What follows belongs to an exercise in optimizing a design on an open flow for small area, a short achievable clock period and few clock cycles per item; a production flow would make more cautious choices. At most, simulation tests tie the RTL to the original design; equivalence was not proved. Not every run is shown, and edits may drop behaviour that the tests do not exercise. Only the layout flow was run in run 12; the RTL was not checked for function there.

==> design.v <==
module fpu_s (
  input         clk,
  input         rst_n,
  input         req_valid,
  input  [6:0]  req_opcode,
  input  [6:0]  req_f7,
  input  [2:0]  req_rm,
  input  [4:0]  req_rs2,
  input  [31:0] req_v1,
  input  [31:0] req_v2,
  input  [31:0] req_v3,
  output        resp_valid,
  output [31:0] resp_value,
  output [4:0]  resp_fflags
);
  localparam K = 4;                  
  localparam NC = 6;                 
  localparam N = K * NC + 1;         
  localparam F = N + 1;              
  localparam WD = F + 3;
  wire [31:0] a = req_v1, b = req_v2, c = req_v3;
  wire op53 = req_opcode == 7'h53;
  wire is_fmadd = ~op53;
  wire d_add  = op53 & (req_f7 == 7'h00);
  wire d_sub  = op53 & (req_f7 == 7'h04);
  wire d_mul  = op53 & (req_f7 == 7'h08);
  wire d_div  = op53 & (req_f7 == 7'h0c);
  wire d_sqrt = op53 & (req_f7 == 7'h2c);
  wire d_i2f  = op53 & (req_f7 == 7'h68);
  wire d_f2i  = op53 & (req_f7 == 7'h60);
  wire d_addsub = d_add | d_sub;
  wire d_fma  = d_addsub | d_mul | is_fmadd | d_i2f;
  wire d_ds   = d_div | d_sqrt;
  wire d_misc = ~d_fma & ~d_ds;
  wire start = req_valid & rst_n;
  reg [2:0] brm;
  always @* case (req_rm) 3'd0: brm = 0; 3'd1: brm = 4; 3'd2: brm = 3; 3'd3: brm = 2; 3'd4: brm = 1; default: brm = 0; endcase
  reg        pend;           
  reg        slowm;          
  reg        v_misc;         
  reg [31:0] misc_res; reg [4:0] misc_fl;
  reg [WD-1:0] r_x, r_y;
  wire [27:0] f_x = r_x[27:0], f_y = r_y[27:0];
  reg f_abgt, f_eeq, f_sub;
  reg [7:0]  f_xe; reg [2:0] f_abfl; reg f_sgn, f_sgnc, f_acc, f_neg, f_spec, f_ssgn, f_snv;
  reg [1:0]  f_skind; reg [2:0] f_rm; reg [9:0] f_exp;
  reg        busy; reg [2:0] cnt; reg f_dmode;
  wire [WD-1:0] ds_ws = r_x, ds_wc = r_y; reg [N:0] ds_q, ds_qm; wire [N:0] ds_m; reg ds_sq; reg ds_s;
  wire [23:0] ds_d = misc_res[23:0];    
  wire [9:0]  ds_e = f_exp;             
  wire [31:0] oa = d_addsub ? {b[31] ^ d_sub, b[30:0]} : a;
  wire [31:0] ob = d_addsub ? 32'h3f800000 : b;
  wire acc = ~d_mul & ~d_i2f;
  wire [31:0] oc = d_addsub ? a : ~acc ? 32'd0 : {c[31] ^ req_opcode[2] ^ req_opcode[3], c[30:0]};
  wire neg = is_fmadd & req_opcode[3];
  wire [9:0] m_exp; wire m_sgn, m_spec, m_ssgn, m_snv, m_subab, m_zab; wire [1:0] m_skind;
  fma_spec u_spec (.a(oa), .b(ob), .c(oc), .acc(acc), .exp_ab(m_exp), .sgn_ab(m_sgn),
                   .spec(m_spec), .spec_kind(m_skind), .spec_sgn(m_ssgn), .spec_nv(m_snv),
                   .sub_ab(m_subab), .zero_ab(m_zab));
  wire [47:0] prod;
  mul24 u_prod (.a({a[30:23] != 0, a[22:0]}), .b({b[30:23] != 0, b[22:0]}), .p(prod));
  wire [31:0] cv_res, cv_norm; wire [4:0] cv_fl; wire [5:0] cv_lz; wire cv_neg, cv_rnd, cv_inc;
  fpu_cvt u_cvt (.a(a), .rm(req_rm), .uns(req_rs2[0]), .f2i(d_f2i), .i2f(d_i2f),
                 .f2i_res(cv_res), .f2i_fl(cv_fl), .f2i_rnd(cv_rnd), .f2i_inc(cv_inc),
                 .norm(cv_norm), .lz(cv_lz), .i2f_neg(cv_neg));
  wire [47:0] sp = {f_x, f_y[27:8]};
  wire signed [9:0] sx = f_exp;
  wire s_ovf46 = sx > 10'sd127;
  wire s_tiny = sx < -10'sd151;
  wire s_l = ~sp[47] & ~sp[46] & (sp != 0) & (sx > -10'sd126) & ~s_ovf46;
  wire s_r = (sp != 0) & ~s_tiny & (sp[47] ? (sx < -10'sd127) : (sx < -10'sd126));
  wire replay = slowm & ~s_l & ~s_r;
  wire [47:0] p_src = replay ? {f_x, f_y[27:8]} : d_i2f ? {1'b0, cv_norm, 15'd0}
                    : d_addsub ? {1'b0, b[30:23] != 0, b[22:0], 23'd0} : prod;
  wire [7:0]  xa_r = oa[30:23] | {7'd0, oa[30:23] == 0};
  wire [7:0]  xb_r = ob[30:23] | {7'd0, ob[30:23] == 0};
  wire [7:0]  xa_src = replay ? f_exp[7:0] + 8'd127 : xa_r;
  wire [7:0]  xb_src = replay ? 8'd127 : xb_r;
  wire [9:0]  e_src = replay ? f_exp : m_exp;
  wire [31:0] c_src = replay ? misc_res : oc;
  wire        a_src = replay ? f_acc : acc;
  wire [47:0] pr_dec; wire pr_ovf47, pr_ovf46, pr_tiny, pr_gt126, pr_r47, pr_r46;
  fma_pre u_pre (.xa(xa_src), .xb(xb_src), .ec(c_src[30:23]), .acc(a_src), .dec(pr_dec), .ovf47(pr_ovf47), .ovf46(pr_ovf46),
                 .tiny(pr_tiny), .gt126(pr_gt126), .r47(pr_r47), .r46(pr_r46));
  wire [27:0] al_x, al_y; wire al_abgt, al_eeq; wire [7:0] al_xe; wire [2:0] al_abfl;
  wire sub_src = replay ? (f_sgnc ^ f_sgn) : (oc[31] ^ m_sgn);
  wire i2f_now = start & d_i2f;
  fma_align u_align (.prod(p_src), .dec(pr_dec), .ovf47(pr_ovf47 & ~i2f_now), .ovf46(pr_ovf46 & ~i2f_now), .tiny(pr_tiny & ~i2f_now), .c(c_src),
                     .x(al_x), .y(al_y), .sub(sub_src), .ab_gt(al_abgt), .e_eq(al_eeq),
                     .xe(al_xe), .abfl(al_abfl));
  wire fma_go = (start & d_fma) | replay;
  wire go_slow = start & (d_mul | is_fmadd) & ~m_spec & ~m_zab & ~pr_tiny & (m_subab | pr_r46);
  wire [31:0] pf_res; wire [4:0] pf_fl;
  f2i_post u_post (.ip(cv_res), .inc(cv_inc), .s(a[31]), .uns(req_rs2[0]), .fl(cv_fl), .res(pf_res), .flags(pf_fl));
  wire [31:0] f2i_res = cv_rnd ? pf_res : cv_res;
  wire [4:0]  f2i_fl  = cv_rnd ? pf_fl : cv_fl;
  reg [2:0] msel;
  always @* begin
    case (req_f7)
      7'h10: msel = 3'd0;
      7'h14: msel = 3'd1;
      7'h50: msel = 3'd2;
      default: msel = 3'd4;
    endcase
  end
  wire [31:0] mi_res; wire [4:0] mi_fl;
  fpu_misc u_misc (.sel(msel), .rm(req_rm), .a(a), .b(b), .res(mi_res), .flags(mi_fl));
  wire [7:0] ea = a[30:23], eb = b[30:23];
  wire [23:0] sq_sig = (ea == 0) ? cv_norm[31:8] : {1'b1, a[22:0]};
  wire [9:0]  sq_e   = (ea == 0) ? -10'd127 - {4'd0, cv_lz} : {2'd0, ea} - 10'd127;
  wire        sq_odd = sq_e[0];
  wire [9:0]  sq_eh  = {sq_e[9], sq_e[9:1]};     
  wire        dv_lt  = a[22:0] < b[22:0];        
  wire [WD-1:0] ds_w0 = d_sqrt ? (({{(WD-24){1'b0}}, sq_sig} << (F - 26 + (sq_odd ? 1 : 0))) - ({{(WD-1){1'b0}}, 1'b1} << (F - 1)))
                               : ({{(WD-24){1'b0}}, 1'b1, a[22:0]} << (F - 25 + (dv_lt ? 1 : 0)));
  wire [WD-1:0] dd = {{(WD-24){1'b0}}, ds_d} << (F - 24);
  wire [WD-1:0] sws [0:K]; wire [WD-1:0] swc [0:K]; wire [N:0] qq [0:K]; wire [N:0] qm [0:K]; wire [N:0] mm [0:K];
  assign sws[0] = ds_ws; assign swc[0] = ds_wc; assign qq[0] = ds_q; assign qm[0] = ds_qm; assign mm[0] = ds_m;
  genvar g;
  generate for (g = 0; g <= N; g = g + 1) begin : mw
    if (g < N && (N - 1 - g) % K == 0) assign ds_m[g] = cnt == (N - 1 - g) / K;
    else assign ds_m[g] = 1'b0;
  end endgenerate
  generate for (g = 0; g < K; g = g + 1) begin : st
    srt_step #(.F(F), .N(N)) u (.sq(ds_sq), .ws(sws[g]), .wc(swc[g]), .q(qq[g]), .qm(qm[g]), .m(mm[g]), .d(dd),
                                .ws_n(sws[g+1]), .wc_n(swc[g+1]), .q_n(qq[g+1]), .qm_n(qm[g+1]), .m_n(mm[g+1]));
  end endgenerate
  wire ds_last = busy & (cnt == NC - 1);
  wire [WD-1:0] lws = sws[1], lwc = swc[1];      
  wire [N:0] lq = qq[1], lqm = qm[1];
  wire [WD-1:0] fw = lws + lwc;
  wire [WD-1:0] tend = ds_sq ? (({{(WD-N-1){1'b0}}, lqm} << (F - N)) | ({{(WD-1){1'b0}}, 1'b1} << (F - N - 1))) : dd;
  wire [WD-1:0] t3s = lws ^ lwc ^ tend;
  wire [WD-1:0] t3c = {((lws & lwc) | (lws & tend) | (lwc & tend)), 1'b0};
  wire [WD-1:0] o2 = {(lws[WD-2:0] | lwc[WD-2:0]), 1'b0};
  wire [WD-1:0] o3 = {(t3s[WD-2:0] | t3c[WD-2:0]), 1'b0};
  wire fw_z  = (lws ^ lwc) == o2;
  wire fw2_z = (t3s ^ t3c) == o3;
  wire fneg = fw[WD-1];
  wire [N:0] fq = fneg ? lqm : lq;
  wire ds_sticky = fneg ? ~fw2_z : ~fw_z;
  wire [47:0] pd = {1'b0, fq[N-1:0], ds_sticky, {(47-N-1){1'b0}}};
  always @(posedge clk) begin
    if (!rst_n) begin
      pend <= 1'b0; v_misc <= 1'b0; busy <= 1'b0; slowm <= 1'b0;
    end else begin
      v_misc <= start & d_misc;
      pend   <= (fma_go & ~go_slow) | ds_last;
      slowm  <= go_slow | (slowm & (s_l | s_r));
      if (start & d_ds) busy <= 1'b1;
      else if (ds_last) busy <= 1'b0;
    end
    misc_fl <= d_f2i ? f2i_fl : mi_fl;
    f_sub <= sub_src; f_abgt <= al_abgt; f_eeq <= al_eeq;
    f_xe <= (start & d_i2f) ? 8'd158 - {2'd0, cv_lz} : al_xe;
    if (start & d_ds) begin r_x <= ds_w0; r_y <= {WD{1'b0}}; end
    else if (busy) begin r_x <= sws[K]; r_y <= swc[K]; end
    else if (slowm & s_l) begin r_x <= {1'b0, sp[46:19]}; r_y <= {1'b0, sp[18:0], 1'b0, f_y[7:0]}; end
    else if (slowm & s_r) begin r_x <= {2'b00, sp[47:21]}; r_y <= {1'b0, sp[20:2], sp[1] | sp[0], f_y[7:0]}; end
    else if (go_slow) begin r_x <= {1'b0, p_src[47:20]}; r_y <= {1'b0, p_src[19:0], 8'd0}; end
    else begin r_x <= {1'b0, al_x}; r_y <= {1'b0, al_y}; end
    if (slowm & s_l) f_exp <= f_exp - 10'd1;
    else if (slowm & s_r) f_exp <= f_exp + 10'd1;
    else if (go_slow) f_exp <= e_src;
    if (start & ~d_fma) misc_res <= d_f2i ? f2i_res : mi_res;
    if (start & d_fma) begin
      f_sgn  <= d_i2f ? cv_neg : m_sgn;
      f_spec <= ~d_i2f & m_spec;
      f_skind <= m_skind; f_ssgn <= m_ssgn; f_snv <= m_snv;
      f_sgnc <= oc[31]; f_acc <= acc; f_neg <= neg; f_rm <= brm;
      misc_res <= oc;
    end
    if (fma_go & ~go_slow) f_abfl <= al_abfl;
    ds_q  <= start ? (d_sqrt ? {1'b1, {N{1'b0}}} : {(N+1){1'b0}}) : qq[K];
    ds_qm <= start ? {(N+1){1'b0}} : qm[K];
    if (start) begin
      cnt <= 3'd0;
      ds_sq <= d_sqrt;
      if (d_ds) begin
        misc_res <= {8'd0, 1'b1, b[22:0]};
        f_exp <= d_sqrt ? sq_eh : {2'd0, ea} - {2'd0, eb} - {9'd0, dv_lt};
      end
      ds_s <= d_sqrt ? 1'b0 : a[31] ^ b[31];
      f_dmode <= d_ds;
      if (d_ds) begin
        f_rm <= brm; f_abfl <= 3'd0; f_acc <= 1'b0; f_neg <= 1'b0; f_spec <= 1'b0;
      end
    end else if (busy) begin
      cnt <= cnt + 3'd1;
    end
  end
  wire [31:0] f_res; wire [4:0] f_fl;
  fma_add u_add (.x(f_x), .y(f_y), .sub(f_sub), .ab_gt(f_abgt), .e_eq(f_eeq),
                 .xe(f_xe), .abfl(f_abfl), .sgn_ab(f_sgn), .sgn_c(f_sgnc), .acc(f_acc), .rmode(f_rm),
                 .negres(f_neg), .spec(f_spec), .spec_kind(f_skind), .spec_sgn(f_ssgn), .spec_nv(f_snv),
                 .dmode(f_dmode), .d_e(ds_e[7:0] + 8'd127), .d_s(pd[45:23]), .d_g({pd[22], |pd[21:0]}), .d_sgn(ds_s),
                 .res(f_res), .flags(f_fl));
  assign resp_valid  = v_misc | pend;
  assign resp_value  = v_misc ? misc_res : f_res;
  assign resp_fflags = v_misc ? misc_fl : f_fl;
endmodule
module fma_spec (
  input  [31:0] a,           
  input  [31:0] b,           
  input  [31:0] c,           
  input         acc,         
  output [9:0]  exp_ab,      
  output        sgn_ab,
  output        spec,        
  output [1:0]  spec_kind,   
  output        spec_sgn,
  output        spec_nv,
  output        sub_ab,      
  output        zero_ab
);
  wire [7:0] ea = a[30:23], eb = b[30:23], ec = c[30:23];
  wire a_max = &ea, b_max = &eb, c_max = acc & (&ec);
  wire a_mz = a[22:0] == 0, b_mz = b[22:0] == 0, c_mz = c[22:0] == 0;
  wire a_nan = a_max & ~a_mz, b_nan = b_max & ~b_mz, c_nan = c_max & ~c_mz;
  wire a_inf = a_max & a_mz,  b_inf = b_max & b_mz,  c_inf = c_max & c_mz;
  wire a_zero = (ea == 0) & a_mz, b_zero = (eb == 0) & b_mz;
  wire c_zero = (ec == 0) & c_mz;
  wire sc = c[31];
  assign sgn_ab = a[31] ^ b[31];
  wire inf_ab = a_inf | b_inf;
  assign zero_ab = a_zero | b_zero;
  assign sub_ab = ~zero_ab & (((ea == 0) & ~a_mz) | ((eb == 0) & ~b_mz));
  wire any_nan = a_nan | b_nan | c_nan;
  wire inv = (a_inf & b_zero) | (a_zero & b_inf) | (c_inf & inf_ab & (sc != sgn_ab));
  assign spec_nv = (a_nan & ~a[22]) | (b_nan & ~b[22]) | (c_nan & ~c[22]) | (~any_nan & inv);
  assign spec = any_nan | inv | c_inf | inf_ab | (c_zero & zero_ab & (sc == sgn_ab));
  assign spec_kind = (any_nan | inv) ? 2'd2 : (c_inf | inf_ab) ? 2'd1 : 2'd0;
  assign spec_sgn = c_inf ? sc : inf_ab ? sgn_ab : sc;
  wire [9:0] xa = {2'b00, ea | {7'd0, ea == 0}};
  wire [9:0] xb = {2'b00, eb | {7'd0, eb == 0}};
  assign exp_ab = xa + xb - 10'd254;
endmodule
module fma_pre (
  input  [7:0]  xa, xb,
  input  [7:0]  ec,
  input         acc,
  output [47:0] dec,         
  output        ovf47, ovf46, tiny,
  output        gt126,       
  output        r47, r46     
);
  wire [8:0] s = {1'b0, xa} + {1'b0, xb};         
  assign ovf47 = s >= 9'd381;
  assign ovf46 = s > 9'd381;
  assign tiny  = s < 9'd103;
  assign gt126 = s > 9'd128;
  assign r47 = ~tiny & (s < 9'd127);
  assign r46 = ~tiny & (s < 9'd128);
  wire [7:0] ec1 = ec | {7'd0, ec == 0};
  wire [9:0] d46 = {2'b00, xa} + {2'b00, xb} - {2'b00, ec1} - 10'd127;
  wire [9:0] n46 = {2'b00, ec1} + 10'd127 - {2'b00, xa} - {2'b00, xb};
  wire [9:0] d47 = d46 + 10'd1;
  wire [9:0] n47 = n46 - 10'd1;
  wire [9:0] dhi = 10'd254 - {2'b00, ec1};
  wire [9:0] nhi = {2'b00, ec1} - 10'd254;
  wire [9:0] dlo = 10'd1 - {2'b00, ec1};
  wire [9:0] nlo = {2'b00, ec1} - 10'd1;
  function [15:0] cmp(input [7:0] ea1, input [9:0] d, input [9:0] n);
    reg gt, eq; reg [9:0] sh;
    begin
      eq = d == 0;
      gt = ~d[9] & ~eq;
      sh = gt ? d : n;
      cmp = {~acc | gt, eq & acc, sh >= 10'd28, sh[4:0], gt ? ea1 : ec1};
    end
  endfunction
  wire [15:0] c47 = ovf47 ? cmp(8'd254, dhi, nhi) : tiny ? cmp(8'd1, dlo, nlo) : cmp(s[7:0] - 8'd126, d47, n47);
  wire [15:0] c46 = ovf46 ? cmp(8'd254, dhi, nhi) : tiny ? cmp(8'd1, dlo, nlo) : cmp(s[7:0] - 8'd127, d46, n46);
  wire [15:0] c00 = ovf46 ? cmp(8'd254, dhi, nhi) : cmp(8'd1, dlo, nlo);
  assign dec = {c47, c46, c00};
endmodule
module fma_align (
  input  [47:0] prod,
  input  [47:0] dec,
  input         ovf47, ovf46, tiny,
  input  [31:0] c,           
  output [27:0] x,           
  output [27:0] y,           
  input         sub,
  output        ab_gt, e_eq,
  output [7:0]  xe,
  output [2:0]  abfl         
);
  wire p47 = prod[47], p46 = prod[46];
  wire [15:0] dk = p47 ? dec[47:32] : p46 ? dec[31:16] : dec[15:0];
  assign ab_gt = dk[15]; assign e_eq = dk[14];
  wire big = dk[13];
  wire [4:0] shamt = dk[12:8];
  assign xe = dk[7:0];
  wire ovf = p47 ? ovf47 : ovf46;
  wire pnz = prod != 0;
  wire [27:0] sab_p = p47 ? {1'b0, 1'b1, prod[46:24], prod[23], |prod[22:0], 1'b0}
                          : {1'b0, p46, prod[45:23], prod[22], |prod[21:0], 1'b0};
  wire [27:0] sab = ovf ? {2'b01, 23'h7fffff, 2'b11, 1'b0} : tiny ? {26'd0, pnz, 1'b0} : sab_p;
  wire ab0 = ~ovf & (tiny | (~p47 & ~p46));
  assign abfl = ovf ? 3'b101 : tiny ? {1'b0, pnz, pnz} : {1'b0, ab0 & (sab[2] | sab[1]), 1'b0};
  wire [27:0] sc = {1'b0, c[30:23] != 0, c[22:0], 3'b000};
  assign x = ab_gt ? sab : sc;
  wire [27:0] y0 = ab_gt ? sc : sab;
  wire [27:0] ysh = y0 >> shamt;
  wire yst = |(y0 & ~(28'hfffffff << shamt));
  wire [27:0] ya = big ? {27'd0, y0 != 0} : {ysh[27:1], ysh[0] | yst};
  assign y = sub ? ~ya : ya;
endmodule
module lzc32 (input [31:0] v, output [5:0] z);
  wire [15:0] v1; wire [15:0] z1;      
  genvar i;
  generate for (i = 0; i < 16; i = i + 1) begin : l1
    assign v1[i] = v[2*i+1] | v[2*i];
    assign z1[i] = ~v[2*i+1];
  end endgenerate
  wire [7:0] v2; wire [15:0] z2;       
  generate for (i = 0; i < 8; i = i + 1) begin : l2
    assign v2[i] = v1[2*i+1] | v1[2*i];
    assign z2[2*i+1 -: 2] = v1[2*i+1] ? {1'b0, z1[2*i+1]} : {1'b1, z1[2*i]};
  end endgenerate
  wire [3:0] v3; wire [11:0] z3;       
  generate for (i = 0; i < 4; i = i + 1) begin : l3
    assign v3[i] = v2[2*i+1] | v2[2*i];
    assign z3[3*i+2 -: 3] = v2[2*i+1] ? {1'b0, z2[4*i+3 -: 2]} : {1'b1, z2[4*i+1 -: 2]};
  end endgenerate
  wire [1:0] v4; wire [7:0] z4;        
  generate for (i = 0; i < 2; i = i + 1) begin : l4
    assign v4[i] = v3[2*i+1] | v3[2*i];
    assign z4[4*i+3 -: 4] = v3[2*i+1] ? {1'b0, z3[6*i+5 -: 3]} : {1'b1, z3[6*i+2 -: 3]};
  end endgenerate
  assign z = ~v4[1] & ~v4[0] ? 6'd32 : v4[1] ? {2'b00, z4[7:4]} : {2'b01, z4[3:0]};
endmodule
module fp_round2 (
  input  [2:0]  rmode,
  input         sgn,
  input  [7:0]  ein,
  input  [7:0]  ein1,        
  input  [22:0] sin,
  input  [1:0]  guard,
  output [30:0] res
);
  wire [24:0] s1 = {1'b0, ein != 0, sin} + 25'd1;
  reg [30:0] inc;
  always @* begin
    if (s1[24]) inc = (ein == 8'd254) ? 31'h7f800000 : {ein1, s1[23:1]};
    else inc = {(ein == 0) ? {7'd0, s1[23]} : ein, s1[22:0]};
  end
  reg up;
  always @* begin
    case (rmode)
      3'd0: up = guard[1] & (guard[0] | sin[0]);
      3'd1: up = guard != 0;
      3'd2: up = (guard != 0) & ~sgn;
      3'd3: up = (guard != 0) & sgn;
      default: up = 1'b0;
    endcase
  end
  assign res = up ? inc : {ein, sin};
endmodule
module fma_add (
  input  [27:0] x,
  input  [27:0] y,           
  input         sub,
  input         ab_gt, e_eq,
  input  [7:0]  xe,
  input  [2:0]  abfl,
  input         sgn_ab,
  input         sgn_c,
  input         acc,
  input  [2:0]  rmode,
  input         negres,
  input         spec,
  input  [1:0]  spec_kind,
  input         spec_sgn,
  input         spec_nv,
  input         dmode,       
  input  [7:0]  d_e,
  input  [22:0] d_s,
  input  [1:0]  d_g,
  input         d_sgn,
  output [31:0] res,
  output [4:0]  flags
);
  wire [28:0] mainsum = {1'b0, x} + {1'b0, y} + {28'd0, sub};
  wire borrow = sub & ~mainsum[28];
  wire [27:0] alt = ~(x + y);             
  wire swap = e_eq & borrow;
  wire [27:0] sum = swap ? alt : mainsum[27:0];
  wire xsgn = (ab_gt | swap) ? sgn_ab : sgn_c;
  wire [7:0] maxsh = xe - 8'd1;
  wire [7:0] xe1 = xe + 8'd1;
  wire [27:0] sent = (maxsh > 8'd26) ? 28'd0 : (28'd1 << (5'd26 - maxsh[4:0]));
  wire [5:0] zs;
  lzc32 u_lzc (.v({sum | sent, 4'b1111}), .z(zs));
  wire [28:0] slw = {1'b0, sum} << zs[4:0];
  wire [27:0] sl = slw[28:1];             
  wire szero = sum == 0;
  reg [7:0] ne, ne1; reg [22:0] ns; reg [1:0] ng; reg novf;
  always @* begin
    novf = 1'b0;
    if (sum[27]) begin
      novf = xe == 8'd254;
      ne = novf ? 8'd254 : xe1; ne1 = xe1 + 8'd1;
      ns = novf ? 23'h7fffff : sum[26:4];
      ng = novf ? 2'b11 : {sum[3], |sum[2:0]};
    end else if (sum[26]) begin
      ne = xe; ne1 = xe1; ns = sum[25:3]; ng = {sum[2], |sum[1:0]};
    end else begin
      ne = (sl[26] & ~szero) ? xe1 - {2'd0, zs} : 8'd0;
      ne1 = (sl[26] & ~szero) ? xe1 + 8'd1 - {2'd0, zs} : 8'd1;
      ns = sl[25:3]; ng = {sl[2], |sl[1:0]};
    end
  end
  wire [7:0] re = dmode ? d_e : ne;
  wire [7:0] re1 = dmode ? d_e + 8'd1 : ne1;
  wire [22:0] rs = dmode ? d_s : ns;
  wire [1:0] rg = dmode ? d_g : ng;
  wire rsgn = dmode ? d_sgn : xsgn;
  wire rovf = ~dmode & novf;
  wire [30:0] rr;
  fp_round2 rnd (.rmode(rmode), .sgn(rsgn), .ein(re), .ein1(re1), .sin(rs), .guard(rg), .res(rr));
  wire nx = abfl[0] | rovf | (rg != 0);
  wire is_inf = rr[30:23] == 8'hff;
  wire [4:0] fl = {2'b00, abfl[2] | rovf | is_inf, abfl[1] | ((re == 0) & (rg != 0)), nx};
  wire zrule = ~dmode & acc & sub & szero & ~abfl[0];
  wire zsgn = zrule ? (rmode == 3'd3) : rsgn;
  wire [31:0] sres = (spec_kind == 2'd2) ? 32'h7fc00000 :
                     {spec_sgn ^ negres, (spec_kind == 2'd1) ? 31'h7f800000 : 31'd0};
  assign res   = spec ? sres : {zsgn ^ negres, rr};
  assign flags = spec ? {spec_nv, 4'd0} : fl;
endmodule
module fpu_misc (
  input  [2:0]  sel,
  input  [2:0]  rm,
  input  [31:0] a,
  input  [31:0] b,
  output reg [31:0] res,
  output reg [4:0]  flags
);
  wire [7:0] ea = a[30:23], eb = b[30:23];
  wire a_max = &ea, b_max = &eb;
  wire a_nan = a_max & (a[22:0] != 0);
  wire b_nan = b_max & (b[22:0] != 0);
  wire a_q = a_max & a[22];
  wire b_q = b_max & b[22];
  wire a_snan = a_nan & ~a[22], b_snan = b_nan & ~b[22];
  wire a_inf = a_max & (a[22:0] == 0);
  wire a_zero = (a[30:0] == 0), b_zero = (b[30:0] == 0);
  wire [31:0] df = {1'b0, a[30:0]} - {1'b0, b[30:0]};
  wire mag_lt = df[31];
  wire mag_eq = a[30:0] == b[30:0];
  wire mag_gt = ~mag_lt & ~mag_eq;
  wire lt = ~(a_zero & b_zero) & ((a[31] & ~b[31]) | ((a[31] == b[31]) & (a[31] ? mag_gt : mag_lt)));
  wire eq = (mag_eq & (a[31] == b[31])) | (a_zero & b_zero);
  wire a_neg0 = a_zero & a[31], b_neg0 = b_zero & b[31];
  wire zz = a_zero & b_zero & (a[31] ^ b[31]);      
  reg [31:0] mm;
  always @* begin
    if (a_snan & b_snan) mm = 32'h7fc00000;
    else if (a_snan) mm = b;
    else if (b_snan) mm = a;
    else if (a_q & b_q) mm = 32'h7fc00000;
    else if (a_q) mm = b;
    else if (b_q) mm = a;
    else if (zz) mm = (a_neg0 ^ rm[0]) ? a : b;
    else mm = (lt ^ rm[0]) ? a : b;
  end
  wire [9:0] cls;
  wire a_sub = (ea == 0) & ~a_zero;
  wire a_nrm = (ea != 0) & ~a_max;
  assign cls = {a_q, a_nan & ~a[22], ~a[31] & a_inf, ~a[31] & a_nrm, ~a[31] & a_sub, ~a[31] & a_zero,
                a[31] & a_zero, a[31] & a_sub, a[31] & a_nrm, a[31] & a_inf};
  always @* begin
    res = 32'd0; flags = 5'd0;
    case (sel)
      3'd0: res = {rm[1] ? a[31] ^ b[31] : rm[0] ^ b[31], a[30:0]};
      3'd1: begin res = mm; flags = {a_snan | b_snan, 4'd0}; end
      3'd2: begin
        if (rm[1]) begin res = {31'd0, ~a_nan & ~b_nan & eq}; flags = {a_snan | b_snan, 4'd0}; end
        else begin res = {31'd0, ~a_nan & ~b_nan & (lt | (~rm[0] & eq))}; flags = {a_nan | b_nan, 4'd0}; end
      end
      default: res = rm[0] ? {22'd0, cls} : a;
    endcase
  end
endmodule
module fpu_cvt (
  input  [31:0] a,
  input  [2:0]  rm,
  input         uns,
  input         f2i,         
  input         i2f,         
  output reg [31:0] f2i_res,    
  output reg [4:0]  f2i_fl,
  output reg        f2i_rnd,    
  output            f2i_inc,
  output [31:0] norm,        
  output [5:0]  lz,          
  output        i2f_neg
);
  function [31:0] rev32(input [31:0] v);
    integer k;
    for (k = 0; k < 32; k = k + 1) rev32[k] = v[31-k];
  endfunction
  wire s = a[31];
  wire [7:0] e = a[30:23];
  assign i2f_neg = ~uns & s;
  wire [31:0] v = i2f ? (i2f_neg ? -a : a) : {a[22:0], 9'd0};
  wire [5:0] lzc;
  lzc32 u_lz (.v(v), .z(lzc));
  assign lz = lzc;
  wire [23:0] sig = {e != 0, a[22:0]};
  wire [8:0] rsh = 9'd158 - {1'b0, e};          
  wire [5:0] sh = f2i ? ((rsh > 9'd33) ? 6'd33 : rsh[5:0]) : lzc;
  wire [31:0] xin = f2i ? {sig, 8'd0} : rev32(v);
  wire [31:0] y = (sh >= 6'd32) ? 32'd0 : xin >> sh[4:0];
  assign norm = rev32(y);
  wire [63:0] xw = {32'd0, xin};
  wire [5:0] shm1 = sh - 6'd1;
  wire g1 = (sh != 0) & xw[shm1];
  wire [5:0] tz;      
  lzc32 u_tz (.v(rev32(xin)), .z(tz));
  wire g0 = (sh > 6'd1) & (tz < shm1);
  wire [31:0] ip = y;
  wire inexact = g1 | g0;
  reg minc;
  always @* begin
    case (rm)
      3'd1: minc = 1'b0;
      3'd2: minc = ~uns & s & inexact;
      3'd3: minc = ~s & inexact;
      3'd4: minc = ~uns & s & inexact;
      default: minc = g1 & (g0 | ip[0]);
    endcase
  end
  assign f2i_inc = minc;
  wire nan = (e == 8'hff) & (a[22:0] != 0);
  wire inf = (e == 8'hff) & (a[22:0] == 0);
  wire zero = (a[30:0] == 0);
  wire signed [8:0] sx = {1'b0, e} - 9'd127;
  always @* begin
    f2i_rnd = 1'b0;
    if (!uns) begin
      if (nan | (inf & ~s)) begin f2i_res = 32'h7fffffff; f2i_fl = 5'b10000; end
      else if (inf) begin f2i_res = 32'h80000000; f2i_fl = 5'b10000; end
      else if (zero) begin f2i_res = 32'd0; f2i_fl = 5'd0; end
      else if (sx == 9'sd31) begin
        if (s & (a[22:0] == 0)) begin f2i_res = 32'h80000000; f2i_fl = 5'd0; end
        else begin f2i_res = s ? 32'h80000000 : 32'h7fffffff; f2i_fl = 5'b10000; end
      end
      else if (sx > 9'sd31) begin f2i_res = s ? 32'h80000000 : 32'h7fffffff; f2i_fl = 5'b10000; end
      else if (sx < -9'sd2) begin f2i_res = 32'd0; f2i_fl = 5'b00001; end
      else begin f2i_res = ip; f2i_fl = {4'd0, inexact}; f2i_rnd = 1'b1; end
    end else begin
      if (nan | (inf & ~s)) begin f2i_res = 32'hffffffff; f2i_fl = 5'b10000; end
      else if (s) begin
        f2i_res = 32'd0;
        if (inf | zero | (sx > 9'sd31)) f2i_fl = 5'b10000;
        else if (sx < -9'sd1) f2i_fl = 5'b00001;
        else f2i_fl = inexact ? 5'b00001 : 5'b10000;
      end
      else if (zero) begin f2i_res = 32'd0; f2i_fl = 5'd0; end
      else if (sx > 9'sd31) begin f2i_res = 32'hffffffff; f2i_fl = 5'b10000; end
      else if (sx < -9'sd1) begin f2i_res = 32'd0; f2i_fl = 5'b00001; end
      else begin f2i_res = ip; f2i_fl = {4'd0, inexact}; f2i_rnd = 1'b1; end
    end
  end
endmodule
module f2i_post (
  input  [31:0] ip,
  input         inc,
  input         s,
  input         uns,
  input  [4:0]  fl,
  output [31:0] res,
  output [4:0]  flags
);
  wire [31:0] maxv = uns ? 32'hffffffff : 32'h7fffffff;
  wire ovr = ~s & inc & (ip == maxv);
  wire [31:0] sum = (s ? ~ip : ip) + {31'd0, s ? ~inc : inc};
  assign res = ovr ? maxv : sum;
  assign flags = ovr ? 5'b10001 : fl;
endmodule
module srt_step #(parameter F = 30, N = 28) (
  input             sq,
  input  [F+2:0]    ws, wc,
  input  [N:0]      q, qm, m,
  input  [F+2:0]    d,
  output [F+2:0]    ws_n, wc_n,
  output [N:0]      q_n, qm_n, m_n
);
  localparam WD = F + 3;
  wire [WD-1:0] a = {ws[WD-2:0], 1'b0};
  wire [WD-1:0] b = {wc[WD-2:0], 1'b0};
  wire [3:0] v = a[WD-1:WD-4] + b[WD-1:WD-4];
  wire pos = ~v[3];                  
  wire neg = v[3] & (v != 4'hf);     
  wire [WD-1:0] mf = {{(WD-N-1){1'b0}}, m} << (F - N);
  wire [WD-1:0] tq = ({{(WD-N-1){1'b0}}, pos ? q : qm} << (F - N)) | (mf >> 1) | (pos ? {WD{1'b0}} : mf);
  wire [WD-1:0] t = sq ? tq : d;
  wire [WD-1:0] c = pos ? ~t : neg ? t : {WD{1'b0}};
  assign ws_n = a ^ b ^ c;
  wire [WD-1:0] mj = (a & b) | (a & c) | (b & c);
  assign wc_n = {mj[WD-2:0], pos};
  assign q_n  = neg ? (qm | m) : pos ? (q | m) : q;
  assign qm_n = pos ? q : neg ? qm : (qm | m);
  assign m_n  = {1'b0, m[N:1]};
endmodule
module mul24 (
  input  [23:0] a,
  input  [23:0] b,
  output [47:0] p
);
  wire x0_0 = ~(a[0] & b[0]);
  wire x0_1 = ~(a[1] & b[0]);
  wire x0_2 = ~(a[2] & b[0]);
  wire x0_3 = ~(a[3] & b[0]);
  wire x0_4 = ~(a[4] & b[0]);
  wire x0_5 = ~(a[5] & b[0]);
  wire x0_6 = ~(a[6] & b[0]);
  wire x0_7 = ~(a[7] & b[0]);
  wire x0_8 = ~(a[8] & b[0]);
  wire x0_9 = ~(a[9] & b[0]);
  wire x0_10 = ~(a[10] & b[0]);
  wire x0_11 = ~(a[11] & b[0]);
  wire x0_12 = ~(a[12] & b[0]);
  wire x0_13 = ~(a[13] & b[0]);
  wire x0_14 = ~(a[14] & b[0]);
  wire x0_15 = ~(a[15] & b[0]);
  wire x0_16 = ~(a[16] & b[0]);
  wire x0_17 = ~(a[17] & b[0]);
  wire x0_18 = ~(a[18] & b[0]);
  wire x0_19 = ~(a[19] & b[0]);
  wire x0_20 = ~(a[20] & b[0]);
  wire x0_21 = ~(a[21] & b[0]);
  wire x0_22 = ~(a[22] & b[0]);
  wire x0_23 = ~(a[23] & b[0]);
  wire x1_0 = ~(a[0] & b[1]);
  wire x1_1 = ~(a[1] & b[1]);
  wire x1_2 = ~(a[2] & b[1]);
  wire x1_3 = ~(a[3] & b[1]);
  wire x1_4 = ~(a[4] & b[1]);
  wire x1_5 = ~(a[5] & b[1]);
  wire x1_6 = ~(a[6] & b[1]);
  wire x1_7 = ~(a[7] & b[1]);
  wire x1_8 = ~(a[8] & b[1]);
  wire x1_9 = ~(a[9] & b[1]);
  wire x1_10 = ~(a[10] & b[1]);
  wire x1_11 = ~(a[11] & b[1]);
  wire x1_12 = ~(a[12] & b[1]);
  wire x1_13 = ~(a[13] & b[1]);
  wire x1_14 = ~(a[14] & b[1]);
  wire x1_15 = ~(a[15] & b[1]);
  wire x1_16 = ~(a[16] & b[1]);
  wire x1_17 = ~(a[17] & b[1]);
  wire x1_18 = ~(a[18] & b[1]);
  wire x1_19 = ~(a[19] & b[1]);
  wire x1_20 = ~(a[20] & b[1]);
  wire x1_21 = ~(a[21] & b[1]);
  wire x1_22 = ~(a[22] & b[1]);
  wire x1_23 = ~(a[23] & b[1]);
  wire x2_0 = ~(a[0] & b[2]);
  wire x2_1 = ~(a[1] & b[2]);
  wire x2_2 = ~(a[2] & b[2]);
  wire x2_3 = ~(a[3] & b[2]);
  wire x2_4 = ~(a[4] & b[2]);
  wire x2_5 = ~(a[5] & b[2]);
  wire x2_6 = ~(a[6] & b[2]);
  wire x2_7 = ~(a[7] & b[2]);
  wire x2_8 = ~(a[8] & b[2]);
  wire x2_9 = ~(a[9] & b[2]);
  wire x2_10 = ~(a[10] & b[2]);
  wire x2_11 = ~(a[11] & b[2]);
  wire x2_12 = ~(a[12] & b[2]);
  wire x2_13 = ~(a[13] & b[2]);
  wire x2_14 = ~(a[14] & b[2]);
  wire x2_15 = ~(a[15] & b[2]);
  wire x2_16 = ~(a[16] & b[2]);
  wire x2_17 = ~(a[17] & b[2]);
  wire x2_18 = ~(a[18] & b[2]);
  wire x2_19 = ~(a[19] & b[2]);
  wire x2_20 = ~(a[20] & b[2]);
  wire x2_21 = ~(a[21] & b[2]);
  wire x2_22 = ~(a[22] & b[2]);
  wire x2_23 = ~(a[23] & b[2]);
  wire x3_0 = ~(a[0] & b[3]);
  wire x3_1 = ~(a[1] & b[3]);
  wire x3_2 = ~(a[2] & b[3]);
  wire x3_3 = ~(a[3] & b[3]);
  wire x3_4 = ~(a[4] & b[3]);
  wire x3_5 = ~(a[5] & b[3]);
  wire x3_6 = ~(a[6] & b[3]);
  wire x3_7 = ~(a[7] & b[3]);
  wire x3_8 = ~(a[8] & b[3]);
  wire x3_9 = ~(a[9] & b[3]);
  wire x3_10 = ~(a[10] & b[3]);
  wire x3_11 = ~(a[11] & b[3]);
  wire x3_12 = ~(a[12] & b[3]);
  wire x3_13 = ~(a[13] & b[3]);
  wire x3_14 = ~(a[14] & b[3]);
  wire x3_15 = ~(a[15] & b[3]);
  wire x3_16 = ~(a[16] & b[3]);
  wire x3_17 = ~(a[17] & b[3]);
  wire x3_18 = ~(a[18] & b[3]);
  wire x3_19 = ~(a[19] & b[3]);
  wire x3_20 = ~(a[20] & b[3]);
  wire x3_21 = ~(a[21] & b[3]);
  wire x3_22 = ~(a[22] & b[3]);
  wire x3_23 = ~(a[23] & b[3]);
  wire x4_0 = ~(a[0] & b[4]);
  wire x4_1 = ~(a[1] & b[4]);
  wire x4_2 = ~(a[2] & b[4]);
  wire x4_3 = ~(a[3] & b[4]);
  wire x4_4 = ~(a[4] & b[4]);
  wire x4_5 = ~(a[5] & b[4]);
  wire x4_6 = ~(a[6] & b[4]);
  wire x4_7 = ~(a[7] & b[4]);
  wire x4_8 = ~(a[8] & b[4]);
  wire x4_9 = ~(a[9] & b[4]);
  wire x4_10 = ~(a[10] & b[4]);
  wire x4_11 = ~(a[11] & b[4]);
  wire x4_12 = ~(a[12] & b[4]);
  wire x4_13 = ~(a[13] & b[4]);
  wire x4_14 = ~(a[14] & b[4]);
  wire x4_15 = ~(a[15] & b[4]);
  wire x4_16 = ~(a[16] & b[4]);
  wire x4_17 = ~(a[17] & b[4]);
  wire x4_18 = ~(a[18] & b[4]);
  wire x4_19 = ~(a[19] & b[4]);
  wire x4_20 = ~(a[20] & b[4]);
  wire x4_21 = ~(a[21] & b[4]);
  wire x4_22 = ~(a[22] & b[4]);
  wire x4_23 = ~(a[23] & b[4]);
  wire x5_0 = ~(a[0] & b[5]);
  wire x5_1 = ~(a[1] & b[5]);
  wire x5_2 = ~(a[2] & b[5]);
  wire x5_3 = ~(a[3] & b[5]);
  wire x5_4 = ~(a[4] & b[5]);
  wire x5_5 = ~(a[5] & b[5]);
  wire x5_6 = ~(a[6] & b[5]);
  wire x5_7 = ~(a[7] & b[5]);
  wire x5_8 = ~(a[8] & b[5]);
  wire x5_9 = ~(a[9] & b[5]);
  wire x5_10 = ~(a[10] & b[5]);
  wire x5_11 = ~(a[11] & b[5]);
  wire x5_12 = ~(a[12] & b[5]);
  wire x5_13 = ~(a[13] & b[5]);
  wire x5_14 = ~(a[14] & b[5]);
  wire x5_15 = ~(a[15] & b[5]);
  wire x5_16 = ~(a[16] & b[5]);
  wire x5_17 = ~(a[17] & b[5]);
  wire x5_18 = ~(a[18] & b[5]);
  wire x5_19 = ~(a[19] & b[5]);
  wire x5_20 = ~(a[20] & b[5]);
  wire x5_21 = ~(a[21] & b[5]);
  wire x5_22 = ~(a[22] & b[5]);
  wire x5_23 = ~(a[23] & b[5]);
  wire x6_0 = ~(a[0] & b[6]);
  wire x6_1 = ~(a[1] & b[6]);
  wire x6_2 = ~(a[2] & b[6]);
  wire x6_3 = ~(a[3] & b[6]);
  wire x6_4 = ~(a[4] & b[6]);
  wire x6_5 = ~(a[5] & b[6]);
  wire x6_6 = ~(a[6] & b[6]);
  wire x6_7 = ~(a[7] & b[6]);
  wire x6_8 = ~(a[8] & b[6]);
  wire x6_9 = ~(a[9] & b[6]);
  wire x6_10 = ~(a[10] & b[6]);
  wire x6_11 = ~(a[11] & b[6]);
  wire x6_12 = ~(a[12] & b[6]);
  wire x6_13 = ~(a[13] & b[6]);
  wire x6_14 = ~(a[14] & b[6]);
  wire x6_15 = ~(a[15] & b[6]);
  wire x6_16 = ~(a[16] & b[6]);
  wire x6_17 = ~(a[17] & b[6]);
  wire x6_18 = ~(a[18] & b[6]);
  wire x6_19 = ~(a[19] & b[6]);
  wire x6_20 = ~(a[20] & b[6]);
  wire x6_21 = ~(a[21] & b[6]);
  wire x6_22 = ~(a[22] & b[6]);
  wire x6_23 = ~(a[23] & b[6]);
  wire x7_0 = ~(a[0] & b[7]);
  wire x7_1 = ~(a[1] & b[7]);
  wire x7_2 = ~(a[2] & b[7]);
  wire x7_3 = ~(a[3] & b[7]);
  wire x7_4 = ~(a[4] & b[7]);
  wire x7_5 = ~(a[5] & b[7]);
  wire x7_6 = ~(a[6] & b[7]);
  wire x7_7 = ~(a[7] & b[7]);
  wire x7_8 = ~(a[8] & b[7]);
  wire x7_9 = ~(a[9] & b[7]);
  wire x7_10 = ~(a[10] & b[7]);
  wire x7_11 = ~(a[11] & b[7]);
  wire x7_12 = ~(a[12] & b[7]);
  wire x7_13 = ~(a[13] & b[7]);
  wire x7_14 = ~(a[14] & b[7]);
  wire x7_15 = ~(a[15] & b[7]);
  wire x7_16 = ~(a[16] & b[7]);
  wire x7_17 = ~(a[17] & b[7]);
  wire x7_18 = ~(a[18] & b[7]);
  wire x7_19 = ~(a[19] & b[7]);
  wire x7_20 = ~(a[20] & b[7]);
  wire x7_21 = ~(a[21] & b[7]);
  wire x7_22 = ~(a[22] & b[7]);
  wire x7_23 = ~(a[23] & b[7]);
  wire x8_0 = ~(a[0] & b[8]);
  wire x8_1 = ~(a[1] & b[8]);
  wire x8_2 = ~(a[2] & b[8]);
  wire x8_3 = ~(a[3] & b[8]);
  wire x8_4 = ~(a[4] & b[8]);
  wire x8_5 = ~(a[5] & b[8]);
  wire x8_6 = ~(a[6] & b[8]);
  wire x8_7 = ~(a[7] & b[8]);
  wire x8_8 = ~(a[8] & b[8]);
  wire x8_9 = ~(a[9] & b[8]);
  wire x8_10 = ~(a[10] & b[8]);
  wire x8_11 = ~(a[11] & b[8]);
  wire x8_12 = ~(a[12] & b[8]);
  wire x8_13 = ~(a[13] & b[8]);
  wire x8_14 = ~(a[14] & b[8]);
  wire x8_15 = ~(a[15] & b[8]);
  wire x8_16 = ~(a[16] & b[8]);
  wire x8_17 = ~(a[17] & b[8]);
  wire x8_18 = ~(a[18] & b[8]);
  wire x8_19 = ~(a[19] & b[8]);
  wire x8_20 = ~(a[20] & b[8]);
  wire x8_21 = ~(a[21] & b[8]);
  wire x8_22 = ~(a[22] & b[8]);
  wire x8_23 = ~(a[23] & b[8]);
  wire x9_0 = ~(a[0] & b[9]);
  wire x9_1 = ~(a[1] & b[9]);
  wire x9_2 = ~(a[2] & b[9]);
  wire x9_3 = ~(a[3] & b[9]);
  wire x9_4 = ~(a[4] & b[9]);
  wire x9_5 = ~(a[5] & b[9]);
  wire x9_6 = ~(a[6] & b[9]);
  wire x9_7 = ~(a[7] & b[9]);
  wire x9_8 = ~(a[8] & b[9]);
  wire x9_9 = ~(a[9] & b[9]);
  wire x9_10 = ~(a[10] & b[9]);
  wire x9_11 = ~(a[11] & b[9]);
  wire x9_12 = ~(a[12] & b[9]);
  wire x9_13 = ~(a[13] & b[9]);
  wire x9_14 = ~(a[14] & b[9]);
  wire x9_15 = ~(a[15] & b[9]);
  wire x9_16 = ~(a[16] & b[9]);
  wire x9_17 = ~(a[17] & b[9]);
  wire x9_18 = ~(a[18] & b[9]);
  wire x9_19 = ~(a[19] & b[9]);
  wire x9_20 = ~(a[20] & b[9]);
  wire x9_21 = ~(a[21] & b[9]);
  wire x9_22 = ~(a[22] & b[9]);
  wire x9_23 = ~(a[23] & b[9]);
  wire x10_0 = ~(a[0] & b[10]);
  wire x10_1 = ~(a[1] & b[10]);
  wire x10_2 = ~(a[2] & b[10]);
  wire x10_3 = ~(a[3] & b[10]);
  wire x10_4 = ~(a[4] & b[10]);
  wire x10_5 = ~(a[5] & b[10]);
  wire x10_6 = ~(a[6] & b[10]);
  wire x10_7 = ~(a[7] & b[10]);
  wire x10_8 = ~(a[8] & b[10]);
  wire x10_9 = ~(a[9] & b[10]);
  wire x10_10 = ~(a[10] & b[10]);
  wire x10_11 = ~(a[11] & b[10]);
  wire x10_12 = ~(a[12] & b[10]);
  wire x10_13 = ~(a[13] & b[10]);
  wire x10_14 = ~(a[14] & b[10]);
  wire x10_15 = ~(a[15] & b[10]);
  wire x10_16 = ~(a[16] & b[10]);
  wire x10_17 = ~(a[17] & b[10]);
  wire x10_18 = ~(a[18] & b[10]);
  wire x10_19 = ~(a[19] & b[10]);
  wire x10_20 = ~(a[20] & b[10]);
  wire x10_21 = ~(a[21] & b[10]);
  wire x10_22 = ~(a[22] & b[10]);
  wire x10_23 = ~(a[23] & b[10]);
  wire x11_0 = ~(a[0] & b[11]);
  wire x11_1 = ~(a[1] & b[11]);
  wire x11_2 = ~(a[2] & b[11]);
  wire x11_3 = ~(a[3] & b[11]);
  wire x11_4 = ~(a[4] & b[11]);
  wire x11_5 = ~(a[5] & b[11]);
  wire x11_6 = ~(a[6] & b[11]);
  wire x11_7 = ~(a[7] & b[11]);
  wire x11_8 = ~(a[8] & b[11]);
  wire x11_9 = ~(a[9] & b[11]);
  wire x11_10 = ~(a[10] & b[11]);
  wire x11_11 = ~(a[11] & b[11]);
  wire x11_12 = ~(a[12] & b[11]);
  wire x11_13 = ~(a[13] & b[11]);
  wire x11_14 = ~(a[14] & b[11]);
  wire x11_15 = ~(a[15] & b[11]);
  wire x11_16 = ~(a[16] & b[11]);
  wire x11_17 = ~(a[17] & b[11]);
  wire x11_18 = ~(a[18] & b[11]);
  wire x11_19 = ~(a[19] & b[11]);
  wire x11_20 = ~(a[20] & b[11]);
  wire x11_21 = ~(a[21] & b[11]);
  wire x11_22 = ~(a[22] & b[11]);
  wire x11_23 = ~(a[23] & b[11]);
  wire x12_0 = ~(a[0] & b[12]);
  wire x12_1 = ~(a[1] & b[12]);
  wire x12_2 = ~(a[2] & b[12]);
  wire x12_3 = ~(a[3] & b[12]);
  wire x12_4 = ~(a[4] & b[12]);
  wire x12_5 = ~(a[5] & b[12]);
  wire x12_6 = ~(a[6] & b[12]);
  wire x12_7 = ~(a[7] & b[12]);
  wire x12_8 = ~(a[8] & b[12]);
  wire x12_9 = ~(a[9] & b[12]);
  wire x12_10 = ~(a[10] & b[12]);
  wire x12_11 = ~(a[11] & b[12]);
  wire x12_12 = ~(a[12] & b[12]);
  wire x12_13 = ~(a[13] & b[12]);
  wire x12_14 = ~(a[14] & b[12]);
  wire x12_15 = ~(a[15] & b[12]);
  wire x12_16 = ~(a[16] & b[12]);
  wire x12_17 = ~(a[17] & b[12]);
  wire x12_18 = ~(a[18] & b[12]);
  wire x12_19 = ~(a[19] & b[12]);
  wire x12_20 = ~(a[20] & b[12]);
  wire x12_21 = ~(a[21] & b[12]);
  wire x12_22 = ~(a[22] & b[12]);
  wire x12_23 = ~(a[23] & b[12]);
  wire x13_0 = ~(a[0] & b[13]);
  wire x13_1 = ~(a[1] & b[13]);
  wire x13_2 = ~(a[2] & b[13]);
  wire x13_3 = ~(a[3] & b[13]);
  wire x13_4 = ~(a[4] & b[13]);
  wire x13_5 = ~(a[5] & b[13]);
  wire x13_6 = ~(a[6] & b[13]);
  wire x13_7 = ~(a[7] & b[13]);
  wire x13_8 = ~(a[8] & b[13]);
  wire x13_9 = ~(a[9] & b[13]);
  wire x13_10 = ~(a[10] & b[13]);
  wire x13_11 = ~(a[11] & b[13]);
  wire x13_12 = ~(a[12] & b[13]);
  wire x13_13 = ~(a[13] & b[13]);
  wire x13_14 = ~(a[14] & b[13]);
  wire x13_15 = ~(a[15] & b[13]);
  wire x13_16 = ~(a[16] & b[13]);
  wire x13_17 = ~(a[17] & b[13]);
  wire x13_18 = ~(a[18] & b[13]);
  wire x13_19 = ~(a[19] & b[13]);
  wire x13_20 = ~(a[20] & b[13]);
  wire x13_21 = ~(a[21] & b[13]);
  wire x13_22 = ~(a[22] & b[13]);
  wire x13_23 = ~(a[23] & b[13]);
  wire x14_0 = ~(a[0] & b[14]);
  wire x14_1 = ~(a[1] & b[14]);
  wire x14_2 = ~(a[2] & b[14]);
  wire x14_3 = ~(a[3] & b[14]);
  wire x14_4 = ~(a[4] & b[14]);
  wire x14_5 = ~(a[5] & b[14]);
  wire x14_6 = ~(a[6] & b[14]);
  wire x14_7 = ~(a[7] & b[14]);
  wire x14_8 = ~(a[8] & b[14]);
  wire x14_9 = ~(a[9] & b[14]);
  wire x14_10 = ~(a[10] & b[14]);
  wire x14_11 = ~(a[11] & b[14]);
  wire x14_12 = ~(a[12] & b[14]);
  wire x14_13 = ~(a[13] & b[14]);
  wire x14_14 = ~(a[14] & b[14]);
  wire x14_15 = ~(a[15] & b[14]);
  wire x14_16 = ~(a[16] & b[14]);
  wire x14_17 = ~(a[17] & b[14]);
  wire x14_18 = ~(a[18] & b[14]);
  wire x14_19 = ~(a[19] & b[14]);
  wire x14_20 = ~(a[20] & b[14]);
  wire x14_21 = ~(a[21] & b[14]);
  wire x14_22 = ~(a[22] & b[14]);
  wire x14_23 = ~(a[23] & b[14]);
  wire x15_0 = ~(a[0] & b[15]);
  wire x15_1 = ~(a[1] & b[15]);
  wire x15_2 = ~(a[2] & b[15]);
  wire x15_3 = ~(a[3] & b[15]);
  wire x15_4 = ~(a[4] & b[15]);
  wire x15_5 = ~(a[5] & b[15]);
  wire x15_6 = ~(a[6] & b[15]);
  wire x15_7 = ~(a[7] & b[15]);
  wire x15_8 = ~(a[8] & b[15]);
  wire x15_9 = ~(a[9] & b[15]);
  wire x15_10 = ~(a[10] & b[15]);
  wire x15_11 = ~(a[11] & b[15]);
  wire x15_12 = ~(a[12] & b[15]);
  wire x15_13 = ~(a[13] & b[15]);
  wire x15_14 = ~(a[14] & b[15]);
  wire x15_15 = ~(a[15] & b[15]);
  wire x15_16 = ~(a[16] & b[15]);
  wire x15_17 = ~(a[17] & b[15]);
  wire x15_18 = ~(a[18] & b[15]);
  wire x15_19 = ~(a[19] & b[15]);
  wire x15_20 = ~(a[20] & b[15]);
  wire x15_21 = ~(a[21] & b[15]);
  wire x15_22 = ~(a[22] & b[15]);
  wire x15_23 = ~(a[23] & b[15]);
  wire x16_0 = ~(a[0] & b[16]);
  wire x16_1 = ~(a[1] & b[16]);
  wire x16_2 = ~(a[2] & b[16]);
  wire x16_3 = ~(a[3] & b[16]);
  wire x16_4 = ~(a[4] & b[16]);
  wire x16_5 = ~(a[5] & b[16]);
  wire x16_6 = ~(a[6] & b[16]);
  wire x16_7 = ~(a[7] & b[16]);
  wire x16_8 = ~(a[8] & b[16]);
  wire x16_9 = ~(a[9] & b[16]);
  wire x16_10 = ~(a[10] & b[16]);
  wire x16_11 = ~(a[11] & b[16]);
  wire x16_12 = ~(a[12] & b[16]);
  wire x16_13 = ~(a[13] & b[16]);
  wire x16_14 = ~(a[14] & b[16]);
  wire x16_15 = ~(a[15] & b[16]);
  wire x16_16 = ~(a[16] & b[16]);
  wire x16_17 = ~(a[17] & b[16]);
  wire x16_18 = ~(a[18] & b[16]);
  wire x16_19 = ~(a[19] & b[16]);
  wire x16_20 = ~(a[20] & b[16]);
  wire x16_21 = ~(a[21] & b[16]);
  wire x16_22 = ~(a[22] & b[16]);
  wire x16_23 = ~(a[23] & b[16]);
  wire x17_0 = ~(a[0] & b[17]);
  wire x17_1 = ~(a[1] & b[17]);
  wire x17_2 = ~(a[2] & b[17]);
  wire x17_3 = ~(a[3] & b[17]);
  wire x17_4 = ~(a[4] & b[17]);
  wire x17_5 = ~(a[5] & b[17]);
  wire x17_6 = ~(a[6] & b[17]);
  wire x17_7 = ~(a[7] & b[17]);
  wire x17_8 = ~(a[8] & b[17]);
  wire x17_9 = ~(a[9] & b[17]);
  wire x17_10 = ~(a[10] & b[17]);
  wire x17_11 = ~(a[11] & b[17]);
  wire x17_12 = ~(a[12] & b[17]);
  wire x17_13 = ~(a[13] & b[17]);
  wire x17_14 = ~(a[14] & b[17]);
  wire x17_15 = ~(a[15] & b[17]);
  wire x17_16 = ~(a[16] & b[17]);
  wire x17_17 = ~(a[17] & b[17]);
  wire x17_18 = ~(a[18] & b[17]);
  wire x17_19 = ~(a[19] & b[17]);
  wire x17_20 = ~(a[20] & b[17]);
  wire x17_21 = ~(a[21] & b[17]);
  wire x17_22 = ~(a[22] & b[17]);
  wire x17_23 = ~(a[23] & b[17]);
  wire x18_0 = ~(a[0] & b[18]);
  wire x18_1 = ~(a[1] & b[18]);
  wire x18_2 = ~(a[2] & b[18]);
  wire x18_3 = ~(a[3] & b[18]);
  wire x18_4 = ~(a[4] & b[18]);
  wire x18_5 = ~(a[5] & b[18]);
  wire x18_6 = ~(a[6] & b[18]);
  wire x18_7 = ~(a[7] & b[18]);
  wire x18_8 = ~(a[8] & b[18]);
  wire x18_9 = ~(a[9] & b[18]);
  wire x18_10 = ~(a[10] & b[18]);
  wire x18_11 = ~(a[11] & b[18]);
  wire x18_12 = ~(a[12] & b[18]);
  wire x18_13 = ~(a[13] & b[18]);
  wire x18_14 = ~(a[14] & b[18]);
  wire x18_15 = ~(a[15] & b[18]);
  wire x18_16 = ~(a[16] & b[18]);
  wire x18_17 = ~(a[17] & b[18]);
  wire x18_18 = ~(a[18] & b[18]);
  wire x18_19 = ~(a[19] & b[18]);
  wire x18_20 = ~(a[20] & b[18]);
  wire x18_21 = ~(a[21] & b[18]);
  wire x18_22 = ~(a[22] & b[18]);
  wire x18_23 = ~(a[23] & b[18]);
  wire x19_0 = ~(a[0] & b[19]);
  wire x19_1 = ~(a[1] & b[19]);
  wire x19_2 = ~(a[2] & b[19]);
  wire x19_3 = ~(a[3] & b[19]);
  wire x19_4 = ~(a[4] & b[19]);
  wire x19_5 = ~(a[5] & b[19]);
  wire x19_6 = ~(a[6] & b[19]);
  wire x19_7 = ~(a[7] & b[19]);
  wire x19_8 = ~(a[8] & b[19]);
  wire x19_9 = ~(a[9] & b[19]);
  wire x19_10 = ~(a[10] & b[19]);
  wire x19_11 = ~(a[11] & b[19]);
  wire x19_12 = ~(a[12] & b[19]);
  wire x19_13 = ~(a[13] & b[19]);
  wire x19_14 = ~(a[14] & b[19]);
  wire x19_15 = ~(a[15] & b[19]);
  wire x19_16 = ~(a[16] & b[19]);
  wire x19_17 = ~(a[17] & b[19]);
  wire x19_18 = ~(a[18] & b[19]);
  wire x19_19 = ~(a[19] & b[19]);
  wire x19_20 = ~(a[20] & b[19]);
  wire x19_21 = ~(a[21] & b[19]);
  wire x19_22 = ~(a[22] & b[19]);
  wire x19_23 = ~(a[23] & b[19]);
  wire x20_0 = ~(a[0] & b[20]);
  wire x20_1 = ~(a[1] & b[20]);
  wire x20_2 = ~(a[2] & b[20]);
  wire x20_3 = ~(a[3] & b[20]);
  wire x20_4 = ~(a[4] & b[20]);
  wire x20_5 = ~(a[5] & b[20]);
  wire x20_6 = ~(a[6] & b[20]);
  wire x20_7 = ~(a[7] & b[20]);
  wire x20_8 = ~(a[8] & b[20]);
  wire x20_9 = ~(a[9] & b[20]);
  wire x20_10 = ~(a[10] & b[20]);
  wire x20_11 = ~(a[11] & b[20]);
  wire x20_12 = ~(a[12] & b[20]);
  wire x20_13 = ~(a[13] & b[20]);
  wire x20_14 = ~(a[14] & b[20]);
  wire x20_15 = ~(a[15] & b[20]);
  wire x20_16 = ~(a[16] & b[20]);
  wire x20_17 = ~(a[17] & b[20]);
  wire x20_18 = ~(a[18] & b[20]);
  wire x20_19 = ~(a[19] & b[20]);
  wire x20_20 = ~(a[20] & b[20]);
  wire x20_21 = ~(a[21] & b[20]);
  wire x20_22 = ~(a[22] & b[20]);
  wire x20_23 = ~(a[23] & b[20]);
  wire x21_0 = ~(a[0] & b[21]);
  wire x21_1 = ~(a[1] & b[21]);
  wire x21_2 = ~(a[2] & b[21]);
  wire x21_3 = ~(a[3] & b[21]);
  wire x21_4 = ~(a[4] & b[21]);
  wire x21_5 = ~(a[5] & b[21]);
  wire x21_6 = ~(a[6] & b[21]);
  wire x21_7 = ~(a[7] & b[21]);
  wire x21_8 = ~(a[8] & b[21]);
  wire x21_9 = ~(a[9] & b[21]);
  wire x21_10 = ~(a[10] & b[21]);
  wire x21_11 = ~(a[11] & b[21]);
  wire x21_12 = ~(a[12] & b[21]);
  wire x21_13 = ~(a[13] & b[21]);
  wire x21_14 = ~(a[14] & b[21]);
  wire x21_15 = ~(a[15] & b[21]);
  wire x21_16 = ~(a[16] & b[21]);
  wire x21_17 = ~(a[17] & b[21]);
  wire x21_18 = ~(a[18] & b[21]);
  wire x21_19 = ~(a[19] & b[21]);
  wire x21_20 = ~(a[20] & b[21]);
  wire x21_21 = ~(a[21] & b[21]);
  wire x21_22 = ~(a[22] & b[21]);
  wire x21_23 = ~(a[23] & b[21]);
  wire x22_0 = ~(a[0] & b[22]);
  wire x22_1 = ~(a[1] & b[22]);
  wire x22_2 = ~(a[2] & b[22]);
  wire x22_3 = ~(a[3] & b[22]);
  wire x22_4 = ~(a[4] & b[22]);
  wire x22_5 = ~(a[5] & b[22]);
  wire x22_6 = ~(a[6] & b[22]);
  wire x22_7 = ~(a[7] & b[22]);
  wire x22_8 = ~(a[8] & b[22]);
  wire x22_9 = ~(a[9] & b[22]);
  wire x22_10 = ~(a[10] & b[22]);
  wire x22_11 = ~(a[11] & b[22]);
  wire x22_12 = ~(a[12] & b[22]);
  wire x22_13 = ~(a[13] & b[22]);
  wire x22_14 = ~(a[14] & b[22]);
  wire x22_15 = ~(a[15] & b[22]);
  wire x22_16 = ~(a[16] & b[22]);
  wire x22_17 = ~(a[17] & b[22]);
  wire x22_18 = ~(a[18] & b[22]);
  wire x22_19 = ~(a[19] & b[22]);
  wire x22_20 = ~(a[20] & b[22]);
  wire x22_21 = ~(a[21] & b[22]);
  wire x22_22 = ~(a[22] & b[22]);
  wire x22_23 = ~(a[23] & b[22]);
  wire x23_0 = ~(a[0] & b[23]);
  wire x23_1 = ~(a[1] & b[23]);
  wire x23_2 = ~(a[2] & b[23]);
  wire x23_3 = ~(a[3] & b[23]);
  wire x23_4 = ~(a[4] & b[23]);
  wire x23_5 = ~(a[5] & b[23]);
  wire x23_6 = ~(a[6] & b[23]);
  wire x23_7 = ~(a[7] & b[23]);
  wire x23_8 = ~(a[8] & b[23]);
  wire x23_9 = ~(a[9] & b[23]);
  wire x23_10 = ~(a[10] & b[23]);
  wire x23_11 = ~(a[11] & b[23]);
  wire x23_12 = ~(a[12] & b[23]);
  wire x23_13 = ~(a[13] & b[23]);
  wire x23_14 = ~(a[14] & b[23]);
  wire x23_15 = ~(a[15] & b[23]);
  wire x23_16 = ~(a[16] & b[23]);
  wire x23_17 = ~(a[17] & b[23]);
  wire x23_18 = ~(a[18] & b[23]);
  wire x23_19 = ~(a[19] & b[23]);
  wire x23_20 = ~(a[20] & b[23]);
  wire x23_21 = ~(a[21] & b[23]);
  wire x23_22 = ~(a[22] & b[23]);
  wire x23_23 = ~(a[23] & b[23]);
  wire hs1 = ~(x0_19 ^ x1_18);
  wire hc2 = x0_19 | x1_18;
  wire fs3 = x0_20 ^ x1_19 ^ x2_18;
  wire fc4 = (x0_20 & x1_19) | (x0_20 & x2_18) | (x1_19 & x2_18);
  wire hs5 = ~(x3_17 ^ x4_16);
  wire hc6 = x3_17 | x4_16;
  wire fs7 = x0_21 ^ x1_20 ^ x2_19;
  wire fc8 = (x0_21 & x1_20) | (x0_21 & x2_19) | (x1_20 & x2_19);
  wire fs9 = x3_18 ^ x4_17 ^ x5_16;
  wire fc10 = (x3_18 & x4_17) | (x3_18 & x5_16) | (x4_17 & x5_16);
  wire hs11 = ~(x6_15 ^ x7_14);
  wire hc12 = x6_15 | x7_14;
  wire fs13 = x0_22 ^ x1_21 ^ x2_20;
  wire fc14 = (x0_22 & x1_21) | (x0_22 & x2_20) | (x1_21 & x2_20);
  wire fs15 = x3_19 ^ x4_18 ^ x5_17;
  wire fc16 = (x3_19 & x4_18) | (x3_19 & x5_17) | (x4_18 & x5_17);
  wire fs17 = x6_16 ^ x7_15 ^ x8_14;
  wire fc18 = (x6_16 & x7_15) | (x6_16 & x8_14) | (x7_15 & x8_14);
  wire hs19 = ~(x9_13 ^ x10_12);
  wire hc20 = x9_13 | x10_12;
  wire fs21 = x0_23 ^ x1_22 ^ x2_21;
  wire fc22 = (x0_23 & x1_22) | (x0_23 & x2_21) | (x1_22 & x2_21);
  wire fs23 = x3_20 ^ x4_19 ^ x5_18;
  wire fc24 = (x3_20 & x4_19) | (x3_20 & x5_18) | (x4_19 & x5_18);
  wire fs25 = x6_17 ^ x7_16 ^ x8_15;
  wire fc26 = (x6_17 & x7_16) | (x6_17 & x8_15) | (x7_16 & x8_15);
  wire fs27 = x9_14 ^ x10_13 ^ x11_12;
  wire fc28 = (x9_14 & x10_13) | (x9_14 & x11_12) | (x10_13 & x11_12);
  wire hs29 = ~(x12_11 ^ x13_10);
  wire hc30 = x12_11 | x13_10;
  wire fs31 = x1_23 ^ x2_22 ^ x3_21;
  wire fc32 = (x1_23 & x2_22) | (x1_23 & x3_21) | (x2_22 & x3_21);
  wire fs33 = x4_20 ^ x5_19 ^ x6_18;
  wire fc34 = (x4_20 & x5_19) | (x4_20 & x6_18) | (x5_19 & x6_18);
  wire fs35 = x7_17 ^ x8_16 ^ x9_15;
  wire fc36 = (x7_17 & x8_16) | (x7_17 & x9_15) | (x8_16 & x9_15);
  wire fs37 = x10_14 ^ x11_13 ^ x12_12;
  wire fc38 = (x10_14 & x11_13) | (x10_14 & x12_12) | (x11_13 & x12_12);
  wire hs39 = ~(x13_11 ^ x14_10);
  wire hc40 = x13_11 | x14_10;
  wire fs41 = x2_23 ^ x3_22 ^ x4_21;
  wire fc42 = (x2_23 & x3_22) | (x2_23 & x4_21) | (x3_22 & x4_21);
  wire fs43 = x5_20 ^ x6_19 ^ x7_18;
  wire fc44 = (x5_20 & x6_19) | (x5_20 & x7_18) | (x6_19 & x7_18);
  wire fs45 = x8_17 ^ x9_16 ^ x10_15;
  wire fc46 = (x8_17 & x9_16) | (x8_17 & x10_15) | (x9_16 & x10_15);
  wire fs47 = x11_14 ^ x12_13 ^ x13_12;
  wire fc48 = (x11_14 & x12_13) | (x11_14 & x13_12) | (x12_13 & x13_12);
  wire fs49 = x3_23 ^ x4_22 ^ x5_21;
  wire fc50 = (x3_23 & x4_22) | (x3_23 & x5_21) | (x4_22 & x5_21);
  wire fs51 = x6_20 ^ x7_19 ^ x8_18;
  wire fc52 = (x6_20 & x7_19) | (x6_20 & x8_18) | (x7_19 & x8_18);
  wire fs53 = x9_17 ^ x10_16 ^ x11_15;
  wire fc54 = (x9_17 & x10_16) | (x9_17 & x11_15) | (x10_16 & x11_15);
  wire fs55 = x4_23 ^ x5_22 ^ x6_21;
  wire fc56 = (x4_23 & x5_22) | (x4_23 & x6_21) | (x5_22 & x6_21);
  wire fs57 = x7_20 ^ x8_19 ^ x9_18;
  wire fc58 = (x7_20 & x8_19) | (x7_20 & x9_18) | (x8_19 & x9_18);
  wire fs59 = x5_23 ^ x6_22 ^ x7_21;
  wire fc60 = (x5_23 & x6_22) | (x5_23 & x7_21) | (x6_22 & x7_21);
  wire hs61 = ~(x0_13 ^ x1_12);
  wire hc62 = x0_13 | x1_12;
  wire fs63 = x0_14 ^ x1_13 ^ x2_12;
  wire fc64 = (x0_14 & x1_13) | (x0_14 & x2_12) | (x1_13 & x2_12);
  wire hs65 = ~(x3_11 ^ x4_10);
  wire hc66 = x3_11 | x4_10;
  wire fs67 = x0_15 ^ x1_14 ^ x2_13;
  wire fc68 = (x0_15 & x1_14) | (x0_15 & x2_13) | (x1_14 & x2_13);
  wire fs69 = x3_12 ^ x4_11 ^ x5_10;
  wire fc70 = (x3_12 & x4_11) | (x3_12 & x5_10) | (x4_11 & x5_10);
  wire hs71 = ~(x6_9 ^ x7_8);
  wire hc72 = x6_9 | x7_8;
  wire fs73 = x0_16 ^ x1_15 ^ x2_14;
  wire fc74 = (x0_16 & x1_15) | (x0_16 & x2_14) | (x1_15 & x2_14);
  wire fs75 = x3_13 ^ x4_12 ^ x5_11;
  wire fc76 = (x3_13 & x4_12) | (x3_13 & x5_11) | (x4_12 & x5_11);
  wire fs77 = x6_10 ^ x7_9 ^ x8_8;
  wire fc78 = (x6_10 & x7_9) | (x6_10 & x8_8) | (x7_9 & x8_8);
  wire hs79 = ~(x9_7 ^ x10_6);
  wire hc80 = x9_7 | x10_6;
  wire fs81 = x0_17 ^ x1_16 ^ x2_15;
  wire fc82 = (x0_17 & x1_16) | (x0_17 & x2_15) | (x1_16 & x2_15);
  wire fs83 = x3_14 ^ x4_13 ^ x5_12;
  wire fc84 = (x3_14 & x4_13) | (x3_14 & x5_12) | (x4_13 & x5_12);
  wire fs85 = x6_11 ^ x7_10 ^ x8_9;
  wire fc86 = (x6_11 & x7_10) | (x6_11 & x8_9) | (x7_10 & x8_9);
  wire fs87 = x9_8 ^ x10_7 ^ x11_6;
  wire fc88 = (x9_8 & x10_7) | (x9_8 & x11_6) | (x10_7 & x11_6);
  wire hs89 = ~(x12_5 ^ x13_4);
  wire hc90 = x12_5 | x13_4;
  wire fs91 = x0_18 ^ x1_17 ^ x2_16;
  wire fc92 = (x0_18 & x1_17) | (x0_18 & x2_16) | (x1_17 & x2_16);
  wire fs93 = x3_15 ^ x4_14 ^ x5_13;
  wire fc94 = (x3_15 & x4_14) | (x3_15 & x5_13) | (x4_14 & x5_13);
  wire fs95 = x6_12 ^ x7_11 ^ x8_10;
  wire fc96 = (x6_12 & x7_11) | (x6_12 & x8_10) | (x7_11 & x8_10);
  wire fs97 = x9_9 ^ x10_8 ^ x11_7;
  wire fc98 = (x9_9 & x10_8) | (x9_9 & x11_7) | (x10_8 & x11_7);
  wire fs99 = x12_6 ^ x13_5 ^ x14_4;
  wire fc100 = (x12_6 & x13_5) | (x12_6 & x14_4) | (x13_5 & x14_4);
  wire hs101 = ~(x15_3 ^ x16_2);
  wire hc102 = x15_3 | x16_2;
  wire fs103 = hs1 ^ x2_17 ^ x3_16;
  wire fc104 = (hs1 & x2_17) | (hs1 & x3_16) | (x2_17 & x3_16);
  wire fs105 = x4_15 ^ x5_14 ^ x6_13;
  wire fc106 = (x4_15 & x5_14) | (x4_15 & x6_13) | (x5_14 & x6_13);
  wire fs107 = x7_12 ^ x8_11 ^ x9_10;
  wire fc108 = (x7_12 & x8_11) | (x7_12 & x9_10) | (x8_11 & x9_10);
  wire fs109 = x10_9 ^ x11_8 ^ x12_7;
  wire fc110 = (x10_9 & x11_8) | (x10_9 & x12_7) | (x11_8 & x12_7);
  wire fs111 = x13_6 ^ x14_5 ^ x15_4;
  wire fc112 = (x13_6 & x14_5) | (x13_6 & x15_4) | (x14_5 & x15_4);
  wire fs113 = x16_3 ^ x17_2 ^ x18_1;
  wire fc114 = (x16_3 & x17_2) | (x16_3 & x18_1) | (x17_2 & x18_1);
  wire fs115 = hc2 ^ fs3 ^ hs5;
  wire fc116 = (hc2 & fs3) | (hc2 & hs5) | (fs3 & hs5);
  wire fs117 = x5_15 ^ x6_14 ^ x7_13;
  wire fc118 = (x5_15 & x6_14) | (x5_15 & x7_13) | (x6_14 & x7_13);
  wire fs119 = x8_12 ^ x9_11 ^ x10_10;
  wire fc120 = (x8_12 & x9_11) | (x8_12 & x10_10) | (x9_11 & x10_10);
  wire fs121 = x11_9 ^ x12_8 ^ x13_7;
  wire fc122 = (x11_9 & x12_8) | (x11_9 & x13_7) | (x12_8 & x13_7);
  wire fs123 = x14_6 ^ x15_5 ^ x16_4;
  wire fc124 = (x14_6 & x15_5) | (x14_6 & x16_4) | (x15_5 & x16_4);
  wire fs125 = x17_3 ^ x18_2 ^ x19_1;
  wire fc126 = (x17_3 & x18_2) | (x17_3 & x19_1) | (x18_2 & x19_1);
  wire fs127 = fc4 ^ hc6 ^ fs7;
  wire fc128 = (fc4 & hc6) | (fc4 & fs7) | (hc6 & fs7);
  wire fs129 = fs9 ^ hs11 ^ x8_13;
  wire fc130 = (fs9 & hs11) | (fs9 & x8_13) | (hs11 & x8_13);
  wire fs131 = x9_12 ^ x10_11 ^ x11_10;
  wire fc132 = (x9_12 & x10_11) | (x9_12 & x11_10) | (x10_11 & x11_10);
  wire fs133 = x12_9 ^ x13_8 ^ x14_7;
  wire fc134 = (x12_9 & x13_8) | (x12_9 & x14_7) | (x13_8 & x14_7);
  wire fs135 = x15_6 ^ x16_5 ^ x17_4;
  wire fc136 = (x15_6 & x16_5) | (x15_6 & x17_4) | (x16_5 & x17_4);
  wire fs137 = x18_3 ^ x19_2 ^ x20_1;
  wire fc138 = (x18_3 & x19_2) | (x18_3 & x20_1) | (x19_2 & x20_1);
  wire fs139 = fc8 ^ fc10 ^ hc12;
  wire fc140 = (fc8 & fc10) | (fc8 & hc12) | (fc10 & hc12);
  wire fs141 = fs13 ^ fs15 ^ fs17;
  wire fc142 = (fs13 & fs15) | (fs13 & fs17) | (fs15 & fs17);
  wire fs143 = hs19 ^ x11_11 ^ x12_10;
  wire fc144 = (hs19 & x11_11) | (hs19 & x12_10) | (x11_11 & x12_10);
  wire fs145 = x13_9 ^ x14_8 ^ x15_7;
  wire fc146 = (x13_9 & x14_8) | (x13_9 & x15_7) | (x14_8 & x15_7);
  wire fs147 = x16_6 ^ x17_5 ^ x18_4;
  wire fc148 = (x16_6 & x17_5) | (x16_6 & x18_4) | (x17_5 & x18_4);
  wire fs149 = x19_3 ^ x20_2 ^ x21_1;
  wire fc150 = (x19_3 & x20_2) | (x19_3 & x21_1) | (x20_2 & x21_1);
  wire fs151 = fc14 ^ fc16 ^ fc18;
  wire fc152 = (fc14 & fc16) | (fc14 & fc18) | (fc16 & fc18);
  wire fs153 = hc20 ^ fs21 ^ fs23;
  wire fc154 = (hc20 & fs21) | (hc20 & fs23) | (fs21 & fs23);
  wire fs155 = fs25 ^ fs27 ^ hs29;
  wire fc156 = (fs25 & fs27) | (fs25 & hs29) | (fs27 & hs29);
  wire fs157 = x14_9 ^ x15_8 ^ x16_7;
  wire fc158 = (x14_9 & x15_8) | (x14_9 & x16_7) | (x15_8 & x16_7);
  wire fs159 = x17_6 ^ x18_5 ^ x19_4;
  wire fc160 = (x17_6 & x18_5) | (x17_6 & x19_4) | (x18_5 & x19_4);
  wire fs161 = x20_3 ^ x21_2 ^ x22_1;
  wire fc162 = (x20_3 & x21_2) | (x20_3 & x22_1) | (x21_2 & x22_1);
  wire fs163 = fc22 ^ fc24 ^ fc26;
  wire fc164 = (fc22 & fc24) | (fc22 & fc26) | (fc24 & fc26);
  wire fs165 = fc28 ^ hc30 ^ fs31;
  wire fc166 = (fc28 & hc30) | (fc28 & fs31) | (hc30 & fs31);
  wire fs167 = fs33 ^ fs35 ^ fs37;
  wire fc168 = (fs33 & fs35) | (fs33 & fs37) | (fs35 & fs37);
  wire fs169 = hs39 ^ x15_9 ^ x16_8;
  wire fc170 = (hs39 & x15_9) | (hs39 & x16_8) | (x15_9 & x16_8);
  wire fs171 = x17_7 ^ x18_6 ^ x19_5;
  wire fc172 = (x17_7 & x18_6) | (x17_7 & x19_5) | (x18_6 & x19_5);
  wire fs173 = x20_4 ^ x21_3 ^ x22_2;
  wire fc174 = (x20_4 & x21_3) | (x20_4 & x22_2) | (x21_3 & x22_2);
  wire fs175 = fc32 ^ fc34 ^ fc36;
  wire fc176 = (fc32 & fc34) | (fc32 & fc36) | (fc34 & fc36);
  wire fs177 = fc38 ^ hc40 ^ fs41;
  wire fc178 = (fc38 & hc40) | (fc38 & fs41) | (hc40 & fs41);
  wire fs179 = fs43 ^ fs45 ^ fs47;
  wire fc180 = (fs43 & fs45) | (fs43 & fs47) | (fs45 & fs47);
  wire fs181 = x14_11 ^ x15_10 ^ x16_9;
  wire fc182 = (x14_11 & x15_10) | (x14_11 & x16_9) | (x15_10 & x16_9);
  wire fs183 = x17_8 ^ x18_7 ^ x19_6;
  wire fc184 = (x17_8 & x18_7) | (x17_8 & x19_6) | (x18_7 & x19_6);
  wire fs185 = x20_5 ^ x21_4 ^ x22_3;
  wire fc186 = (x20_5 & x21_4) | (x20_5 & x22_3) | (x21_4 & x22_3);
  wire fs187 = fc42 ^ fc44 ^ fc46;
  wire fc188 = (fc42 & fc44) | (fc42 & fc46) | (fc44 & fc46);
  wire fs189 = fc48 ^ fs49 ^ fs51;
  wire fc190 = (fc48 & fs49) | (fc48 & fs51) | (fs49 & fs51);
  wire fs191 = fs53 ^ x12_14 ^ x13_13;
  wire fc192 = (fs53 & x12_14) | (fs53 & x13_13) | (x12_14 & x13_13);
  wire fs193 = x14_12 ^ x15_11 ^ x16_10;
  wire fc194 = (x14_12 & x15_11) | (x14_12 & x16_10) | (x15_11 & x16_10);
  wire fs195 = x17_9 ^ x18_8 ^ x19_7;
  wire fc196 = (x17_9 & x18_8) | (x17_9 & x19_7) | (x18_8 & x19_7);
  wire fs197 = x20_6 ^ x21_5 ^ x22_4;
  wire fc198 = (x20_6 & x21_5) | (x20_6 & x22_4) | (x21_5 & x22_4);
  wire fs199 = fc50 ^ fc52 ^ fc54;
  wire fc200 = (fc50 & fc52) | (fc50 & fc54) | (fc52 & fc54);
  wire fs201 = fs55 ^ fs57 ^ x10_17;
  wire fc202 = (fs55 & fs57) | (fs55 & x10_17) | (fs57 & x10_17);
  wire fs203 = x11_16 ^ x12_15 ^ x13_14;
  wire fc204 = (x11_16 & x12_15) | (x11_16 & x13_14) | (x12_15 & x13_14);
  wire fs205 = x14_13 ^ x15_12 ^ x16_11;
  wire fc206 = (x14_13 & x15_12) | (x14_13 & x16_11) | (x15_12 & x16_11);
  wire fs207 = x17_10 ^ x18_9 ^ x19_8;
  wire fc208 = (x17_10 & x18_9) | (x17_10 & x19_8) | (x18_9 & x19_8);
  wire fs209 = x20_7 ^ x21_6 ^ x22_5;
  wire fc210 = (x20_7 & x21_6) | (x20_7 & x22_5) | (x21_6 & x22_5);
  wire fs211 = fc56 ^ fc58 ^ fs59;
  wire fc212 = (fc56 & fc58) | (fc56 & fs59) | (fc58 & fs59);
  wire fs213 = x8_20 ^ x9_19 ^ x10_18;
  wire fc214 = (x8_20 & x9_19) | (x8_20 & x10_18) | (x9_19 & x10_18);
  wire fs215 = x11_17 ^ x12_16 ^ x13_15;
  wire fc216 = (x11_17 & x12_16) | (x11_17 & x13_15) | (x12_16 & x13_15);
  wire fs217 = x14_14 ^ x15_13 ^ x16_12;
  wire fc218 = (x14_14 & x15_13) | (x14_14 & x16_12) | (x15_13 & x16_12);
  wire fs219 = x17_11 ^ x18_10 ^ x19_9;
  wire fc220 = (x17_11 & x18_10) | (x17_11 & x19_9) | (x18_10 & x19_9);
  wire fs221 = x20_8 ^ x21_7 ^ x22_6;
  wire fc222 = (x20_8 & x21_7) | (x20_8 & x22_6) | (x21_7 & x22_6);
  wire fs223 = fc60 ^ x6_23 ^ x7_22;
  wire fc224 = (fc60 & x6_23) | (fc60 & x7_22) | (x6_23 & x7_22);
  wire fs225 = x8_21 ^ x9_20 ^ x10_19;
  wire fc226 = (x8_21 & x9_20) | (x8_21 & x10_19) | (x9_20 & x10_19);
  wire fs227 = x11_18 ^ x12_17 ^ x13_16;
  wire fc228 = (x11_18 & x12_17) | (x11_18 & x13_16) | (x12_17 & x13_16);
  wire fs229 = x14_15 ^ x15_14 ^ x16_13;
  wire fc230 = (x14_15 & x15_14) | (x14_15 & x16_13) | (x15_14 & x16_13);
  wire fs231 = x17_12 ^ x18_11 ^ x19_10;
  wire fc232 = (x17_12 & x18_11) | (x17_12 & x19_10) | (x18_11 & x19_10);
  wire fs233 = x20_9 ^ x21_8 ^ x22_7;
  wire fc234 = (x20_9 & x21_8) | (x20_9 & x22_7) | (x21_8 & x22_7);
  wire fs235 = x7_23 ^ x8_22 ^ x9_21;
  wire fc236 = (x7_23 & x8_22) | (x7_23 & x9_21) | (x8_22 & x9_21);
  wire fs237 = x10_20 ^ x11_19 ^ x12_18;
  wire fc238 = (x10_20 & x11_19) | (x10_20 & x12_18) | (x11_19 & x12_18);
  wire fs239 = x13_17 ^ x14_16 ^ x15_15;
  wire fc240 = (x13_17 & x14_16) | (x13_17 & x15_15) | (x14_16 & x15_15);
  wire fs241 = x16_14 ^ x17_13 ^ x18_12;
  wire fc242 = (x16_14 & x17_13) | (x16_14 & x18_12) | (x17_13 & x18_12);
  wire fs243 = x19_11 ^ x20_10 ^ x21_9;
  wire fc244 = (x19_11 & x20_10) | (x19_11 & x21_9) | (x20_10 & x21_9);
  wire fs245 = x8_23 ^ x9_22 ^ x10_21;
  wire fc246 = (x8_23 & x9_22) | (x8_23 & x10_21) | (x9_22 & x10_21);
  wire fs247 = x11_20 ^ x12_19 ^ x13_18;
  wire fc248 = (x11_20 & x12_19) | (x11_20 & x13_18) | (x12_19 & x13_18);
  wire fs249 = x14_17 ^ x15_16 ^ x16_15;
  wire fc250 = (x14_17 & x15_16) | (x14_17 & x16_15) | (x15_16 & x16_15);
  wire fs251 = x17_14 ^ x18_13 ^ x19_12;
  wire fc252 = (x17_14 & x18_13) | (x17_14 & x19_12) | (x18_13 & x19_12);
  wire fs253 = x9_23 ^ x10_22 ^ x11_21;
  wire fc254 = (x9_23 & x10_22) | (x9_23 & x11_21) | (x10_22 & x11_21);
  wire fs255 = x12_20 ^ x13_19 ^ x14_18;
  wire fc256 = (x12_20 & x13_19) | (x12_20 & x14_18) | (x13_19 & x14_18);
  wire fs257 = x15_17 ^ x16_16 ^ x17_15;
  wire fc258 = (x15_17 & x16_16) | (x15_17 & x17_15) | (x16_16 & x17_15);
  wire fs259 = x10_23 ^ x11_22 ^ x12_21;
  wire fc260 = (x10_23 & x11_22) | (x10_23 & x12_21) | (x11_22 & x12_21);
  wire fs261 = x13_20 ^ x14_19 ^ x15_18;
  wire fc262 = (x13_20 & x14_19) | (x13_20 & x15_18) | (x14_19 & x15_18);
  wire fs263 = x11_23 ^ x12_22 ^ x13_21;
  wire fc264 = (x11_23 & x12_22) | (x11_23 & x13_21) | (x12_22 & x13_21);
  wire hs265 = ~(x0_9 ^ x1_8);
  wire hc266 = x0_9 | x1_8;
  wire fs267 = x0_10 ^ x1_9 ^ x2_8;
  wire fc268 = (x0_10 & x1_9) | (x0_10 & x2_8) | (x1_9 & x2_8);
  wire hs269 = ~(x3_7 ^ x4_6);
  wire hc270 = x3_7 | x4_6;
  wire fs271 = x0_11 ^ x1_10 ^ x2_9;
  wire fc272 = (x0_11 & x1_10) | (x0_11 & x2_9) | (x1_10 & x2_9);
  wire fs273 = x3_8 ^ x4_7 ^ x5_6;
  wire fc274 = (x3_8 & x4_7) | (x3_8 & x5_6) | (x4_7 & x5_6);
  wire hs275 = ~(x6_5 ^ x7_4);
  wire hc276 = x6_5 | x7_4;
  wire fs277 = x0_12 ^ x1_11 ^ x2_10;
  wire fc278 = (x0_12 & x1_11) | (x0_12 & x2_10) | (x1_11 & x2_10);
  wire fs279 = x3_9 ^ x4_8 ^ x5_7;
  wire fc280 = (x3_9 & x4_8) | (x3_9 & x5_7) | (x4_8 & x5_7);
  wire fs281 = x6_6 ^ x7_5 ^ x8_4;
  wire fc282 = (x6_6 & x7_5) | (x6_6 & x8_4) | (x7_5 & x8_4);
  wire hs283 = ~(x9_3 ^ x10_2);
  wire hc284 = x9_3 | x10_2;
  wire fs285 = hs61 ^ x2_11 ^ x3_10;
  wire fc286 = (hs61 & x2_11) | (hs61 & x3_10) | (x2_11 & x3_10);
  wire fs287 = x4_9 ^ x5_8 ^ x6_7;
  wire fc288 = (x4_9 & x5_8) | (x4_9 & x6_7) | (x5_8 & x6_7);
  wire fs289 = x7_6 ^ x8_5 ^ x9_4;
  wire fc290 = (x7_6 & x8_5) | (x7_6 & x9_4) | (x8_5 & x9_4);
  wire fs291 = x10_3 ^ x11_2 ^ x12_1;
  wire fc292 = (x10_3 & x11_2) | (x10_3 & x12_1) | (x11_2 & x12_1);
  wire fs293 = hc62 ^ fs63 ^ hs65;
  wire fc294 = (hc62 & fs63) | (hc62 & hs65) | (fs63 & hs65);
  wire fs295 = x5_9 ^ x6_8 ^ x7_7;
  wire fc296 = (x5_9 & x6_8) | (x5_9 & x7_7) | (x6_8 & x7_7);
  wire fs297 = x8_6 ^ x9_5 ^ x10_4;
  wire fc298 = (x8_6 & x9_5) | (x8_6 & x10_4) | (x9_5 & x10_4);
  wire fs299 = x11_3 ^ x12_2 ^ x13_1;
  wire fc300 = (x11_3 & x12_2) | (x11_3 & x13_1) | (x12_2 & x13_1);
  wire fs301 = fc64 ^ hc66 ^ fs67;
  wire fc302 = (fc64 & hc66) | (fc64 & fs67) | (hc66 & fs67);
  wire fs303 = fs69 ^ hs71 ^ x8_7;
  wire fc304 = (fs69 & hs71) | (fs69 & x8_7) | (hs71 & x8_7);
  wire fs305 = x9_6 ^ x10_5 ^ x11_4;
  wire fc306 = (x9_6 & x10_5) | (x9_6 & x11_4) | (x10_5 & x11_4);
  wire fs307 = x12_3 ^ x13_2 ^ x14_1;
  wire fc308 = (x12_3 & x13_2) | (x12_3 & x14_1) | (x13_2 & x14_1);
  wire fs309 = fc68 ^ fc70 ^ hc72;
  wire fc310 = (fc68 & fc70) | (fc68 & hc72) | (fc70 & hc72);
  wire fs311 = fs73 ^ fs75 ^ fs77;
  wire fc312 = (fs73 & fs75) | (fs73 & fs77) | (fs75 & fs77);
  wire fs313 = hs79 ^ x11_5 ^ x12_4;
  wire fc314 = (hs79 & x11_5) | (hs79 & x12_4) | (x11_5 & x12_4);
  wire fs315 = x13_3 ^ x14_2 ^ x15_1;
  wire fc316 = (x13_3 & x14_2) | (x13_3 & x15_1) | (x14_2 & x15_1);
  wire fs317 = fc74 ^ fc76 ^ fc78;
  wire fc318 = (fc74 & fc76) | (fc74 & fc78) | (fc76 & fc78);
  wire fs319 = hc80 ^ fs81 ^ fs83;
  wire fc320 = (hc80 & fs81) | (hc80 & fs83) | (fs81 & fs83);
  wire fs321 = fs85 ^ fs87 ^ hs89;
  wire fc322 = (fs85 & fs87) | (fs85 & hs89) | (fs87 & hs89);
  wire fs323 = x14_3 ^ x15_2 ^ x16_1;
  wire fc324 = (x14_3 & x15_2) | (x14_3 & x16_1) | (x15_2 & x16_1);
  wire fs325 = fc82 ^ fc84 ^ fc86;
  wire fc326 = (fc82 & fc84) | (fc82 & fc86) | (fc84 & fc86);
  wire fs327 = fc88 ^ hc90 ^ fs91;
  wire fc328 = (fc88 & hc90) | (fc88 & fs91) | (hc90 & fs91);
  wire fs329 = fs93 ^ fs95 ^ fs97;
  wire fc330 = (fs93 & fs95) | (fs93 & fs97) | (fs95 & fs97);
  wire fs331 = fs99 ^ hs101 ^ x17_1;
  wire fc332 = (fs99 & hs101) | (fs99 & x17_1) | (hs101 & x17_1);
  wire fs333 = fc92 ^ fc94 ^ fc96;
  wire fc334 = (fc92 & fc94) | (fc92 & fc96) | (fc94 & fc96);
  wire fs335 = fc98 ^ fc100 ^ hc102;
  wire fc336 = (fc98 & fc100) | (fc98 & hc102) | (fc100 & hc102);
  wire fs337 = fs103 ^ fs105 ^ fs107;
  wire fc338 = (fs103 & fs105) | (fs103 & fs107) | (fs105 & fs107);
  wire fs339 = fs109 ^ fs111 ^ fs113;
  wire fc340 = (fs109 & fs111) | (fs109 & fs113) | (fs111 & fs113);
  wire fs341 = fc104 ^ fc106 ^ fc108;
  wire fc342 = (fc104 & fc106) | (fc104 & fc108) | (fc106 & fc108);
  wire fs343 = fc110 ^ fc112 ^ fc114;
  wire fc344 = (fc110 & fc112) | (fc110 & fc114) | (fc112 & fc114);
  wire fs345 = fs115 ^ fs117 ^ fs119;
  wire fc346 = (fs115 & fs117) | (fs115 & fs119) | (fs117 & fs119);
  wire fs347 = fs121 ^ fs123 ^ fs125;
  wire fc348 = (fs121 & fs123) | (fs121 & fs125) | (fs123 & fs125);
  wire fs349 = fc116 ^ fc118 ^ fc120;
  wire fc350 = (fc116 & fc118) | (fc116 & fc120) | (fc118 & fc120);
  wire fs351 = fc122 ^ fc124 ^ fc126;
  wire fc352 = (fc122 & fc124) | (fc122 & fc126) | (fc124 & fc126);
  wire fs353 = fs127 ^ fs129 ^ fs131;
  wire fc354 = (fs127 & fs129) | (fs127 & fs131) | (fs129 & fs131);
  wire fs355 = fs133 ^ fs135 ^ fs137;
  wire fc356 = (fs133 & fs135) | (fs133 & fs137) | (fs135 & fs137);
  wire fs357 = fc128 ^ fc130 ^ fc132;
  wire fc358 = (fc128 & fc130) | (fc128 & fc132) | (fc130 & fc132);
  wire fs359 = fc134 ^ fc136 ^ fc138;
  wire fc360 = (fc134 & fc136) | (fc134 & fc138) | (fc136 & fc138);
  wire fs361 = fs139 ^ fs141 ^ fs143;
  wire fc362 = (fs139 & fs141) | (fs139 & fs143) | (fs141 & fs143);
  wire fs363 = fs145 ^ fs147 ^ fs149;
  wire fc364 = (fs145 & fs147) | (fs145 & fs149) | (fs147 & fs149);
  wire fs365 = fc140 ^ fc142 ^ fc144;
  wire fc366 = (fc140 & fc142) | (fc140 & fc144) | (fc142 & fc144);
  wire fs367 = fc146 ^ fc148 ^ fc150;
  wire fc368 = (fc146 & fc148) | (fc146 & fc150) | (fc148 & fc150);
  wire fs369 = fs151 ^ fs153 ^ fs155;
  wire fc370 = (fs151 & fs153) | (fs151 & fs155) | (fs153 & fs155);
  wire fs371 = fs157 ^ fs159 ^ fs161;
  wire fc372 = (fs157 & fs159) | (fs157 & fs161) | (fs159 & fs161);
  wire fs373 = fc152 ^ fc154 ^ fc156;
  wire fc374 = (fc152 & fc154) | (fc152 & fc156) | (fc154 & fc156);
  wire fs375 = fc158 ^ fc160 ^ fc162;
  wire fc376 = (fc158 & fc160) | (fc158 & fc162) | (fc160 & fc162);
  wire fs377 = fs163 ^ fs165 ^ fs167;
  wire fc378 = (fs163 & fs165) | (fs163 & fs167) | (fs165 & fs167);
  wire fs379 = fs169 ^ fs171 ^ fs173;
  wire fc380 = (fs169 & fs171) | (fs169 & fs173) | (fs171 & fs173);
  wire fs381 = fc164 ^ fc166 ^ fc168;
  wire fc382 = (fc164 & fc166) | (fc164 & fc168) | (fc166 & fc168);
  wire fs383 = fc170 ^ fc172 ^ fc174;
  wire fc384 = (fc170 & fc172) | (fc170 & fc174) | (fc172 & fc174);
  wire fs385 = fs175 ^ fs177 ^ fs179;
  wire fc386 = (fs175 & fs177) | (fs175 & fs179) | (fs177 & fs179);
  wire fs387 = fs181 ^ fs183 ^ fs185;
  wire fc388 = (fs181 & fs183) | (fs181 & fs185) | (fs183 & fs185);
  wire fs389 = fc176 ^ fc178 ^ fc180;
  wire fc390 = (fc176 & fc178) | (fc176 & fc180) | (fc178 & fc180);
  wire fs391 = fc182 ^ fc184 ^ fc186;
  wire fc392 = (fc182 & fc184) | (fc182 & fc186) | (fc184 & fc186);
  wire fs393 = fs187 ^ fs189 ^ fs191;
  wire fc394 = (fs187 & fs189) | (fs187 & fs191) | (fs189 & fs191);
  wire fs395 = fs193 ^ fs195 ^ fs197;
  wire fc396 = (fs193 & fs195) | (fs193 & fs197) | (fs195 & fs197);
  wire fs397 = fc188 ^ fc190 ^ fc192;
  wire fc398 = (fc188 & fc190) | (fc188 & fc192) | (fc190 & fc192);
  wire fs399 = fc194 ^ fc196 ^ fc198;
  wire fc400 = (fc194 & fc196) | (fc194 & fc198) | (fc196 & fc198);
  wire fs401 = fs199 ^ fs201 ^ fs203;
  wire fc402 = (fs199 & fs201) | (fs199 & fs203) | (fs201 & fs203);
  wire fs403 = fs205 ^ fs207 ^ fs209;
  wire fc404 = (fs205 & fs207) | (fs205 & fs209) | (fs207 & fs209);
  wire fs405 = fc200 ^ fc202 ^ fc204;
  wire fc406 = (fc200 & fc202) | (fc200 & fc204) | (fc202 & fc204);
  wire fs407 = fc206 ^ fc208 ^ fc210;
  wire fc408 = (fc206 & fc208) | (fc206 & fc210) | (fc208 & fc210);
  wire fs409 = fs211 ^ fs213 ^ fs215;
  wire fc410 = (fs211 & fs213) | (fs211 & fs215) | (fs213 & fs215);
  wire fs411 = fs217 ^ fs219 ^ fs221;
  wire fc412 = (fs217 & fs219) | (fs217 & fs221) | (fs219 & fs221);
  wire fs413 = fc212 ^ fc214 ^ fc216;
  wire fc414 = (fc212 & fc214) | (fc212 & fc216) | (fc214 & fc216);
  wire fs415 = fc218 ^ fc220 ^ fc222;
  wire fc416 = (fc218 & fc220) | (fc218 & fc222) | (fc220 & fc222);
  wire fs417 = fs223 ^ fs225 ^ fs227;
  wire fc418 = (fs223 & fs225) | (fs223 & fs227) | (fs225 & fs227);
  wire fs419 = fs229 ^ fs231 ^ fs233;
  wire fc420 = (fs229 & fs231) | (fs229 & fs233) | (fs231 & fs233);
  wire fs421 = fc224 ^ fc226 ^ fc228;
  wire fc422 = (fc224 & fc226) | (fc224 & fc228) | (fc226 & fc228);
  wire fs423 = fc230 ^ fc232 ^ fc234;
  wire fc424 = (fc230 & fc232) | (fc230 & fc234) | (fc232 & fc234);
  wire fs425 = fs235 ^ fs237 ^ fs239;
  wire fc426 = (fs235 & fs237) | (fs235 & fs239) | (fs237 & fs239);
  wire fs427 = fs241 ^ fs243 ^ x22_8;
  wire fc428 = (fs241 & fs243) | (fs241 & x22_8) | (fs243 & x22_8);
  wire fs429 = fc236 ^ fc238 ^ fc240;
  wire fc430 = (fc236 & fc238) | (fc236 & fc240) | (fc238 & fc240);
  wire fs431 = fc242 ^ fc244 ^ fs245;
  wire fc432 = (fc242 & fc244) | (fc242 & fs245) | (fc244 & fs245);
  wire fs433 = fs247 ^ fs249 ^ fs251;
  wire fc434 = (fs247 & fs249) | (fs247 & fs251) | (fs249 & fs251);
  wire fs435 = x20_11 ^ x21_10 ^ x22_9;
  wire fc436 = (x20_11 & x21_10) | (x20_11 & x22_9) | (x21_10 & x22_9);
  wire fs437 = fc246 ^ fc248 ^ fc250;
  wire fc438 = (fc246 & fc248) | (fc246 & fc250) | (fc248 & fc250);
  wire fs439 = fc252 ^ fs253 ^ fs255;
  wire fc440 = (fc252 & fs253) | (fc252 & fs255) | (fs253 & fs255);
  wire fs441 = fs257 ^ x18_14 ^ x19_13;
  wire fc442 = (fs257 & x18_14) | (fs257 & x19_13) | (x18_14 & x19_13);
  wire fs443 = x20_12 ^ x21_11 ^ x22_10;
  wire fc444 = (x20_12 & x21_11) | (x20_12 & x22_10) | (x21_11 & x22_10);
  wire fs445 = fc254 ^ fc256 ^ fc258;
  wire fc446 = (fc254 & fc256) | (fc254 & fc258) | (fc256 & fc258);
  wire fs447 = fs259 ^ fs261 ^ x16_17;
  wire fc448 = (fs259 & fs261) | (fs259 & x16_17) | (fs261 & x16_17);
  wire fs449 = x17_16 ^ x18_15 ^ x19_14;
  wire fc450 = (x17_16 & x18_15) | (x17_16 & x19_14) | (x18_15 & x19_14);
  wire fs451 = x20_13 ^ x21_12 ^ x22_11;
  wire fc452 = (x20_13 & x21_12) | (x20_13 & x22_11) | (x21_12 & x22_11);
  wire fs453 = fc260 ^ fc262 ^ fs263;
  wire fc454 = (fc260 & fc262) | (fc260 & fs263) | (fc262 & fs263);
  wire fs455 = x14_20 ^ x15_19 ^ x16_18;
  wire fc456 = (x14_20 & x15_19) | (x14_20 & x16_18) | (x15_19 & x16_18);
  wire fs457 = x17_17 ^ x18_16 ^ x19_15;
  wire fc458 = (x17_17 & x18_16) | (x17_17 & x19_15) | (x18_16 & x19_15);
  wire fs459 = x20_14 ^ x21_13 ^ x22_12;
  wire fc460 = (x20_14 & x21_13) | (x20_14 & x22_12) | (x21_13 & x22_12);
  wire fs461 = fc264 ^ x12_23 ^ x13_22;
  wire fc462 = (fc264 & x12_23) | (fc264 & x13_22) | (x12_23 & x13_22);
  wire fs463 = x14_21 ^ x15_20 ^ x16_19;
  wire fc464 = (x14_21 & x15_20) | (x14_21 & x16_19) | (x15_20 & x16_19);
  wire fs465 = x17_18 ^ x18_17 ^ x19_16;
  wire fc466 = (x17_18 & x18_17) | (x17_18 & x19_16) | (x18_17 & x19_16);
  wire fs467 = x20_15 ^ x21_14 ^ x22_13;
  wire fc468 = (x20_15 & x21_14) | (x20_15 & x22_13) | (x21_14 & x22_13);
  wire fs469 = x13_23 ^ x14_22 ^ x15_21;
  wire fc470 = (x13_23 & x14_22) | (x13_23 & x15_21) | (x14_22 & x15_21);
  wire fs471 = x16_20 ^ x17_19 ^ x18_18;
  wire fc472 = (x16_20 & x17_19) | (x16_20 & x18_18) | (x17_19 & x18_18);
  wire fs473 = x19_17 ^ x20_16 ^ x21_15;
  wire fc474 = (x19_17 & x20_16) | (x19_17 & x21_15) | (x20_16 & x21_15);
  wire fs475 = x14_23 ^ x15_22 ^ x16_21;
  wire fc476 = (x14_23 & x15_22) | (x14_23 & x16_21) | (x15_22 & x16_21);
  wire fs477 = x17_20 ^ x18_19 ^ x19_18;
  wire fc478 = (x17_20 & x18_19) | (x17_20 & x19_18) | (x18_19 & x19_18);
  wire fs479 = x15_23 ^ x16_22 ^ x17_21;
  wire fc480 = (x15_23 & x16_22) | (x15_23 & x17_21) | (x16_22 & x17_21);
  wire hs481 = ~(x0_6 ^ x1_5);
  wire hc482 = x0_6 | x1_5;
  wire fs483 = x0_7 ^ x1_6 ^ x2_5;
  wire fc484 = (x0_7 & x1_6) | (x0_7 & x2_5) | (x1_6 & x2_5);
  wire hs485 = ~(x3_4 ^ x4_3);
  wire hc486 = x3_4 | x4_3;
  wire fs487 = x0_8 ^ x1_7 ^ x2_6;
  wire fc488 = (x0_8 & x1_7) | (x0_8 & x2_6) | (x1_7 & x2_6);
  wire fs489 = x3_5 ^ x4_4 ^ x5_3;
  wire fc490 = (x3_5 & x4_4) | (x3_5 & x5_3) | (x4_4 & x5_3);
  wire hs491 = ~(x6_2 ^ x7_1);
  wire hc492 = x6_2 | x7_1;
  wire fs493 = hs265 ^ x2_7 ^ x3_6;
  wire fc494 = (hs265 & x2_7) | (hs265 & x3_6) | (x2_7 & x3_6);
  wire fs495 = x4_5 ^ x5_4 ^ x6_3;
  wire fc496 = (x4_5 & x5_4) | (x4_5 & x6_3) | (x5_4 & x6_3);
  wire fs497 = x7_2 ^ x8_1 ^ x9_0;
  wire fc498 = (x7_2 & x8_1) | (x7_2 & x9_0) | (x8_1 & x9_0);
  wire fs499 = hc266 ^ fs267 ^ hs269;
  wire fc500 = (hc266 & fs267) | (hc266 & hs269) | (fs267 & hs269);
  wire fs501 = x5_5 ^ x6_4 ^ x7_3;
  wire fc502 = (x5_5 & x6_4) | (x5_5 & x7_3) | (x6_4 & x7_3);
  wire fs503 = x8_2 ^ x9_1 ^ x10_0;
  wire fc504 = (x8_2 & x9_1) | (x8_2 & x10_0) | (x9_1 & x10_0);
  wire fs505 = fc268 ^ hc270 ^ fs271;
  wire fc506 = (fc268 & hc270) | (fc268 & fs271) | (hc270 & fs271);
  wire fs507 = fs273 ^ hs275 ^ x8_3;
  wire fc508 = (fs273 & hs275) | (fs273 & x8_3) | (hs275 & x8_3);
  wire fs509 = x9_2 ^ x10_1 ^ x11_0;
  wire fc510 = (x9_2 & x10_1) | (x9_2 & x11_0) | (x10_1 & x11_0);
  wire fs511 = fc272 ^ fc274 ^ hc276;
  wire fc512 = (fc272 & fc274) | (fc272 & hc276) | (fc274 & hc276);
  wire fs513 = fs277 ^ fs279 ^ fs281;
  wire fc514 = (fs277 & fs279) | (fs277 & fs281) | (fs279 & fs281);
  wire fs515 = hs283 ^ x11_1 ^ x12_0;
  wire fc516 = (hs283 & x11_1) | (hs283 & x12_0) | (x11_1 & x12_0);
  wire fs517 = fc278 ^ fc280 ^ fc282;
  wire fc518 = (fc278 & fc280) | (fc278 & fc282) | (fc280 & fc282);
  wire fs519 = hc284 ^ fs285 ^ fs287;
  wire fc520 = (hc284 & fs285) | (hc284 & fs287) | (fs285 & fs287);
  wire fs521 = fs289 ^ fs291 ^ x13_0;
  wire fc522 = (fs289 & fs291) | (fs289 & x13_0) | (fs291 & x13_0);
  wire fs523 = fc286 ^ fc288 ^ fc290;
  wire fc524 = (fc286 & fc288) | (fc286 & fc290) | (fc288 & fc290);
  wire fs525 = fc292 ^ fs293 ^ fs295;
  wire fc526 = (fc292 & fs293) | (fc292 & fs295) | (fs293 & fs295);
  wire fs527 = fs297 ^ fs299 ^ x14_0;
  wire fc528 = (fs297 & fs299) | (fs297 & x14_0) | (fs299 & x14_0);
  wire fs529 = fc294 ^ fc296 ^ fc298;
  wire fc530 = (fc294 & fc296) | (fc294 & fc298) | (fc296 & fc298);
  wire fs531 = fc300 ^ fs301 ^ fs303;
  wire fc532 = (fc300 & fs301) | (fc300 & fs303) | (fs301 & fs303);
  wire fs533 = fs305 ^ fs307 ^ x15_0;
  wire fc534 = (fs305 & fs307) | (fs305 & x15_0) | (fs307 & x15_0);
  wire fs535 = fc302 ^ fc304 ^ fc306;
  wire fc536 = (fc302 & fc304) | (fc302 & fc306) | (fc304 & fc306);
  wire fs537 = fc308 ^ fs309 ^ fs311;
  wire fc538 = (fc308 & fs309) | (fc308 & fs311) | (fs309 & fs311);
  wire fs539 = fs313 ^ fs315 ^ x16_0;
  wire fc540 = (fs313 & fs315) | (fs313 & x16_0) | (fs315 & x16_0);
  wire fs541 = fc310 ^ fc312 ^ fc314;
  wire fc542 = (fc310 & fc312) | (fc310 & fc314) | (fc312 & fc314);
  wire fs543 = fc316 ^ fs317 ^ fs319;
  wire fc544 = (fc316 & fs317) | (fc316 & fs319) | (fs317 & fs319);
  wire fs545 = fs321 ^ fs323 ^ x17_0;
  wire fc546 = (fs321 & fs323) | (fs321 & x17_0) | (fs323 & x17_0);
  wire fs547 = fc318 ^ fc320 ^ fc322;
  wire fc548 = (fc318 & fc320) | (fc318 & fc322) | (fc320 & fc322);
  wire fs549 = fc324 ^ fs325 ^ fs327;
  wire fc550 = (fc324 & fs325) | (fc324 & fs327) | (fs325 & fs327);
  wire fs551 = fs329 ^ fs331 ^ x18_0;
  wire fc552 = (fs329 & fs331) | (fs329 & x18_0) | (fs331 & x18_0);
  wire fs553 = fc326 ^ fc328 ^ fc330;
  wire fc554 = (fc326 & fc328) | (fc326 & fc330) | (fc328 & fc330);
  wire fs555 = fc332 ^ fs333 ^ fs335;
  wire fc556 = (fc332 & fs333) | (fc332 & fs335) | (fs333 & fs335);
  wire fs557 = fs337 ^ fs339 ^ x19_0;
  wire fc558 = (fs337 & fs339) | (fs337 & x19_0) | (fs339 & x19_0);
  wire fs559 = fc334 ^ fc336 ^ fc338;
  wire fc560 = (fc334 & fc336) | (fc334 & fc338) | (fc336 & fc338);
  wire fs561 = fc340 ^ fs341 ^ fs343;
  wire fc562 = (fc340 & fs341) | (fc340 & fs343) | (fs341 & fs343);
  wire fs563 = fs345 ^ fs347 ^ x20_0;
  wire fc564 = (fs345 & fs347) | (fs345 & x20_0) | (fs347 & x20_0);
  wire fs565 = fc342 ^ fc344 ^ fc346;
  wire fc566 = (fc342 & fc344) | (fc342 & fc346) | (fc344 & fc346);
  wire fs567 = fc348 ^ fs349 ^ fs351;
  wire fc568 = (fc348 & fs349) | (fc348 & fs351) | (fs349 & fs351);
  wire fs569 = fs353 ^ fs355 ^ x21_0;
  wire fc570 = (fs353 & fs355) | (fs353 & x21_0) | (fs355 & x21_0);
  wire fs571 = fc350 ^ fc352 ^ fc354;
  wire fc572 = (fc350 & fc352) | (fc350 & fc354) | (fc352 & fc354);
  wire fs573 = fc356 ^ fs357 ^ fs359;
  wire fc574 = (fc356 & fs357) | (fc356 & fs359) | (fs357 & fs359);
  wire fs575 = fs361 ^ fs363 ^ x22_0;
  wire fc576 = (fs361 & fs363) | (fs361 & x22_0) | (fs363 & x22_0);
  wire fs577 = fc358 ^ fc360 ^ fc362;
  wire fc578 = (fc358 & fc360) | (fc358 & fc362) | (fc360 & fc362);
  wire fs579 = fc364 ^ fs365 ^ fs367;
  wire fc580 = (fc364 & fs365) | (fc364 & fs367) | (fs365 & fs367);
  wire fs581 = fs369 ^ fs371 ^ x23_0;
  wire fc582 = (fs369 & fs371) | (fs369 & x23_0) | (fs371 & x23_0);
  wire fs583 = fc366 ^ fc368 ^ fc370;
  wire fc584 = (fc366 & fc368) | (fc366 & fc370) | (fc368 & fc370);
  wire fs585 = fc372 ^ fs373 ^ fs375;
  wire fc586 = (fc372 & fs373) | (fc372 & fs375) | (fs373 & fs375);
  wire fs587 = fs377 ^ fs379 ^ x23_1;
  wire fc588 = (fs377 & fs379) | (fs377 & x23_1) | (fs379 & x23_1);
  wire fs589 = fc374 ^ fc376 ^ fc378;
  wire fc590 = (fc374 & fc376) | (fc374 & fc378) | (fc376 & fc378);
  wire fs591 = fc380 ^ fs381 ^ fs383;
  wire fc592 = (fc380 & fs381) | (fc380 & fs383) | (fs381 & fs383);
  wire fs593 = fs385 ^ fs387 ^ x23_2;
  wire fc594 = (fs385 & fs387) | (fs385 & x23_2) | (fs387 & x23_2);
  wire fs595 = fc382 ^ fc384 ^ fc386;
  wire fc596 = (fc382 & fc384) | (fc382 & fc386) | (fc384 & fc386);
  wire fs597 = fc388 ^ fs389 ^ fs391;
  wire fc598 = (fc388 & fs389) | (fc388 & fs391) | (fs389 & fs391);
  wire fs599 = fs393 ^ fs395 ^ x23_3;
  wire fc600 = (fs393 & fs395) | (fs393 & x23_3) | (fs395 & x23_3);
  wire fs601 = fc390 ^ fc392 ^ fc394;
  wire fc602 = (fc390 & fc392) | (fc390 & fc394) | (fc392 & fc394);
  wire fs603 = fc396 ^ fs397 ^ fs399;
  wire fc604 = (fc396 & fs397) | (fc396 & fs399) | (fs397 & fs399);
  wire fs605 = fs401 ^ fs403 ^ x23_4;
  wire fc606 = (fs401 & fs403) | (fs401 & x23_4) | (fs403 & x23_4);
  wire fs607 = fc398 ^ fc400 ^ fc402;
  wire fc608 = (fc398 & fc400) | (fc398 & fc402) | (fc400 & fc402);
  wire fs609 = fc404 ^ fs405 ^ fs407;
  wire fc610 = (fc404 & fs405) | (fc404 & fs407) | (fs405 & fs407);
  wire fs611 = fs409 ^ fs411 ^ x23_5;
  wire fc612 = (fs409 & fs411) | (fs409 & x23_5) | (fs411 & x23_5);
  wire fs613 = fc406 ^ fc408 ^ fc410;
  wire fc614 = (fc406 & fc408) | (fc406 & fc410) | (fc408 & fc410);
  wire fs615 = fc412 ^ fs413 ^ fs415;
  wire fc616 = (fc412 & fs413) | (fc412 & fs415) | (fs413 & fs415);
  wire fs617 = fs417 ^ fs419 ^ x23_6;
  wire fc618 = (fs417 & fs419) | (fs417 & x23_6) | (fs419 & x23_6);
  wire fs619 = fc414 ^ fc416 ^ fc418;
  wire fc620 = (fc414 & fc416) | (fc414 & fc418) | (fc416 & fc418);
  wire fs621 = fc420 ^ fs421 ^ fs423;
  wire fc622 = (fc420 & fs421) | (fc420 & fs423) | (fs421 & fs423);
  wire fs623 = fs425 ^ fs427 ^ x23_7;
  wire fc624 = (fs425 & fs427) | (fs425 & x23_7) | (fs427 & x23_7);
  wire fs625 = fc422 ^ fc424 ^ fc426;
  wire fc626 = (fc422 & fc424) | (fc422 & fc426) | (fc424 & fc426);
  wire fs627 = fc428 ^ fs429 ^ fs431;
  wire fc628 = (fc428 & fs429) | (fc428 & fs431) | (fs429 & fs431);
  wire fs629 = fs433 ^ fs435 ^ x23_8;
  wire fc630 = (fs433 & fs435) | (fs433 & x23_8) | (fs435 & x23_8);
  wire fs631 = fc430 ^ fc432 ^ fc434;
  wire fc632 = (fc430 & fc432) | (fc430 & fc434) | (fc432 & fc434);
  wire fs633 = fc436 ^ fs437 ^ fs439;
  wire fc634 = (fc436 & fs437) | (fc436 & fs439) | (fs437 & fs439);
  wire fs635 = fs441 ^ fs443 ^ x23_9;
  wire fc636 = (fs441 & fs443) | (fs441 & x23_9) | (fs443 & x23_9);
  wire fs637 = fc438 ^ fc440 ^ fc442;
  wire fc638 = (fc438 & fc440) | (fc438 & fc442) | (fc440 & fc442);
  wire fs639 = fc444 ^ fs445 ^ fs447;
  wire fc640 = (fc444 & fs445) | (fc444 & fs447) | (fs445 & fs447);
  wire fs641 = fs449 ^ fs451 ^ x23_10;
  wire fc642 = (fs449 & fs451) | (fs449 & x23_10) | (fs451 & x23_10);
  wire fs643 = fc446 ^ fc448 ^ fc450;
  wire fc644 = (fc446 & fc448) | (fc446 & fc450) | (fc448 & fc450);
  wire fs645 = fc452 ^ fs453 ^ fs455;
  wire fc646 = (fc452 & fs453) | (fc452 & fs455) | (fs453 & fs455);
  wire fs647 = fs457 ^ fs459 ^ x23_11;
  wire fc648 = (fs457 & fs459) | (fs457 & x23_11) | (fs459 & x23_11);
  wire fs649 = fc454 ^ fc456 ^ fc458;
  wire fc650 = (fc454 & fc456) | (fc454 & fc458) | (fc456 & fc458);
  wire fs651 = fc460 ^ fs461 ^ fs463;
  wire fc652 = (fc460 & fs461) | (fc460 & fs463) | (fs461 & fs463);
  wire fs653 = fs465 ^ fs467 ^ x23_12;
  wire fc654 = (fs465 & fs467) | (fs465 & x23_12) | (fs467 & x23_12);
  wire fs655 = fc462 ^ fc464 ^ fc466;
  wire fc656 = (fc462 & fc464) | (fc462 & fc466) | (fc464 & fc466);
  wire fs657 = fc468 ^ fs469 ^ fs471;
  wire fc658 = (fc468 & fs469) | (fc468 & fs471) | (fs469 & fs471);
  wire fs659 = fs473 ^ x22_14 ^ x23_13;
  wire fc660 = (fs473 & x22_14) | (fs473 & x23_13) | (x22_14 & x23_13);
  wire fs661 = fc470 ^ fc472 ^ fc474;
  wire fc662 = (fc470 & fc472) | (fc470 & fc474) | (fc472 & fc474);
  wire fs663 = fs475 ^ fs477 ^ x20_17;
  wire fc664 = (fs475 & fs477) | (fs475 & x20_17) | (fs477 & x20_17);
  wire fs665 = x21_16 ^ x22_15 ^ x23_14;
  wire fc666 = (x21_16 & x22_15) | (x21_16 & x23_14) | (x22_15 & x23_14);
  wire fs667 = fc476 ^ fc478 ^ fs479;
  wire fc668 = (fc476 & fc478) | (fc476 & fs479) | (fc478 & fs479);
  wire fs669 = x18_20 ^ x19_19 ^ x20_18;
  wire fc670 = (x18_20 & x19_19) | (x18_20 & x20_18) | (x19_19 & x20_18);
  wire fs671 = x21_17 ^ x22_16 ^ x23_15;
  wire fc672 = (x21_17 & x22_16) | (x21_17 & x23_15) | (x22_16 & x23_15);
  wire fs673 = fc480 ^ x16_23 ^ x17_22;
  wire fc674 = (fc480 & x16_23) | (fc480 & x17_22) | (x16_23 & x17_22);
  wire fs675 = x18_21 ^ x19_20 ^ x20_19;
  wire fc676 = (x18_21 & x19_20) | (x18_21 & x20_19) | (x19_20 & x20_19);
  wire fs677 = x21_18 ^ x22_17 ^ x23_16;
  wire fc678 = (x21_18 & x22_17) | (x21_18 & x23_16) | (x22_17 & x23_16);
  wire fs679 = x17_23 ^ x18_22 ^ x19_21;
  wire fc680 = (x17_23 & x18_22) | (x17_23 & x19_21) | (x18_22 & x19_21);
  wire fs681 = x20_20 ^ x21_19 ^ x22_18;
  wire fc682 = (x20_20 & x21_19) | (x20_20 & x22_18) | (x21_19 & x22_18);
  wire fs683 = x18_23 ^ x19_22 ^ x20_21;
  wire fc684 = (x18_23 & x19_22) | (x18_23 & x20_21) | (x19_22 & x20_21);
  wire hs685 = ~(x0_4 ^ x1_3);
  wire hc686 = x0_4 | x1_3;
  wire fs687 = x0_5 ^ x1_4 ^ x2_3;
  wire fc688 = (x0_5 & x1_4) | (x0_5 & x2_3) | (x1_4 & x2_3);
  wire hs689 = ~(x3_2 ^ x4_1);
  wire hc690 = x3_2 | x4_1;
  wire fs691 = hs481 ^ x2_4 ^ x3_3;
  wire fc692 = (hs481 & x2_4) | (hs481 & x3_3) | (x2_4 & x3_3);
  wire fs693 = x4_2 ^ x5_1 ^ x6_0;
  wire fc694 = (x4_2 & x5_1) | (x4_2 & x6_0) | (x5_1 & x6_0);
  wire fs695 = hc482 ^ fs483 ^ hs485;
  wire fc696 = (hc482 & fs483) | (hc482 & hs485) | (fs483 & hs485);
  wire fs697 = x5_2 ^ x6_1 ^ x7_0;
  wire fc698 = (x5_2 & x6_1) | (x5_2 & x7_0) | (x6_1 & x7_0);
  wire fs699 = fc484 ^ hc486 ^ fs487;
  wire fc700 = (fc484 & hc486) | (fc484 & fs487) | (hc486 & fs487);
  wire fs701 = fs489 ^ hs491 ^ x8_0;
  wire fc702 = (fs489 & hs491) | (fs489 & x8_0) | (hs491 & x8_0);
  wire fs703 = fc488 ^ fc490 ^ hc492;
  wire fc704 = (fc488 & fc490) | (fc488 & hc492) | (fc490 & hc492);
  wire fs705 = fs493 ^ fs495 ^ fs497;
  wire fc706 = (fs493 & fs495) | (fs493 & fs497) | (fs495 & fs497);
  wire fs707 = fc494 ^ fc496 ^ fc498;
  wire fc708 = (fc494 & fc496) | (fc494 & fc498) | (fc496 & fc498);
  wire fs709 = fs499 ^ fs501 ^ fs503;
  wire fc710 = (fs499 & fs501) | (fs499 & fs503) | (fs501 & fs503);
  wire fs711 = fc500 ^ fc502 ^ fc504;
  wire fc712 = (fc500 & fc502) | (fc500 & fc504) | (fc502 & fc504);
  wire fs713 = fs505 ^ fs507 ^ fs509;
  wire fc714 = (fs505 & fs507) | (fs505 & fs509) | (fs507 & fs509);
  wire fs715 = fc506 ^ fc508 ^ fc510;
  wire fc716 = (fc506 & fc508) | (fc506 & fc510) | (fc508 & fc510);
  wire fs717 = fs511 ^ fs513 ^ fs515;
  wire fc718 = (fs511 & fs513) | (fs511 & fs515) | (fs513 & fs515);
  wire fs719 = fc512 ^ fc514 ^ fc516;
  wire fc720 = (fc512 & fc514) | (fc512 & fc516) | (fc514 & fc516);
  wire fs721 = fs517 ^ fs519 ^ fs521;
  wire fc722 = (fs517 & fs519) | (fs517 & fs521) | (fs519 & fs521);
  wire fs723 = fc518 ^ fc520 ^ fc522;
  wire fc724 = (fc518 & fc520) | (fc518 & fc522) | (fc520 & fc522);
  wire fs725 = fs523 ^ fs525 ^ fs527;
  wire fc726 = (fs523 & fs525) | (fs523 & fs527) | (fs525 & fs527);
  wire fs727 = fc524 ^ fc526 ^ fc528;
  wire fc728 = (fc524 & fc526) | (fc524 & fc528) | (fc526 & fc528);
  wire fs729 = fs529 ^ fs531 ^ fs533;
  wire fc730 = (fs529 & fs531) | (fs529 & fs533) | (fs531 & fs533);
  wire fs731 = fc530 ^ fc532 ^ fc534;
  wire fc732 = (fc530 & fc532) | (fc530 & fc534) | (fc532 & fc534);
  wire fs733 = fs535 ^ fs537 ^ fs539;
  wire fc734 = (fs535 & fs537) | (fs535 & fs539) | (fs537 & fs539);
  wire fs735 = fc536 ^ fc538 ^ fc540;
  wire fc736 = (fc536 & fc538) | (fc536 & fc540) | (fc538 & fc540);
  wire fs737 = fs541 ^ fs543 ^ fs545;
  wire fc738 = (fs541 & fs543) | (fs541 & fs545) | (fs543 & fs545);
  wire fs739 = fc542 ^ fc544 ^ fc546;
  wire fc740 = (fc542 & fc544) | (fc542 & fc546) | (fc544 & fc546);
  wire fs741 = fs547 ^ fs549 ^ fs551;
  wire fc742 = (fs547 & fs549) | (fs547 & fs551) | (fs549 & fs551);
  wire fs743 = fc548 ^ fc550 ^ fc552;
  wire fc744 = (fc548 & fc550) | (fc548 & fc552) | (fc550 & fc552);
  wire fs745 = fs553 ^ fs555 ^ fs557;
  wire fc746 = (fs553 & fs555) | (fs553 & fs557) | (fs555 & fs557);
  wire fs747 = fc554 ^ fc556 ^ fc558;
  wire fc748 = (fc554 & fc556) | (fc554 & fc558) | (fc556 & fc558);
  wire fs749 = fs559 ^ fs561 ^ fs563;
  wire fc750 = (fs559 & fs561) | (fs559 & fs563) | (fs561 & fs563);
  wire fs751 = fc560 ^ fc562 ^ fc564;
  wire fc752 = (fc560 & fc562) | (fc560 & fc564) | (fc562 & fc564);
  wire fs753 = fs565 ^ fs567 ^ fs569;
  wire fc754 = (fs565 & fs567) | (fs565 & fs569) | (fs567 & fs569);
  wire fs755 = fc566 ^ fc568 ^ fc570;
  wire fc756 = (fc566 & fc568) | (fc566 & fc570) | (fc568 & fc570);
  wire fs757 = fs571 ^ fs573 ^ fs575;
  wire fc758 = (fs571 & fs573) | (fs571 & fs575) | (fs573 & fs575);
  wire fs759 = fc572 ^ fc574 ^ fc576;
  wire fc760 = (fc572 & fc574) | (fc572 & fc576) | (fc574 & fc576);
  wire fs761 = fs577 ^ fs579 ^ fs581;
  wire fc762 = (fs577 & fs579) | (fs577 & fs581) | (fs579 & fs581);
  wire fs763 = fc578 ^ fc580 ^ fc582;
  wire fc764 = (fc578 & fc580) | (fc578 & fc582) | (fc580 & fc582);
  wire fs765 = fs583 ^ fs585 ^ fs587;
  wire fc766 = (fs583 & fs585) | (fs583 & fs587) | (fs585 & fs587);
  wire fs767 = fc584 ^ fc586 ^ fc588;
  wire fc768 = (fc584 & fc586) | (fc584 & fc588) | (fc586 & fc588);
  wire fs769 = fs589 ^ fs591 ^ fs593;
  wire fc770 = (fs589 & fs591) | (fs589 & fs593) | (fs591 & fs593);
  wire fs771 = fc590 ^ fc592 ^ fc594;
  wire fc772 = (fc590 & fc592) | (fc590 & fc594) | (fc592 & fc594);
  wire fs773 = fs595 ^ fs597 ^ fs599;
  wire fc774 = (fs595 & fs597) | (fs595 & fs599) | (fs597 & fs599);
  wire fs775 = fc596 ^ fc598 ^ fc600;
  wire fc776 = (fc596 & fc598) | (fc596 & fc600) | (fc598 & fc600);
  wire fs777 = fs601 ^ fs603 ^ fs605;
  wire fc778 = (fs601 & fs603) | (fs601 & fs605) | (fs603 & fs605);
  wire fs779 = fc602 ^ fc604 ^ fc606;
  wire fc780 = (fc602 & fc604) | (fc602 & fc606) | (fc604 & fc606);
  wire fs781 = fs607 ^ fs609 ^ fs611;
  wire fc782 = (fs607 & fs609) | (fs607 & fs611) | (fs609 & fs611);
  wire fs783 = fc608 ^ fc610 ^ fc612;
  wire fc784 = (fc608 & fc610) | (fc608 & fc612) | (fc610 & fc612);
  wire fs785 = fs613 ^ fs615 ^ fs617;
  wire fc786 = (fs613 & fs615) | (fs613 & fs617) | (fs615 & fs617);
  wire fs787 = fc614 ^ fc616 ^ fc618;
  wire fc788 = (fc614 & fc616) | (fc614 & fc618) | (fc616 & fc618);
  wire fs789 = fs619 ^ fs621 ^ fs623;
  wire fc790 = (fs619 & fs621) | (fs619 & fs623) | (fs621 & fs623);
  wire fs791 = fc620 ^ fc622 ^ fc624;
  wire fc792 = (fc620 & fc622) | (fc620 & fc624) | (fc622 & fc624);
  wire fs793 = fs625 ^ fs627 ^ fs629;
  wire fc794 = (fs625 & fs627) | (fs625 & fs629) | (fs627 & fs629);
  wire fs795 = fc626 ^ fc628 ^ fc630;
  wire fc796 = (fc626 & fc628) | (fc626 & fc630) | (fc628 & fc630);
  wire fs797 = fs631 ^ fs633 ^ fs635;
  wire fc798 = (fs631 & fs633) | (fs631 & fs635) | (fs633 & fs635);
  wire fs799 = fc632 ^ fc634 ^ fc636;
  wire fc800 = (fc632 & fc634) | (fc632 & fc636) | (fc634 & fc636);
  wire fs801 = fs637 ^ fs639 ^ fs641;
  wire fc802 = (fs637 & fs639) | (fs637 & fs641) | (fs639 & fs641);
  wire fs803 = fc638 ^ fc640 ^ fc642;
  wire fc804 = (fc638 & fc640) | (fc638 & fc642) | (fc640 & fc642);
  wire fs805 = fs643 ^ fs645 ^ fs647;
  wire fc806 = (fs643 & fs645) | (fs643 & fs647) | (fs645 & fs647);
  wire fs807 = fc644 ^ fc646 ^ fc648;
  wire fc808 = (fc644 & fc646) | (fc644 & fc648) | (fc646 & fc648);
  wire fs809 = fs649 ^ fs651 ^ fs653;
  wire fc810 = (fs649 & fs651) | (fs649 & fs653) | (fs651 & fs653);
  wire fs811 = fc650 ^ fc652 ^ fc654;
  wire fc812 = (fc650 & fc652) | (fc650 & fc654) | (fc652 & fc654);
  wire fs813 = fs655 ^ fs657 ^ fs659;
  wire fc814 = (fs655 & fs657) | (fs655 & fs659) | (fs657 & fs659);
  wire fs815 = fc656 ^ fc658 ^ fc660;
  wire fc816 = (fc656 & fc658) | (fc656 & fc660) | (fc658 & fc660);
  wire fs817 = fs661 ^ fs663 ^ fs665;
  wire fc818 = (fs661 & fs663) | (fs661 & fs665) | (fs663 & fs665);
  wire fs819 = fc662 ^ fc664 ^ fc666;
  wire fc820 = (fc662 & fc664) | (fc662 & fc666) | (fc664 & fc666);
  wire fs821 = fs667 ^ fs669 ^ fs671;
  wire fc822 = (fs667 & fs669) | (fs667 & fs671) | (fs669 & fs671);
  wire fs823 = fc668 ^ fc670 ^ fc672;
  wire fc824 = (fc668 & fc670) | (fc668 & fc672) | (fc670 & fc672);
  wire fs825 = fs673 ^ fs675 ^ fs677;
  wire fc826 = (fs673 & fs675) | (fs673 & fs677) | (fs675 & fs677);
  wire fs827 = fc674 ^ fc676 ^ fc678;
  wire fc828 = (fc674 & fc676) | (fc674 & fc678) | (fc676 & fc678);
  wire fs829 = fs679 ^ fs681 ^ x23_17;
  wire fc830 = (fs679 & fs681) | (fs679 & x23_17) | (fs681 & x23_17);
  wire fs831 = fc680 ^ fc682 ^ fs683;
  wire fc832 = (fc680 & fc682) | (fc680 & fs683) | (fc682 & fs683);
  wire fs833 = x21_20 ^ x22_19 ^ x23_18;
  wire fc834 = (x21_20 & x22_19) | (x21_20 & x23_18) | (x22_19 & x23_18);
  wire fs835 = fc684 ^ x19_23 ^ x20_22;
  wire fc836 = (fc684 & x19_23) | (fc684 & x20_22) | (x19_23 & x20_22);
  wire fs837 = x21_21 ^ x22_20 ^ x23_19;
  wire fc838 = (x21_21 & x22_20) | (x21_21 & x23_19) | (x22_20 & x23_19);
  wire fs839 = x20_23 ^ x21_22 ^ x22_21;
  wire fc840 = (x20_23 & x21_22) | (x20_23 & x22_21) | (x21_22 & x22_21);
  wire hs841 = ~(x0_3 ^ x1_2);
  wire hc842 = x0_3 | x1_2;
  wire fs843 = hs685 ^ x2_2 ^ x3_1;
  wire fc844 = (hs685 & x2_2) | (hs685 & x3_1) | (x2_2 & x3_1);
  wire fs845 = hc686 ^ fs687 ^ hs689;
  wire fc846 = (hc686 & fs687) | (hc686 & hs689) | (fs687 & hs689);
  wire fs847 = fc688 ^ hc690 ^ fs691;
  wire fc848 = (fc688 & hc690) | (fc688 & fs691) | (hc690 & fs691);
  wire fs849 = fc692 ^ fc694 ^ fs695;
  wire fc850 = (fc692 & fc694) | (fc692 & fs695) | (fc694 & fs695);
  wire fs851 = fc696 ^ fc698 ^ fs699;
  wire fc852 = (fc696 & fc698) | (fc696 & fs699) | (fc698 & fs699);
  wire fs853 = fc700 ^ fc702 ^ fs703;
  wire fc854 = (fc700 & fc702) | (fc700 & fs703) | (fc702 & fs703);
  wire fs855 = fc704 ^ fc706 ^ fs707;
  wire fc856 = (fc704 & fc706) | (fc704 & fs707) | (fc706 & fs707);
  wire fs857 = fc708 ^ fc710 ^ fs711;
  wire fc858 = (fc708 & fc710) | (fc708 & fs711) | (fc710 & fs711);
  wire fs859 = fc712 ^ fc714 ^ fs715;
  wire fc860 = (fc712 & fc714) | (fc712 & fs715) | (fc714 & fs715);
  wire fs861 = fc716 ^ fc718 ^ fs719;
  wire fc862 = (fc716 & fc718) | (fc716 & fs719) | (fc718 & fs719);
  wire fs863 = fc720 ^ fc722 ^ fs723;
  wire fc864 = (fc720 & fc722) | (fc720 & fs723) | (fc722 & fs723);
  wire fs865 = fc724 ^ fc726 ^ fs727;
  wire fc866 = (fc724 & fc726) | (fc724 & fs727) | (fc726 & fs727);
  wire fs867 = fc728 ^ fc730 ^ fs731;
  wire fc868 = (fc728 & fc730) | (fc728 & fs731) | (fc730 & fs731);
  wire fs869 = fc732 ^ fc734 ^ fs735;
  wire fc870 = (fc732 & fc734) | (fc732 & fs735) | (fc734 & fs735);
  wire fs871 = fc736 ^ fc738 ^ fs739;
  wire fc872 = (fc736 & fc738) | (fc736 & fs739) | (fc738 & fs739);
  wire fs873 = fc740 ^ fc742 ^ fs743;
  wire fc874 = (fc740 & fc742) | (fc740 & fs743) | (fc742 & fs743);
  wire fs875 = fc744 ^ fc746 ^ fs747;
  wire fc876 = (fc744 & fc746) | (fc744 & fs747) | (fc746 & fs747);
  wire fs877 = fc748 ^ fc750 ^ fs751;
  wire fc878 = (fc748 & fc750) | (fc748 & fs751) | (fc750 & fs751);
  wire fs879 = fc752 ^ fc754 ^ fs755;
  wire fc880 = (fc752 & fc754) | (fc752 & fs755) | (fc754 & fs755);
  wire fs881 = fc756 ^ fc758 ^ fs759;
  wire fc882 = (fc756 & fc758) | (fc756 & fs759) | (fc758 & fs759);
  wire fs883 = fc760 ^ fc762 ^ fs763;
  wire fc884 = (fc760 & fc762) | (fc760 & fs763) | (fc762 & fs763);
  wire fs885 = fc764 ^ fc766 ^ fs767;
  wire fc886 = (fc764 & fc766) | (fc764 & fs767) | (fc766 & fs767);
  wire fs887 = fc768 ^ fc770 ^ fs771;
  wire fc888 = (fc768 & fc770) | (fc768 & fs771) | (fc770 & fs771);
  wire fs889 = fc772 ^ fc774 ^ fs775;
  wire fc890 = (fc772 & fc774) | (fc772 & fs775) | (fc774 & fs775);
  wire fs891 = fc776 ^ fc778 ^ fs779;
  wire fc892 = (fc776 & fc778) | (fc776 & fs779) | (fc778 & fs779);
  wire fs893 = fc780 ^ fc782 ^ fs783;
  wire fc894 = (fc780 & fc782) | (fc780 & fs783) | (fc782 & fs783);
  wire fs895 = fc784 ^ fc786 ^ fs787;
  wire fc896 = (fc784 & fc786) | (fc784 & fs787) | (fc786 & fs787);
  wire fs897 = fc788 ^ fc790 ^ fs791;
  wire fc898 = (fc788 & fc790) | (fc788 & fs791) | (fc790 & fs791);
  wire fs899 = fc792 ^ fc794 ^ fs795;
  wire fc900 = (fc792 & fc794) | (fc792 & fs795) | (fc794 & fs795);
  wire fs901 = fc796 ^ fc798 ^ fs799;
  wire fc902 = (fc796 & fc798) | (fc796 & fs799) | (fc798 & fs799);
  wire fs903 = fc800 ^ fc802 ^ fs803;
  wire fc904 = (fc800 & fc802) | (fc800 & fs803) | (fc802 & fs803);
  wire fs905 = fc804 ^ fc806 ^ fs807;
  wire fc906 = (fc804 & fc806) | (fc804 & fs807) | (fc806 & fs807);
  wire fs907 = fc808 ^ fc810 ^ fs811;
  wire fc908 = (fc808 & fc810) | (fc808 & fs811) | (fc810 & fs811);
  wire fs909 = fc812 ^ fc814 ^ fs815;
  wire fc910 = (fc812 & fc814) | (fc812 & fs815) | (fc814 & fs815);
  wire fs911 = fc816 ^ fc818 ^ fs819;
  wire fc912 = (fc816 & fc818) | (fc816 & fs819) | (fc818 & fs819);
  wire fs913 = fc820 ^ fc822 ^ fs823;
  wire fc914 = (fc820 & fc822) | (fc820 & fs823) | (fc822 & fs823);
  wire fs915 = fc824 ^ fc826 ^ fs827;
  wire fc916 = (fc824 & fc826) | (fc824 & fs827) | (fc826 & fs827);
  wire fs917 = fc828 ^ fc830 ^ fs831;
  wire fc918 = (fc828 & fc830) | (fc828 & fs831) | (fc830 & fs831);
  wire fs919 = fc832 ^ fc834 ^ fs835;
  wire fc920 = (fc832 & fc834) | (fc832 & fs835) | (fc834 & fs835);
  wire fs921 = fc836 ^ fc838 ^ fs839;
  wire fc922 = (fc836 & fc838) | (fc836 & fs839) | (fc838 & fs839);
  wire fs923 = fc840 ^ x21_23 ^ x22_22;
  wire fc924 = (fc840 & x21_23) | (fc840 & x22_22) | (x21_23 & x22_22);
  wire hs925 = ~(x0_2 ^ x1_1);
  wire hc926 = x0_2 | x1_1;
  wire fs927 = hs841 ^ x2_1 ^ x3_0;
  wire fc928 = (hs841 & x2_1) | (hs841 & x3_0) | (x2_1 & x3_0);
  wire fs929 = hc842 ^ fs843 ^ x4_0;
  wire fc930 = (hc842 & fs843) | (hc842 & x4_0) | (fs843 & x4_0);
  wire fs931 = fc844 ^ fs845 ^ x5_0;
  wire fc932 = (fc844 & fs845) | (fc844 & x5_0) | (fs845 & x5_0);
  wire fs933 = fc846 ^ fs847 ^ fs693;
  wire fc934 = (fc846 & fs847) | (fc846 & fs693) | (fs847 & fs693);
  wire fs935 = fc848 ^ fs849 ^ fs697;
  wire fc936 = (fc848 & fs849) | (fc848 & fs697) | (fs849 & fs697);
  wire fs937 = fc850 ^ fs851 ^ fs701;
  wire fc938 = (fc850 & fs851) | (fc850 & fs701) | (fs851 & fs701);
  wire fs939 = fc852 ^ fs853 ^ fs705;
  wire fc940 = (fc852 & fs853) | (fc852 & fs705) | (fs853 & fs705);
  wire fs941 = fc854 ^ fs855 ^ fs709;
  wire fc942 = (fc854 & fs855) | (fc854 & fs709) | (fs855 & fs709);
  wire fs943 = fc856 ^ fs857 ^ fs713;
  wire fc944 = (fc856 & fs857) | (fc856 & fs713) | (fs857 & fs713);
  wire fs945 = fc858 ^ fs859 ^ fs717;
  wire fc946 = (fc858 & fs859) | (fc858 & fs717) | (fs859 & fs717);
  wire fs947 = fc860 ^ fs861 ^ fs721;
  wire fc948 = (fc860 & fs861) | (fc860 & fs721) | (fs861 & fs721);
  wire fs949 = fc862 ^ fs863 ^ fs725;
  wire fc950 = (fc862 & fs863) | (fc862 & fs725) | (fs863 & fs725);
  wire fs951 = fc864 ^ fs865 ^ fs729;
  wire fc952 = (fc864 & fs865) | (fc864 & fs729) | (fs865 & fs729);
  wire fs953 = fc866 ^ fs867 ^ fs733;
  wire fc954 = (fc866 & fs867) | (fc866 & fs733) | (fs867 & fs733);
  wire fs955 = fc868 ^ fs869 ^ fs737;
  wire fc956 = (fc868 & fs869) | (fc868 & fs737) | (fs869 & fs737);
  wire fs957 = fc870 ^ fs871 ^ fs741;
  wire fc958 = (fc870 & fs871) | (fc870 & fs741) | (fs871 & fs741);
  wire fs959 = fc872 ^ fs873 ^ fs745;
  wire fc960 = (fc872 & fs873) | (fc872 & fs745) | (fs873 & fs745);
  wire fs961 = fc874 ^ fs875 ^ fs749;
  wire fc962 = (fc874 & fs875) | (fc874 & fs749) | (fs875 & fs749);
  wire fs963 = fc876 ^ fs877 ^ fs753;
  wire fc964 = (fc876 & fs877) | (fc876 & fs753) | (fs877 & fs753);
  wire fs965 = fc878 ^ fs879 ^ fs757;
  wire fc966 = (fc878 & fs879) | (fc878 & fs757) | (fs879 & fs757);
  wire fs967 = fc880 ^ fs881 ^ fs761;
  wire fc968 = (fc880 & fs881) | (fc880 & fs761) | (fs881 & fs761);
  wire fs969 = fc882 ^ fs883 ^ fs765;
  wire fc970 = (fc882 & fs883) | (fc882 & fs765) | (fs883 & fs765);
  wire fs971 = fc884 ^ fs885 ^ fs769;
  wire fc972 = (fc884 & fs885) | (fc884 & fs769) | (fs885 & fs769);
  wire fs973 = fc886 ^ fs887 ^ fs773;
  wire fc974 = (fc886 & fs887) | (fc886 & fs773) | (fs887 & fs773);
  wire fs975 = fc888 ^ fs889 ^ fs777;
  wire fc976 = (fc888 & fs889) | (fc888 & fs777) | (fs889 & fs777);
  wire fs977 = fc890 ^ fs891 ^ fs781;
  wire fc978 = (fc890 & fs891) | (fc890 & fs781) | (fs891 & fs781);
  wire fs979 = fc892 ^ fs893 ^ fs785;
  wire fc980 = (fc892 & fs893) | (fc892 & fs785) | (fs893 & fs785);
  wire fs981 = fc894 ^ fs895 ^ fs789;
  wire fc982 = (fc894 & fs895) | (fc894 & fs789) | (fs895 & fs789);
  wire fs983 = fc896 ^ fs897 ^ fs793;
  wire fc984 = (fc896 & fs897) | (fc896 & fs793) | (fs897 & fs793);
  wire fs985 = fc898 ^ fs899 ^ fs797;
  wire fc986 = (fc898 & fs899) | (fc898 & fs797) | (fs899 & fs797);
  wire fs987 = fc900 ^ fs901 ^ fs801;
  wire fc988 = (fc900 & fs901) | (fc900 & fs801) | (fs901 & fs801);
  wire fs989 = fc902 ^ fs903 ^ fs805;
  wire fc990 = (fc902 & fs903) | (fc902 & fs805) | (fs903 & fs805);
  wire fs991 = fc904 ^ fs905 ^ fs809;
  wire fc992 = (fc904 & fs905) | (fc904 & fs809) | (fs905 & fs809);
  wire fs993 = fc906 ^ fs907 ^ fs813;
  wire fc994 = (fc906 & fs907) | (fc906 & fs813) | (fs907 & fs813);
  wire fs995 = fc908 ^ fs909 ^ fs817;
  wire fc996 = (fc908 & fs909) | (fc908 & fs817) | (fs909 & fs817);
  wire fs997 = fc910 ^ fs911 ^ fs821;
  wire fc998 = (fc910 & fs911) | (fc910 & fs821) | (fs911 & fs821);
  wire fs999 = fc912 ^ fs913 ^ fs825;
  wire fc1000 = (fc912 & fs913) | (fc912 & fs825) | (fs913 & fs825);
  wire fs1001 = fc914 ^ fs915 ^ fs829;
  wire fc1002 = (fc914 & fs915) | (fc914 & fs829) | (fs915 & fs829);
  wire fs1003 = fc916 ^ fs917 ^ fs833;
  wire fc1004 = (fc916 & fs917) | (fc916 & fs833) | (fs917 & fs833);
  wire fs1005 = fc918 ^ fs919 ^ fs837;
  wire fc1006 = (fc918 & fs919) | (fc918 & fs837) | (fs919 & fs837);
  wire fs1007 = fc920 ^ fs921 ^ x23_20;
  wire fc1008 = (fc920 & fs921) | (fc920 & x23_20) | (fs921 & x23_20);
  wire fs1009 = fc922 ^ fs923 ^ x23_21;
  wire fc1010 = (fc922 & fs923) | (fc922 & x23_21) | (fs923 & x23_21);
  wire fs1011 = fc924 ^ x22_23 ^ x23_22;
  wire fc1012 = (fc924 & x22_23) | (fc924 & x23_22) | (x22_23 & x23_22);
  wire [47:0] r0 = {1'b1, fc1012, fc1010, fc1008, fc1006, fc1004, fc1002, fc1000, fc998, fc996, fc994, fc992, fc990, fc988, fc986, fc984, fc982, fc980, fc978, fc976, fc974, fc972, fc970, fc968, fc966, fc964, fc962, fc960, fc958, fc956, fc954, fc952, fc950, fc948, fc946, fc944, fc942, fc940, fc938, fc936, fc934, fc932, fc930, fc928, hc926, hs925, x0_1, x0_0};
  wire [47:0] r1 = {1'b1, x23_23, fs1011, fs1009, fs1007, fs1005, fs1003, fs1001, fs999, fs997, fs995, fs993, fs991, fs989, fs987, fs985, fs983, fs981, fs979, fs977, fs975, fs973, fs971, fs969, fs967, fs965, fs963, fs961, fs959, fs957, fs955, fs953, fs951, fs949, fs947, fs945, fs943, fs941, fs939, fs937, fs935, fs933, fs931, fs929, fs927, x2_0, x1_0, 1'b1};
  assign p = ~(r0 + r1 + 48'd1);
endmodule
==> flow/run.sh <==
#!/bin/bash
# Layout flow: the standard synthesis unchanged, then the standard ORFS
# steps (floorplan to finish) with timing repair aimed at a setup margin of
# 7 ns. The clock period and all constraints stay the design's.
# Each step's full output goes to a log file in this folder.
set -euo pipefail
bash standard.sh synth > synth.log 2>&1
bash standard.sh SETUP_SLACK_MARGIN=7 finish > layout.log 2>&1
==> standard.sh <==
#!/bin/bash
# synth_recipe.tcl (not shown) runs the flow's synth.tcl, then flattens the netlist and writes it again
# the make line also repeats each setting of config.mk as NAME=value (left out here)
make -C /OpenROAD-flow-scripts/flow DESIGN_CONFIG=/design/flow/config.mk WORK_HOME=/design/flow/orfs CLKGATE_MAP_FILE= SYNTH_SCRIPT=/design/flow/synth_recipe.tcl "${@:-finish}"
==> config.mk <==
export PLATFORM = sky130hd
export DESIGN_NAME = fpu_s
export DESIGN_NICKNAME = fpu_s
export VERILOG_FILES = /design/flow/design.v
export SDC_FILE = /design/flow/constraint.sdc
export NUM_CORES = 8
export LEC_CHECK = 0
export ABC_AREA = 1
export CAP_MARGIN = 20
export CORE_MARGIN = 2
export CORE_UTILIZATION = 55
export SLEW_MARGIN = 20
==> constraint.sdc <==
create_clock -name core_clock -period 20.0 [get_ports {clk}]
set_input_delay 4.0000 -clock core_clock [delete_from_list [all_inputs] [get_ports {clk}]]
set_output_delay 4.0000 -clock core_clock [all_outputs]
set_load 0.01 [all_outputs]
Figure 1. The whole layout, all layers (run 1).
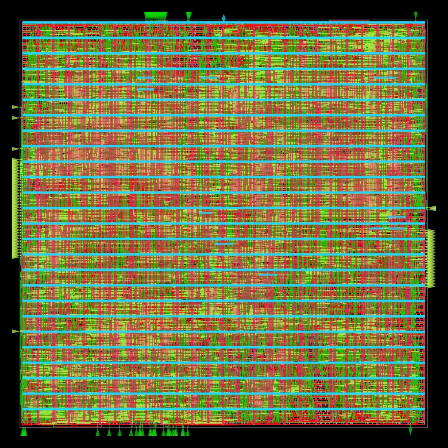
Post-Layout Inst Area: 75400 um^2
# rows: 130
die area: 129000 um^2
drt total wl: 373000 um

Figure 2. Gate-type map (run 1).
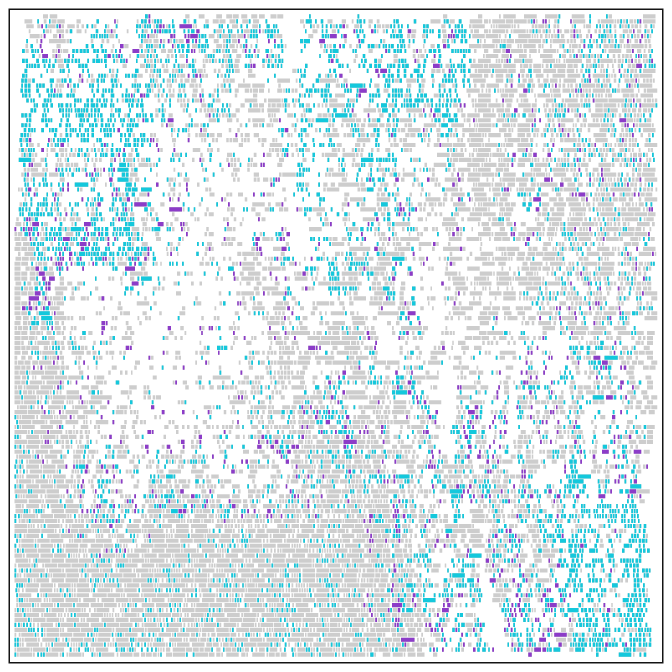
NAND gates -> cyan  # cells 4106, most used nand2_1, where all over the die
NOR gates -> purple  # cells 965, most used nor2_1, where all over the die
Final Non-Filler Cells: 13200
fraction of area in multi-input gates: 0.749
most common cell after layout, fill and taps aside: nand2_1

Figure 3. Supply network (run 1).
Pins as bars on the die edge. Tap cells in grey.
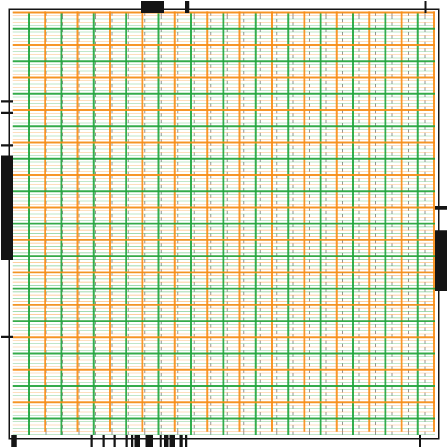
VDD -> orange
VSS -> green
tap cells = 1650
rows = 130
met1 rails = 131
met5 straps = 26
area of the core: 125000 um^2
die boundary height: 358 um

==> flow_summary.json, run 1 <==
{
  "post-dp-hpwl_um": 276000,
  "route.met3.wl_um": 57600,
  "ys_seq_elements": 188,
  "use_met1": 0.636,
  "clk_pin_slew_ns": 0.09,
  "synth_mux_area_frac": 0.00206,
  "multi_input_area_um2": 56500,
  "use_met2": 0.795,
  "tns_ns": 0,
  "synth_edf_count": 9,
  "met2_length_um": 147000,
  "slowest_stage": "fa_1",
  "slew_headroom": 0.155,
  "period_share": 0.660,
  "hold_buffers": 0,
  "top_usage_layer": "met2",
  "post-cts-setup-buffers": 62,
  "crit_top_cell": "inv_1",
  "start_util": 0.552,
  "grt_pass1_wl_um": 526000,
  "holdPathEnd": "f_acc",
  "synth_flop_cell": "dfxtp_1",
  "hold_violations": 0,
  "synth_cell_type_count": 86,
  "boundaryPins": 159,
  "synthCells": 11600,
  "syn-num-nets": 12700,
  "cap_viol_max_count": 0,
  "seqCellArea_um2": 3880,
  "grt_remaining_overflow": 0,
  "ys_warn_count": 6,
  "yosys.area_share.simple": 0.315,
  "highest_layer": "met5",
  "first_iter_violations": 15400,
  "slew_violations": 0,
  "grt_pass1_vias": 81000,
  "crit_arrival_ns": 13.58,
  "required_ns": 20.38,
  "crit_type": "input pin to flop",
  "fmax_ghz": 0.0758,
  "crit_end": "r_y[25]",
  "layout-drive-gt1-share": 0.0802,
  "grtUsageTotal": 0.557,
  "drc": 0,
  "antenna_found_initial": 38,
  "postPlaceCellArea_um2": 71400,
  "nets": 12600,
  "die_w_um": 358,
  "outcome": "complete, no violations",
  "met3_usage": 0.212,
  "cts_tree": "yes"
}
Testbench counts for the RTL of run 1, summed over its fixed seeds: cycles 3,250, ops 2,400.
[run 1: cells in the mapped netlist (all sizes together) (8+ instances only)]
cell	instances	area share
inv	2006	0.11
o21ai	1142	0.084
o31ai	12	0.0013
a221oi	50	0.0063
clkbuf	390	0.021
a32o	8	0.0012
edfxtp	9	0.0039
o221ai	44	0.0056
o22ai	67	0.0062
a21oi	683	0.050
o211ai	152	0.017
nand4	124	0.012
o2111ai	22	0.0028
dfxtp	179	0.052
nor2	804	0.047
nand3	859	0.064
a22oi	33	0.0037
ha	348	0.063
xor2	187	0.024
o21a	19	0.0021
buf	212	0.018
a211oi	28	0.0030
o21bai	14	0.0015
xnor2	72	0.0091
clkinv	32	0.0017
nand3b	20	0.0022
fa	629	0.18
a21boi	14	0.0017
a31oi	67	0.0061
nor4	44	0.0041
a2111oi	9	0.0011
nand2	3095	0.17
nor3	108	0.0081
or2	66	0.0060
mux2i	12	0.0017
[run 1: area by class of cell]
type | instances | share of cell area
antenna | 29 | 0.000963
clock buffer | 20 | 0.00621
inverter | 2038 | 0.103
tap | 1650 | 0.0274
timing repair inverter | 2 | 0.000166
multi-input combinational | 8804 | 0.749
clock inverter | 12 | 0.00133
sequential | 188 | 0.0514
timing repair buffer | 479 | 0.0602
[run 1: critical path, delay by kind of cell]
kind | cells | cell delay (ns)
and+or+nand+nor | 15 | 2.56
buffers and inverters | 14 | 2.61
AOI/OAI and AO/OA | 12 | 2.55
adders and majority gates | 3 | 1.13
xor gates and xnor gates | 2 | 0.64
[run 1: through the flow]
step                setup WS [ns]  instances  hold slack [ns]   util
finish                       6.80      13200            0.526  0.603
detailed placement           3.72      13000            0.501  0.571
global placement             3.90      13000            0.490  0.571
CTS                          7.00      13100            0.514  0.588
global route                 6.62      13200            0.548  0.602
floorplan                    7.81      11600            0.444      -
[run 1: state kept, by name, indices dropped and copies added (netlist names), 3 cells and up]
register  count
ds_q         26
f_xe          8
ds_qm        26
f_abfl        3
f_exp        10
misc_res     32
r_y          28
cnt           3
r_x          28
f_rm          3
Figure 4. Cell classes on the final placement (run 1).
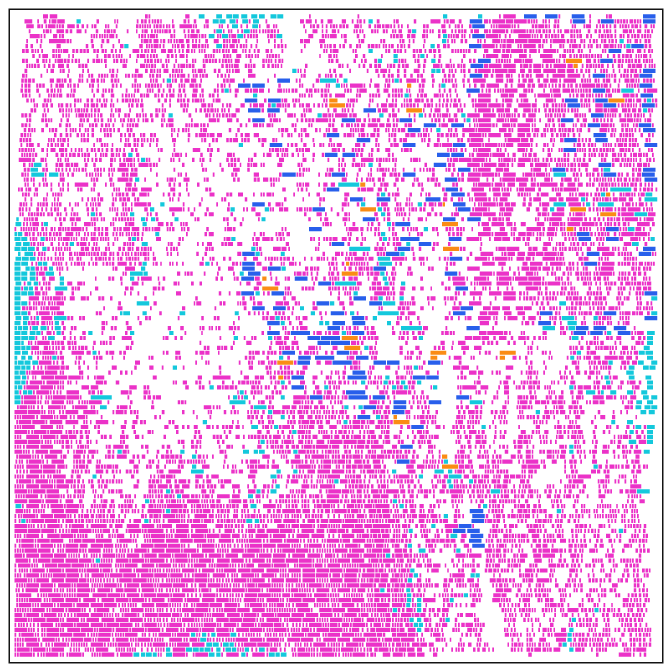

==> run 1 -> run 2 <==
--- a/config.mk
+++ b/config.mk
@@ -10,3 +10,3 @@
 export CORE_MARGIN = 2
-export CORE_UTILIZATION = 55
+export CORE_UTILIZATION = 48
 export SLEW_MARGIN = 20
Figure 5. Cell classes on the final placement (run 2).
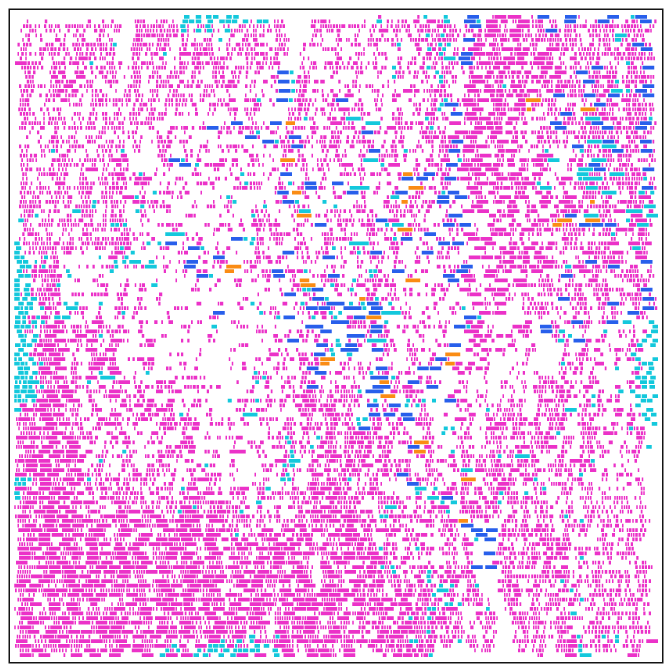
clock drivers and dummy loads -> orange  # cells 32, share of their area 0.88%
all other logic -> magenta  # cells 10846, share of their area 87%
other buffers and delay cells -> cyan  # cells 499, share of their area 6.6%
flip-flops -> blue  # cells 188, share of their area 5.2%
final core utilization: 0.533
# rows: 139

Figure 6. Gate-type map (run 2).
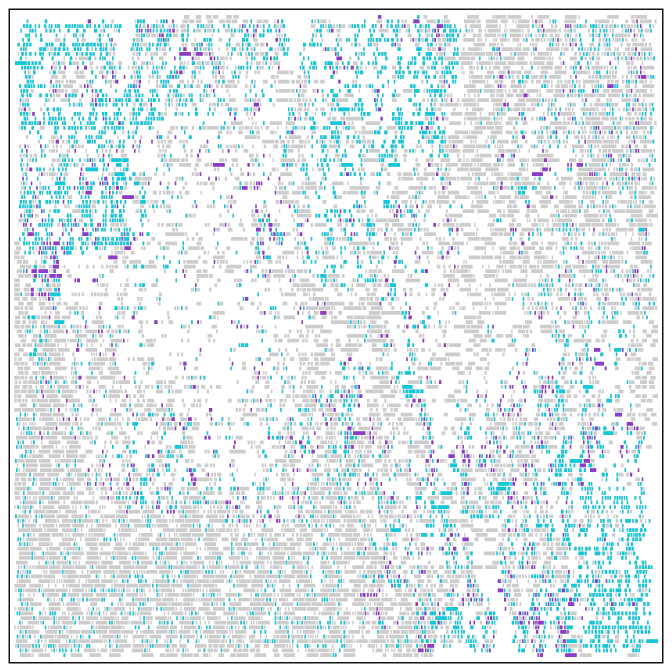
NAND gates -> cyan  # cells 4105, most used nand2_1, where all over the die
NOR gates -> purple  # cells 966, most used nor2_1, where all over the die

==> run 2 against run 1 <==
Compared with the run above: via count is 2.7% lower; final area is 1.3% higher; fmax rose by 1.3%; global-route usage shrank 5.8 points; sequential share of layout area down 0.069 points; final cell count up 2.0%; critical endpoint is now resp_fflags[2]; largest cell class unchanged.
==> flow_summary.json, run 2 <==
{
  "die_area_um2": 147000,
  "cp_top_family": "buffers and inverters",
  "synth_cell_type_count": 86,
  "ys_seq_elements": 188,
  "regMostFlops": "misc_res",
  "crit_arrival_ns": 9.03,
  "highest_layer": "met5",
  "first_iter_violations": 12900,
  "coreArea_um2": 143000,
  "required_ns": 16.00,
  "crit_top_cell": "nand2_1",
  "hold_buffers": 0,
  "crit_buf_inv": 12,
  "wl_um": 382000,
  "cap_viol_max_count": 0,
  "grtUsageTotal": 0.499,
  "boundaryPins": 159,
  "fmax_ghz": 0.0767,
  "ys_warn_count": 6,
  "post-synth-top-count-cell": "nand2_1",
  "route.met3.wl_um": 50100,
  "synthCells": 11600,
  "drc": 0,
  "die_w_um": 383,
  "synth_edf_count": 9,
  "largest_reg_flops": 32,
  "clk_pin_slew_ns": 0.10,
  "largestRegisters": "misc_res x32, r_x x28, r_y x28",
  "crit_type": "flop to output pin",
  "yosysTopAreaCell": "fa_1",
  "grt_remaining_overflow": 0,
  "grt_pass1_vias": 79500,
  "crit_cells": 41,
  "nets": 12700,
  "post-dp-hpwl_um": 286000,
  "seqCellArea_um2": 3870,
  "multi_input_area_um2": 56700,
  "netlist_top_cells_count": "nand2_1, inv_1, o21ai_0",
  "layout-drive-gt1-share": 0.0857,
  "outcome": "complete, no violations",
  "antenna_found_initial": 28,
  "cts_tree": "yes",
  "netlist_top_cells_area": "fa_1, nand2_1, inv_1, o21ai_0, ha_1",
  "slowest_stage": "clkdlybuf4s50_1",
  "syn-num-nets": 12700,
  "die_h_um": 383,
  "slew_headroom": 0.0530,
  "met2_length_um": 157000
}
Figure 7. Path with the least slack (run 2).
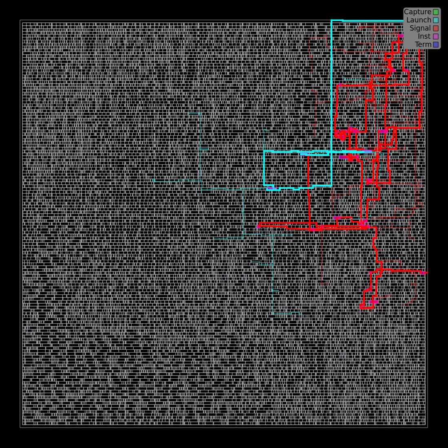
final period demand of the worst path: 13.03 ns
final worst slack: 6.97 ns
Fin Setup TNS: 0 ns

==> run 2: cell families (layout without fill, tap and decap cells) <==
group / count (synthesis) / count (layout) / synth area share
AO/OA/AOI/OAI: 2404 / 2404 / 0.198
AND/OR/NAND/NOR: 5140 / 5149 / 0.315
other: 1 / 17 / 0.0000543
XOR/XNOR: 259 / 259 / 0.0328
adder cells (fa/ha/maj): 977 / 977 / 0.245
buffers and inverters: 2641 / 2573 / 0.150
multiplexers: 14 / 14 / 0.00206
flip-flops: 188 / 188 / 0.0558
==> run 2: worst paths after layout <==
kind,end,start,slack [ns]
max,resp_fflags[2],r_y[25],6.97
min,f_acc,f_acc,0.50
max reg2reg,r_x[12],r_y[25],7.43
min reg2reg,f_acc,f_acc,0.50
==> run 2: per-layer routing <==
metal,global-route usage,up-vias
li1,-,37100
met1,0.595,39700
met2,0.742,6419
met3,0.141,1785
met4,0.415,20
met5,0.00390,-
==> run 2: area by class of cell <==
cell class	count	area share
multi-input cells	8804	0.743
inverters	2038	0.102
repair buffers	499	0.0641
flip-flops and latches	188	0.0507
well taps	1903	0.0312
clock buffers	17	0.00557
clock inverters	15	0.00292
diodes	16	0.000525
repair inverters	4	0.000361
==> run 2: metrics by stage <==
step | instances | cell area, um^2 | setup slack (ns) | hold slack (ns)
detailed placement | 13300 | 71900 | 3.94 | 0.484
global placement | 13300 | 71900 | 4.02 | 0.479
global route | 13500 | 76300 | 6.81 | 0.523
CTS | 13400 | 74100 | 7.00 | 0.499
finish | 13500 | 76300 | 6.97 | 0.500
floorplan | 11600 | 69100 | 7.81 | 0.444
==> run 2: worst register-to-register path, delay by kind of cell, from the launching register on <==
kind / cells / cell delay [ns]
fa+ha+maj: 8 / 3.59
xor+xnor: 3 / 0.40
compound gates: 10 / 1.69
flops: 1 / 0.46
buf+inv: 24 / 3.50
simple gates: 18 / 2.80
==> run 2: repair_timing <==
action	CTS	global route
gates cloned	12	21
resized for setup	269	333
endpoints found under the hold margin	0	0
pin swaps	33	89
setup endpoints to repair	178	118
setup buffers	55	73
Figure 8. Supply network (run 2).
Pins as bars on the die edge. Tap cells in grey.
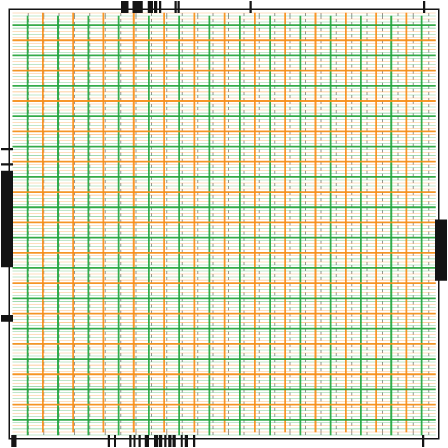

==> run 2 -> run 3 <==
--- a/config.mk
+++ b/config.mk
@@ -10,3 +10,4 @@
 export CORE_MARGIN = 2
-export CORE_UTILIZATION = 48
+export CORE_UTILIZATION = 45
+export PLACE_DENSITY = 0.7
 export SLEW_MARGIN = 20
Figure 9. Supply network (run 3).
Pins as bars on the die edge. Tap cells in grey.
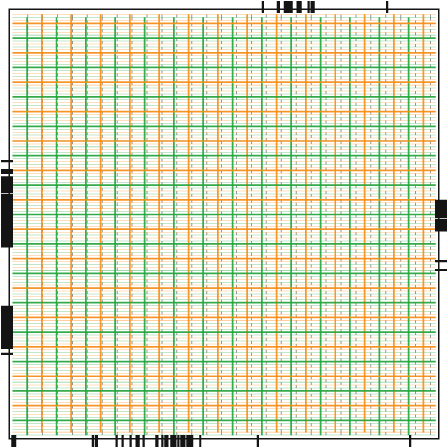
VSS -> green
VDD -> orange
met5 straps = 28
rows = 143
tap cells = 2030
Die Wd: 396 um
area of the core: 152000 um^2
die boundary height: 396 um

Figure 10. Sequential cells grouped by signal name (run 3).
Bar = 100 um. Other sequential cells in the stronger grey, the rest of the logic in the fainter grey.
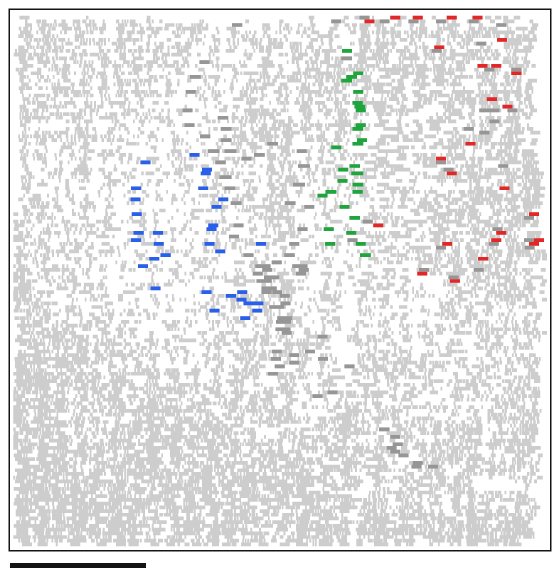
r_y -> green  # placed flops 28
misc_res -> blue  # placed flops 32
ds_q -> red  # placed flops 26
Register Area: 3910 um^2
sequential share of cell area: 0.0502
final core utilization: 0.511

==> run 3 against run 2 <==
Compared with the run above: setup slack improved by 0.068 ns; critical path depth increased by 8; register-to-register slack improved by 0.02 ns; synthesized cell count unchanged; routed wire length increased by 3.8%; global-route usage decreased by 1.5 points; area after synthesis unchanged; fmax increased by 0.52%.
==> flow_summary.json, run 3 <==
{
  "outcome": "complete, no violations",
  "clk_pin_slew_ns": 0.08,
  "yosys.area_share.simple": 0.315,
  "synth_fa_ha_area_frac": 0.245,
  "period_share": 0.648,
  "dr.pass1.iters": 10,
  "regMostFlops": "misc_res",
  "synth-async-reset-ratio": 0,
  "cap_viol_max_count": 0,
  "grt_pass1_wl_um": 553000,
  "num_vias": 85700,
  "largestRegisters": "misc_res x32, r_x x28, r_y x28",
  "layout_common_cells": "nand2_1, inv_1, o21ai_0",
  "stdcell_count": 13700,
  "largest_reg_flops": 32,
  "num_rows": 143,
  "synth_mux_area_frac": 0.00206,
  "post-synth-top-count-cell": "nand2_1",
  "crit_path_end_kind": "flop",
  "fmax_ghz": 0.0771,
  "hold_buffers": 0,
  "post-dp-hpwl_um": 300000,
  "grt_pass1_vias": 79500,
  "crit_top_cell": "nand2_2",
  "vias_per_cell": 6.25,
  "worst_pin_slew_ns": 1.29,
  "ys_seq_elements": 188,
  "cts_tree": "yes",
  "syn-num-nets": 12700,
  "postPlaceCellArea_um2": 72200,
  "crit_type": "input pin to flop",
  "netlist.area_leader.share": 0.182,
  "required_ns": 20.49,
  "synth_area_um2": 69100,
  "synth_top_family_by_area": "simple AND/OR/NAND/NOR gates",
  "syn_to_final_growth_pct": 12.5,
  "synthXorXnorAreaFrac": 0.0328,
  "startpoint_type": "input pin",
  "timing.final.crit_period_ns": 12.96,
  "numCtsBuffers": 17,
  "portBuffers": 153,
  "seq_area_frac_synth": 0.0558,
  "rsz0062_at_grt": "yes",
  "synth.avg_cell_area_um2": 5.95,
  "hold_violations": 0,
  "htree_levels": 4,
  "hp-class": "flop to flop",
  "layout-drive-gt1-share": 0.101,
  "boundaryPins": 159,
  "tns_ns": 0,
  "synthCells": 11600,
  "nets": 12700,
  "clockRootBuffer": "clkbuf_16",
  "netlist_top_cells_area": "fa_1, nand2_1, inv_1, o21ai_0, ha_1",
  "grt_max_degree": 75,
  "die_area_um2": 157000,
  "synth_flop_cell": "dfxtp_1",
  "cts.sinks": 188,
  "synth_cell_type_count": 86,
  "dp_cells": 13400,
  "ys_warn_count": 6,
  "synth_edf_count": 9,
  "drc": 0,
  "antenna_found_initial": 27,
  "wl_um": 396000,
  "slew_violations": 0,
  "slew_headroom": 0.134,
  "grt_remaining_overflow": 0,
  "netlist_top_cells_count": "nand2_1, inv_1, o21ai_0",
  "first_iter_violations": 12300,
  "drtAntennaViolNets": 0,
  "cts_buffer_depth": 2,
  "synth_compound_area_frac": 0.198,
  "grtUsageTotal": 0.484,
  "yosysTopAreaCell": "fa_1",
  "r2r_slack_ns": 7.45,
  "finalClockSkew_ns": 0.0300,
  "finalSetupViolCount": 0,
  "crit_arrival_ns": 13.45,
  "worstPathMaxFanout": 10,
  "place.gp.congestion": 1.10,
  "clk-insertion-delay-late_ns": 0.58,
  "fin_area_um2": 77800,
  "slowest_stage": "clkdlybuf4s50_1",
  "critical_path.max_stage_delay_ns": 0.94,
  "final_common_cell": "nand2_1",
  "wl_per_cell_um": 28.9,
  "start_util": 0.454
}
Figure 11. Cell classes on the final placement (run 3).
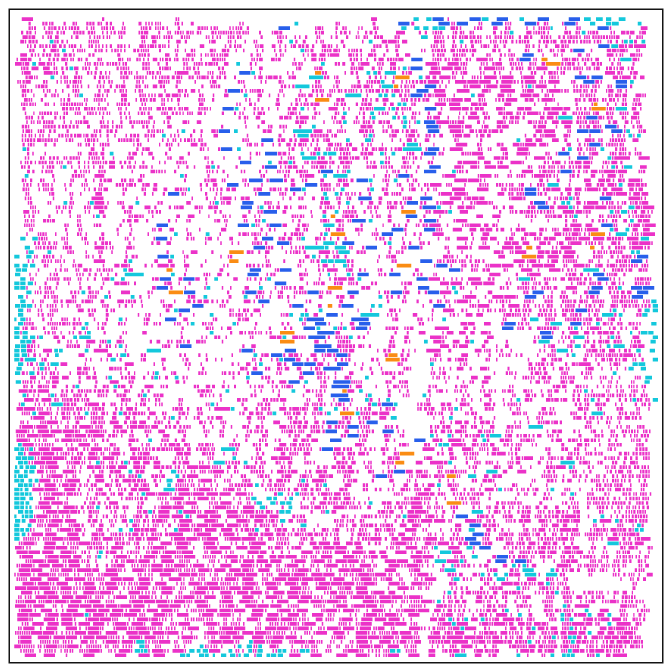
flip-flops -> blue  # cells 188, share of their area 5.2%
other buffers and delay cells -> cyan  # cells 596, share of their area 7.6%
all other logic -> magenta  # cells 10843, share of their area 86%
clock drivers and dummy loads -> orange  # cells 32, share of their area 0.81%

[run 3: cell counts after synthesis]
Identical to the previous run, type by type.
[run 3: worst paths after layout]
check                  start        end  cells after the start
hold reg to reg    f_abfl[1]  f_abfl[1]                      2
setup reg to reg     r_x[26]     r_x[8]                     55
hold / removal     f_abfl[1]  f_abfl[1]                      2
setup / recovery  req_v1[28]     r_y[0]                     49
[run 3: critical path: cells and delay by family]
kind	cells	cell delay, ns
simple gates	24	2.99
xor+xnor	3	0.69
fa+ha+maj	4	1.00
compound gates	8	2.22
buf+inv	10	2.51
[run 3: cell families (layout without fill, tap and decap cells)]
kind of cell             Yosys count  in the layout
AO/OA/AOI/OAI                   2404           2404
XOR/XNOR                         259            259
adder cells (fa/ha/maj)          977            977
buffers and inverters           2641           2671
flip-flops                       188            188
multiplexers                      14             14
other                              1             26
AND/OR/NAND/NOR                 5140           5145
[run 3: final cells by class]
type                       count  area [um^2]
fill                       15800        74500
multi-input combinational   8800        57100
inverter                    2038         7790
timing repair buffer         596         5730
sequential                   188         3910
tap                         2030         2540
clock buffer                  18          450
clock inverter                14          161
antenna                       25         62.6
timing repair inverter         5         35.0
[run 3: timing repair]
action,CTS,global route
buffers inserted,87,116
pin swaps,40,112
endpoints found under the setup margin,153,115
cloned,10,15
hold endpoints to repair,0,0
gates resized for setup,314,422
[run 3: per-layer routing]
metal  vias up  part of all wire  global-route usage
met2      6380              0.41               0.717
met3      1751              0.13               0.143
li1      37300                 -                   -
met1     40200              0.36               0.585
met4        12              0.10               0.380
met5         -           0.00022                   0
[run 3: per-stage QoR]
| stage | setup slack [ns] | hold slack, ns |
|---|---|---|
| 2_1_floorplan | 7.81 | 0.444 |
| 3_3_place_gp | 3.97 | 0.481 |
| 3_5_place_dp | 3.88 | 0.485 |
| 4_1_cts | 7.00 | 0.499 |
| 5_1_grt | 6.75 | 0.528 |
| 6_report | 7.04 | 0.510 |
Figure 12. The whole layout, all layers (run 3).
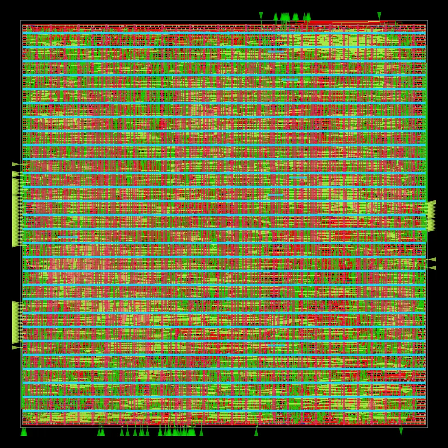

==> run 3 -> run 4 <==
--- a/config.mk
+++ b/config.mk
@@ -11,3 +11,2 @@
 export CORE_UTILIZATION = 45
-export PLACE_DENSITY = 0.7
 export SLEW_MARGIN = 20
Figure 13. The whole layout, all layers (run 4).
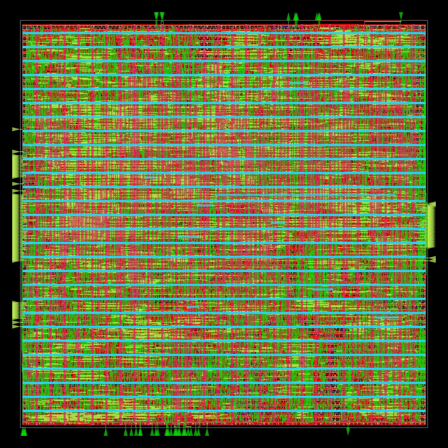
# rows: 143
IO Pins: 159

Figure 14. Cell classes on the final placement (run 4).
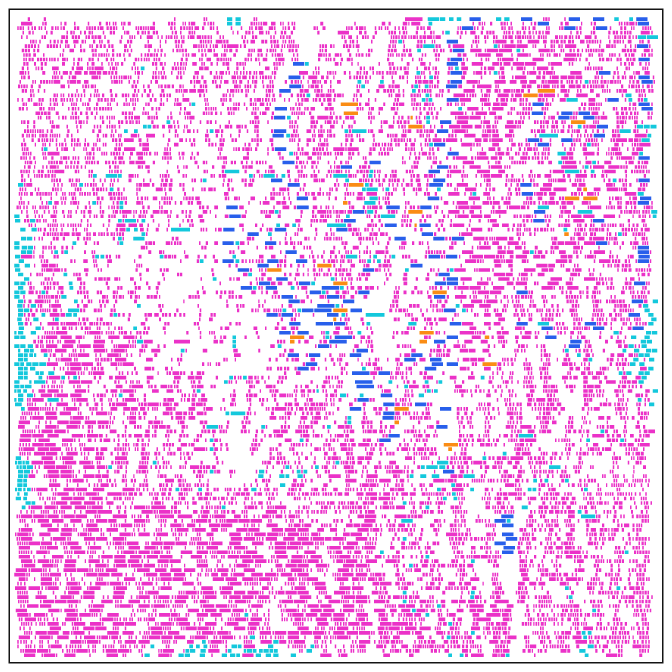
other buffers and delay cells -> cyan  # cells 485, share of their area 6.3%
flip-flops -> blue  # cells 188, share of their area 5.3%
clock drivers and dummy loads -> orange  # cells 31, share of their area 0.82%
all other logic -> magenta  # cells 10841, share of their area 88%

==> run 4 against run 3 <==
Compared with the run above: die area did not move; first-iteration DRC count is 4.6% lower; non-clock buffer count down 111; setup slack improved by 0.050 ns; area after synthesis stayed put; sequential share of layout area rose by 0.088 points; highest routed layer unchanged.
==> flow_summary.json, run 4 <==
{
  "outcome": "complete, no violations",
  "dr.pass1.iters": 12,
  "synthCells": 11600,
  "fillCellCount": 16000,
  "yosysTopAreaCell": "fa_1",
  "wl_um": 381000,
  "rsz0062_at_grt": "yes",
  "stdcell_count": 13600,
  "crit_arrival_ns": 13.33,
  "start_util": 0.454,
  "syn_to_final_growth_pct": 9.90,
  "clockRootBuffer": "clkbuf_16",
  "clk_pin_slew_ns": 0.09,
  "ys_seq_elements": 188,
  "netlist_top_cells_count": "nand2_1, inv_1, o21ai_0",
  "grt_pass1_vias": 78000,
  "final_common_cell": "nand2_1",
  "largestRegisters": "misc_res x32, r_x x28, r_y x28",
  "drc": 0,
  "syn-num-nets": 12700,
  "synth_edf_count": 9,
  "hold-worst-slack_ns": 0.532,
  "wl_met1_um": 138000,
  "seq_area_frac_synth": 0.0558,
  "route.met3.wl_um": 46700,
  "die_area_um2": 157000,
  "num_vias": 83400,
  "synth_area_um2": 69100,
  "slew_violations": 0,
  "yosys.area_share.simple": 0.315,
  "grtUsageTotal": 0.469,
  "slew_headroom": 0.127,
  "first_iter_violations": 11700,
  "post-dp-hpwl_um": 288000,
  "netlist_top_cells_area": "fa_1, nand2_1, inv_1, o21ai_0, ha_1",
  "crit_type": "input pin to flop",
  "finalSetupViolCount": 0,
  "layout-drive-gt1-share": 0.0822,
  "coreArea_um2": 152000,
  "largest_reg_flops": 32,
  "use_met1": 0.569,
  "place.gp.congestion": 1.10,
  "highest_layer": "met5",
  "cts_buffer_depth": 2,
  "synth_fa_ha_area_frac": 0.245,
  "clk-insertion-delay-late_ns": 0.53,
  "synthXorXnorAreaFrac": 0.0328,
  "layout_common_cells": "nand2_1, inv_1, o21ai_0",
  "finalClockSkew_ns": 0.0256,
  "required_ns": 20.41,
  "ys_warn_count": 6,
  "grt_max_degree": 67,
  "met3_usage": 0.125,
  "slowest_stage": "nor2_1",
  "post-cts-setup-buffers": 54,
  "cap_viol_max_count": 0,
  "die_w_um": 396,
  "die_h_um": 396,
  "use_met2": 0.704,
  "timing.final.crit_period_ns": 12.91,
  "dp_cells": 13400,
  "post-synth-top-count-cell": "nand2_1",
  "netlist.area_leader.share": 0.182,
  "antenna_found_initial": 27,
  "worst_pin_slew_ns": 1.30,
  "cts_tree": "yes",
  "period_share": 0.646,
  "numCtsBuffers": 17,
  "synth_top_family_by_area": "simple AND/OR/NAND/NOR gates",
  "synth_cell_type_count": 86,
  "hold_buffers": 0,
  "critical_path.max_stage_delay_ns": 1.14,
  "synth_mux_area_frac": 0.00206,
  "startpoint_type": "input pin",
  "synth-async-reset-ratio": 0,
  "nets": 12600,
  "synth_flop_cell": "dfxtp_1",
  "hp-class": "flop to flop",
  "grt_pass1_wl_um": 538000,
  "synth_compound_area_frac": 0.198,
  "portBuffers": 153,
  "vias_per_cell": 6.13,
  "grt_remaining_overflow": 0,
  "wl_per_cell_um": 28.0,
  "met2_length_um": 157000,
  "r2r_slack_ns": 7.51,
  "hold_violations": 0,
  "htree_levels": 4,
  "top_usage_layer": "met2",
  "crit_path_end_kind": "flop",
  "tns_ns": 0,
  "worstPathMaxFanout": 32,
  "crit_top_cell": "nand2_1",
  "fmax_ghz": 0.0774,
  "drtAntennaViolNets": 0,
  "cts_resized": 271,
  "regMostFlops": "misc_res",
  "synth.avg_cell_area_um2": 5.95,
  "cts.sinks": 188
}
Figure 15. Supply network (run 4).
Pins as bars on the die edge. Tap cells in grey.
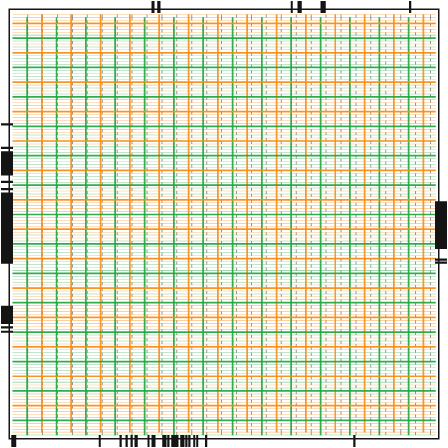
VDD -> orange
VSS -> green
met5 straps = 28
met4 straps = 28
signal pins = 159
met1 rails = 144

## run 4: changes by cell type in the layout (fill, tap and decap cells not counted), moves of 10 or more
cell and delta:
nand2_2 -16, buf_12 -15, a21oi_1 +23, nor2_2 -10, nand3_2 -13, nor2_1 +15, nand2_4 -11, nand3_1 +16
buf_4 -90, dfxtp_1 +11, nand2_1 +28, a21oi_2 -11, a21oi_4 -12
## run 4: final timing paths
kind / from / end / depth (start not counted)
worst max-delay path: req_v1[1] / misc_res[14] / 42
worst min-delay path: f_neg / f_neg / 2
worst max register to register: r_x[27] / r_x[11] / 57
worst min register to register: f_neg / f_neg / 2
## run 4: logic make-up (layout without fill, tap and decap cells)
| family | count (synthesis) | after routing |
|---|---|---|
| adders and majority gates | 977 | 977 |
| and+or+nand+nor | 5140 | 5144 |
| xor gates and xnor gates | 259 | 259 |
| other | 1 | 18 |
| muxes | 14 | 14 |
| buffers and inverters | 2641 | 2558 |
| DFF | 188 | 188 |
| AOI/OAI and AO/OA | 2404 | 2404 |
## run 4: area by class of cell
type / instances / area, um^2 / area share
Timing Repair Buffer: 485 / 4610 / 0.0608
Timing Repair inverter: 4 / 30.0 / 0.000395
Clock inverter: 11 / 130 / 0.00171
Inverter: 2038 / 7820 / 0.103
Clock buffer: 20 / 468 / 0.00616
Tap cell: 2030 / 2540 / 0.0334
Antenna cell: 17 / 42.5 / 0.000560
Sequential cell: 188 / 3880 / 0.0511
Multi-Input combinational cell: 8799 / 56400 / 0.743
## run 4: critical path, delay by kind of cell
| kind | cells | cell delay [ns] |
|---|---|---|
| compound gates | 4 | 1.51 |
| simple gates | 26 | 5.04 |
| buf+inv | 7 | 1.55 |
| fa+ha+maj | 5 | 1.16 |
## run 4: metrics by stage
| stage | setup WS [ns] | util | instance area, um^2 |
|---|---|---|---|
| floorplan | 7.81 | - | 69100 |
| global placement | 3.90 | 0.473 | 72000 |
| detailed placement | 3.84 | 0.473 | 72000 |
| CTS | 6.98 | 0.487 | 74200 |
| global route | 6.94 | 0.499 | 75900 |
| finish | 7.09 | 0.499 | 75900 |
Figure 16. Sequential cells grouped by signal name (run 4).
Bar = 100 um. Other sequential cells in the stronger grey, the rest of the logic in the fainter grey.
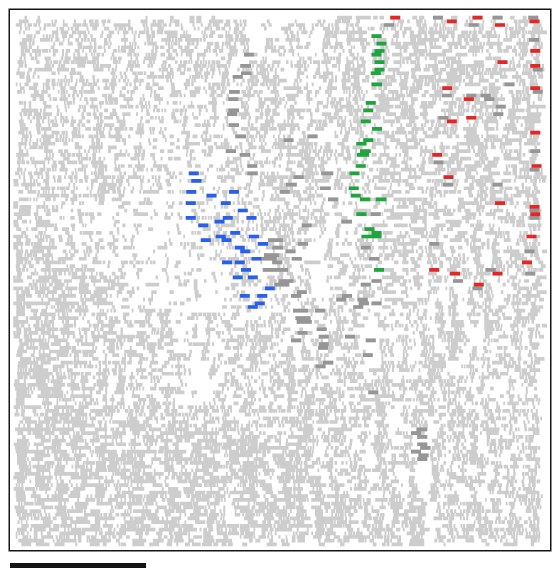

==> run 4 -> run 5 <==
==> flow/run.sh (replaced) <==
#!/bin/bash
# Layout flow: the standard synthesis unchanged, then the standard ORFS
# steps (floorplan to finish) with timing repair aimed at a setup margin of
# 7.5 ns. The clock period and all constraints stay the design's.
# Each step's full output goes to a log file in this folder.
set -euo pipefail
bash standard.sh synth > synth.log 2>&1
bash standard.sh SETUP_SLACK_MARGIN=7.5 finish > layout.log 2>&1
--- a/config.mk
+++ b/config.mk
@@ -10,3 +10,3 @@
 export CORE_MARGIN = 2
-export CORE_UTILIZATION = 45
+export CORE_UTILIZATION = 40
 export SLEW_MARGIN = 20
Figure 17. Sequential cells grouped by signal name (run 5).
Bar = 100 um. Other sequential cells in the stronger grey, the rest of the logic in the fainter grey.
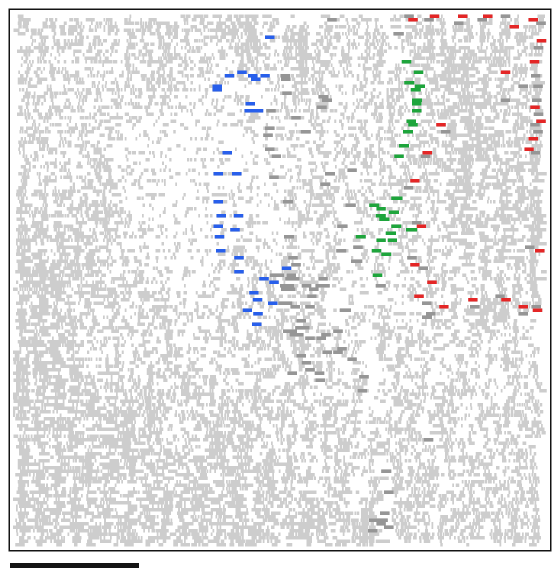
misc_res -> blue  # placed flops 32
ds_q -> red  # placed flops 26
r_y -> green  # placed flops 28
not coloured = 102
sequential share of cell area: 0.0490
final core utilization: 0.465

Figure 18. Path with the least slack (run 5).
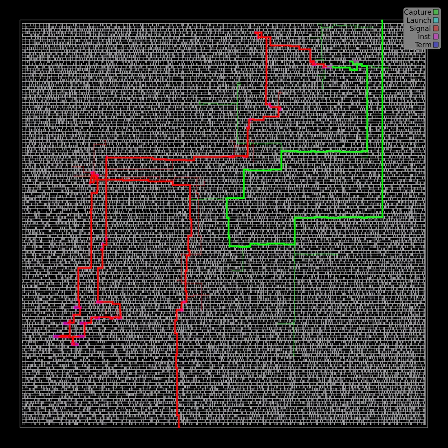
final period demand of the worst path: 12.46 ns
final worst slack: 7.54 ns

==> run 5 against run 4 <==
Compared with the run above: worst hold slack got worse by 0.057 ns; utilization shrank 3.4 points; sequential cell count stayed put; non-clock buffer count increased by 156; setup slack gained 0.46 ns; critical path depth did not move; register-to-register slack improved by 0.45 ns.
==> flow_summary.json, run 5 <==
{
  "grt_remaining_overflow": 0,
  "cts.sinks": 188,
  "fmax_ghz": 0.0803,
  "min-delay-start": "f_abfl[1]",
  "hold_buffers": 0,
  "synth.avg_cell_area_um2": 5.95,
  "grt_max_degree": 72,
  "multi_input_area_um2": 57800,
  "wl_um": 416000,
  "met3_usage": 0.0930,
  "startpoint_type": "input pin",
  "r2r_end": "r_x[21]",
  "final_common_cell": "nand2_1",
  "wl_per_cell_um": 29.6,
  "worst_pin_slew_ns": 1.25,
  "reg2reg_depth": 62,
  "synth_area_um2": 69100,
  "synth_cell_type_count": 86,
  "grtUsageTotal": 0.454,
  "worstPathMaxFanout": 9,
  "place.gp.congestion": 1.09,
  "die_area_um2": 176000,
  "syn_to_final_growth_pct": 15.4,
  "slew_violations": 0,
  "htree_levels": 4,
  "die_w_um": 420,
  "grt_pass1_vias": 79900,
  "seqCellArea_um2": 3910,
  "numCtsBuffers": 17,
  "yosysTopAreaCell": "fa_1",
  "post-place-ws_ns": 3.99,
  "r2r-start": "r_y[26]",
  "synth-async-reset-ratio": 0,
  "clockRootBuffer": "clkbuf_16",
  "required_ns": 20.43,
  "finalClockSkew_ns": 0.0383,
  "synth_edf_count": 9,
  "netlist_top_cells_count": "nand2_1, inv_1, o21ai_0",
  "post-synth-top-count-cell": "nand2_1",
  "largest_reg_flops": 32,
  "top_usage_layer": "met2",
  "fillCellCount": 18400,
  "hold-path-cell-count": 2,
  "period_share": 0.623,
  "nets": 12800,
  "grt_pass1_wl_um": 576000,
  "drc": 0,
  "regMostFlops": "misc_res",
  "drtAntennaViolNets": 0,
  "ys_seq_elements": 188,
  "hold-worst-slack_ns": 0.475,
  "crit_buf_inv": 10,
  "holdPathEnd": "f_abfl[1]",
  "crit_type": "input pin to flop",
  "syn-num-nets": 12700,
  "tns_ns": 0,
  "largestRegisters": "misc_res x32, r_x x28, r_y x28",
  "hp-class": "flop to flop",
  "clk-insertion-delay-late_ns": 0.58,
  "post-dp-hpwl_um": 310000,
  "num_vias": 84600,
  "slowest_stage": "fa_1",
  "cts_tree": "yes",
  "crit_path_end_kind": "flop",
  "dr.pass1.iters": 7,
  "r2r_slack_ns": 7.96,
  "layout_common_cells": "nand2_1, inv_1, o21ai_0",
  "synth_flop_cell": "dfxtp_1",
  "ys_warn_count": 6,
  "synthCells": 11600,
  "cts_buffer_depth": 2,
  "clk_pin_slew_ns": 0.09,
  "layout-drive-gt1-share": 0.117,
  "crit_top_cell": "nand2_1",
  "cap_viol_max_count": 0,
  "crit_arrival_ns": 12.89,
  "slew_headroom": 0.156,
  "rsz0062_at_grt": "yes",
  "first_iter_violations": 10000,
  "netlist_top_cells_area": "fa_1, nand2_1, inv_1, o21ai_0, ha_1",
  "start_util": 0.403,
  "antenna_found_initial": 33,
  "netlist.area_leader.share": 0.182,
  "outcome": "complete, no violations",
  "use_met2": 0.704,
  "finalSetupViolCount": 0,
  "critical_path.max_stage_delay_ns": 0.53,
  "hold_violations": 0,
  "use_met1": 0.528,
  "boundaryPins": 159,
  "die_h_um": 420,
  "cp_top_family": "adder cells",
  "portBuffers": 153,
  "seq_area_frac_synth": 0.0558
}
Figure 19. Cell classes on the final placement (run 5).
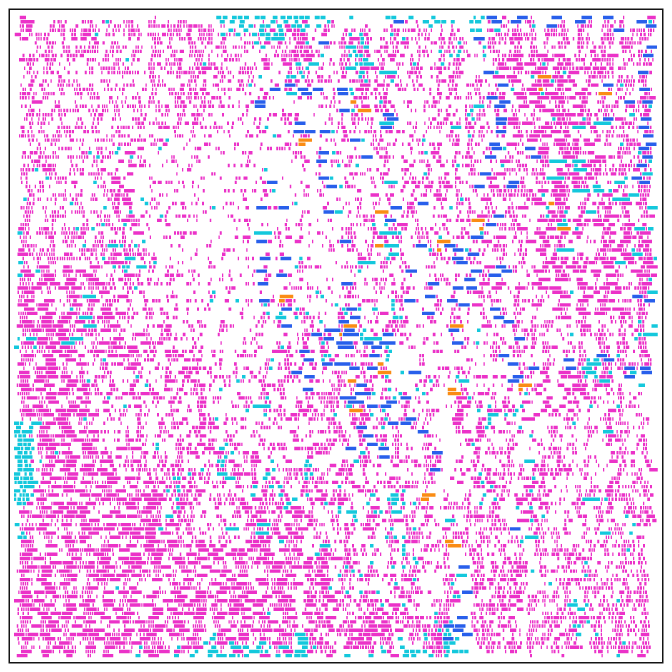
other buffers and delay cells -> cyan  # cells 641, share of their area 8.6%
clock drivers and dummy loads -> orange  # cells 32, share of their area 0.79%
all other logic -> magenta  # cells 10846, share of their area 85%
flip-flops -> blue  # cells 188, share of their area 5.1%
area of the core: 172000 um^2
# rows: 152
Post-Layout Inst Area: 79800 um^2

==> run 5: cells by family after synthesis <==
logic type / after synthesis / share of synthesized area
AO/OA/AOI/OAI: 2404 / 0.198
XOR/XNOR: 259 / 0.0328
adder cells (fa/ha/maj): 977 / 0.245
buffers and inverters: 2641 / 0.150
flip-flops: 188 / 0.0558
multiplexers: 14 / 0.00206
other: 1 / 0.0000543
AND/OR/NAND/NOR: 5140 / 0.315
==> run 5: metal layers <==
layer | wire (um) | vias up
li1 | - | 37500
met1 | 150000 | 40400
met2 | 180000 | 5182
met3 | 39100 | 1491
met4 | 46300 | 18
met5 | 126 | -
==> run 5: final cells by class <==
| class | instances | share of cell area |
|---|---|---|
| multi-input combinational | 8804 | 0.724 |
| timing repair inverter | 4 | 0.000408 |
| tap | 2310 | 0.0362 |
| sequential | 188 | 0.0490 |
| antenna | 30 | 0.000941 |
| timing repair buffer | 641 | 0.0831 |
| clock inverter | 14 | 0.00210 |
| clock buffer | 18 | 0.00551 |
| inverter | 2038 | 0.0983 |
==> run 5: repair_timing <==
item                       in CTS  in global routing
cloned                         24                 17
buffers inserted              121                116
gates resized for setup       567                498
pin swaps                     111                156
setup endpoints to repair     196                119
==> run 5: stage by stage <==
step                      instances  area, um^2
final                         14000       79800
after global routing          14000       79700
after CTS                     13900       76700
after detailed placement      13700       72600
after global placement        13700       72600
after floorplan               11600       69100
==> run 5: how the worst max path moves through the flow <==
stage	from	to	slack, ns	cells past startpoint
global route	req_f7[6]	r_y[9]	7.21	52
finish	req_v1[27]	r_y[0]	7.54	42
global placement	req_opcode[3]	r_y[0]	4.01	58
detailed placement	req_opcode[3]	r_y[0]	3.99	58
floorplan	req_v1[23]	r_y[15]	7.81	47
CTS	req_f7[1]	r_y[21]	7.35	55
==> run 5: worst min-delay path, stage by stage, from the launching register on <==
cell,delay (ns)
dfxtp_1,0.32
nand2_1,0.06
a21oi_1,0.05
Figure 20. Gate-type map (run 5).
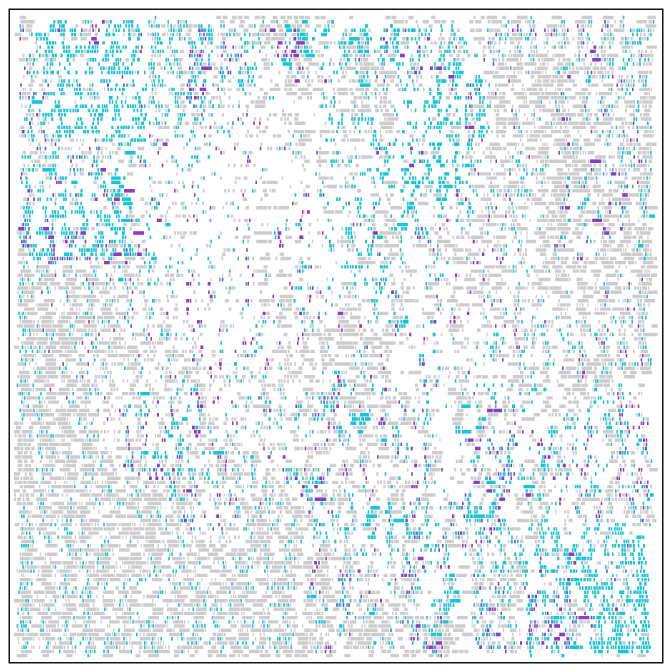

==> run 5 -> run 6 <==
--- a/config.mk
+++ b/config.mk
@@ -10,3 +10,3 @@
 export CORE_MARGIN = 2
-export CORE_UTILIZATION = 40
+export CORE_UTILIZATION = 50
 export SLEW_MARGIN = 20
Figure 21. Gate-type map (run 6).
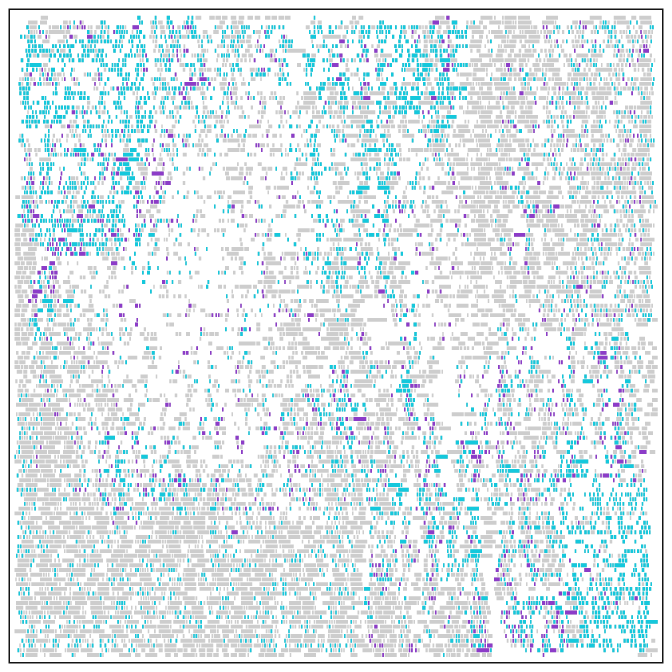
NOR gates -> purple  # cells 966, most used nor2_1, where all over the die
NAND gates -> cyan  # cells 4104, most used nand2_1, where all over the die
fraction of area in multi-input gates: 0.739
Final Non-Filler Cells: 13500

Figure 22. Supply network (run 6).
Pins as bars on the die edge. Tap cells in grey.
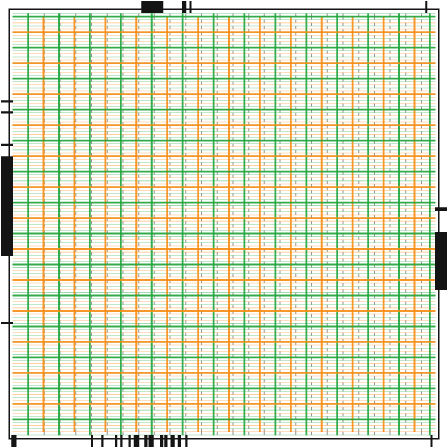
VDD -> orange
VSS -> green
tap cells = 1794
met1 rails = 137
met4 straps = 27
met5 straps = 27

==> run 6 against run 5 <==
Compared with the run above: register-to-register slack better by 0.10 ns; routed wire length down 9.3%; via count up 1.3%; sequential share of layout area up 0.10 points.
==> flow_summary.json, run 6 <==
{
  "synth_area_um2": 69100,
  "portBuffers": 153,
  "layout_common_cells": "nand2_1, inv_1, o21ai_0",
  "rsz0062_at_grt": "yes",
  "synth-async-reset-ratio": 0,
  "worst_pin_slew_ns": 1.19,
  "ys_seq_elements": 188,
  "cts_buffer_depth": 2,
  "crit_top_cell": "nand2_1",
  "ys_warn_count": 6,
  "cts.sinks": 188,
  "regMostFlops": "misc_res",
  "wl_per_cell_um": 28.0,
  "outcome": "complete, no violations",
  "die_h_um": 376,
  "clk_pin_slew_ns": 0.09,
  "synth.avg_cell_area_um2": 5.95,
  "drtAntennaViolNets": 0,
  "drc": 0,
  "largest_reg_flops": 32,
  "dp_cells": 13200,
  "crit_cells": 45,
  "worstPathMaxFanout": 12,
  "reg2reg_depth": 53,
  "coreArea_um2": 137000,
  "startpoint_type": "input pin",
  "cap_viol_max_count": 0,
  "synth_cell_type_count": 86,
  "grt_pass1_vias": 79800,
  "final_common_cell": "nand2_1",
  "finalClockSkew_ns": 0.0297,
  "numCtsBuffers": 17,
  "synth_edf_count": 9,
  "seqCellArea_um2": 3880,
  "first_iter_violations": 13800,
  "clk-insertion-delay-late_ns": 0.54,
  "fillCellCount": 13800,
  "synth_flop_cell": "dfxtp_1",
  "start_util": 0.503
}
Figure 23. The whole layout, all layers (run 6).
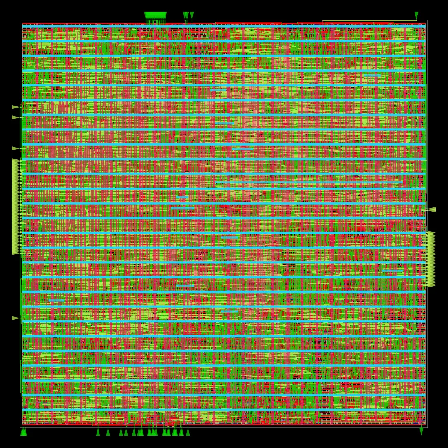
final core utilization: 0.565
Post-Layout Inst Area: 77600 um^2
# rows: 136

## run 6: cell families after synthesis
| family | count (synthesis) | synth area share |
|---|---|---|
| other cells | 1 | 0.0000543 |
| fa+ha+maj | 977 | 0.245 |
| buf+inv | 2641 | 0.150 |
| simple gates | 5140 | 0.315 |
| compound gates | 2404 | 0.198 |
| flops | 188 | 0.0558 |
| xor+xnor | 259 | 0.0328 |
| mux | 14 | 0.00206 |
## run 6: final timing paths
check,start,endpoint,slack [ns]
setup / recovery,req_v1[29],r_y[0],7.26
hold / removal,f_neg,f_neg,0.52
setup reg to reg,r_x[26],r_x[12],8.06
hold reg to reg,f_neg,f_neg,0.52
## run 6: what timing repair did
action                                  in CTS  in global routing
pin swaps                                   99                148
hold buffers                                 0                  0
resized for setup                          405                460
cloned                                      16                 15
endpoints found under the setup margin     194                117
buffers inserted                           122                 95
## run 6: through the flow
stage                     setup WS [ns]  utilization
final                              7.26        0.565
after global routing               7.19        0.565
after CTS                          7.49        0.546
after detailed placement           3.99        0.522
after global placement             4.10        0.522
after floorplan                    7.81            -
## run 6: layout make-up
type | count | area share
diodes | 27 | 0.000870
clock buffers | 19 | 0.00558
clock inverters | 13 | 0.00143
inverters | 2038 | 0.101
multi-input cells | 8803 | 0.739
flip-flops and latches | 188 | 0.0500
well taps | 1794 | 0.0289
repair buffers | 587 | 0.0725
repair inverters | 6 | 0.000500
## run 6: layer usage
metal / up-vias / wire length, um / GRT usage
met3: 1938 / 52400 / 0.162
met1: 39600 / 129000 / 0.606
li1: 37300 / - / -
met2: 6856 / 154000 / 0.757
met4: 24 / 40800 / 0.431
met5: - / 332 / 0.00686
## run 6: tightest hold or removal path, delay by kind of cell, from the launching register on
family | cells | cell delay [ns]
buffers and inverters | 1 | 0.09
flip-flops | 1 | 0.32
AO/OA/AOI/OAI | 1 | 0.06
Figure 24. Cell classes on the final placement (run 6).
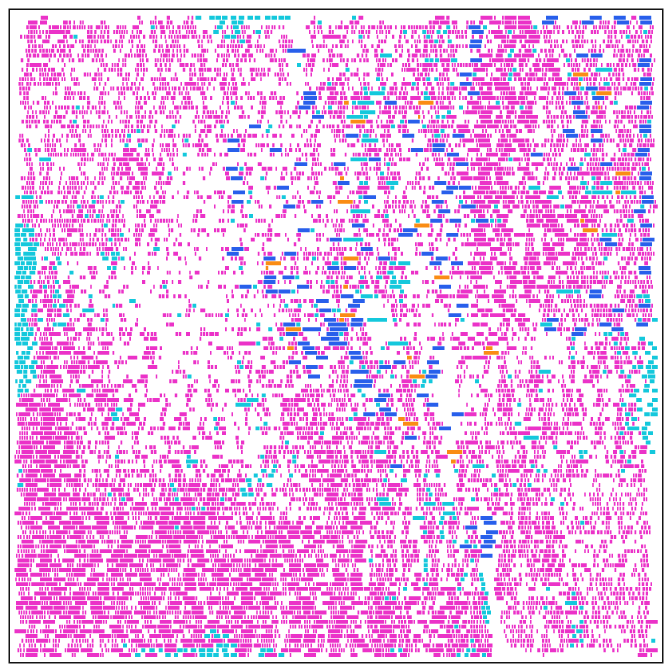

==> run 6 -> run 7 <==
--- a/config.mk
+++ b/config.mk
@@ -10,3 +10,3 @@
 export CORE_MARGIN = 2
-export CORE_UTILIZATION = 50
+export CORE_UTILIZATION = 45
 export SLEW_MARGIN = 20
Figure 25. Cell classes on the final placement (run 7).
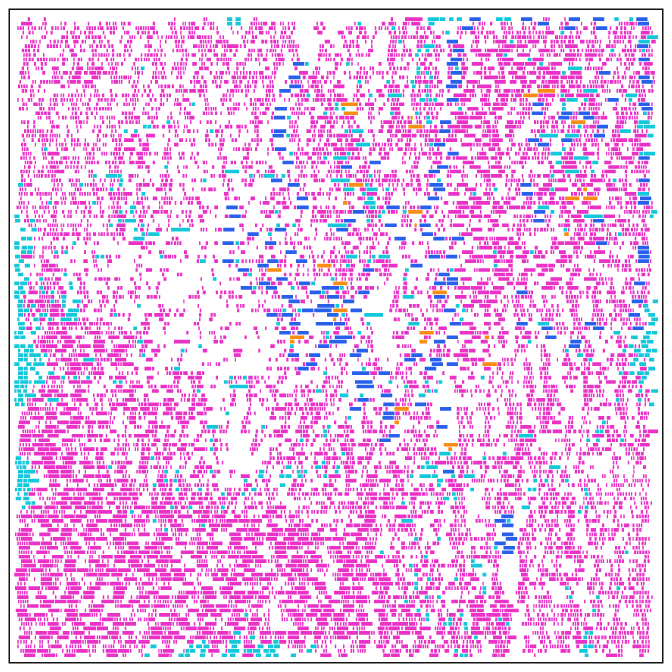
other buffers and delay cells -> cyan  # cells 584, share of their area 7.7%
all other logic -> magenta  # cells 10851, share of their area 86%
clock drivers and dummy loads -> orange  # cells 31, share of their area 0.78%
flip-flops -> blue  # cells 188, share of their area 5.1%
Post-Layout Inst Area: 78800 um^2
area of the core: 152000 um^2
final core utilization: 0.518

Figure 26. Sequential cells grouped by signal name (run 7).
Bar = 100 um. Other sequential cells in the stronger grey, the rest of the logic in the fainter grey.
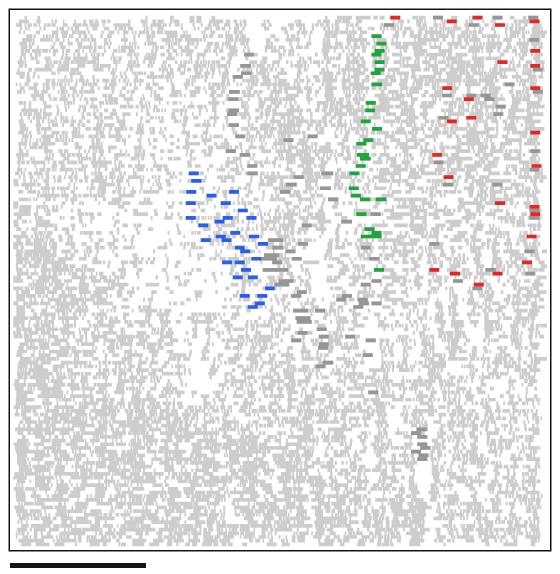
r_y -> green  # placed flops 28
misc_res -> blue  # placed flops 32, where centre
ds_q -> red  # placed flops 26

Figure 27. The whole layout, all layers (run 7).
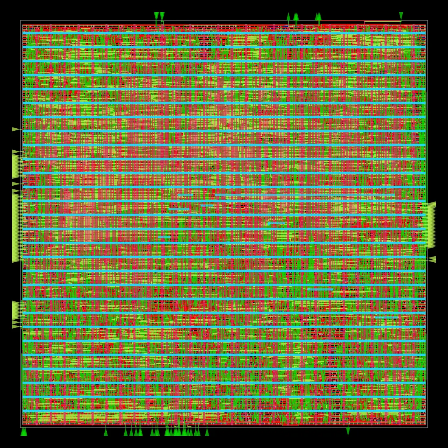
die area: 157000 um^2
Final Non-Filler Cells: 13700

==> run 7 against run 6 <==
Compared with the run above: worst hold slack better by 0.0068 ns; critical path depth fell by 6.
==> flow_summary.json, run 7 <==
{
  "outcome": "complete, no violations",
  "die_w_um": 396,
  "netlist_top_cells_area": "fa_1, nand2_1, inv_1, o21ai_0, ha_1",
  "r2r_slack_ns": 8.05,
  "hold_violations": 0,
  "syn_to_final_growth_pct": 14.1,
  "slowest_stage": "a21oi_1",
  "slew_headroom": 0.121,
  "min-delay-start": "f_neg",
  "die_h_um": 396,
  "netlist.area_leader.share": 0.182,
  "cap_viol_max_count": 0,
  "first_iter_violations": 11800,
  "worst_pin_slew_ns": 1.30,
  "netlist_top_cells_count": "nand2_1, inv_1, o21ai_0",
  "r2r-start": "r_y[24]",
  "postPlaceCellArea_um2": 72000,
  "holdPathEnd": "f_neg",
  "fillCellCount": 15800,
  "layout_common_cells": "nand2_1, inv_1, o21ai_0",
  "clk_pin_slew_ns": 0.07,
  "syn-num-nets": 12700,
  "period_share": 0.621,
  "startpoint_type": "input pin",
  "portBuffers": 153,
  "largest_reg_flops": 32,
  "hp-class": "flop to flop",
  "fmax_ghz": 0.0805,
  "htree_levels": 4,
  "synth_cell_type_count": 86,
  "finalSetupViolCount": 0,
  "numCtsBuffers": 17,
  "yosysTopAreaCell": "fa_1",
  "r2r_end": "r_x[14]",
  "nets": 12700,
  "finalClockSkew_ns": 0.0307,
  "synth.avg_cell_area_um2": 5.95,
  "largestRegisters": "misc_res x32, r_x x28, r_y x28",
  "drtAntennaViolNets": 0,
  "final_common_cell": "nand2_1",
  "ys_warn_count": 6,
  "grt_remaining_overflow": 0,
  "synth_area_um2": 69100,
  "timing.final.crit_period_ns": 12.42,
  "antenna_found_initial": 27,
  "wl_per_cell_um": 28.3,
  "clk-insertion-delay-late_ns": 0.54,
  "cts.sinks": 188,
  "slew_violations": 0,
  "critical_path.max_stage_delay_ns": 0.57,
  "hold_buffers": 0,
  "synth_edf_count": 9,
  "wl_um": 388000,
  "grt_pass1_wl_um": 542000,
  "grt_max_degree": 67,
  "vias_per_cell": 6.16,
  "required_ns": 20.37,
  "dp_cells": 13400,
  "regMostFlops": "misc_res",
  "ys_seq_elements": 188,
  "num_rows": 143,
  "layout-drive-gt1-share": 0.114,
  "synth-async-reset-ratio": 0,
  "cts_buffer_depth": 2,
  "crit_path_end_kind": "flop",
  "num_vias": 84400,
  "crit_arrival_ns": 12.80,
  "cts_tree": "yes",
  "drc": 0,
  "rsz0062_at_grt": "yes",
  "crit_type": "input pin to flop",
  "seq_area_frac_synth": 0.0558,
  "grtUsageTotal": 0.473,
  "reg2reg_depth": 53,
  "tns_ns": 0,
  "grt_pass1_vias": 78500,
  "worstPathMaxFanout": 22,
  "start_util": 0.454,
  "synthCells": 11600,
  "hold-path-cell-count": 2,
  "crit_top_cell": "nand2_1",
  "boundaryPins": 159,
  "post-dp-hpwl_um": 288000,
  "post-synth-top-count-cell": "nand2_1",
  "dr.pass1.iters": 9,
  "clockRootBuffer": "clkbuf_16",
  "place.gp.congestion": 1.10
}
-- run 7: metal layers --
layer	GRT usage	wire length, um
met4	0.375	39600
met3	0.122	47000
met1	0.575	140000
met2	0.707	161000
met5	0.00770	283
-- run 7: cells by family (layout without fill, tap and decap cells) --
kind of cell,Yosys count,in the layout,synth area share
AOI/OAI and AO/OA,2404,2404,0.198
xor gates and xnor gates,259,259,0.0328
adders and majority gates,977,977,0.245
buffers and inverters,2641,2660,0.150
DFF,188,188,0.0558
muxes,14,14,0.00206
other,1,20,0.0000543
and+or+nand+nor,5140,5151,0.315
-- run 7: cell type report --
type / count / area (um^2) / share of cell area
Sequential cell: 188 / 3880 / 0.0493
Clock buffer: 20 / 468 / 0.00594
Inverter: 2038 / 7850 / 0.0996
Clock inverter: 11 / 130 / 0.00165
Multi-Input combinational cell: 8806 / 58000 / 0.736
Antenna cell: 19 / 47.5 / 0.000603
Timing Repair Buffer: 584 / 5850 / 0.0742
Timing Repair inverter: 7 / 56.3 / 0.000714
Tap cell: 2030 / 2540 / 0.0322
-- run 7: worst max path at each step --
| stage | to | cells after the start | startpoint |
|---|---|---|---|
| 4_1_cts | r_y[21] | 46 | req_v1[23] |
| 6_report | r_y[0] | 39 | req_v1[9] |
| 5_1_grt | r_y[17] | 59 | req_opcode[1] |
| 3_3_place_gp | r_y[15] | 45 | req_v1[24] |
| 2_1_floorplan | r_y[15] | 47 | req_v1[23] |
| 3_5_place_dp | r_y[15] | 45 | req_v1[24] |
-- run 7: what timing repair did --
item / in CTS / in global routing
resized for setup: 457 / 605
setup endpoints to repair: 197 / 121
gates cloned: 15 / 21
buffers inserted: 95 / 118
pin swaps: 96 / 233
-- run 7: metrics by stage --
stage	setup slack (ns)	hold slack [ns]
floorplan	7.81	0.444
global placement	3.90	0.493
detailed placement	3.84	0.514
CTS	7.50	0.527
global route	7.26	0.554
finish	7.58	0.531
-- run 7: critical path, delay by kind of cell --
family	cells	cell delay, ns
adder cells (fa/ha/maj)	7	3.37
XOR/XNOR	1	0.14
buffers and inverters	5	1.24
AND/OR/NAND/NOR	21	2.80
AO/OA/AOI/OAI	5	1.17
Figure 28. Path with the least slack (run 7).
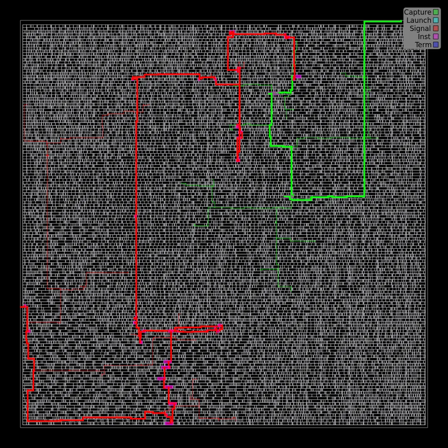

==> run 7 -> run 8 <==
==> flow/run.sh (replaced) <==
#!/bin/bash
# Layout flow: the standard synthesis unchanged, then the standard ORFS
# steps (floorplan to finish) with timing repair aimed at a setup margin of
# 8 ns. The clock period and all constraints stay the design's.
# Each step's full output goes to a log file in this folder.
set -euo pipefail
bash standard.sh synth > synth.log 2>&1
bash standard.sh SETUP_SLACK_MARGIN=8 finish > layout.log 2>&1
--- a/config.mk
+++ b/config.mk
@@ -10,3 +10,3 @@
 export CORE_MARGIN = 2
-export CORE_UTILIZATION = 45
+export CORE_UTILIZATION = 40
 export SLEW_MARGIN = 20
Figure 29. Path with the least slack (run 8).
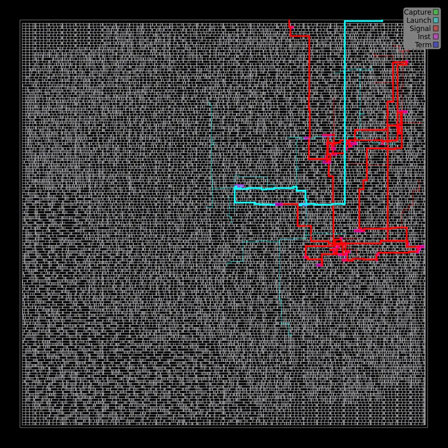
final core utilization: 0.494
final worst slack: 7.70 ns
Final Non-Filler Cells: 14200

Figure 30. The whole layout, all layers (run 8).
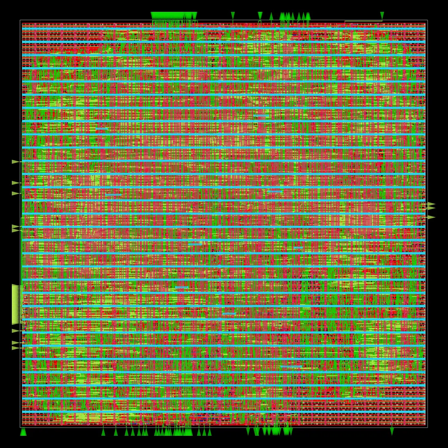
Post-Layout Inst Area: 84800 um^2
die area: 176000 um^2

Figure 31. Gate-type map (run 8).
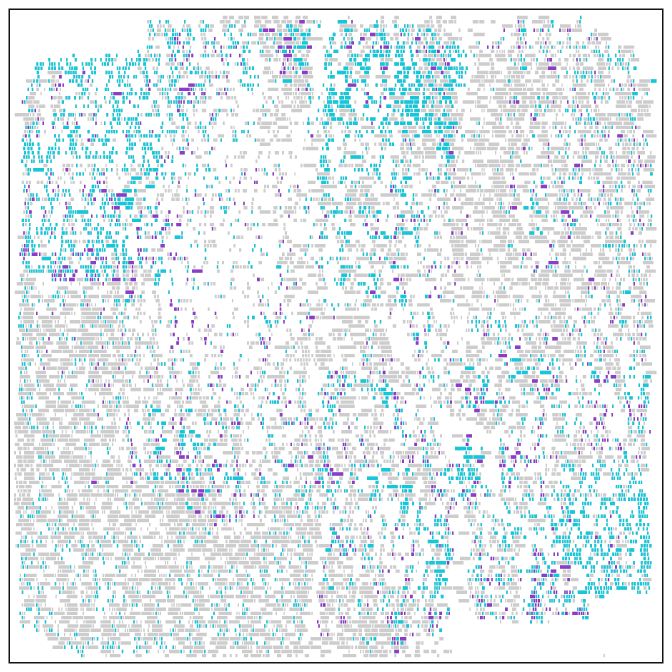
NAND gates -> cyan  # cells 4106, most used nand2_1, where all over the die
NOR gates -> purple  # cells 966, most used nor2_1, where all over the die
fraction of area in multi-input gates: 0.711

==> run 8 against run 7 <==
Compared with the run above: die area increased by 12%; sequential cell count unchanged; utilization decreased by 2.4 points; synthesized cell count unchanged; area after synthesis unchanged; final area increased by 7.5%; fmax increased by 1.0%; critical path type is now flop to output pin; highest routed layer unchanged.
==> flow_summary.json, run 8 <==
{
  "die_h_um": 420,
  "grt_pass1_wl_um": 575000,
  "clockRootBuffer": "clkbuf_16",
  "drtAntennaViolNets": 0,
  "clk-insertion-delay-late_ns": 0.56,
  "slew_headroom": 0.182,
  "coreArea_um2": 172000,
  "synth-async-reset-ratio": 0,
  "die_w_um": 420,
  "crit_path_end_kind": "output pin",
  "synth_area_um2": 69100,
  "drc": 0,
  "antenna_found_initial": 34,
  "cts_buffer_depth": 2,
  "hold-worst-slack_ns": 0.482,
  "synth.avg_cell_area_um2": 5.95,
  "slew_violations": 0,
  "grt_remaining_overflow": 0,
  "required_ns": 16.00,
  "finalClockSkew_ns": 0.0320,
  "largestRegisters": "misc_res x32, r_x x28, r_y x28",
  "num_rows": 152,
  "largest_reg_flops": 32,
  "yosysTopAreaCell": "fa_1",
  "tns_ns": 0,
  "crit_arrival_ns": 8.30,
  "syn_to_final_growth_pct": 22.7,
  "layout-drive-gt1-share": 0.167,
  "syn-num-nets": 12700,
  "layout_common_cells": "nand2_1, inv_1, o21ai_0",
  "netlist_top_cells_area": "fa_1, nand2_1, inv_1, o21ai_0, ha_1",
  "synth_flop_cell": "dfxtp_1",
  "synthCells": 11600,
  "portBuffers": 153,
  "first_iter_violations": 11900,
  "hold-path-cell-count": 2,
  "synth_cell_type_count": 86,
  "synth_edf_count": 9,
  "wl_um": 421000,
  "critical_path.max_stage_delay_ns": 0.82,
  "r2r-start": "r_x[26]",
  "nets": 13000,
  "cp_top_family": "simple AND/OR/NAND/NOR gates",
  "slowest_stage": "o211ai_1",
  "worstPathMaxFanout": 8,
  "crit_cells": 38,
  "hold_violations": 0,
  "post-dp-hpwl_um": 300000,
  "post-synth-top-count-cell": "nand2_1",
  "final_common_cell": "nand2_1",
  "min-delay-start": "f_abfl[1]",
  "grtUsageTotal": 0.452,
  "startpoint_type": "flop",
  "place.gp.congestion": 1.09,
  "ys_warn_count": 6,
  "num_vias": 86700,
  "wl_per_cell_um": 29.6,
  "period_share": 0.615,
  "hp-class": "flop to flop",
  "start_util": 0.403,
  "boundaryPins": 159,
  "r2r_slack_ns": 8.22,
  "dr.pass1.iters": 12,
  "fmax_ghz": 0.0813,
  "finalSetupViolCount": 0,
  "outcome": "complete, no violations",
  "fillCellCount": 17700,
  "seq_area_frac_synth": 0.0558,
  "cts_tree": "yes",
  "timing.final.crit_period_ns": 12.30,
  "dp_cells": 13700
}
## run 8: per-layer routing
| layer | GRT usage | routed length, um |
|---|---|---|
| met4 | 0.399 | 49400 |
| met2 | 0.683 | 175000 |
| met1 | 0.534 | 147000 |
| met3 | 0.109 | 48400 |
| met5 | 0 | 116 |
## run 8: logic make-up after synthesis
family                     synth area share
AOI/OAI and AO/OA                     0.198
other                             0.0000543
DFF                                  0.0558
muxes                               0.00206
xor gates and xnor gates             0.0328
and+or+nand+nor                       0.315
adders and majority gates             0.245
buffers and inverters                 0.150
## run 8: cell type report
cell class              instances  area (um^2)  share of cell area
clock buffers                  21          460             0.00543
repair buffers                822         9040               0.107
repair inverters                8         80.1            0.000945
multi-input cells            8806        60200               0.711
clock inverters                11          124             0.00146
diodes                         16         40.0            0.000472
flip-flops and latches        188         3970              0.0469
inverters                    2038         7930              0.0935
well taps                    2310         2890              0.0341
## run 8: worst min-delay path, delay by kind of cell, from the launching register on
family,cells,cell delay [ns]
flip-flops,1,0.32
AND/OR/NAND/NOR,1,0.06
AO/OA/AOI/OAI,1,0.06
## run 8: through the flow
stage	util	setup WS (ns)	area, um^2
final	0.494	7.70	84800
after global routing	0.494	7.60	84700
after CTS	0.461	7.89	79100
after detailed placement	0.422	3.80	72400
after global placement	0.422	3.93	72400
after floorplan	-	8.01	69100
## run 8: how the worst max path moves through the flow
stage	start	endpoint	slack, ns
CTS	req_f7[5]	misc_res[14]	7.89
detailed placement	req_v1[24]	r_y[25]	3.80
floorplan	req_v1[23]	r_y[21]	8.01
finish	r_x[26]	resp_value[12]	7.70
global route	req_v1[24]	r_y[0]	7.60
global placement	req_v1[24]	r_y[25]	3.93
## run 8: timing repair
item                                    in CTS  in global routing
endpoints found under the setup margin     198                115
hold buffers                                 0                  0
gates cloned                                42                 33
pin swaps                                  195                409
gates resized for setup                    969                969
buffers inserted                           231                181
hold endpoints to repair                     0                  0
Figure 32. Supply network (run 8).
Pins as bars on the die edge. Tap cells in grey.
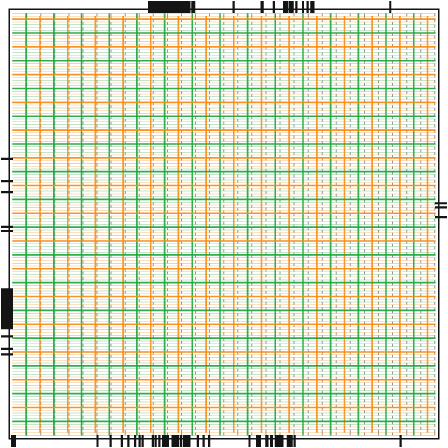

==> run 8 -> run 9 <==
==> flow/run.sh (replaced) <==
#!/bin/bash
# Layout flow: the standard synthesis unchanged, then the standard ORFS
# steps (floorplan to finish) with timing repair aimed at a setup margin of
# 7.25 ns. The clock period and all constraints stay the design's.
# Each step's full output goes to a log file in this folder.
set -euo pipefail
bash standard.sh synth > synth.log 2>&1
bash standard.sh SETUP_SLACK_MARGIN=7.25 finish > layout.log 2>&1
--- a/config.mk
+++ b/config.mk
@@ -10,3 +10,3 @@
 export CORE_MARGIN = 2
-export CORE_UTILIZATION = 40
+export CORE_UTILIZATION = 42
 export SLEW_MARGIN = 20
Figure 33. Supply network (run 9).
Pins as bars on the die edge. Tap cells in grey.
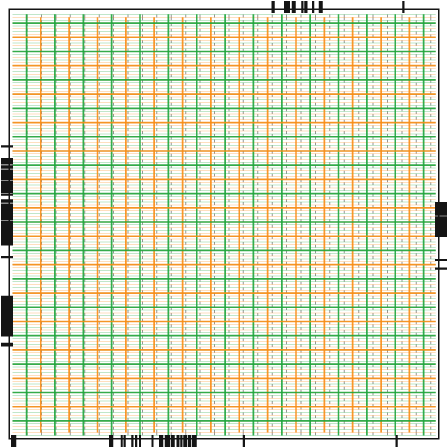
VSS -> green
VDD -> orange
tap cells = 2175
rows = 148

Figure 34. Cell classes on the final placement (run 9).
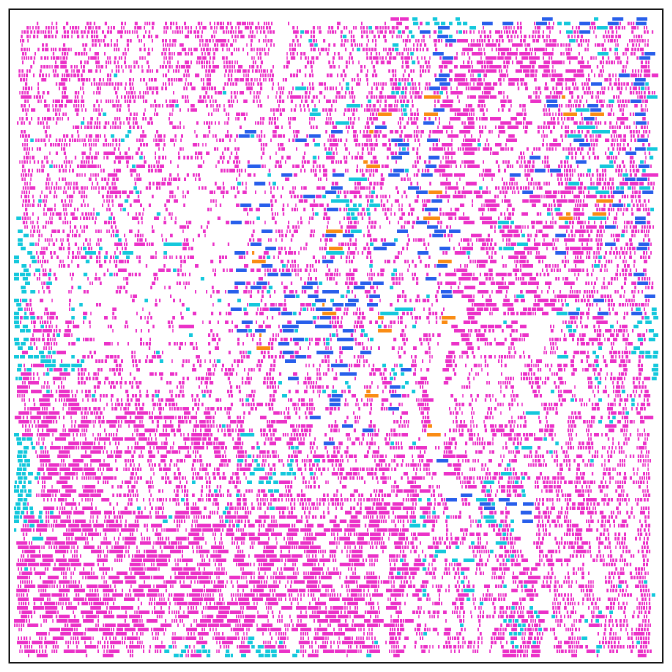
flip-flops -> blue  # cells 188, share of their area 5.2%
all other logic -> magenta  # cells 10846, share of their area 86%
clock drivers and dummy loads -> orange  # cells 32, share of their area 0.85%
other buffers and delay cells -> cyan  # cells 575, share of their area 7.4%
area of the core: 163000 um^2
# rows: 148
Post-Layout Inst Area: 77500 um^2
final core utilization: 0.475
sequential share of cell area: 0.0502

Figure 35. Sequential cells grouped by signal name (run 9).
Bar = 100 um. Other sequential cells in the stronger grey, the rest of the logic in the fainter grey.
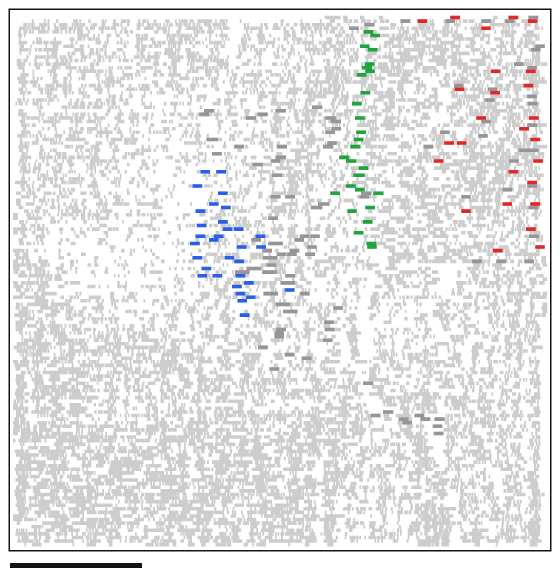
r_y -> green  # placed flops 28
misc_res -> blue  # placed flops 32, where centre
ds_q -> red  # placed flops 26
not coloured = 102
Register Area: 3890 um^2

==> run 9 against run 8 <==
Compared with the run above: still clean; critical path type is now input pin to flop; die area decreased by 4.7%; non-clock buffer count decreased by 247; clock skew decreased by 0.013 ns; highest routed layer unchanged.
==> flow_summary.json, run 9 <==
{
  "synth_edf_count": 9,
  "netlist_top_cells_area": "fa_1, nand2_1, inv_1, o21ai_0, ha_1",
  "slew_violations": 0,
  "nets": 12700,
  "tns_ns": 0,
  "highest_layer": "met5",
  "syn_to_final_growth_pct": 12.2,
  "first_iter_violations": 12400,
  "netlist.area_leader.share": 0.182,
  "grtUsageTotal": 0.458,
  "hp-class": "flop to flop",
  "finalSetupViolCount": 0,
  "fin_ws_ns": 7.17,
  "hold_buffers": 0,
  "outcome": "complete, no violations",
  "die_area_um2": 168000,
  "vias_per_cell": 6.11,
  "boundaryPins": 159,
  "crit_path_end_kind": "flop",
  "startpoint_type": "input pin",
  "grt_pass1_vias": 78700,
  "synthCells": 11600,
  "numCtsBuffers": 17,
  "synth_area_um2": 69100,
  "seq_area_frac_synth": 0.0558,
  "worstPathMaxFanout": 6,
  "portBuffers": 153,
  "cts_tree": "yes",
  "crit_arrival_ns": 13.20,
  "drc": 0,
  "die_w_um": 410,
  "postPlaceCellArea_um2": 72400,
  "largest_reg_flops": 32,
  "met2_length_um": 168000,
  "period_share": 0.641,
  "slowest_stage": "fa_1",
  "route.met3.wl_um": 46300,
  "netlist_top_cells_count": "nand2_1, inv_1, o21ai_0",
  "clockRootBuffer": "clkbuf_16",
  "drtAntennaViolNets": 0,
  "start_util": 0.424,
  "crit_type": "input pin to flop",
  "ys_warn_count": 6,
  "dr.pass1.iters": 9,
  "post-place-ws_ns": 3.50,
  "rsz0062_at_grt": "yes",
  "stdcell_count": 13800,
  "layout_common_cells": "nand2_1, inv_1, o21ai_0",
  "required_ns": 20.38,
  "clk-insertion-delay-late_ns": 0.54,
  "grt_pass1_wl_um": 559000,
  "worst_pin_slew_ns": 1.29,
  "timing.final.crit_period_ns": 12.83,
  "synth_flop_cell": "dfxtp_1",
  "place.gp.congestion": 1.10,
  "yosysTopAreaCell": "fa_1",
  "clk_pin_slew_ns": 0.08,
  "htree_levels": 4,
  "post-dp-hpwl_um": 302000,
  "grt_max_degree": 76,
  "largestRegisters": "misc_res x32, r_x x28, r_y x28",
  "syn-num-nets": 12700,
  "dp_cells": 13600,
  "post-synth-top-count-cell": "nand2_1"
}
[run 9: changes by cell type in the layout (fill, tap and decap cells not counted), moves of 63 or more]
cell / before / now
nand2_1: 2843 / 2997
nand3_2: 106 / 27
clkdlybuf4s50_1: 55 / 118
buf_4: 449 / 343
nand3_1: 725 / 823
nand2_2: 175 / 72
[run 9: layout make-up]
| class | instances | share of cell area |
|---|---|---|
| Multi-Input combinational cell | 8802 | 0.732 |
| Tap cell | 2175 | 0.0351 |
| Sequential cell | 188 | 0.0502 |
| Timing Repair inverter | 6 | 0.000662 |
| Timing Repair Buffer | 575 | 0.0718 |
| Antenna cell | 24 | 0.000775 |
| Inverter | 2038 | 0.101 |
| Clock inverter | 15 | 0.00270 |
| Clock buffer | 17 | 0.00549 |
[run 9: worst paths after layout]
path	end	slack, ns	cells after the start
hold reg to reg	f_acc	0.51	2
setup / recovery	r_y[0]	7.17	54
hold / removal	f_acc	0.51	2
setup reg to reg	r_x[19]	7.73	62
[run 9: worst max-delay path: cells and delay by family]
| family | cells | cell delay (ns) |
|---|---|---|
| compound gates | 10 | 1.51 |
| fa+ha+maj | 9 | 3.89 |
| buf+inv | 13 | 1.40 |
| simple gates | 22 | 2.34 |
[run 9: repair_timing]
item | 4_1_cts | 5_1_grt
gates cloned | 15 | 15
pin swaps | 62 | 100
setup buffers | 110 | 74
endpoints found under the setup margin | 183 | 114
gates resized for setup | 373 | 300
[run 9: kinds of logic after synthesis]
kind of cell / after synthesis / share of synthesized area
buffers and inverters: 2641 / 0.150
adders and majority gates: 977 / 0.245
and+or+nand+nor: 5140 / 0.315
AOI/OAI and AO/OA: 2404 / 0.198
muxes: 14 / 0.00206
DFF: 188 / 0.0558
xor gates and xnor gates: 259 / 0.0328
other: 1 / 0.0000543
[run 9: metal layers]
layer | vias to the layer above | global-route usage
li1 | 37300 | -
met1 | 40200 | 0.564
met2 | 5678 | 0.688
met3 | 1404 | 0.113
met4 | 22 | 0.347
met5 | - | 0
Figure 36. Gate-type map (run 9).
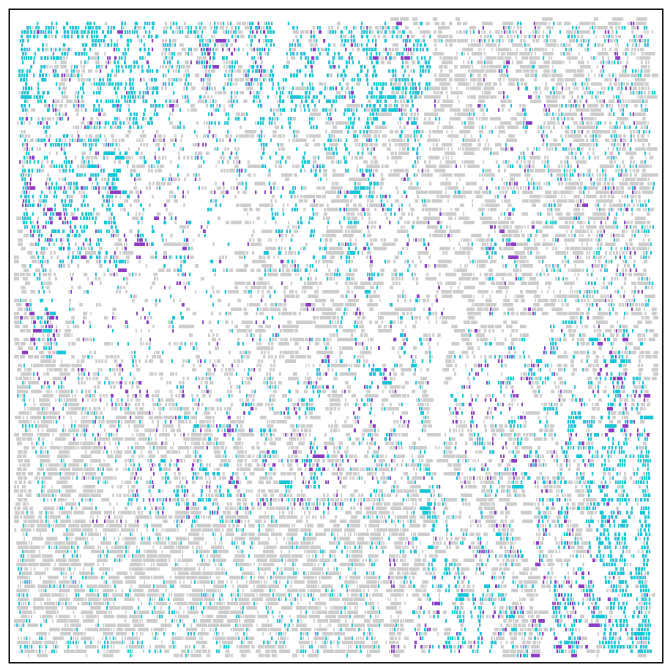

==> run 9 -> run 10 <==
--- a/config.mk
+++ b/config.mk
@@ -10,3 +10,3 @@
 export CORE_MARGIN = 2
-export CORE_UTILIZATION = 42
+export CORE_UTILIZATION = 46
 export SLEW_MARGIN = 20
Figure 37. Gate-type map (run 10).
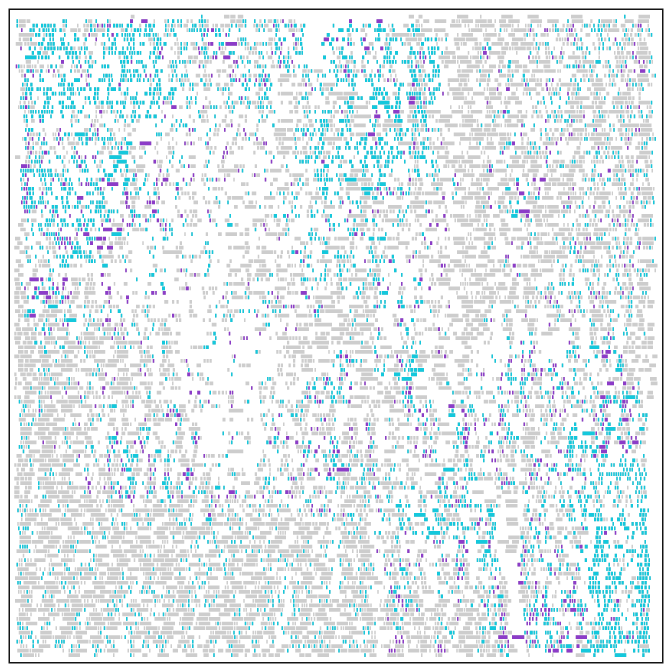
NAND gates -> cyan  # cells 4104, most used nand2_1, where all over the die
NOR gates -> purple  # cells 967, most used nor2_1, where all over the die
Final Non-Filler Cells: 13700
fraction of area in multi-input gates: 0.735

Figure 38. The whole layout, all layers (run 10).
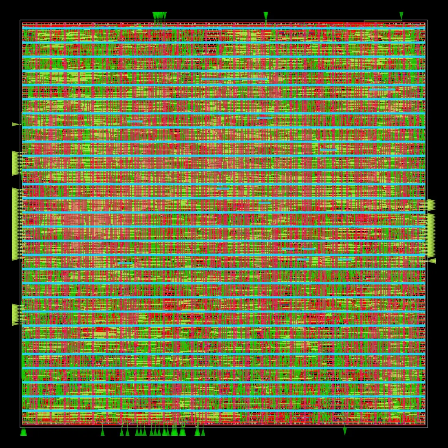
drt total wl: 381000 um
final core utilization: 0.520
# rows: 142
die area: 153000 um^2

==> run 10 against run 9 <==
Compared with the run above: sequential share of layout area is essentially flat; critical endpoint is now resp_value[4]; first-iteration DRC count shrank 7.9%; still clean on timing, DRC and antenna; setup slack gained 0.089 ns; critical path type is now flop to output pin; largest cell class unchanged; utilization grew 4.5 points.
==> flow_summary.json, run 10 <==
{
  "outcome": "complete, no violations",
  "seq_area_frac_synth": 0.0558,
  "coreArea_um2": 149000,
  "netlist.area_leader.share": 0.182,
  "rsz0062_at_grt": "yes",
  "period_share": 0.637,
  "cp_top_family": "compound AO/OA/AOI/OAI gates",
  "slew_violations": 0,
  "htree_levels": 4,
  "synth_flop_cell": "dfxtp_1",
  "slowest_stage": "o211ai_1",
  "final_common_cell": "nand2_1",
  "cts_buffer_depth": 2,
  "drtAntennaViolNets": 0,
  "fmax_ghz": 0.0785,
  "regMostFlops": "misc_res",
  "die_h_um": 392,
  "slew_headroom": 0.111,
  "layout-drive-gt1-share": 0.0985,
  "nets": 12700,
  "ys_seq_elements": 188,
  "hold_violations": 0,
  "yosysTopAreaCell": "fa_1",
  "vias_per_cell": 6.16,
  "synth.avg_cell_area_um2": 5.95,
  "syn_to_final_growth_pct": 12.4,
  "hold_buffers": 0,
  "grt_max_degree": 85,
  "post-place-ws_ns": 3.94,
  "clk-insertion-delay-late_ns": 0.54,
  "start_util": 0.462,
  "first_iter_violations": 11500,
  "drc": 0,
  "grtUsageTotal": 0.483,
  "grt_remaining_overflow": 0,
  "finalSetupViolCount": 0,
  "synth-async-reset-ratio": 0,
  "layout_common_cells": "nand2_1, inv_1, o21ai_0",
  "cts.sinks": 188,
  "num_vias": 84200,
  "crit_path_end_kind": "output pin",
  "timing.final.crit_period_ns": 12.74,
  "portBuffers": 153,
  "fin_ws_ns": 7.26,
  "synth_area_um2": 69100,
  "startpoint_type": "flop",
  "dr.pass1.iters": 9,
  "synthCells": 11600,
  "synth_cell_type_count": 86,
  "postPlaceCellArea_um2": 72100,
  "antenna_found_initial": 31,
  "synth_edf_count": 9,
  "worst_pin_slew_ns": 1.32,
  "hold-worst-slack_ns": 0.517,
  "required_ns": 16.00,
  "cts_tree": "yes",
  "grt_pass1_wl_um": 539000,
  "boundaryPins": 159,
  "die_w_um": 392,
  "largest_reg_flops": 32,
  "tns_ns": 0,
  "fin_area_um2": 77700,
  "wl_per_cell_um": 27.9,
  "netlist_top_cells_count": "nand2_1, inv_1, o21ai_0",
  "dp_cells": 13400,
  "cap_viol_max_count": 0,
  "crit_arrival_ns": 8.74,
  "worstPathMaxFanout": 29,
  "hp-class": "flop to flop",
  "ys_warn_count": 6,
  "numCtsBuffers": 17,
  "place.gp.congestion": 1.13,
  "clockRootBuffer": "clkbuf_16",
  "post-dp-hpwl_um": 283000,
  "grt_pass1_vias": 78700,
  "crit_buf_inv": 12,
  "finalClockSkew_ns": 0.0241,
  "critical_path.max_stage_delay_ns": 0.93,
  "syn-num-nets": 12700,
  "crit_type": "flop to output pin",
  "fillCellCount": 15700
}
Figure 39. Sequential cells grouped by signal name (run 10).
Bar = 100 um. Other sequential cells in the stronger grey, the rest of the logic in the fainter grey.
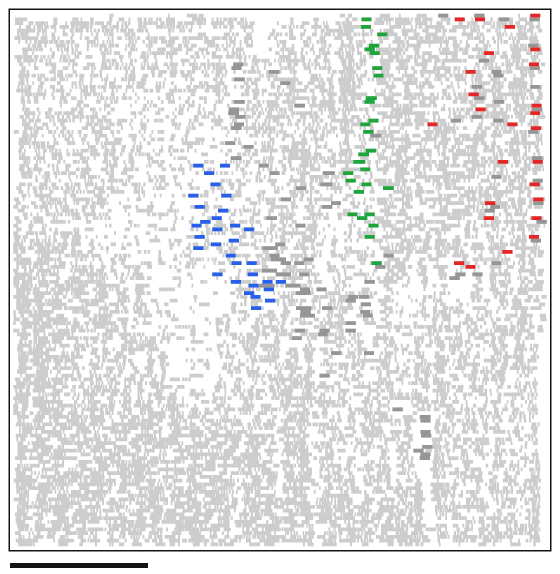
r_y -> green  # placed flops 28
ds_q -> red  # placed flops 26
misc_res -> blue  # placed flops 32, where centre
not coloured = 102
Register Area: 3880 um^2
sequential share of cell area: 0.0500

## run 10: layer usage
layer	routed length, um	up-vias	track usage	share of wire
li1	-	37300	-	-
met4	41500	24	0.405	0.11
met5	196	-	0.00766	0.00051
met1	134000	39200	0.572	0.35
met2	156000	6080	0.713	0.41
met3	49300	1673	0.148	0.13
## run 10: final cells by class
type,count,area [um^2],share of cell area
Clock buffer,21,472,0.00607
Antenna cell,19,47.5,0.000612
Timing Repair Buffer,572,5730,0.0738
Inverter,2038,7810,0.101
Timing Repair inverter,5,42.5,0.000548
Clock inverter,10,104,0.00134
Sequential cell,188,3880,0.0500
Tap cell,2016,2520,0.0325
Multi-Input combinational cell,8805,57100,0.735
## run 10: logic make-up (layout without fill, tap and decap cells)
logic type / count (synthesis) / in the layout / share of synthesized area
and+or+nand+nor: 5140 / 5149 / 0.315
buffers and inverters: 2641 / 2646 / 0.150
AOI/OAI and AO/OA: 2404 / 2405 / 0.198
adders and majority gates: 977 / 977 / 0.245
xor gates and xnor gates: 259 / 259 / 0.0328
DFF: 188 / 188 / 0.0558
muxes: 14 / 14 / 0.00206
other: 1 / 20 / 0.0000543
## run 10: repair_timing
item | CTS | global route
buffers inserted | 91 | 98
resized for setup | 313 | 491
pin swaps | 49 | 143
endpoints found under the setup margin | 185 | 117
cloned | 18 | 16
## run 10: final timing paths
check / start / end / slack (ns) / depth (start not counted)
max: r_x[26] / resp_value[4] / 7.26 / 39
min: f_neg / f_neg / 0.52 / 2
max reg2reg: r_x[26] / r_x[12] / 7.78 / 61
min reg2reg: f_neg / f_neg / 0.52 / 2
## run 10: worst register-to-register path: cells and delay by family, from the launching register on
family / cells / cell delay [ns]
flip-flops: 1 / 0.39
AO/OA/AOI/OAI: 12 / 2.19
AND/OR/NAND/NOR: 16 / 2.41
multiplexers: 1 / 0.17
adder cells (fa/ha/maj): 8 / 3.37
XOR/XNOR: 3 / 0.36
buffers and inverters: 21 / 3.24
Figure 40. Path with the least slack (run 10).
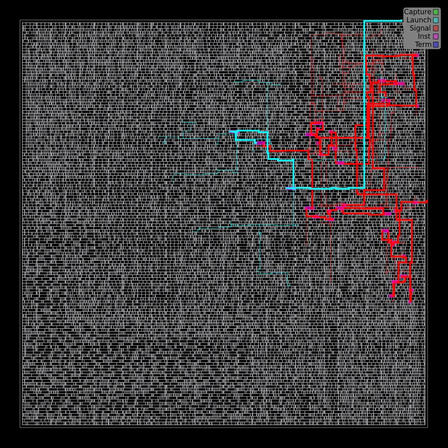

==> run 10 -> run 11 <==
--- a/config.mk
+++ b/config.mk
@@ -10,3 +10,3 @@
 export CORE_MARGIN = 2
-export CORE_UTILIZATION = 46
+export CORE_UTILIZATION = 45
 export SLEW_MARGIN = 20
Figure 41. Path with the least slack (run 11).
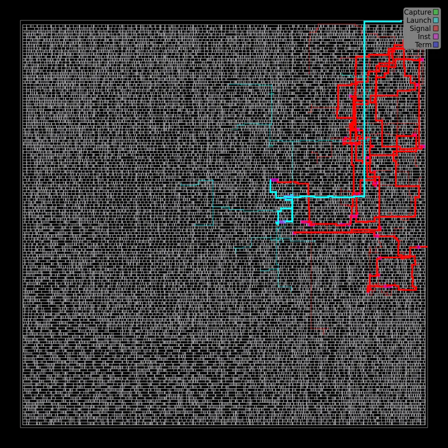
final core utilization: 0.507
final period demand of the worst path: 12.66 ns
Final Non-Filler Cells: 13600
final worst slack: 7.34 ns

Figure 42. Sequential cells grouped by signal name (run 11).
Bar = 100 um. Other sequential cells in the stronger grey, the rest of the logic in the fainter grey.
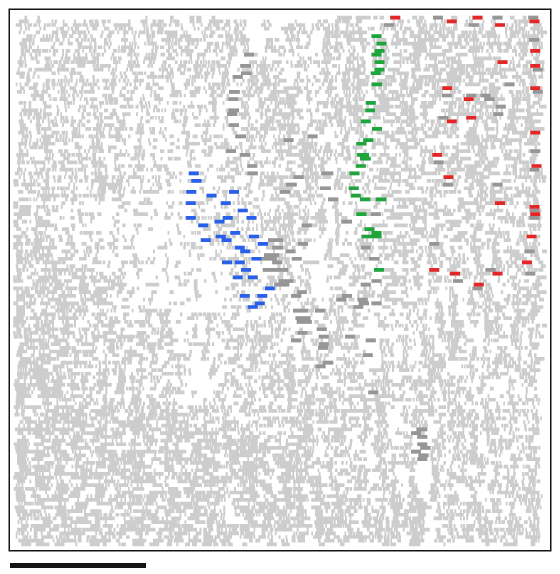
r_y -> green  # placed flops 28
ds_q -> red  # placed flops 26
misc_res -> blue  # placed flops 32, where centre
Register Area: 3880 um^2

==> run 11 against run 10 <==
Compared with the run above: still clean; synthesized cell count is the same; final cell count down 0.27%; critical path depth increased by 1; non-clock buffer count shrank 45; register-to-register slack lost 0.07 ns; final area down 0.69%; global-route usage shrank 1.2 points; utilization decreased by 1.3 points; critical endpoint is now resp_fflags[2]; largest cell class unchanged.
==> flow_summary.json, run 11 <==
{
  "nets": 12700,
  "wl_met1_um": 138000,
  "worstPathMaxFanout": 47,
  "clk-insertion-delay-late_ns": 0.54,
  "vias_per_cell": 6.14,
  "first_iter_violations": 11800,
  "grt_pass1_wl_um": 540000,
  "crit_arrival_ns": 8.66,
  "boundaryPins": 159,
  "period_share": 0.633,
  "startpoint_type": "flop",
  "htree_levels": 4,
  "required_ns": 16.00,
  "clk_pin_slew_ns": 0.08,
  "synthCells": 11600,
  "ys_seq_elements": 188,
  "finalClockSkew_ns": 0.0340,
  "grt_max_degree": 67,
  "die_area_um2": 157000,
  "cts_tree": "yes",
  "numCtsBuffers": 17,
  "slew_headroom": 0.151,
  "die_h_um": 396,
  "synth_edf_count": 9,
  "hold_buffers": 0,
  "synth_area_um2": 69100,
  "tns_ns": 0,
  "syn-num-nets": 12700,
  "grt_remaining_overflow": 0,
  "largest_reg_flops": 32,
  "outcome": "complete, no violations",
  "syn_to_final_growth_pct": 11.6,
  "regMostFlops": "misc_res",
  "cts.sinks": 188,
  "coreArea_um2": 152000,
  "post-dp-hpwl_um": 288000,
  "clockRootBuffer": "clkbuf_16",
  "crit_top_cell": "nand2_1",
  "met2_length_um": 159000,
  "synth_cell_type_count": 86,
  "grtUsageTotal": 0.471,
  "synth_flop_cell": "dfxtp_1",
  "num_vias": 83800,
  "seq_area_frac_synth": 0.0558,
  "drc": 0,
  "num_rows": 143,
  "slowest_stage": "clkdlybuf4s50_1",
  "wl_per_cell_um": 28.1
}
Figure 43. Gate-type map (run 11).
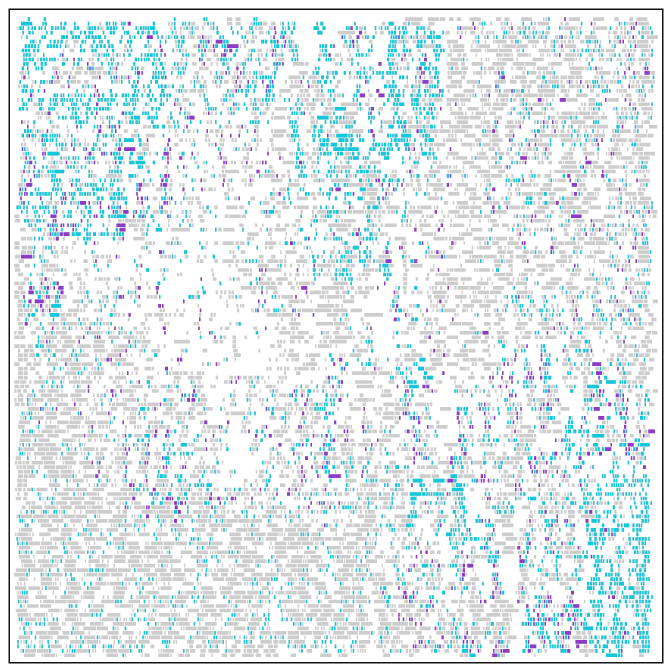
NOR gates -> purple  # cells 965, most used nor2_1, where all over the die
NAND gates -> cyan  # cells 4106, most used nand2_1, where all over the die
fraction of area in multi-input gates: 0.741

==> run 11: cell counts after synthesis <==
No cell type changed its count.
==> run 11: area by class of cell <==
class | instances | area share
inverter | 2038 | 0.102
clock inverter | 11 | 0.00169
multi-input combinational | 8804 | 0.741
clock buffer | 20 | 0.00607
timing repair inverter | 4 | 0.000389
timing repair buffer | 527 | 0.0657
tap | 2030 | 0.0329
antenna | 15 | 0.000487
sequential | 188 | 0.0503
==> run 11: metrics by stage <==
stage	util	hold slack (ns)	worst slack (ns)	area (um^2)
after floorplan	-	0.444	7.81	69100
after global placement	0.473	0.493	3.90	72000
after detailed placement	0.473	0.514	3.84	72000
after CTS	0.491	0.527	7.25	74700
after global routing	0.506	0.554	7.05	77100
final	0.507	0.530	7.34	77100
==> run 11: cells by family after synthesis <==
family,count (synthesis),share of synthesized area
mux,14,0.00206
flops,188,0.0558
simple gates,5140,0.315
fa+ha+maj,977,0.245
xor+xnor,259,0.0328
buf+inv,2641,0.150
compound gates,2404,0.198
other cells,1,0.0000543
==> run 11: worst paths after layout <==
kind	start	slack [ns]	endpoint	cells past startpoint
max	r_x[26]	7.34	resp_fflags[2]	40
min	f_neg	0.53	f_neg	2
max reg2reg	r_x[26]	7.71	r_x[11]	61
min reg2reg	f_neg	0.53	f_neg	2
==> run 11: critical path, delay by kind of cell, from the launching register on <==
family	cells	cell delay, ns
compound gates	9	1.84
fa+ha+maj	3	1.21
buf+inv	11	2.38
flops	1	0.36
simple gates	17	2.17
==> run 11: timing repair <==
item / 4_1_cts / 5_1_grt
setup endpoints to repair: 187 / 118
gates cloned: 13 / 13
pin swaps: 63 / 121
gates resized for setup: 353 / 402
hold endpoints to repair: 0 / 0
setup buffers: 74 / 86
==> run 11: routing by layer <==
metal | track usage | up-vias
met4 | 0.370 | 16
met1 | 0.568 | 39200
li1 | - | 37200
met3 | 0.128 | 1490
met2 | 0.706 | 5853
met5 | 0.00770 | -
Figure 44. The whole layout, all layers (run 11).
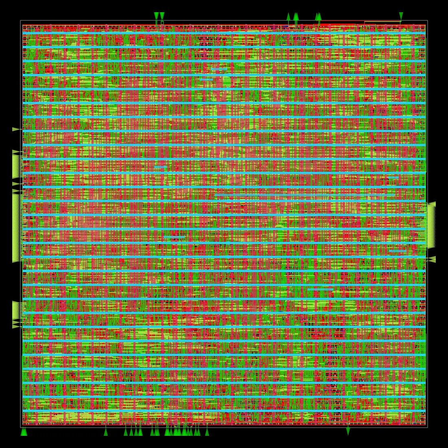

## Run 12: large edit since run 11, in outline
design.v: 2205 -> 459 lines; modules unchanged: 1
  fpu_s: edited, 201 -> 134 lines
  fma_mul: new, 33 lines
  fp_round: new, 26 lines
  fma_abform: new, 29 lines
  fma_add: edited, 72 -> 75 lines
  fpu_cvt: edited, 82 -> 89 lines
  divsqrt_step: new, 19 lines
  removed: fma_spec, fma_pre, fma_align, lzc32, fp_round2, f2i_post, srt_step, mul24
==> module fma_mul as of run 12 <==
module fma_mul (
  input  [31:0] a,           
  input  [31:0] b,           
  input  [31:0] c,           
  input         acc,         
  output [9:0]  exp_ab,      
  output        sgn_ab,
  output        spec,        
  output [1:0]  spec_kind,   
  output        spec_sgn,
  output        spec_nv
);
  wire [7:0] ea = a[30:23], eb = b[30:23], ec = c[30:23];
  wire a_max = &ea, b_max = &eb, c_max = acc & (&ec);
  wire a_mz = a[22:0] == 0, b_mz = b[22:0] == 0, c_mz = c[22:0] == 0;
  wire a_nan = a_max & ~a_mz, b_nan = b_max & ~b_mz, c_nan = c_max & ~c_mz;
  wire a_inf = a_max & a_mz,  b_inf = b_max & b_mz,  c_inf = c_max & c_mz;
  wire a_zero = (ea == 0) & a_mz, b_zero = (eb == 0) & b_mz;
  wire c_zero = (ec == 0) & c_mz;
  wire sc = c[31];
  assign sgn_ab = a[31] ^ b[31];
  wire inf_ab = a_inf | b_inf;
  wire zero_ab = a_zero | b_zero;
  wire any_nan = a_nan | b_nan | c_nan;
  wire inv = (a_inf & b_zero) | (a_zero & b_inf) | (c_inf & inf_ab & (sc != sgn_ab));
  assign spec_nv = (a_nan & ~a[22]) | (b_nan & ~b[22]) | (c_nan & ~c[22]) | (~any_nan & inv);
  assign spec = any_nan | inv | c_inf | inf_ab | (c_zero & zero_ab & (sc == sgn_ab));
  assign spec_kind = (any_nan | inv) ? 2'd2 : (c_inf | inf_ab) ? 2'd1 : 2'd0;
  assign spec_sgn = c_inf ? sc : inf_ab ? sgn_ab : sc;
  wire [9:0] xa = {2'b00, ea | {7'd0, ea == 0}};
  wire [9:0] xb = {2'b00, eb | {7'd0, eb == 0}};
  assign exp_ab = xa + xb - 10'd254;
endmodule
==> module fma_add as of run 12 <==
module fma_add (
  input  [7:0]  abe,
  input  [22:0] abs,
  input  [1:0]  abg,
  input  [2:0]  abfl,
  input         sgn_ab,
  input  [31:0] c,           
  input         acc,
  input  [2:0]  rmode,
  input         negres,
  input         spec,
  input  [1:0]  spec_kind,
  input         spec_sgn,
  input         spec_nv,
  output [31:0] res,
  output [4:0]  flags
);
  wire [7:0] ec = c[30:23];
  wire [7:0] eab1 = abe | {7'd0, abe == 0};    
  wire [7:0] ec1  = ec  | {7'd0, ec == 0};
  wire [27:0] sab = {1'b0, abe != 0, abs, abg, 1'b0};
  wire [27:0] sc  = {1'b0, ec != 0, c[22:0], 3'b000};
  wire [8:0] d1 = {1'b0, eab1} - {1'b0, ec1};
  wire [8:0] d2 = {1'b0, ec1} - {1'b0, eab1};
  wire e_eq = eab1 == ec1;
  wire e_gt = ~d1[8] & ~e_eq;
  wire ab_big = ~acc | e_gt | (e_eq & (sab > sc));
  wire [27:0] x  = ab_big ? sab : sc;
  wire [27:0] y0 = ab_big ? sc : sab;
  wire [7:0] shamt = ab_big ? d1[7:0] : d2[7:0];
  wire [7:0] xe = ab_big ? eab1 : ec1;
  wire xsgn = ab_big ? sgn_ab : c[31];
  wire sub = c[31] ^ sgn_ab;
  wire big = shamt >= 8'd28;
  wire [27:0] ysh = y0 >> shamt[4:0];
  wire yst = |(y0 & ~(28'hfffffff << shamt[4:0]));
  wire [27:0] y = big ? {27'd0, y0 != 0} : {ysh[27:1], ysh[0] | yst};
  wire [27:0] sum = sub ? x - y : x + y;
  integer i;
  reg [4:0] z;
  always @* begin
    z = 5'd28;
    for (i = 0; i < 28; i = i + 1) if (sum[i]) z = 5'd27 - i[4:0];
  end
  wire [7:0] zm1 = {3'd0, z} - 8'd1;
  wire [7:0] maxsh = xe - 8'd1;
  wire fits = zm1 <= maxsh;
  wire [7:0] lsh = fits ? zm1 : maxsh;
  wire [27:0] sl = sum << lsh[4:0];
  reg [7:0] ne; reg [22:0] ns; reg [1:0] ng; reg novf;
  always @* begin
    novf = 1'b0;
    if (sum[27]) begin
      novf = xe == 8'd254;
      ne = novf ? 8'd254 : xe + 8'd1;
      ns = novf ? 23'h7fffff : sum[26:4];
      ng = novf ? 2'b11 : {sum[3], |sum[2:0]};
    end else if (sum[26]) begin
      ne = xe; ns = sum[25:3]; ng = {sum[2], |sum[1:0]};
    end else begin
      ne = (z == 5'd28) ? 8'd0 : fits ? xe - zm1 : 8'd0;
      ns = sl[25:3]; ng = {sl[2], |sl[1:0]};
    end
  end
  wire [30:0] rr;
  fp_round rnd (.rmode(rmode), .sgn(xsgn), .ein(ne), .sin(ns), .guard(ng), .res(rr));
  wire nx = abfl[0] | novf | (ng != 0);
  wire is_inf = rr[30:23] == 8'hff;
  wire [4:0] fl = {2'b00, abfl[2] | novf | is_inf, abfl[1] | ((ne == 0) & (ng != 0)), nx};
  wire zsgn = (acc & (rr == 31'd0) & ~nx & sub) ? (rmode == 3'd3) : xsgn;
  wire [31:0] sres = (spec_kind == 2'd2) ? 32'h7fc00000 :
                     {spec_sgn ^ negres, (spec_kind == 2'd1) ? 31'h7f800000 : 31'd0};
  assign res   = spec ? sres : {zsgn ^ negres, rr};
  assign flags = spec ? {spec_nv, 4'd0} : fl;
endmodule
==> run.sh (new file) <==
#!/bin/bash
# synth_recipe.tcl (not shown) runs the flow's synth.tcl, then flattens the netlist and writes it again
# the make line also repeats each setting of config.mk as NAME=value (left out here)
make -C /OpenROAD-flow-scripts/flow DESIGN_CONFIG=/design/flow/config.mk WORK_HOME=/design/flow/orfs CLKGATE_MAP_FILE= SYNTH_SCRIPT=/design/flow/synth_recipe.tcl finish
--- a/config.mk
+++ b/config.mk
@@ -6,7 +6,6 @@
 export NUM_CORES = 8
 export LEC_CHECK = 0
-export ABC_AREA = 1
 export CAP_MARGIN = 20
 export CORE_MARGIN = 2
-export CORE_UTILIZATION = 45
+export CORE_UTILIZATION = 40
 export SLEW_MARGIN = 20
removed: flow/run.sh
removed: standard.sh
Figure 45. The whole layout, all layers (run 12).
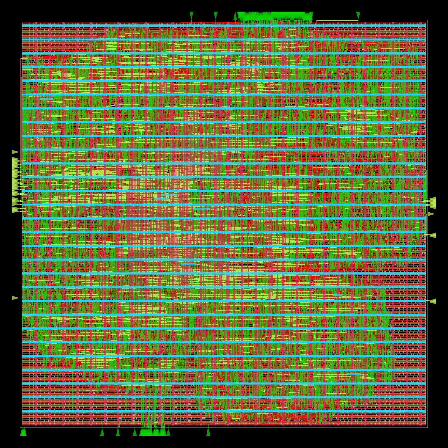
final core utilization: 0.531
die area: 162000 um^2

Figure 46. Cell classes on the final placement (run 12).
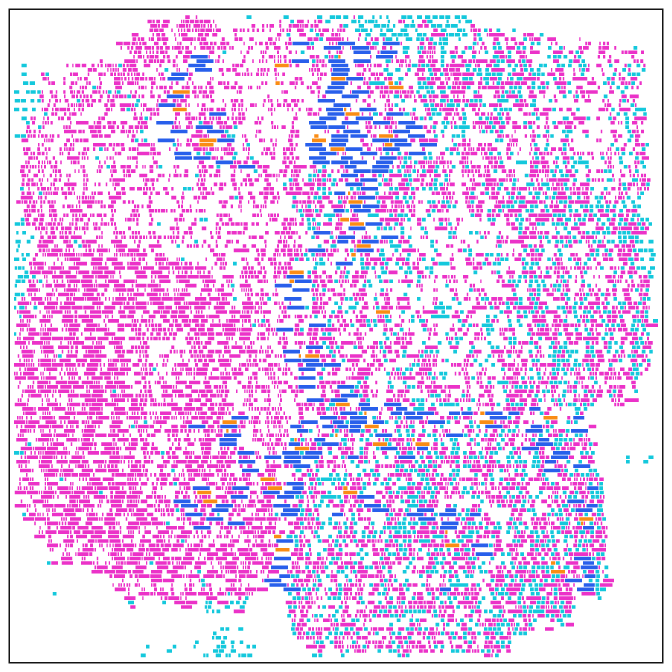
all other logic -> magenta  # cells 7683, share of their area 70%
clock drivers and dummy loads -> orange  # cells 56, share of their area 1.3%
flip-flops -> blue  # cells 244, share of their area 8.5%
other buffers and delay cells -> cyan  # cells 2038, share of their area 20%

Figure 47. Gate-type map (run 12).
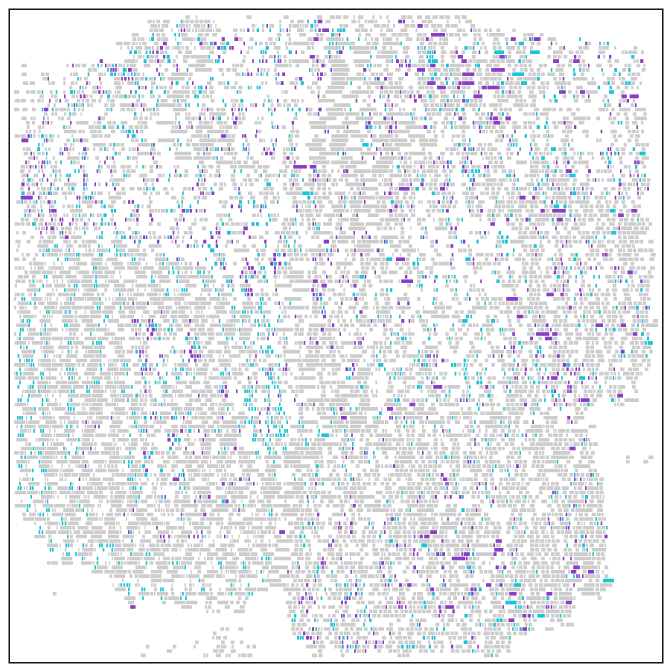
NOR gates -> purple  # cells 1029, most used nor2_1, where all over the die
NAND gates -> cyan  # cells 1455, most used nand2_1, where all over the die
most common cell after layout, fill and taps aside: buf_4
fraction of area in multi-input gates: 0.646

==> run 12 against run 11 <==
Compared with the run above: now fails the layout checks on setup timing; clock skew is 0.023 ns higher; sequential cell count is 56 higher; final cell count shrank 11%; first-iteration DRC count decreased by 29%; worst hold slack got worse by 0.013 ns; largest cell class unchanged.
==> flow_summary.json, run 12 <==
{
  "postPlaceCellArea_um2": 78400,
  "synth_cell_type_count": 136,
  "synthCells": 8459,
  "hold_buffers": 0,
  "antenna_found_initial": 26,
  "outcome": "finished with violations",
  "finalClockSkew_ns": 0.0574,
  "layout_common_cells": "buf_4, nand2_1, inv_1",
  "crit_type": "flop to flop",
  "num_vias": 73600,
  "synth_area_um2": 63600,
  "synth_edf_count": 202,
  "required_ns": 20.36,
  "clk_pin_slew_ns": 0.07,
  "clk-insertion-delay-late_ns": 0.64,
  "slew_headroom": 0.179,
  "synth-async-reset-ratio": 0,
  "htree_levels": 1,
  "grt_pass1_vias": 71600,
  "finalSetupViolCount": 45,
  "yosys.area_share.simple": 0.212,
  "wl_um": 313000,
  "so_faults": "setup timing",
  "hold-path-cell-count": 2,
  "start_util": 0.402,
  "nets": 11100,
  "synth_fa_ha_area_frac": 0.256,
  "die_h_um": 403,
  "r2r-start": "ds_sq",
  "grt_max_degree": 82,
  "cts_buffer_depth": 3,
  "ys_seq_elements": 244,
  "hp-class": "flop to flop",
  "cts_tree": "yes",
  "netlist.area_leader.share": 0.155,
  "synth_mux_area_frac": 0.0550,
  "synth_flop_cell": "edfxtp_1",
  "crit_end": "ds_r[11]",
  "dr.pass1.iters": 6,
  "synthXorXnorAreaFrac": 0.0490,
  "cap_viol_max_count": 0,
  "synth.avg_cell_area_um2": 7.52,
  "r2r_slack_ns": -2.23,
  "startpoint_type": "flop",
  "slew_violations": 0,
  "crit_arrival_ns": 22.58,
  "post-synth-top-count-cell": "nand2_1",
  "timing.final.crit_period_ns": 22.23,
  "fin_ws_ns": -2.23,
  "worst_pin_slew_ns": 1.22,
  "r2r_end": "ds_r[11]",
  "fmax_ghz": 0.0450,
  "coreArea_um2": 158000,
  "post-dp-hpwl_um": 243000,
  "ys_warn_count": 5,
  "portBuffers": 153,
  "first_iter_violations": 8368,
  "period_share": 1.11,
  "boundaryPins": 159,
  "grt_remaining_overflow": 0,
  "grtUsageTotal": 0.373,
  "reg2reg_depth": 131,
  "place.gp.congestion": 1.06,
  "synth_top_family_by_area": "adder cells"
}
-- run 12: cell count changes in the layout (fill, tap and decap cells not counted), moves of 193 or more --
cell	change
mux2i_1	+193
buf_4	+1497
nand2_1	-1869
nand3_1	-619
inv_1	-1138
o21ai_0	-458
edfxtp_1	+193
-- run 12: cell type report --
cell class,instances,area [um^2]
Inverter,813,3070
Timing Repair Buffer,2038,16100
Sequential cell,244,6910
Clock buffer,38,843
Antenna cell,11,27.5
Multi-Input combinational cell,6870,54300
Tap cell,2072,2590
Clock inverter,18,178
Fill cell,15200,74100
-- run 12: per-layer routing --
layer / vias to the layer above / global-route usage / share of wire
li1: 32800 / - / -
met1: 35900 / 0.484 / 0.40
met2: 3896 / 0.594 / 0.44
met3: 953 / 0.0677 / 0.093
met4: 14 / 0.186 / 0.064
met5: - / 0 / 0.00026
-- run 12: worst min-delay path by stage --
stage                           to  slack [ns]  startpoint
after floorplan           ds_q[13]        0.45    ds_q[13]
after global placement      cnt[1]        0.48      cnt[1]
after detailed placement    cnt[1]        0.50      cnt[1]
after CTS                   cnt[1]        0.51      cnt[1]
after global routing        cnt[1]        0.54      cnt[1]
final                       cnt[1]        0.52      cnt[1]
-- run 12: critical path, delay by kind of cell, from the launching register on --
| family | cells | cell delay [ns] |
|---|---|---|
| muxes | 3 | 0.76 |
| DFF | 1 | 0.38 |
| adders and majority gates | 6 | 1.50 |
| AOI/OAI and AO/OA | 97 | 15.91 |
| and+or+nand+nor | 13 | 1.65 |
| buffers and inverters | 12 | 1.64 |
-- run 12: timing repair --
item                                    4_1_cts  5_1_grt
setup buffers                               154      104
resized for setup                           351      378
pin swaps                                   224      238
cloned                                        6        0
endpoints found under the setup margin       78       77
-- run 12: stage by stage --
| step | TNS (ns) | cells | setup WS, ns | utilization | hold WS, ns |
|---|---|---|---|---|---|
| final | -93.01 | 12100 | -2.23 | 0.531 | 0.518 |
| after global routing | -144.11 | 12100 | -3.24 | 0.531 | 0.535 |
| after CTS | -90.09 | 12000 | -2.16 | 0.520 | 0.506 |
| after detailed placement | -190.39 | 11800 | -3.85 | 0.496 | 0.496 |
| after global placement | -173.45 | 11800 | -3.56 | 0.496 | 0.481 |
| after floorplan | -71.18 | 8459 | -1.76 | - | 0.446 |

## Gallery

Supply network.
Pins as bars on the die edge. Tap cells in grey.
panel A
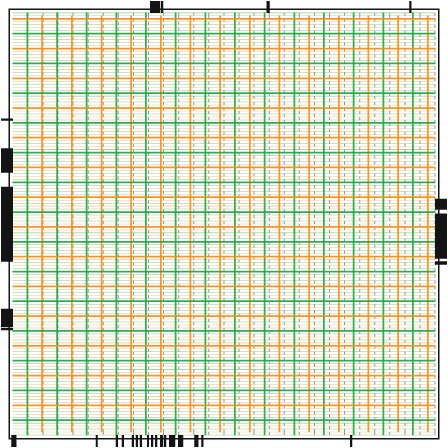
panel B
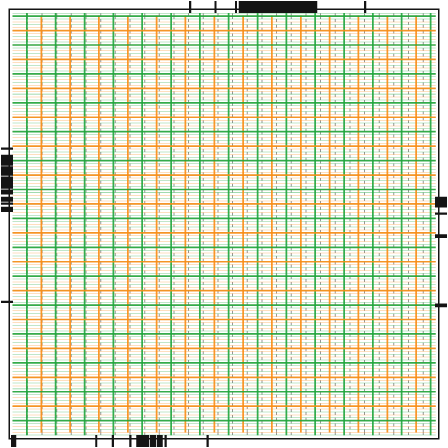
panel C
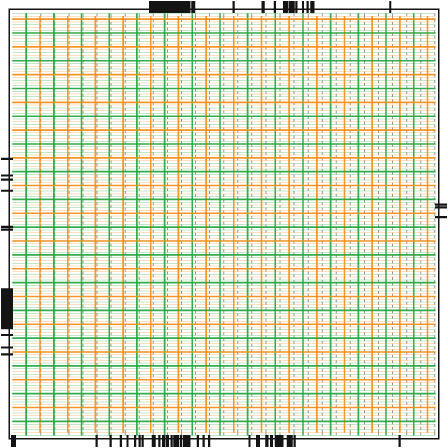
For run 12, see panel B.
For run 5, see panel C.
For run 10, see panel A.

Key to panel B:
VSS -> green
VDD -> orange
rows = 146
signal pins = 159
met5 straps = 29
met4 straps = 29

[static timing again, ports no longer ideal]
The results above use ideal ports. As a check the final layouts listed here were re-extracted and re-timed, cells and wires unchanged. Step 1: set_driving_cell puts a clkbuf_16 on clk and a buf_2 on each other input, an assumption about the parent block. Step 2, shift: input delay + t, output delay - t, t = (earliest + latest rising clock arrival at the registers) / 2. This alone moves slack from input paths to output paths. a / b / c = no drivers / after step 1 / after step 2; a / b = the first two.
run	shift t [ns]	slack for setup (ns)	hold WS [ns]	latest minus earliest clock arrival (ns)
run 1	0.612	6.804 / 6.860 / 6.248	0.526 / 0.526 / 0.526	0.022 / 0.022
run 2	0.615	6.968 / 6.892 / 6.459	0.500 / 0.500 / 0.500	0.031 / 0.031
run 3	0.641	7.035 / 7.007 / 6.367	0.510 / 0.510 / 0.510	0.031 / 0.031
run 4	0.597	7.085 / 7.091 / 6.543	0.532 / 0.532 / 0.532	0.028 / 0.028
run 5	0.642	7.541 / 7.497 / 6.859	0.475 / 0.475 / 0.475	0.042 / 0.042
run 6	0.599	7.263 / 7.308 / 6.708	0.524 / 0.524 / 0.524	0.034 / 0.035
run 7	0.599	7.577 / 7.507 / 6.946	0.531 / 0.531 / 0.531	0.031 / 0.031
run 8	0.613	7.701 / 7.630 / 7.132	0.482 / 0.482 / 0.482	0.037 / 0.037
run 9	0.601	7.174 / 7.133 / 6.532	0.506 / 0.506 / 0.506	0.020 / 0.020
run 10	0.595	7.263 / 7.192 / 6.670	0.517 / 0.517 / 0.517	0.025 / 0.025
run 11	0.604	7.340 / 7.262 / 6.778	0.530 / 0.530 / 0.530	0.034 / 0.034
run 12	0.688	-2.227 / -2.227 / -2.227	0.518 / 0.518 / 0.518	0.058 / 0.058
For run 5, which loses most, drivers alone change the setup slack by -0.044 ns; drivers and shift together by -0.682 ns.
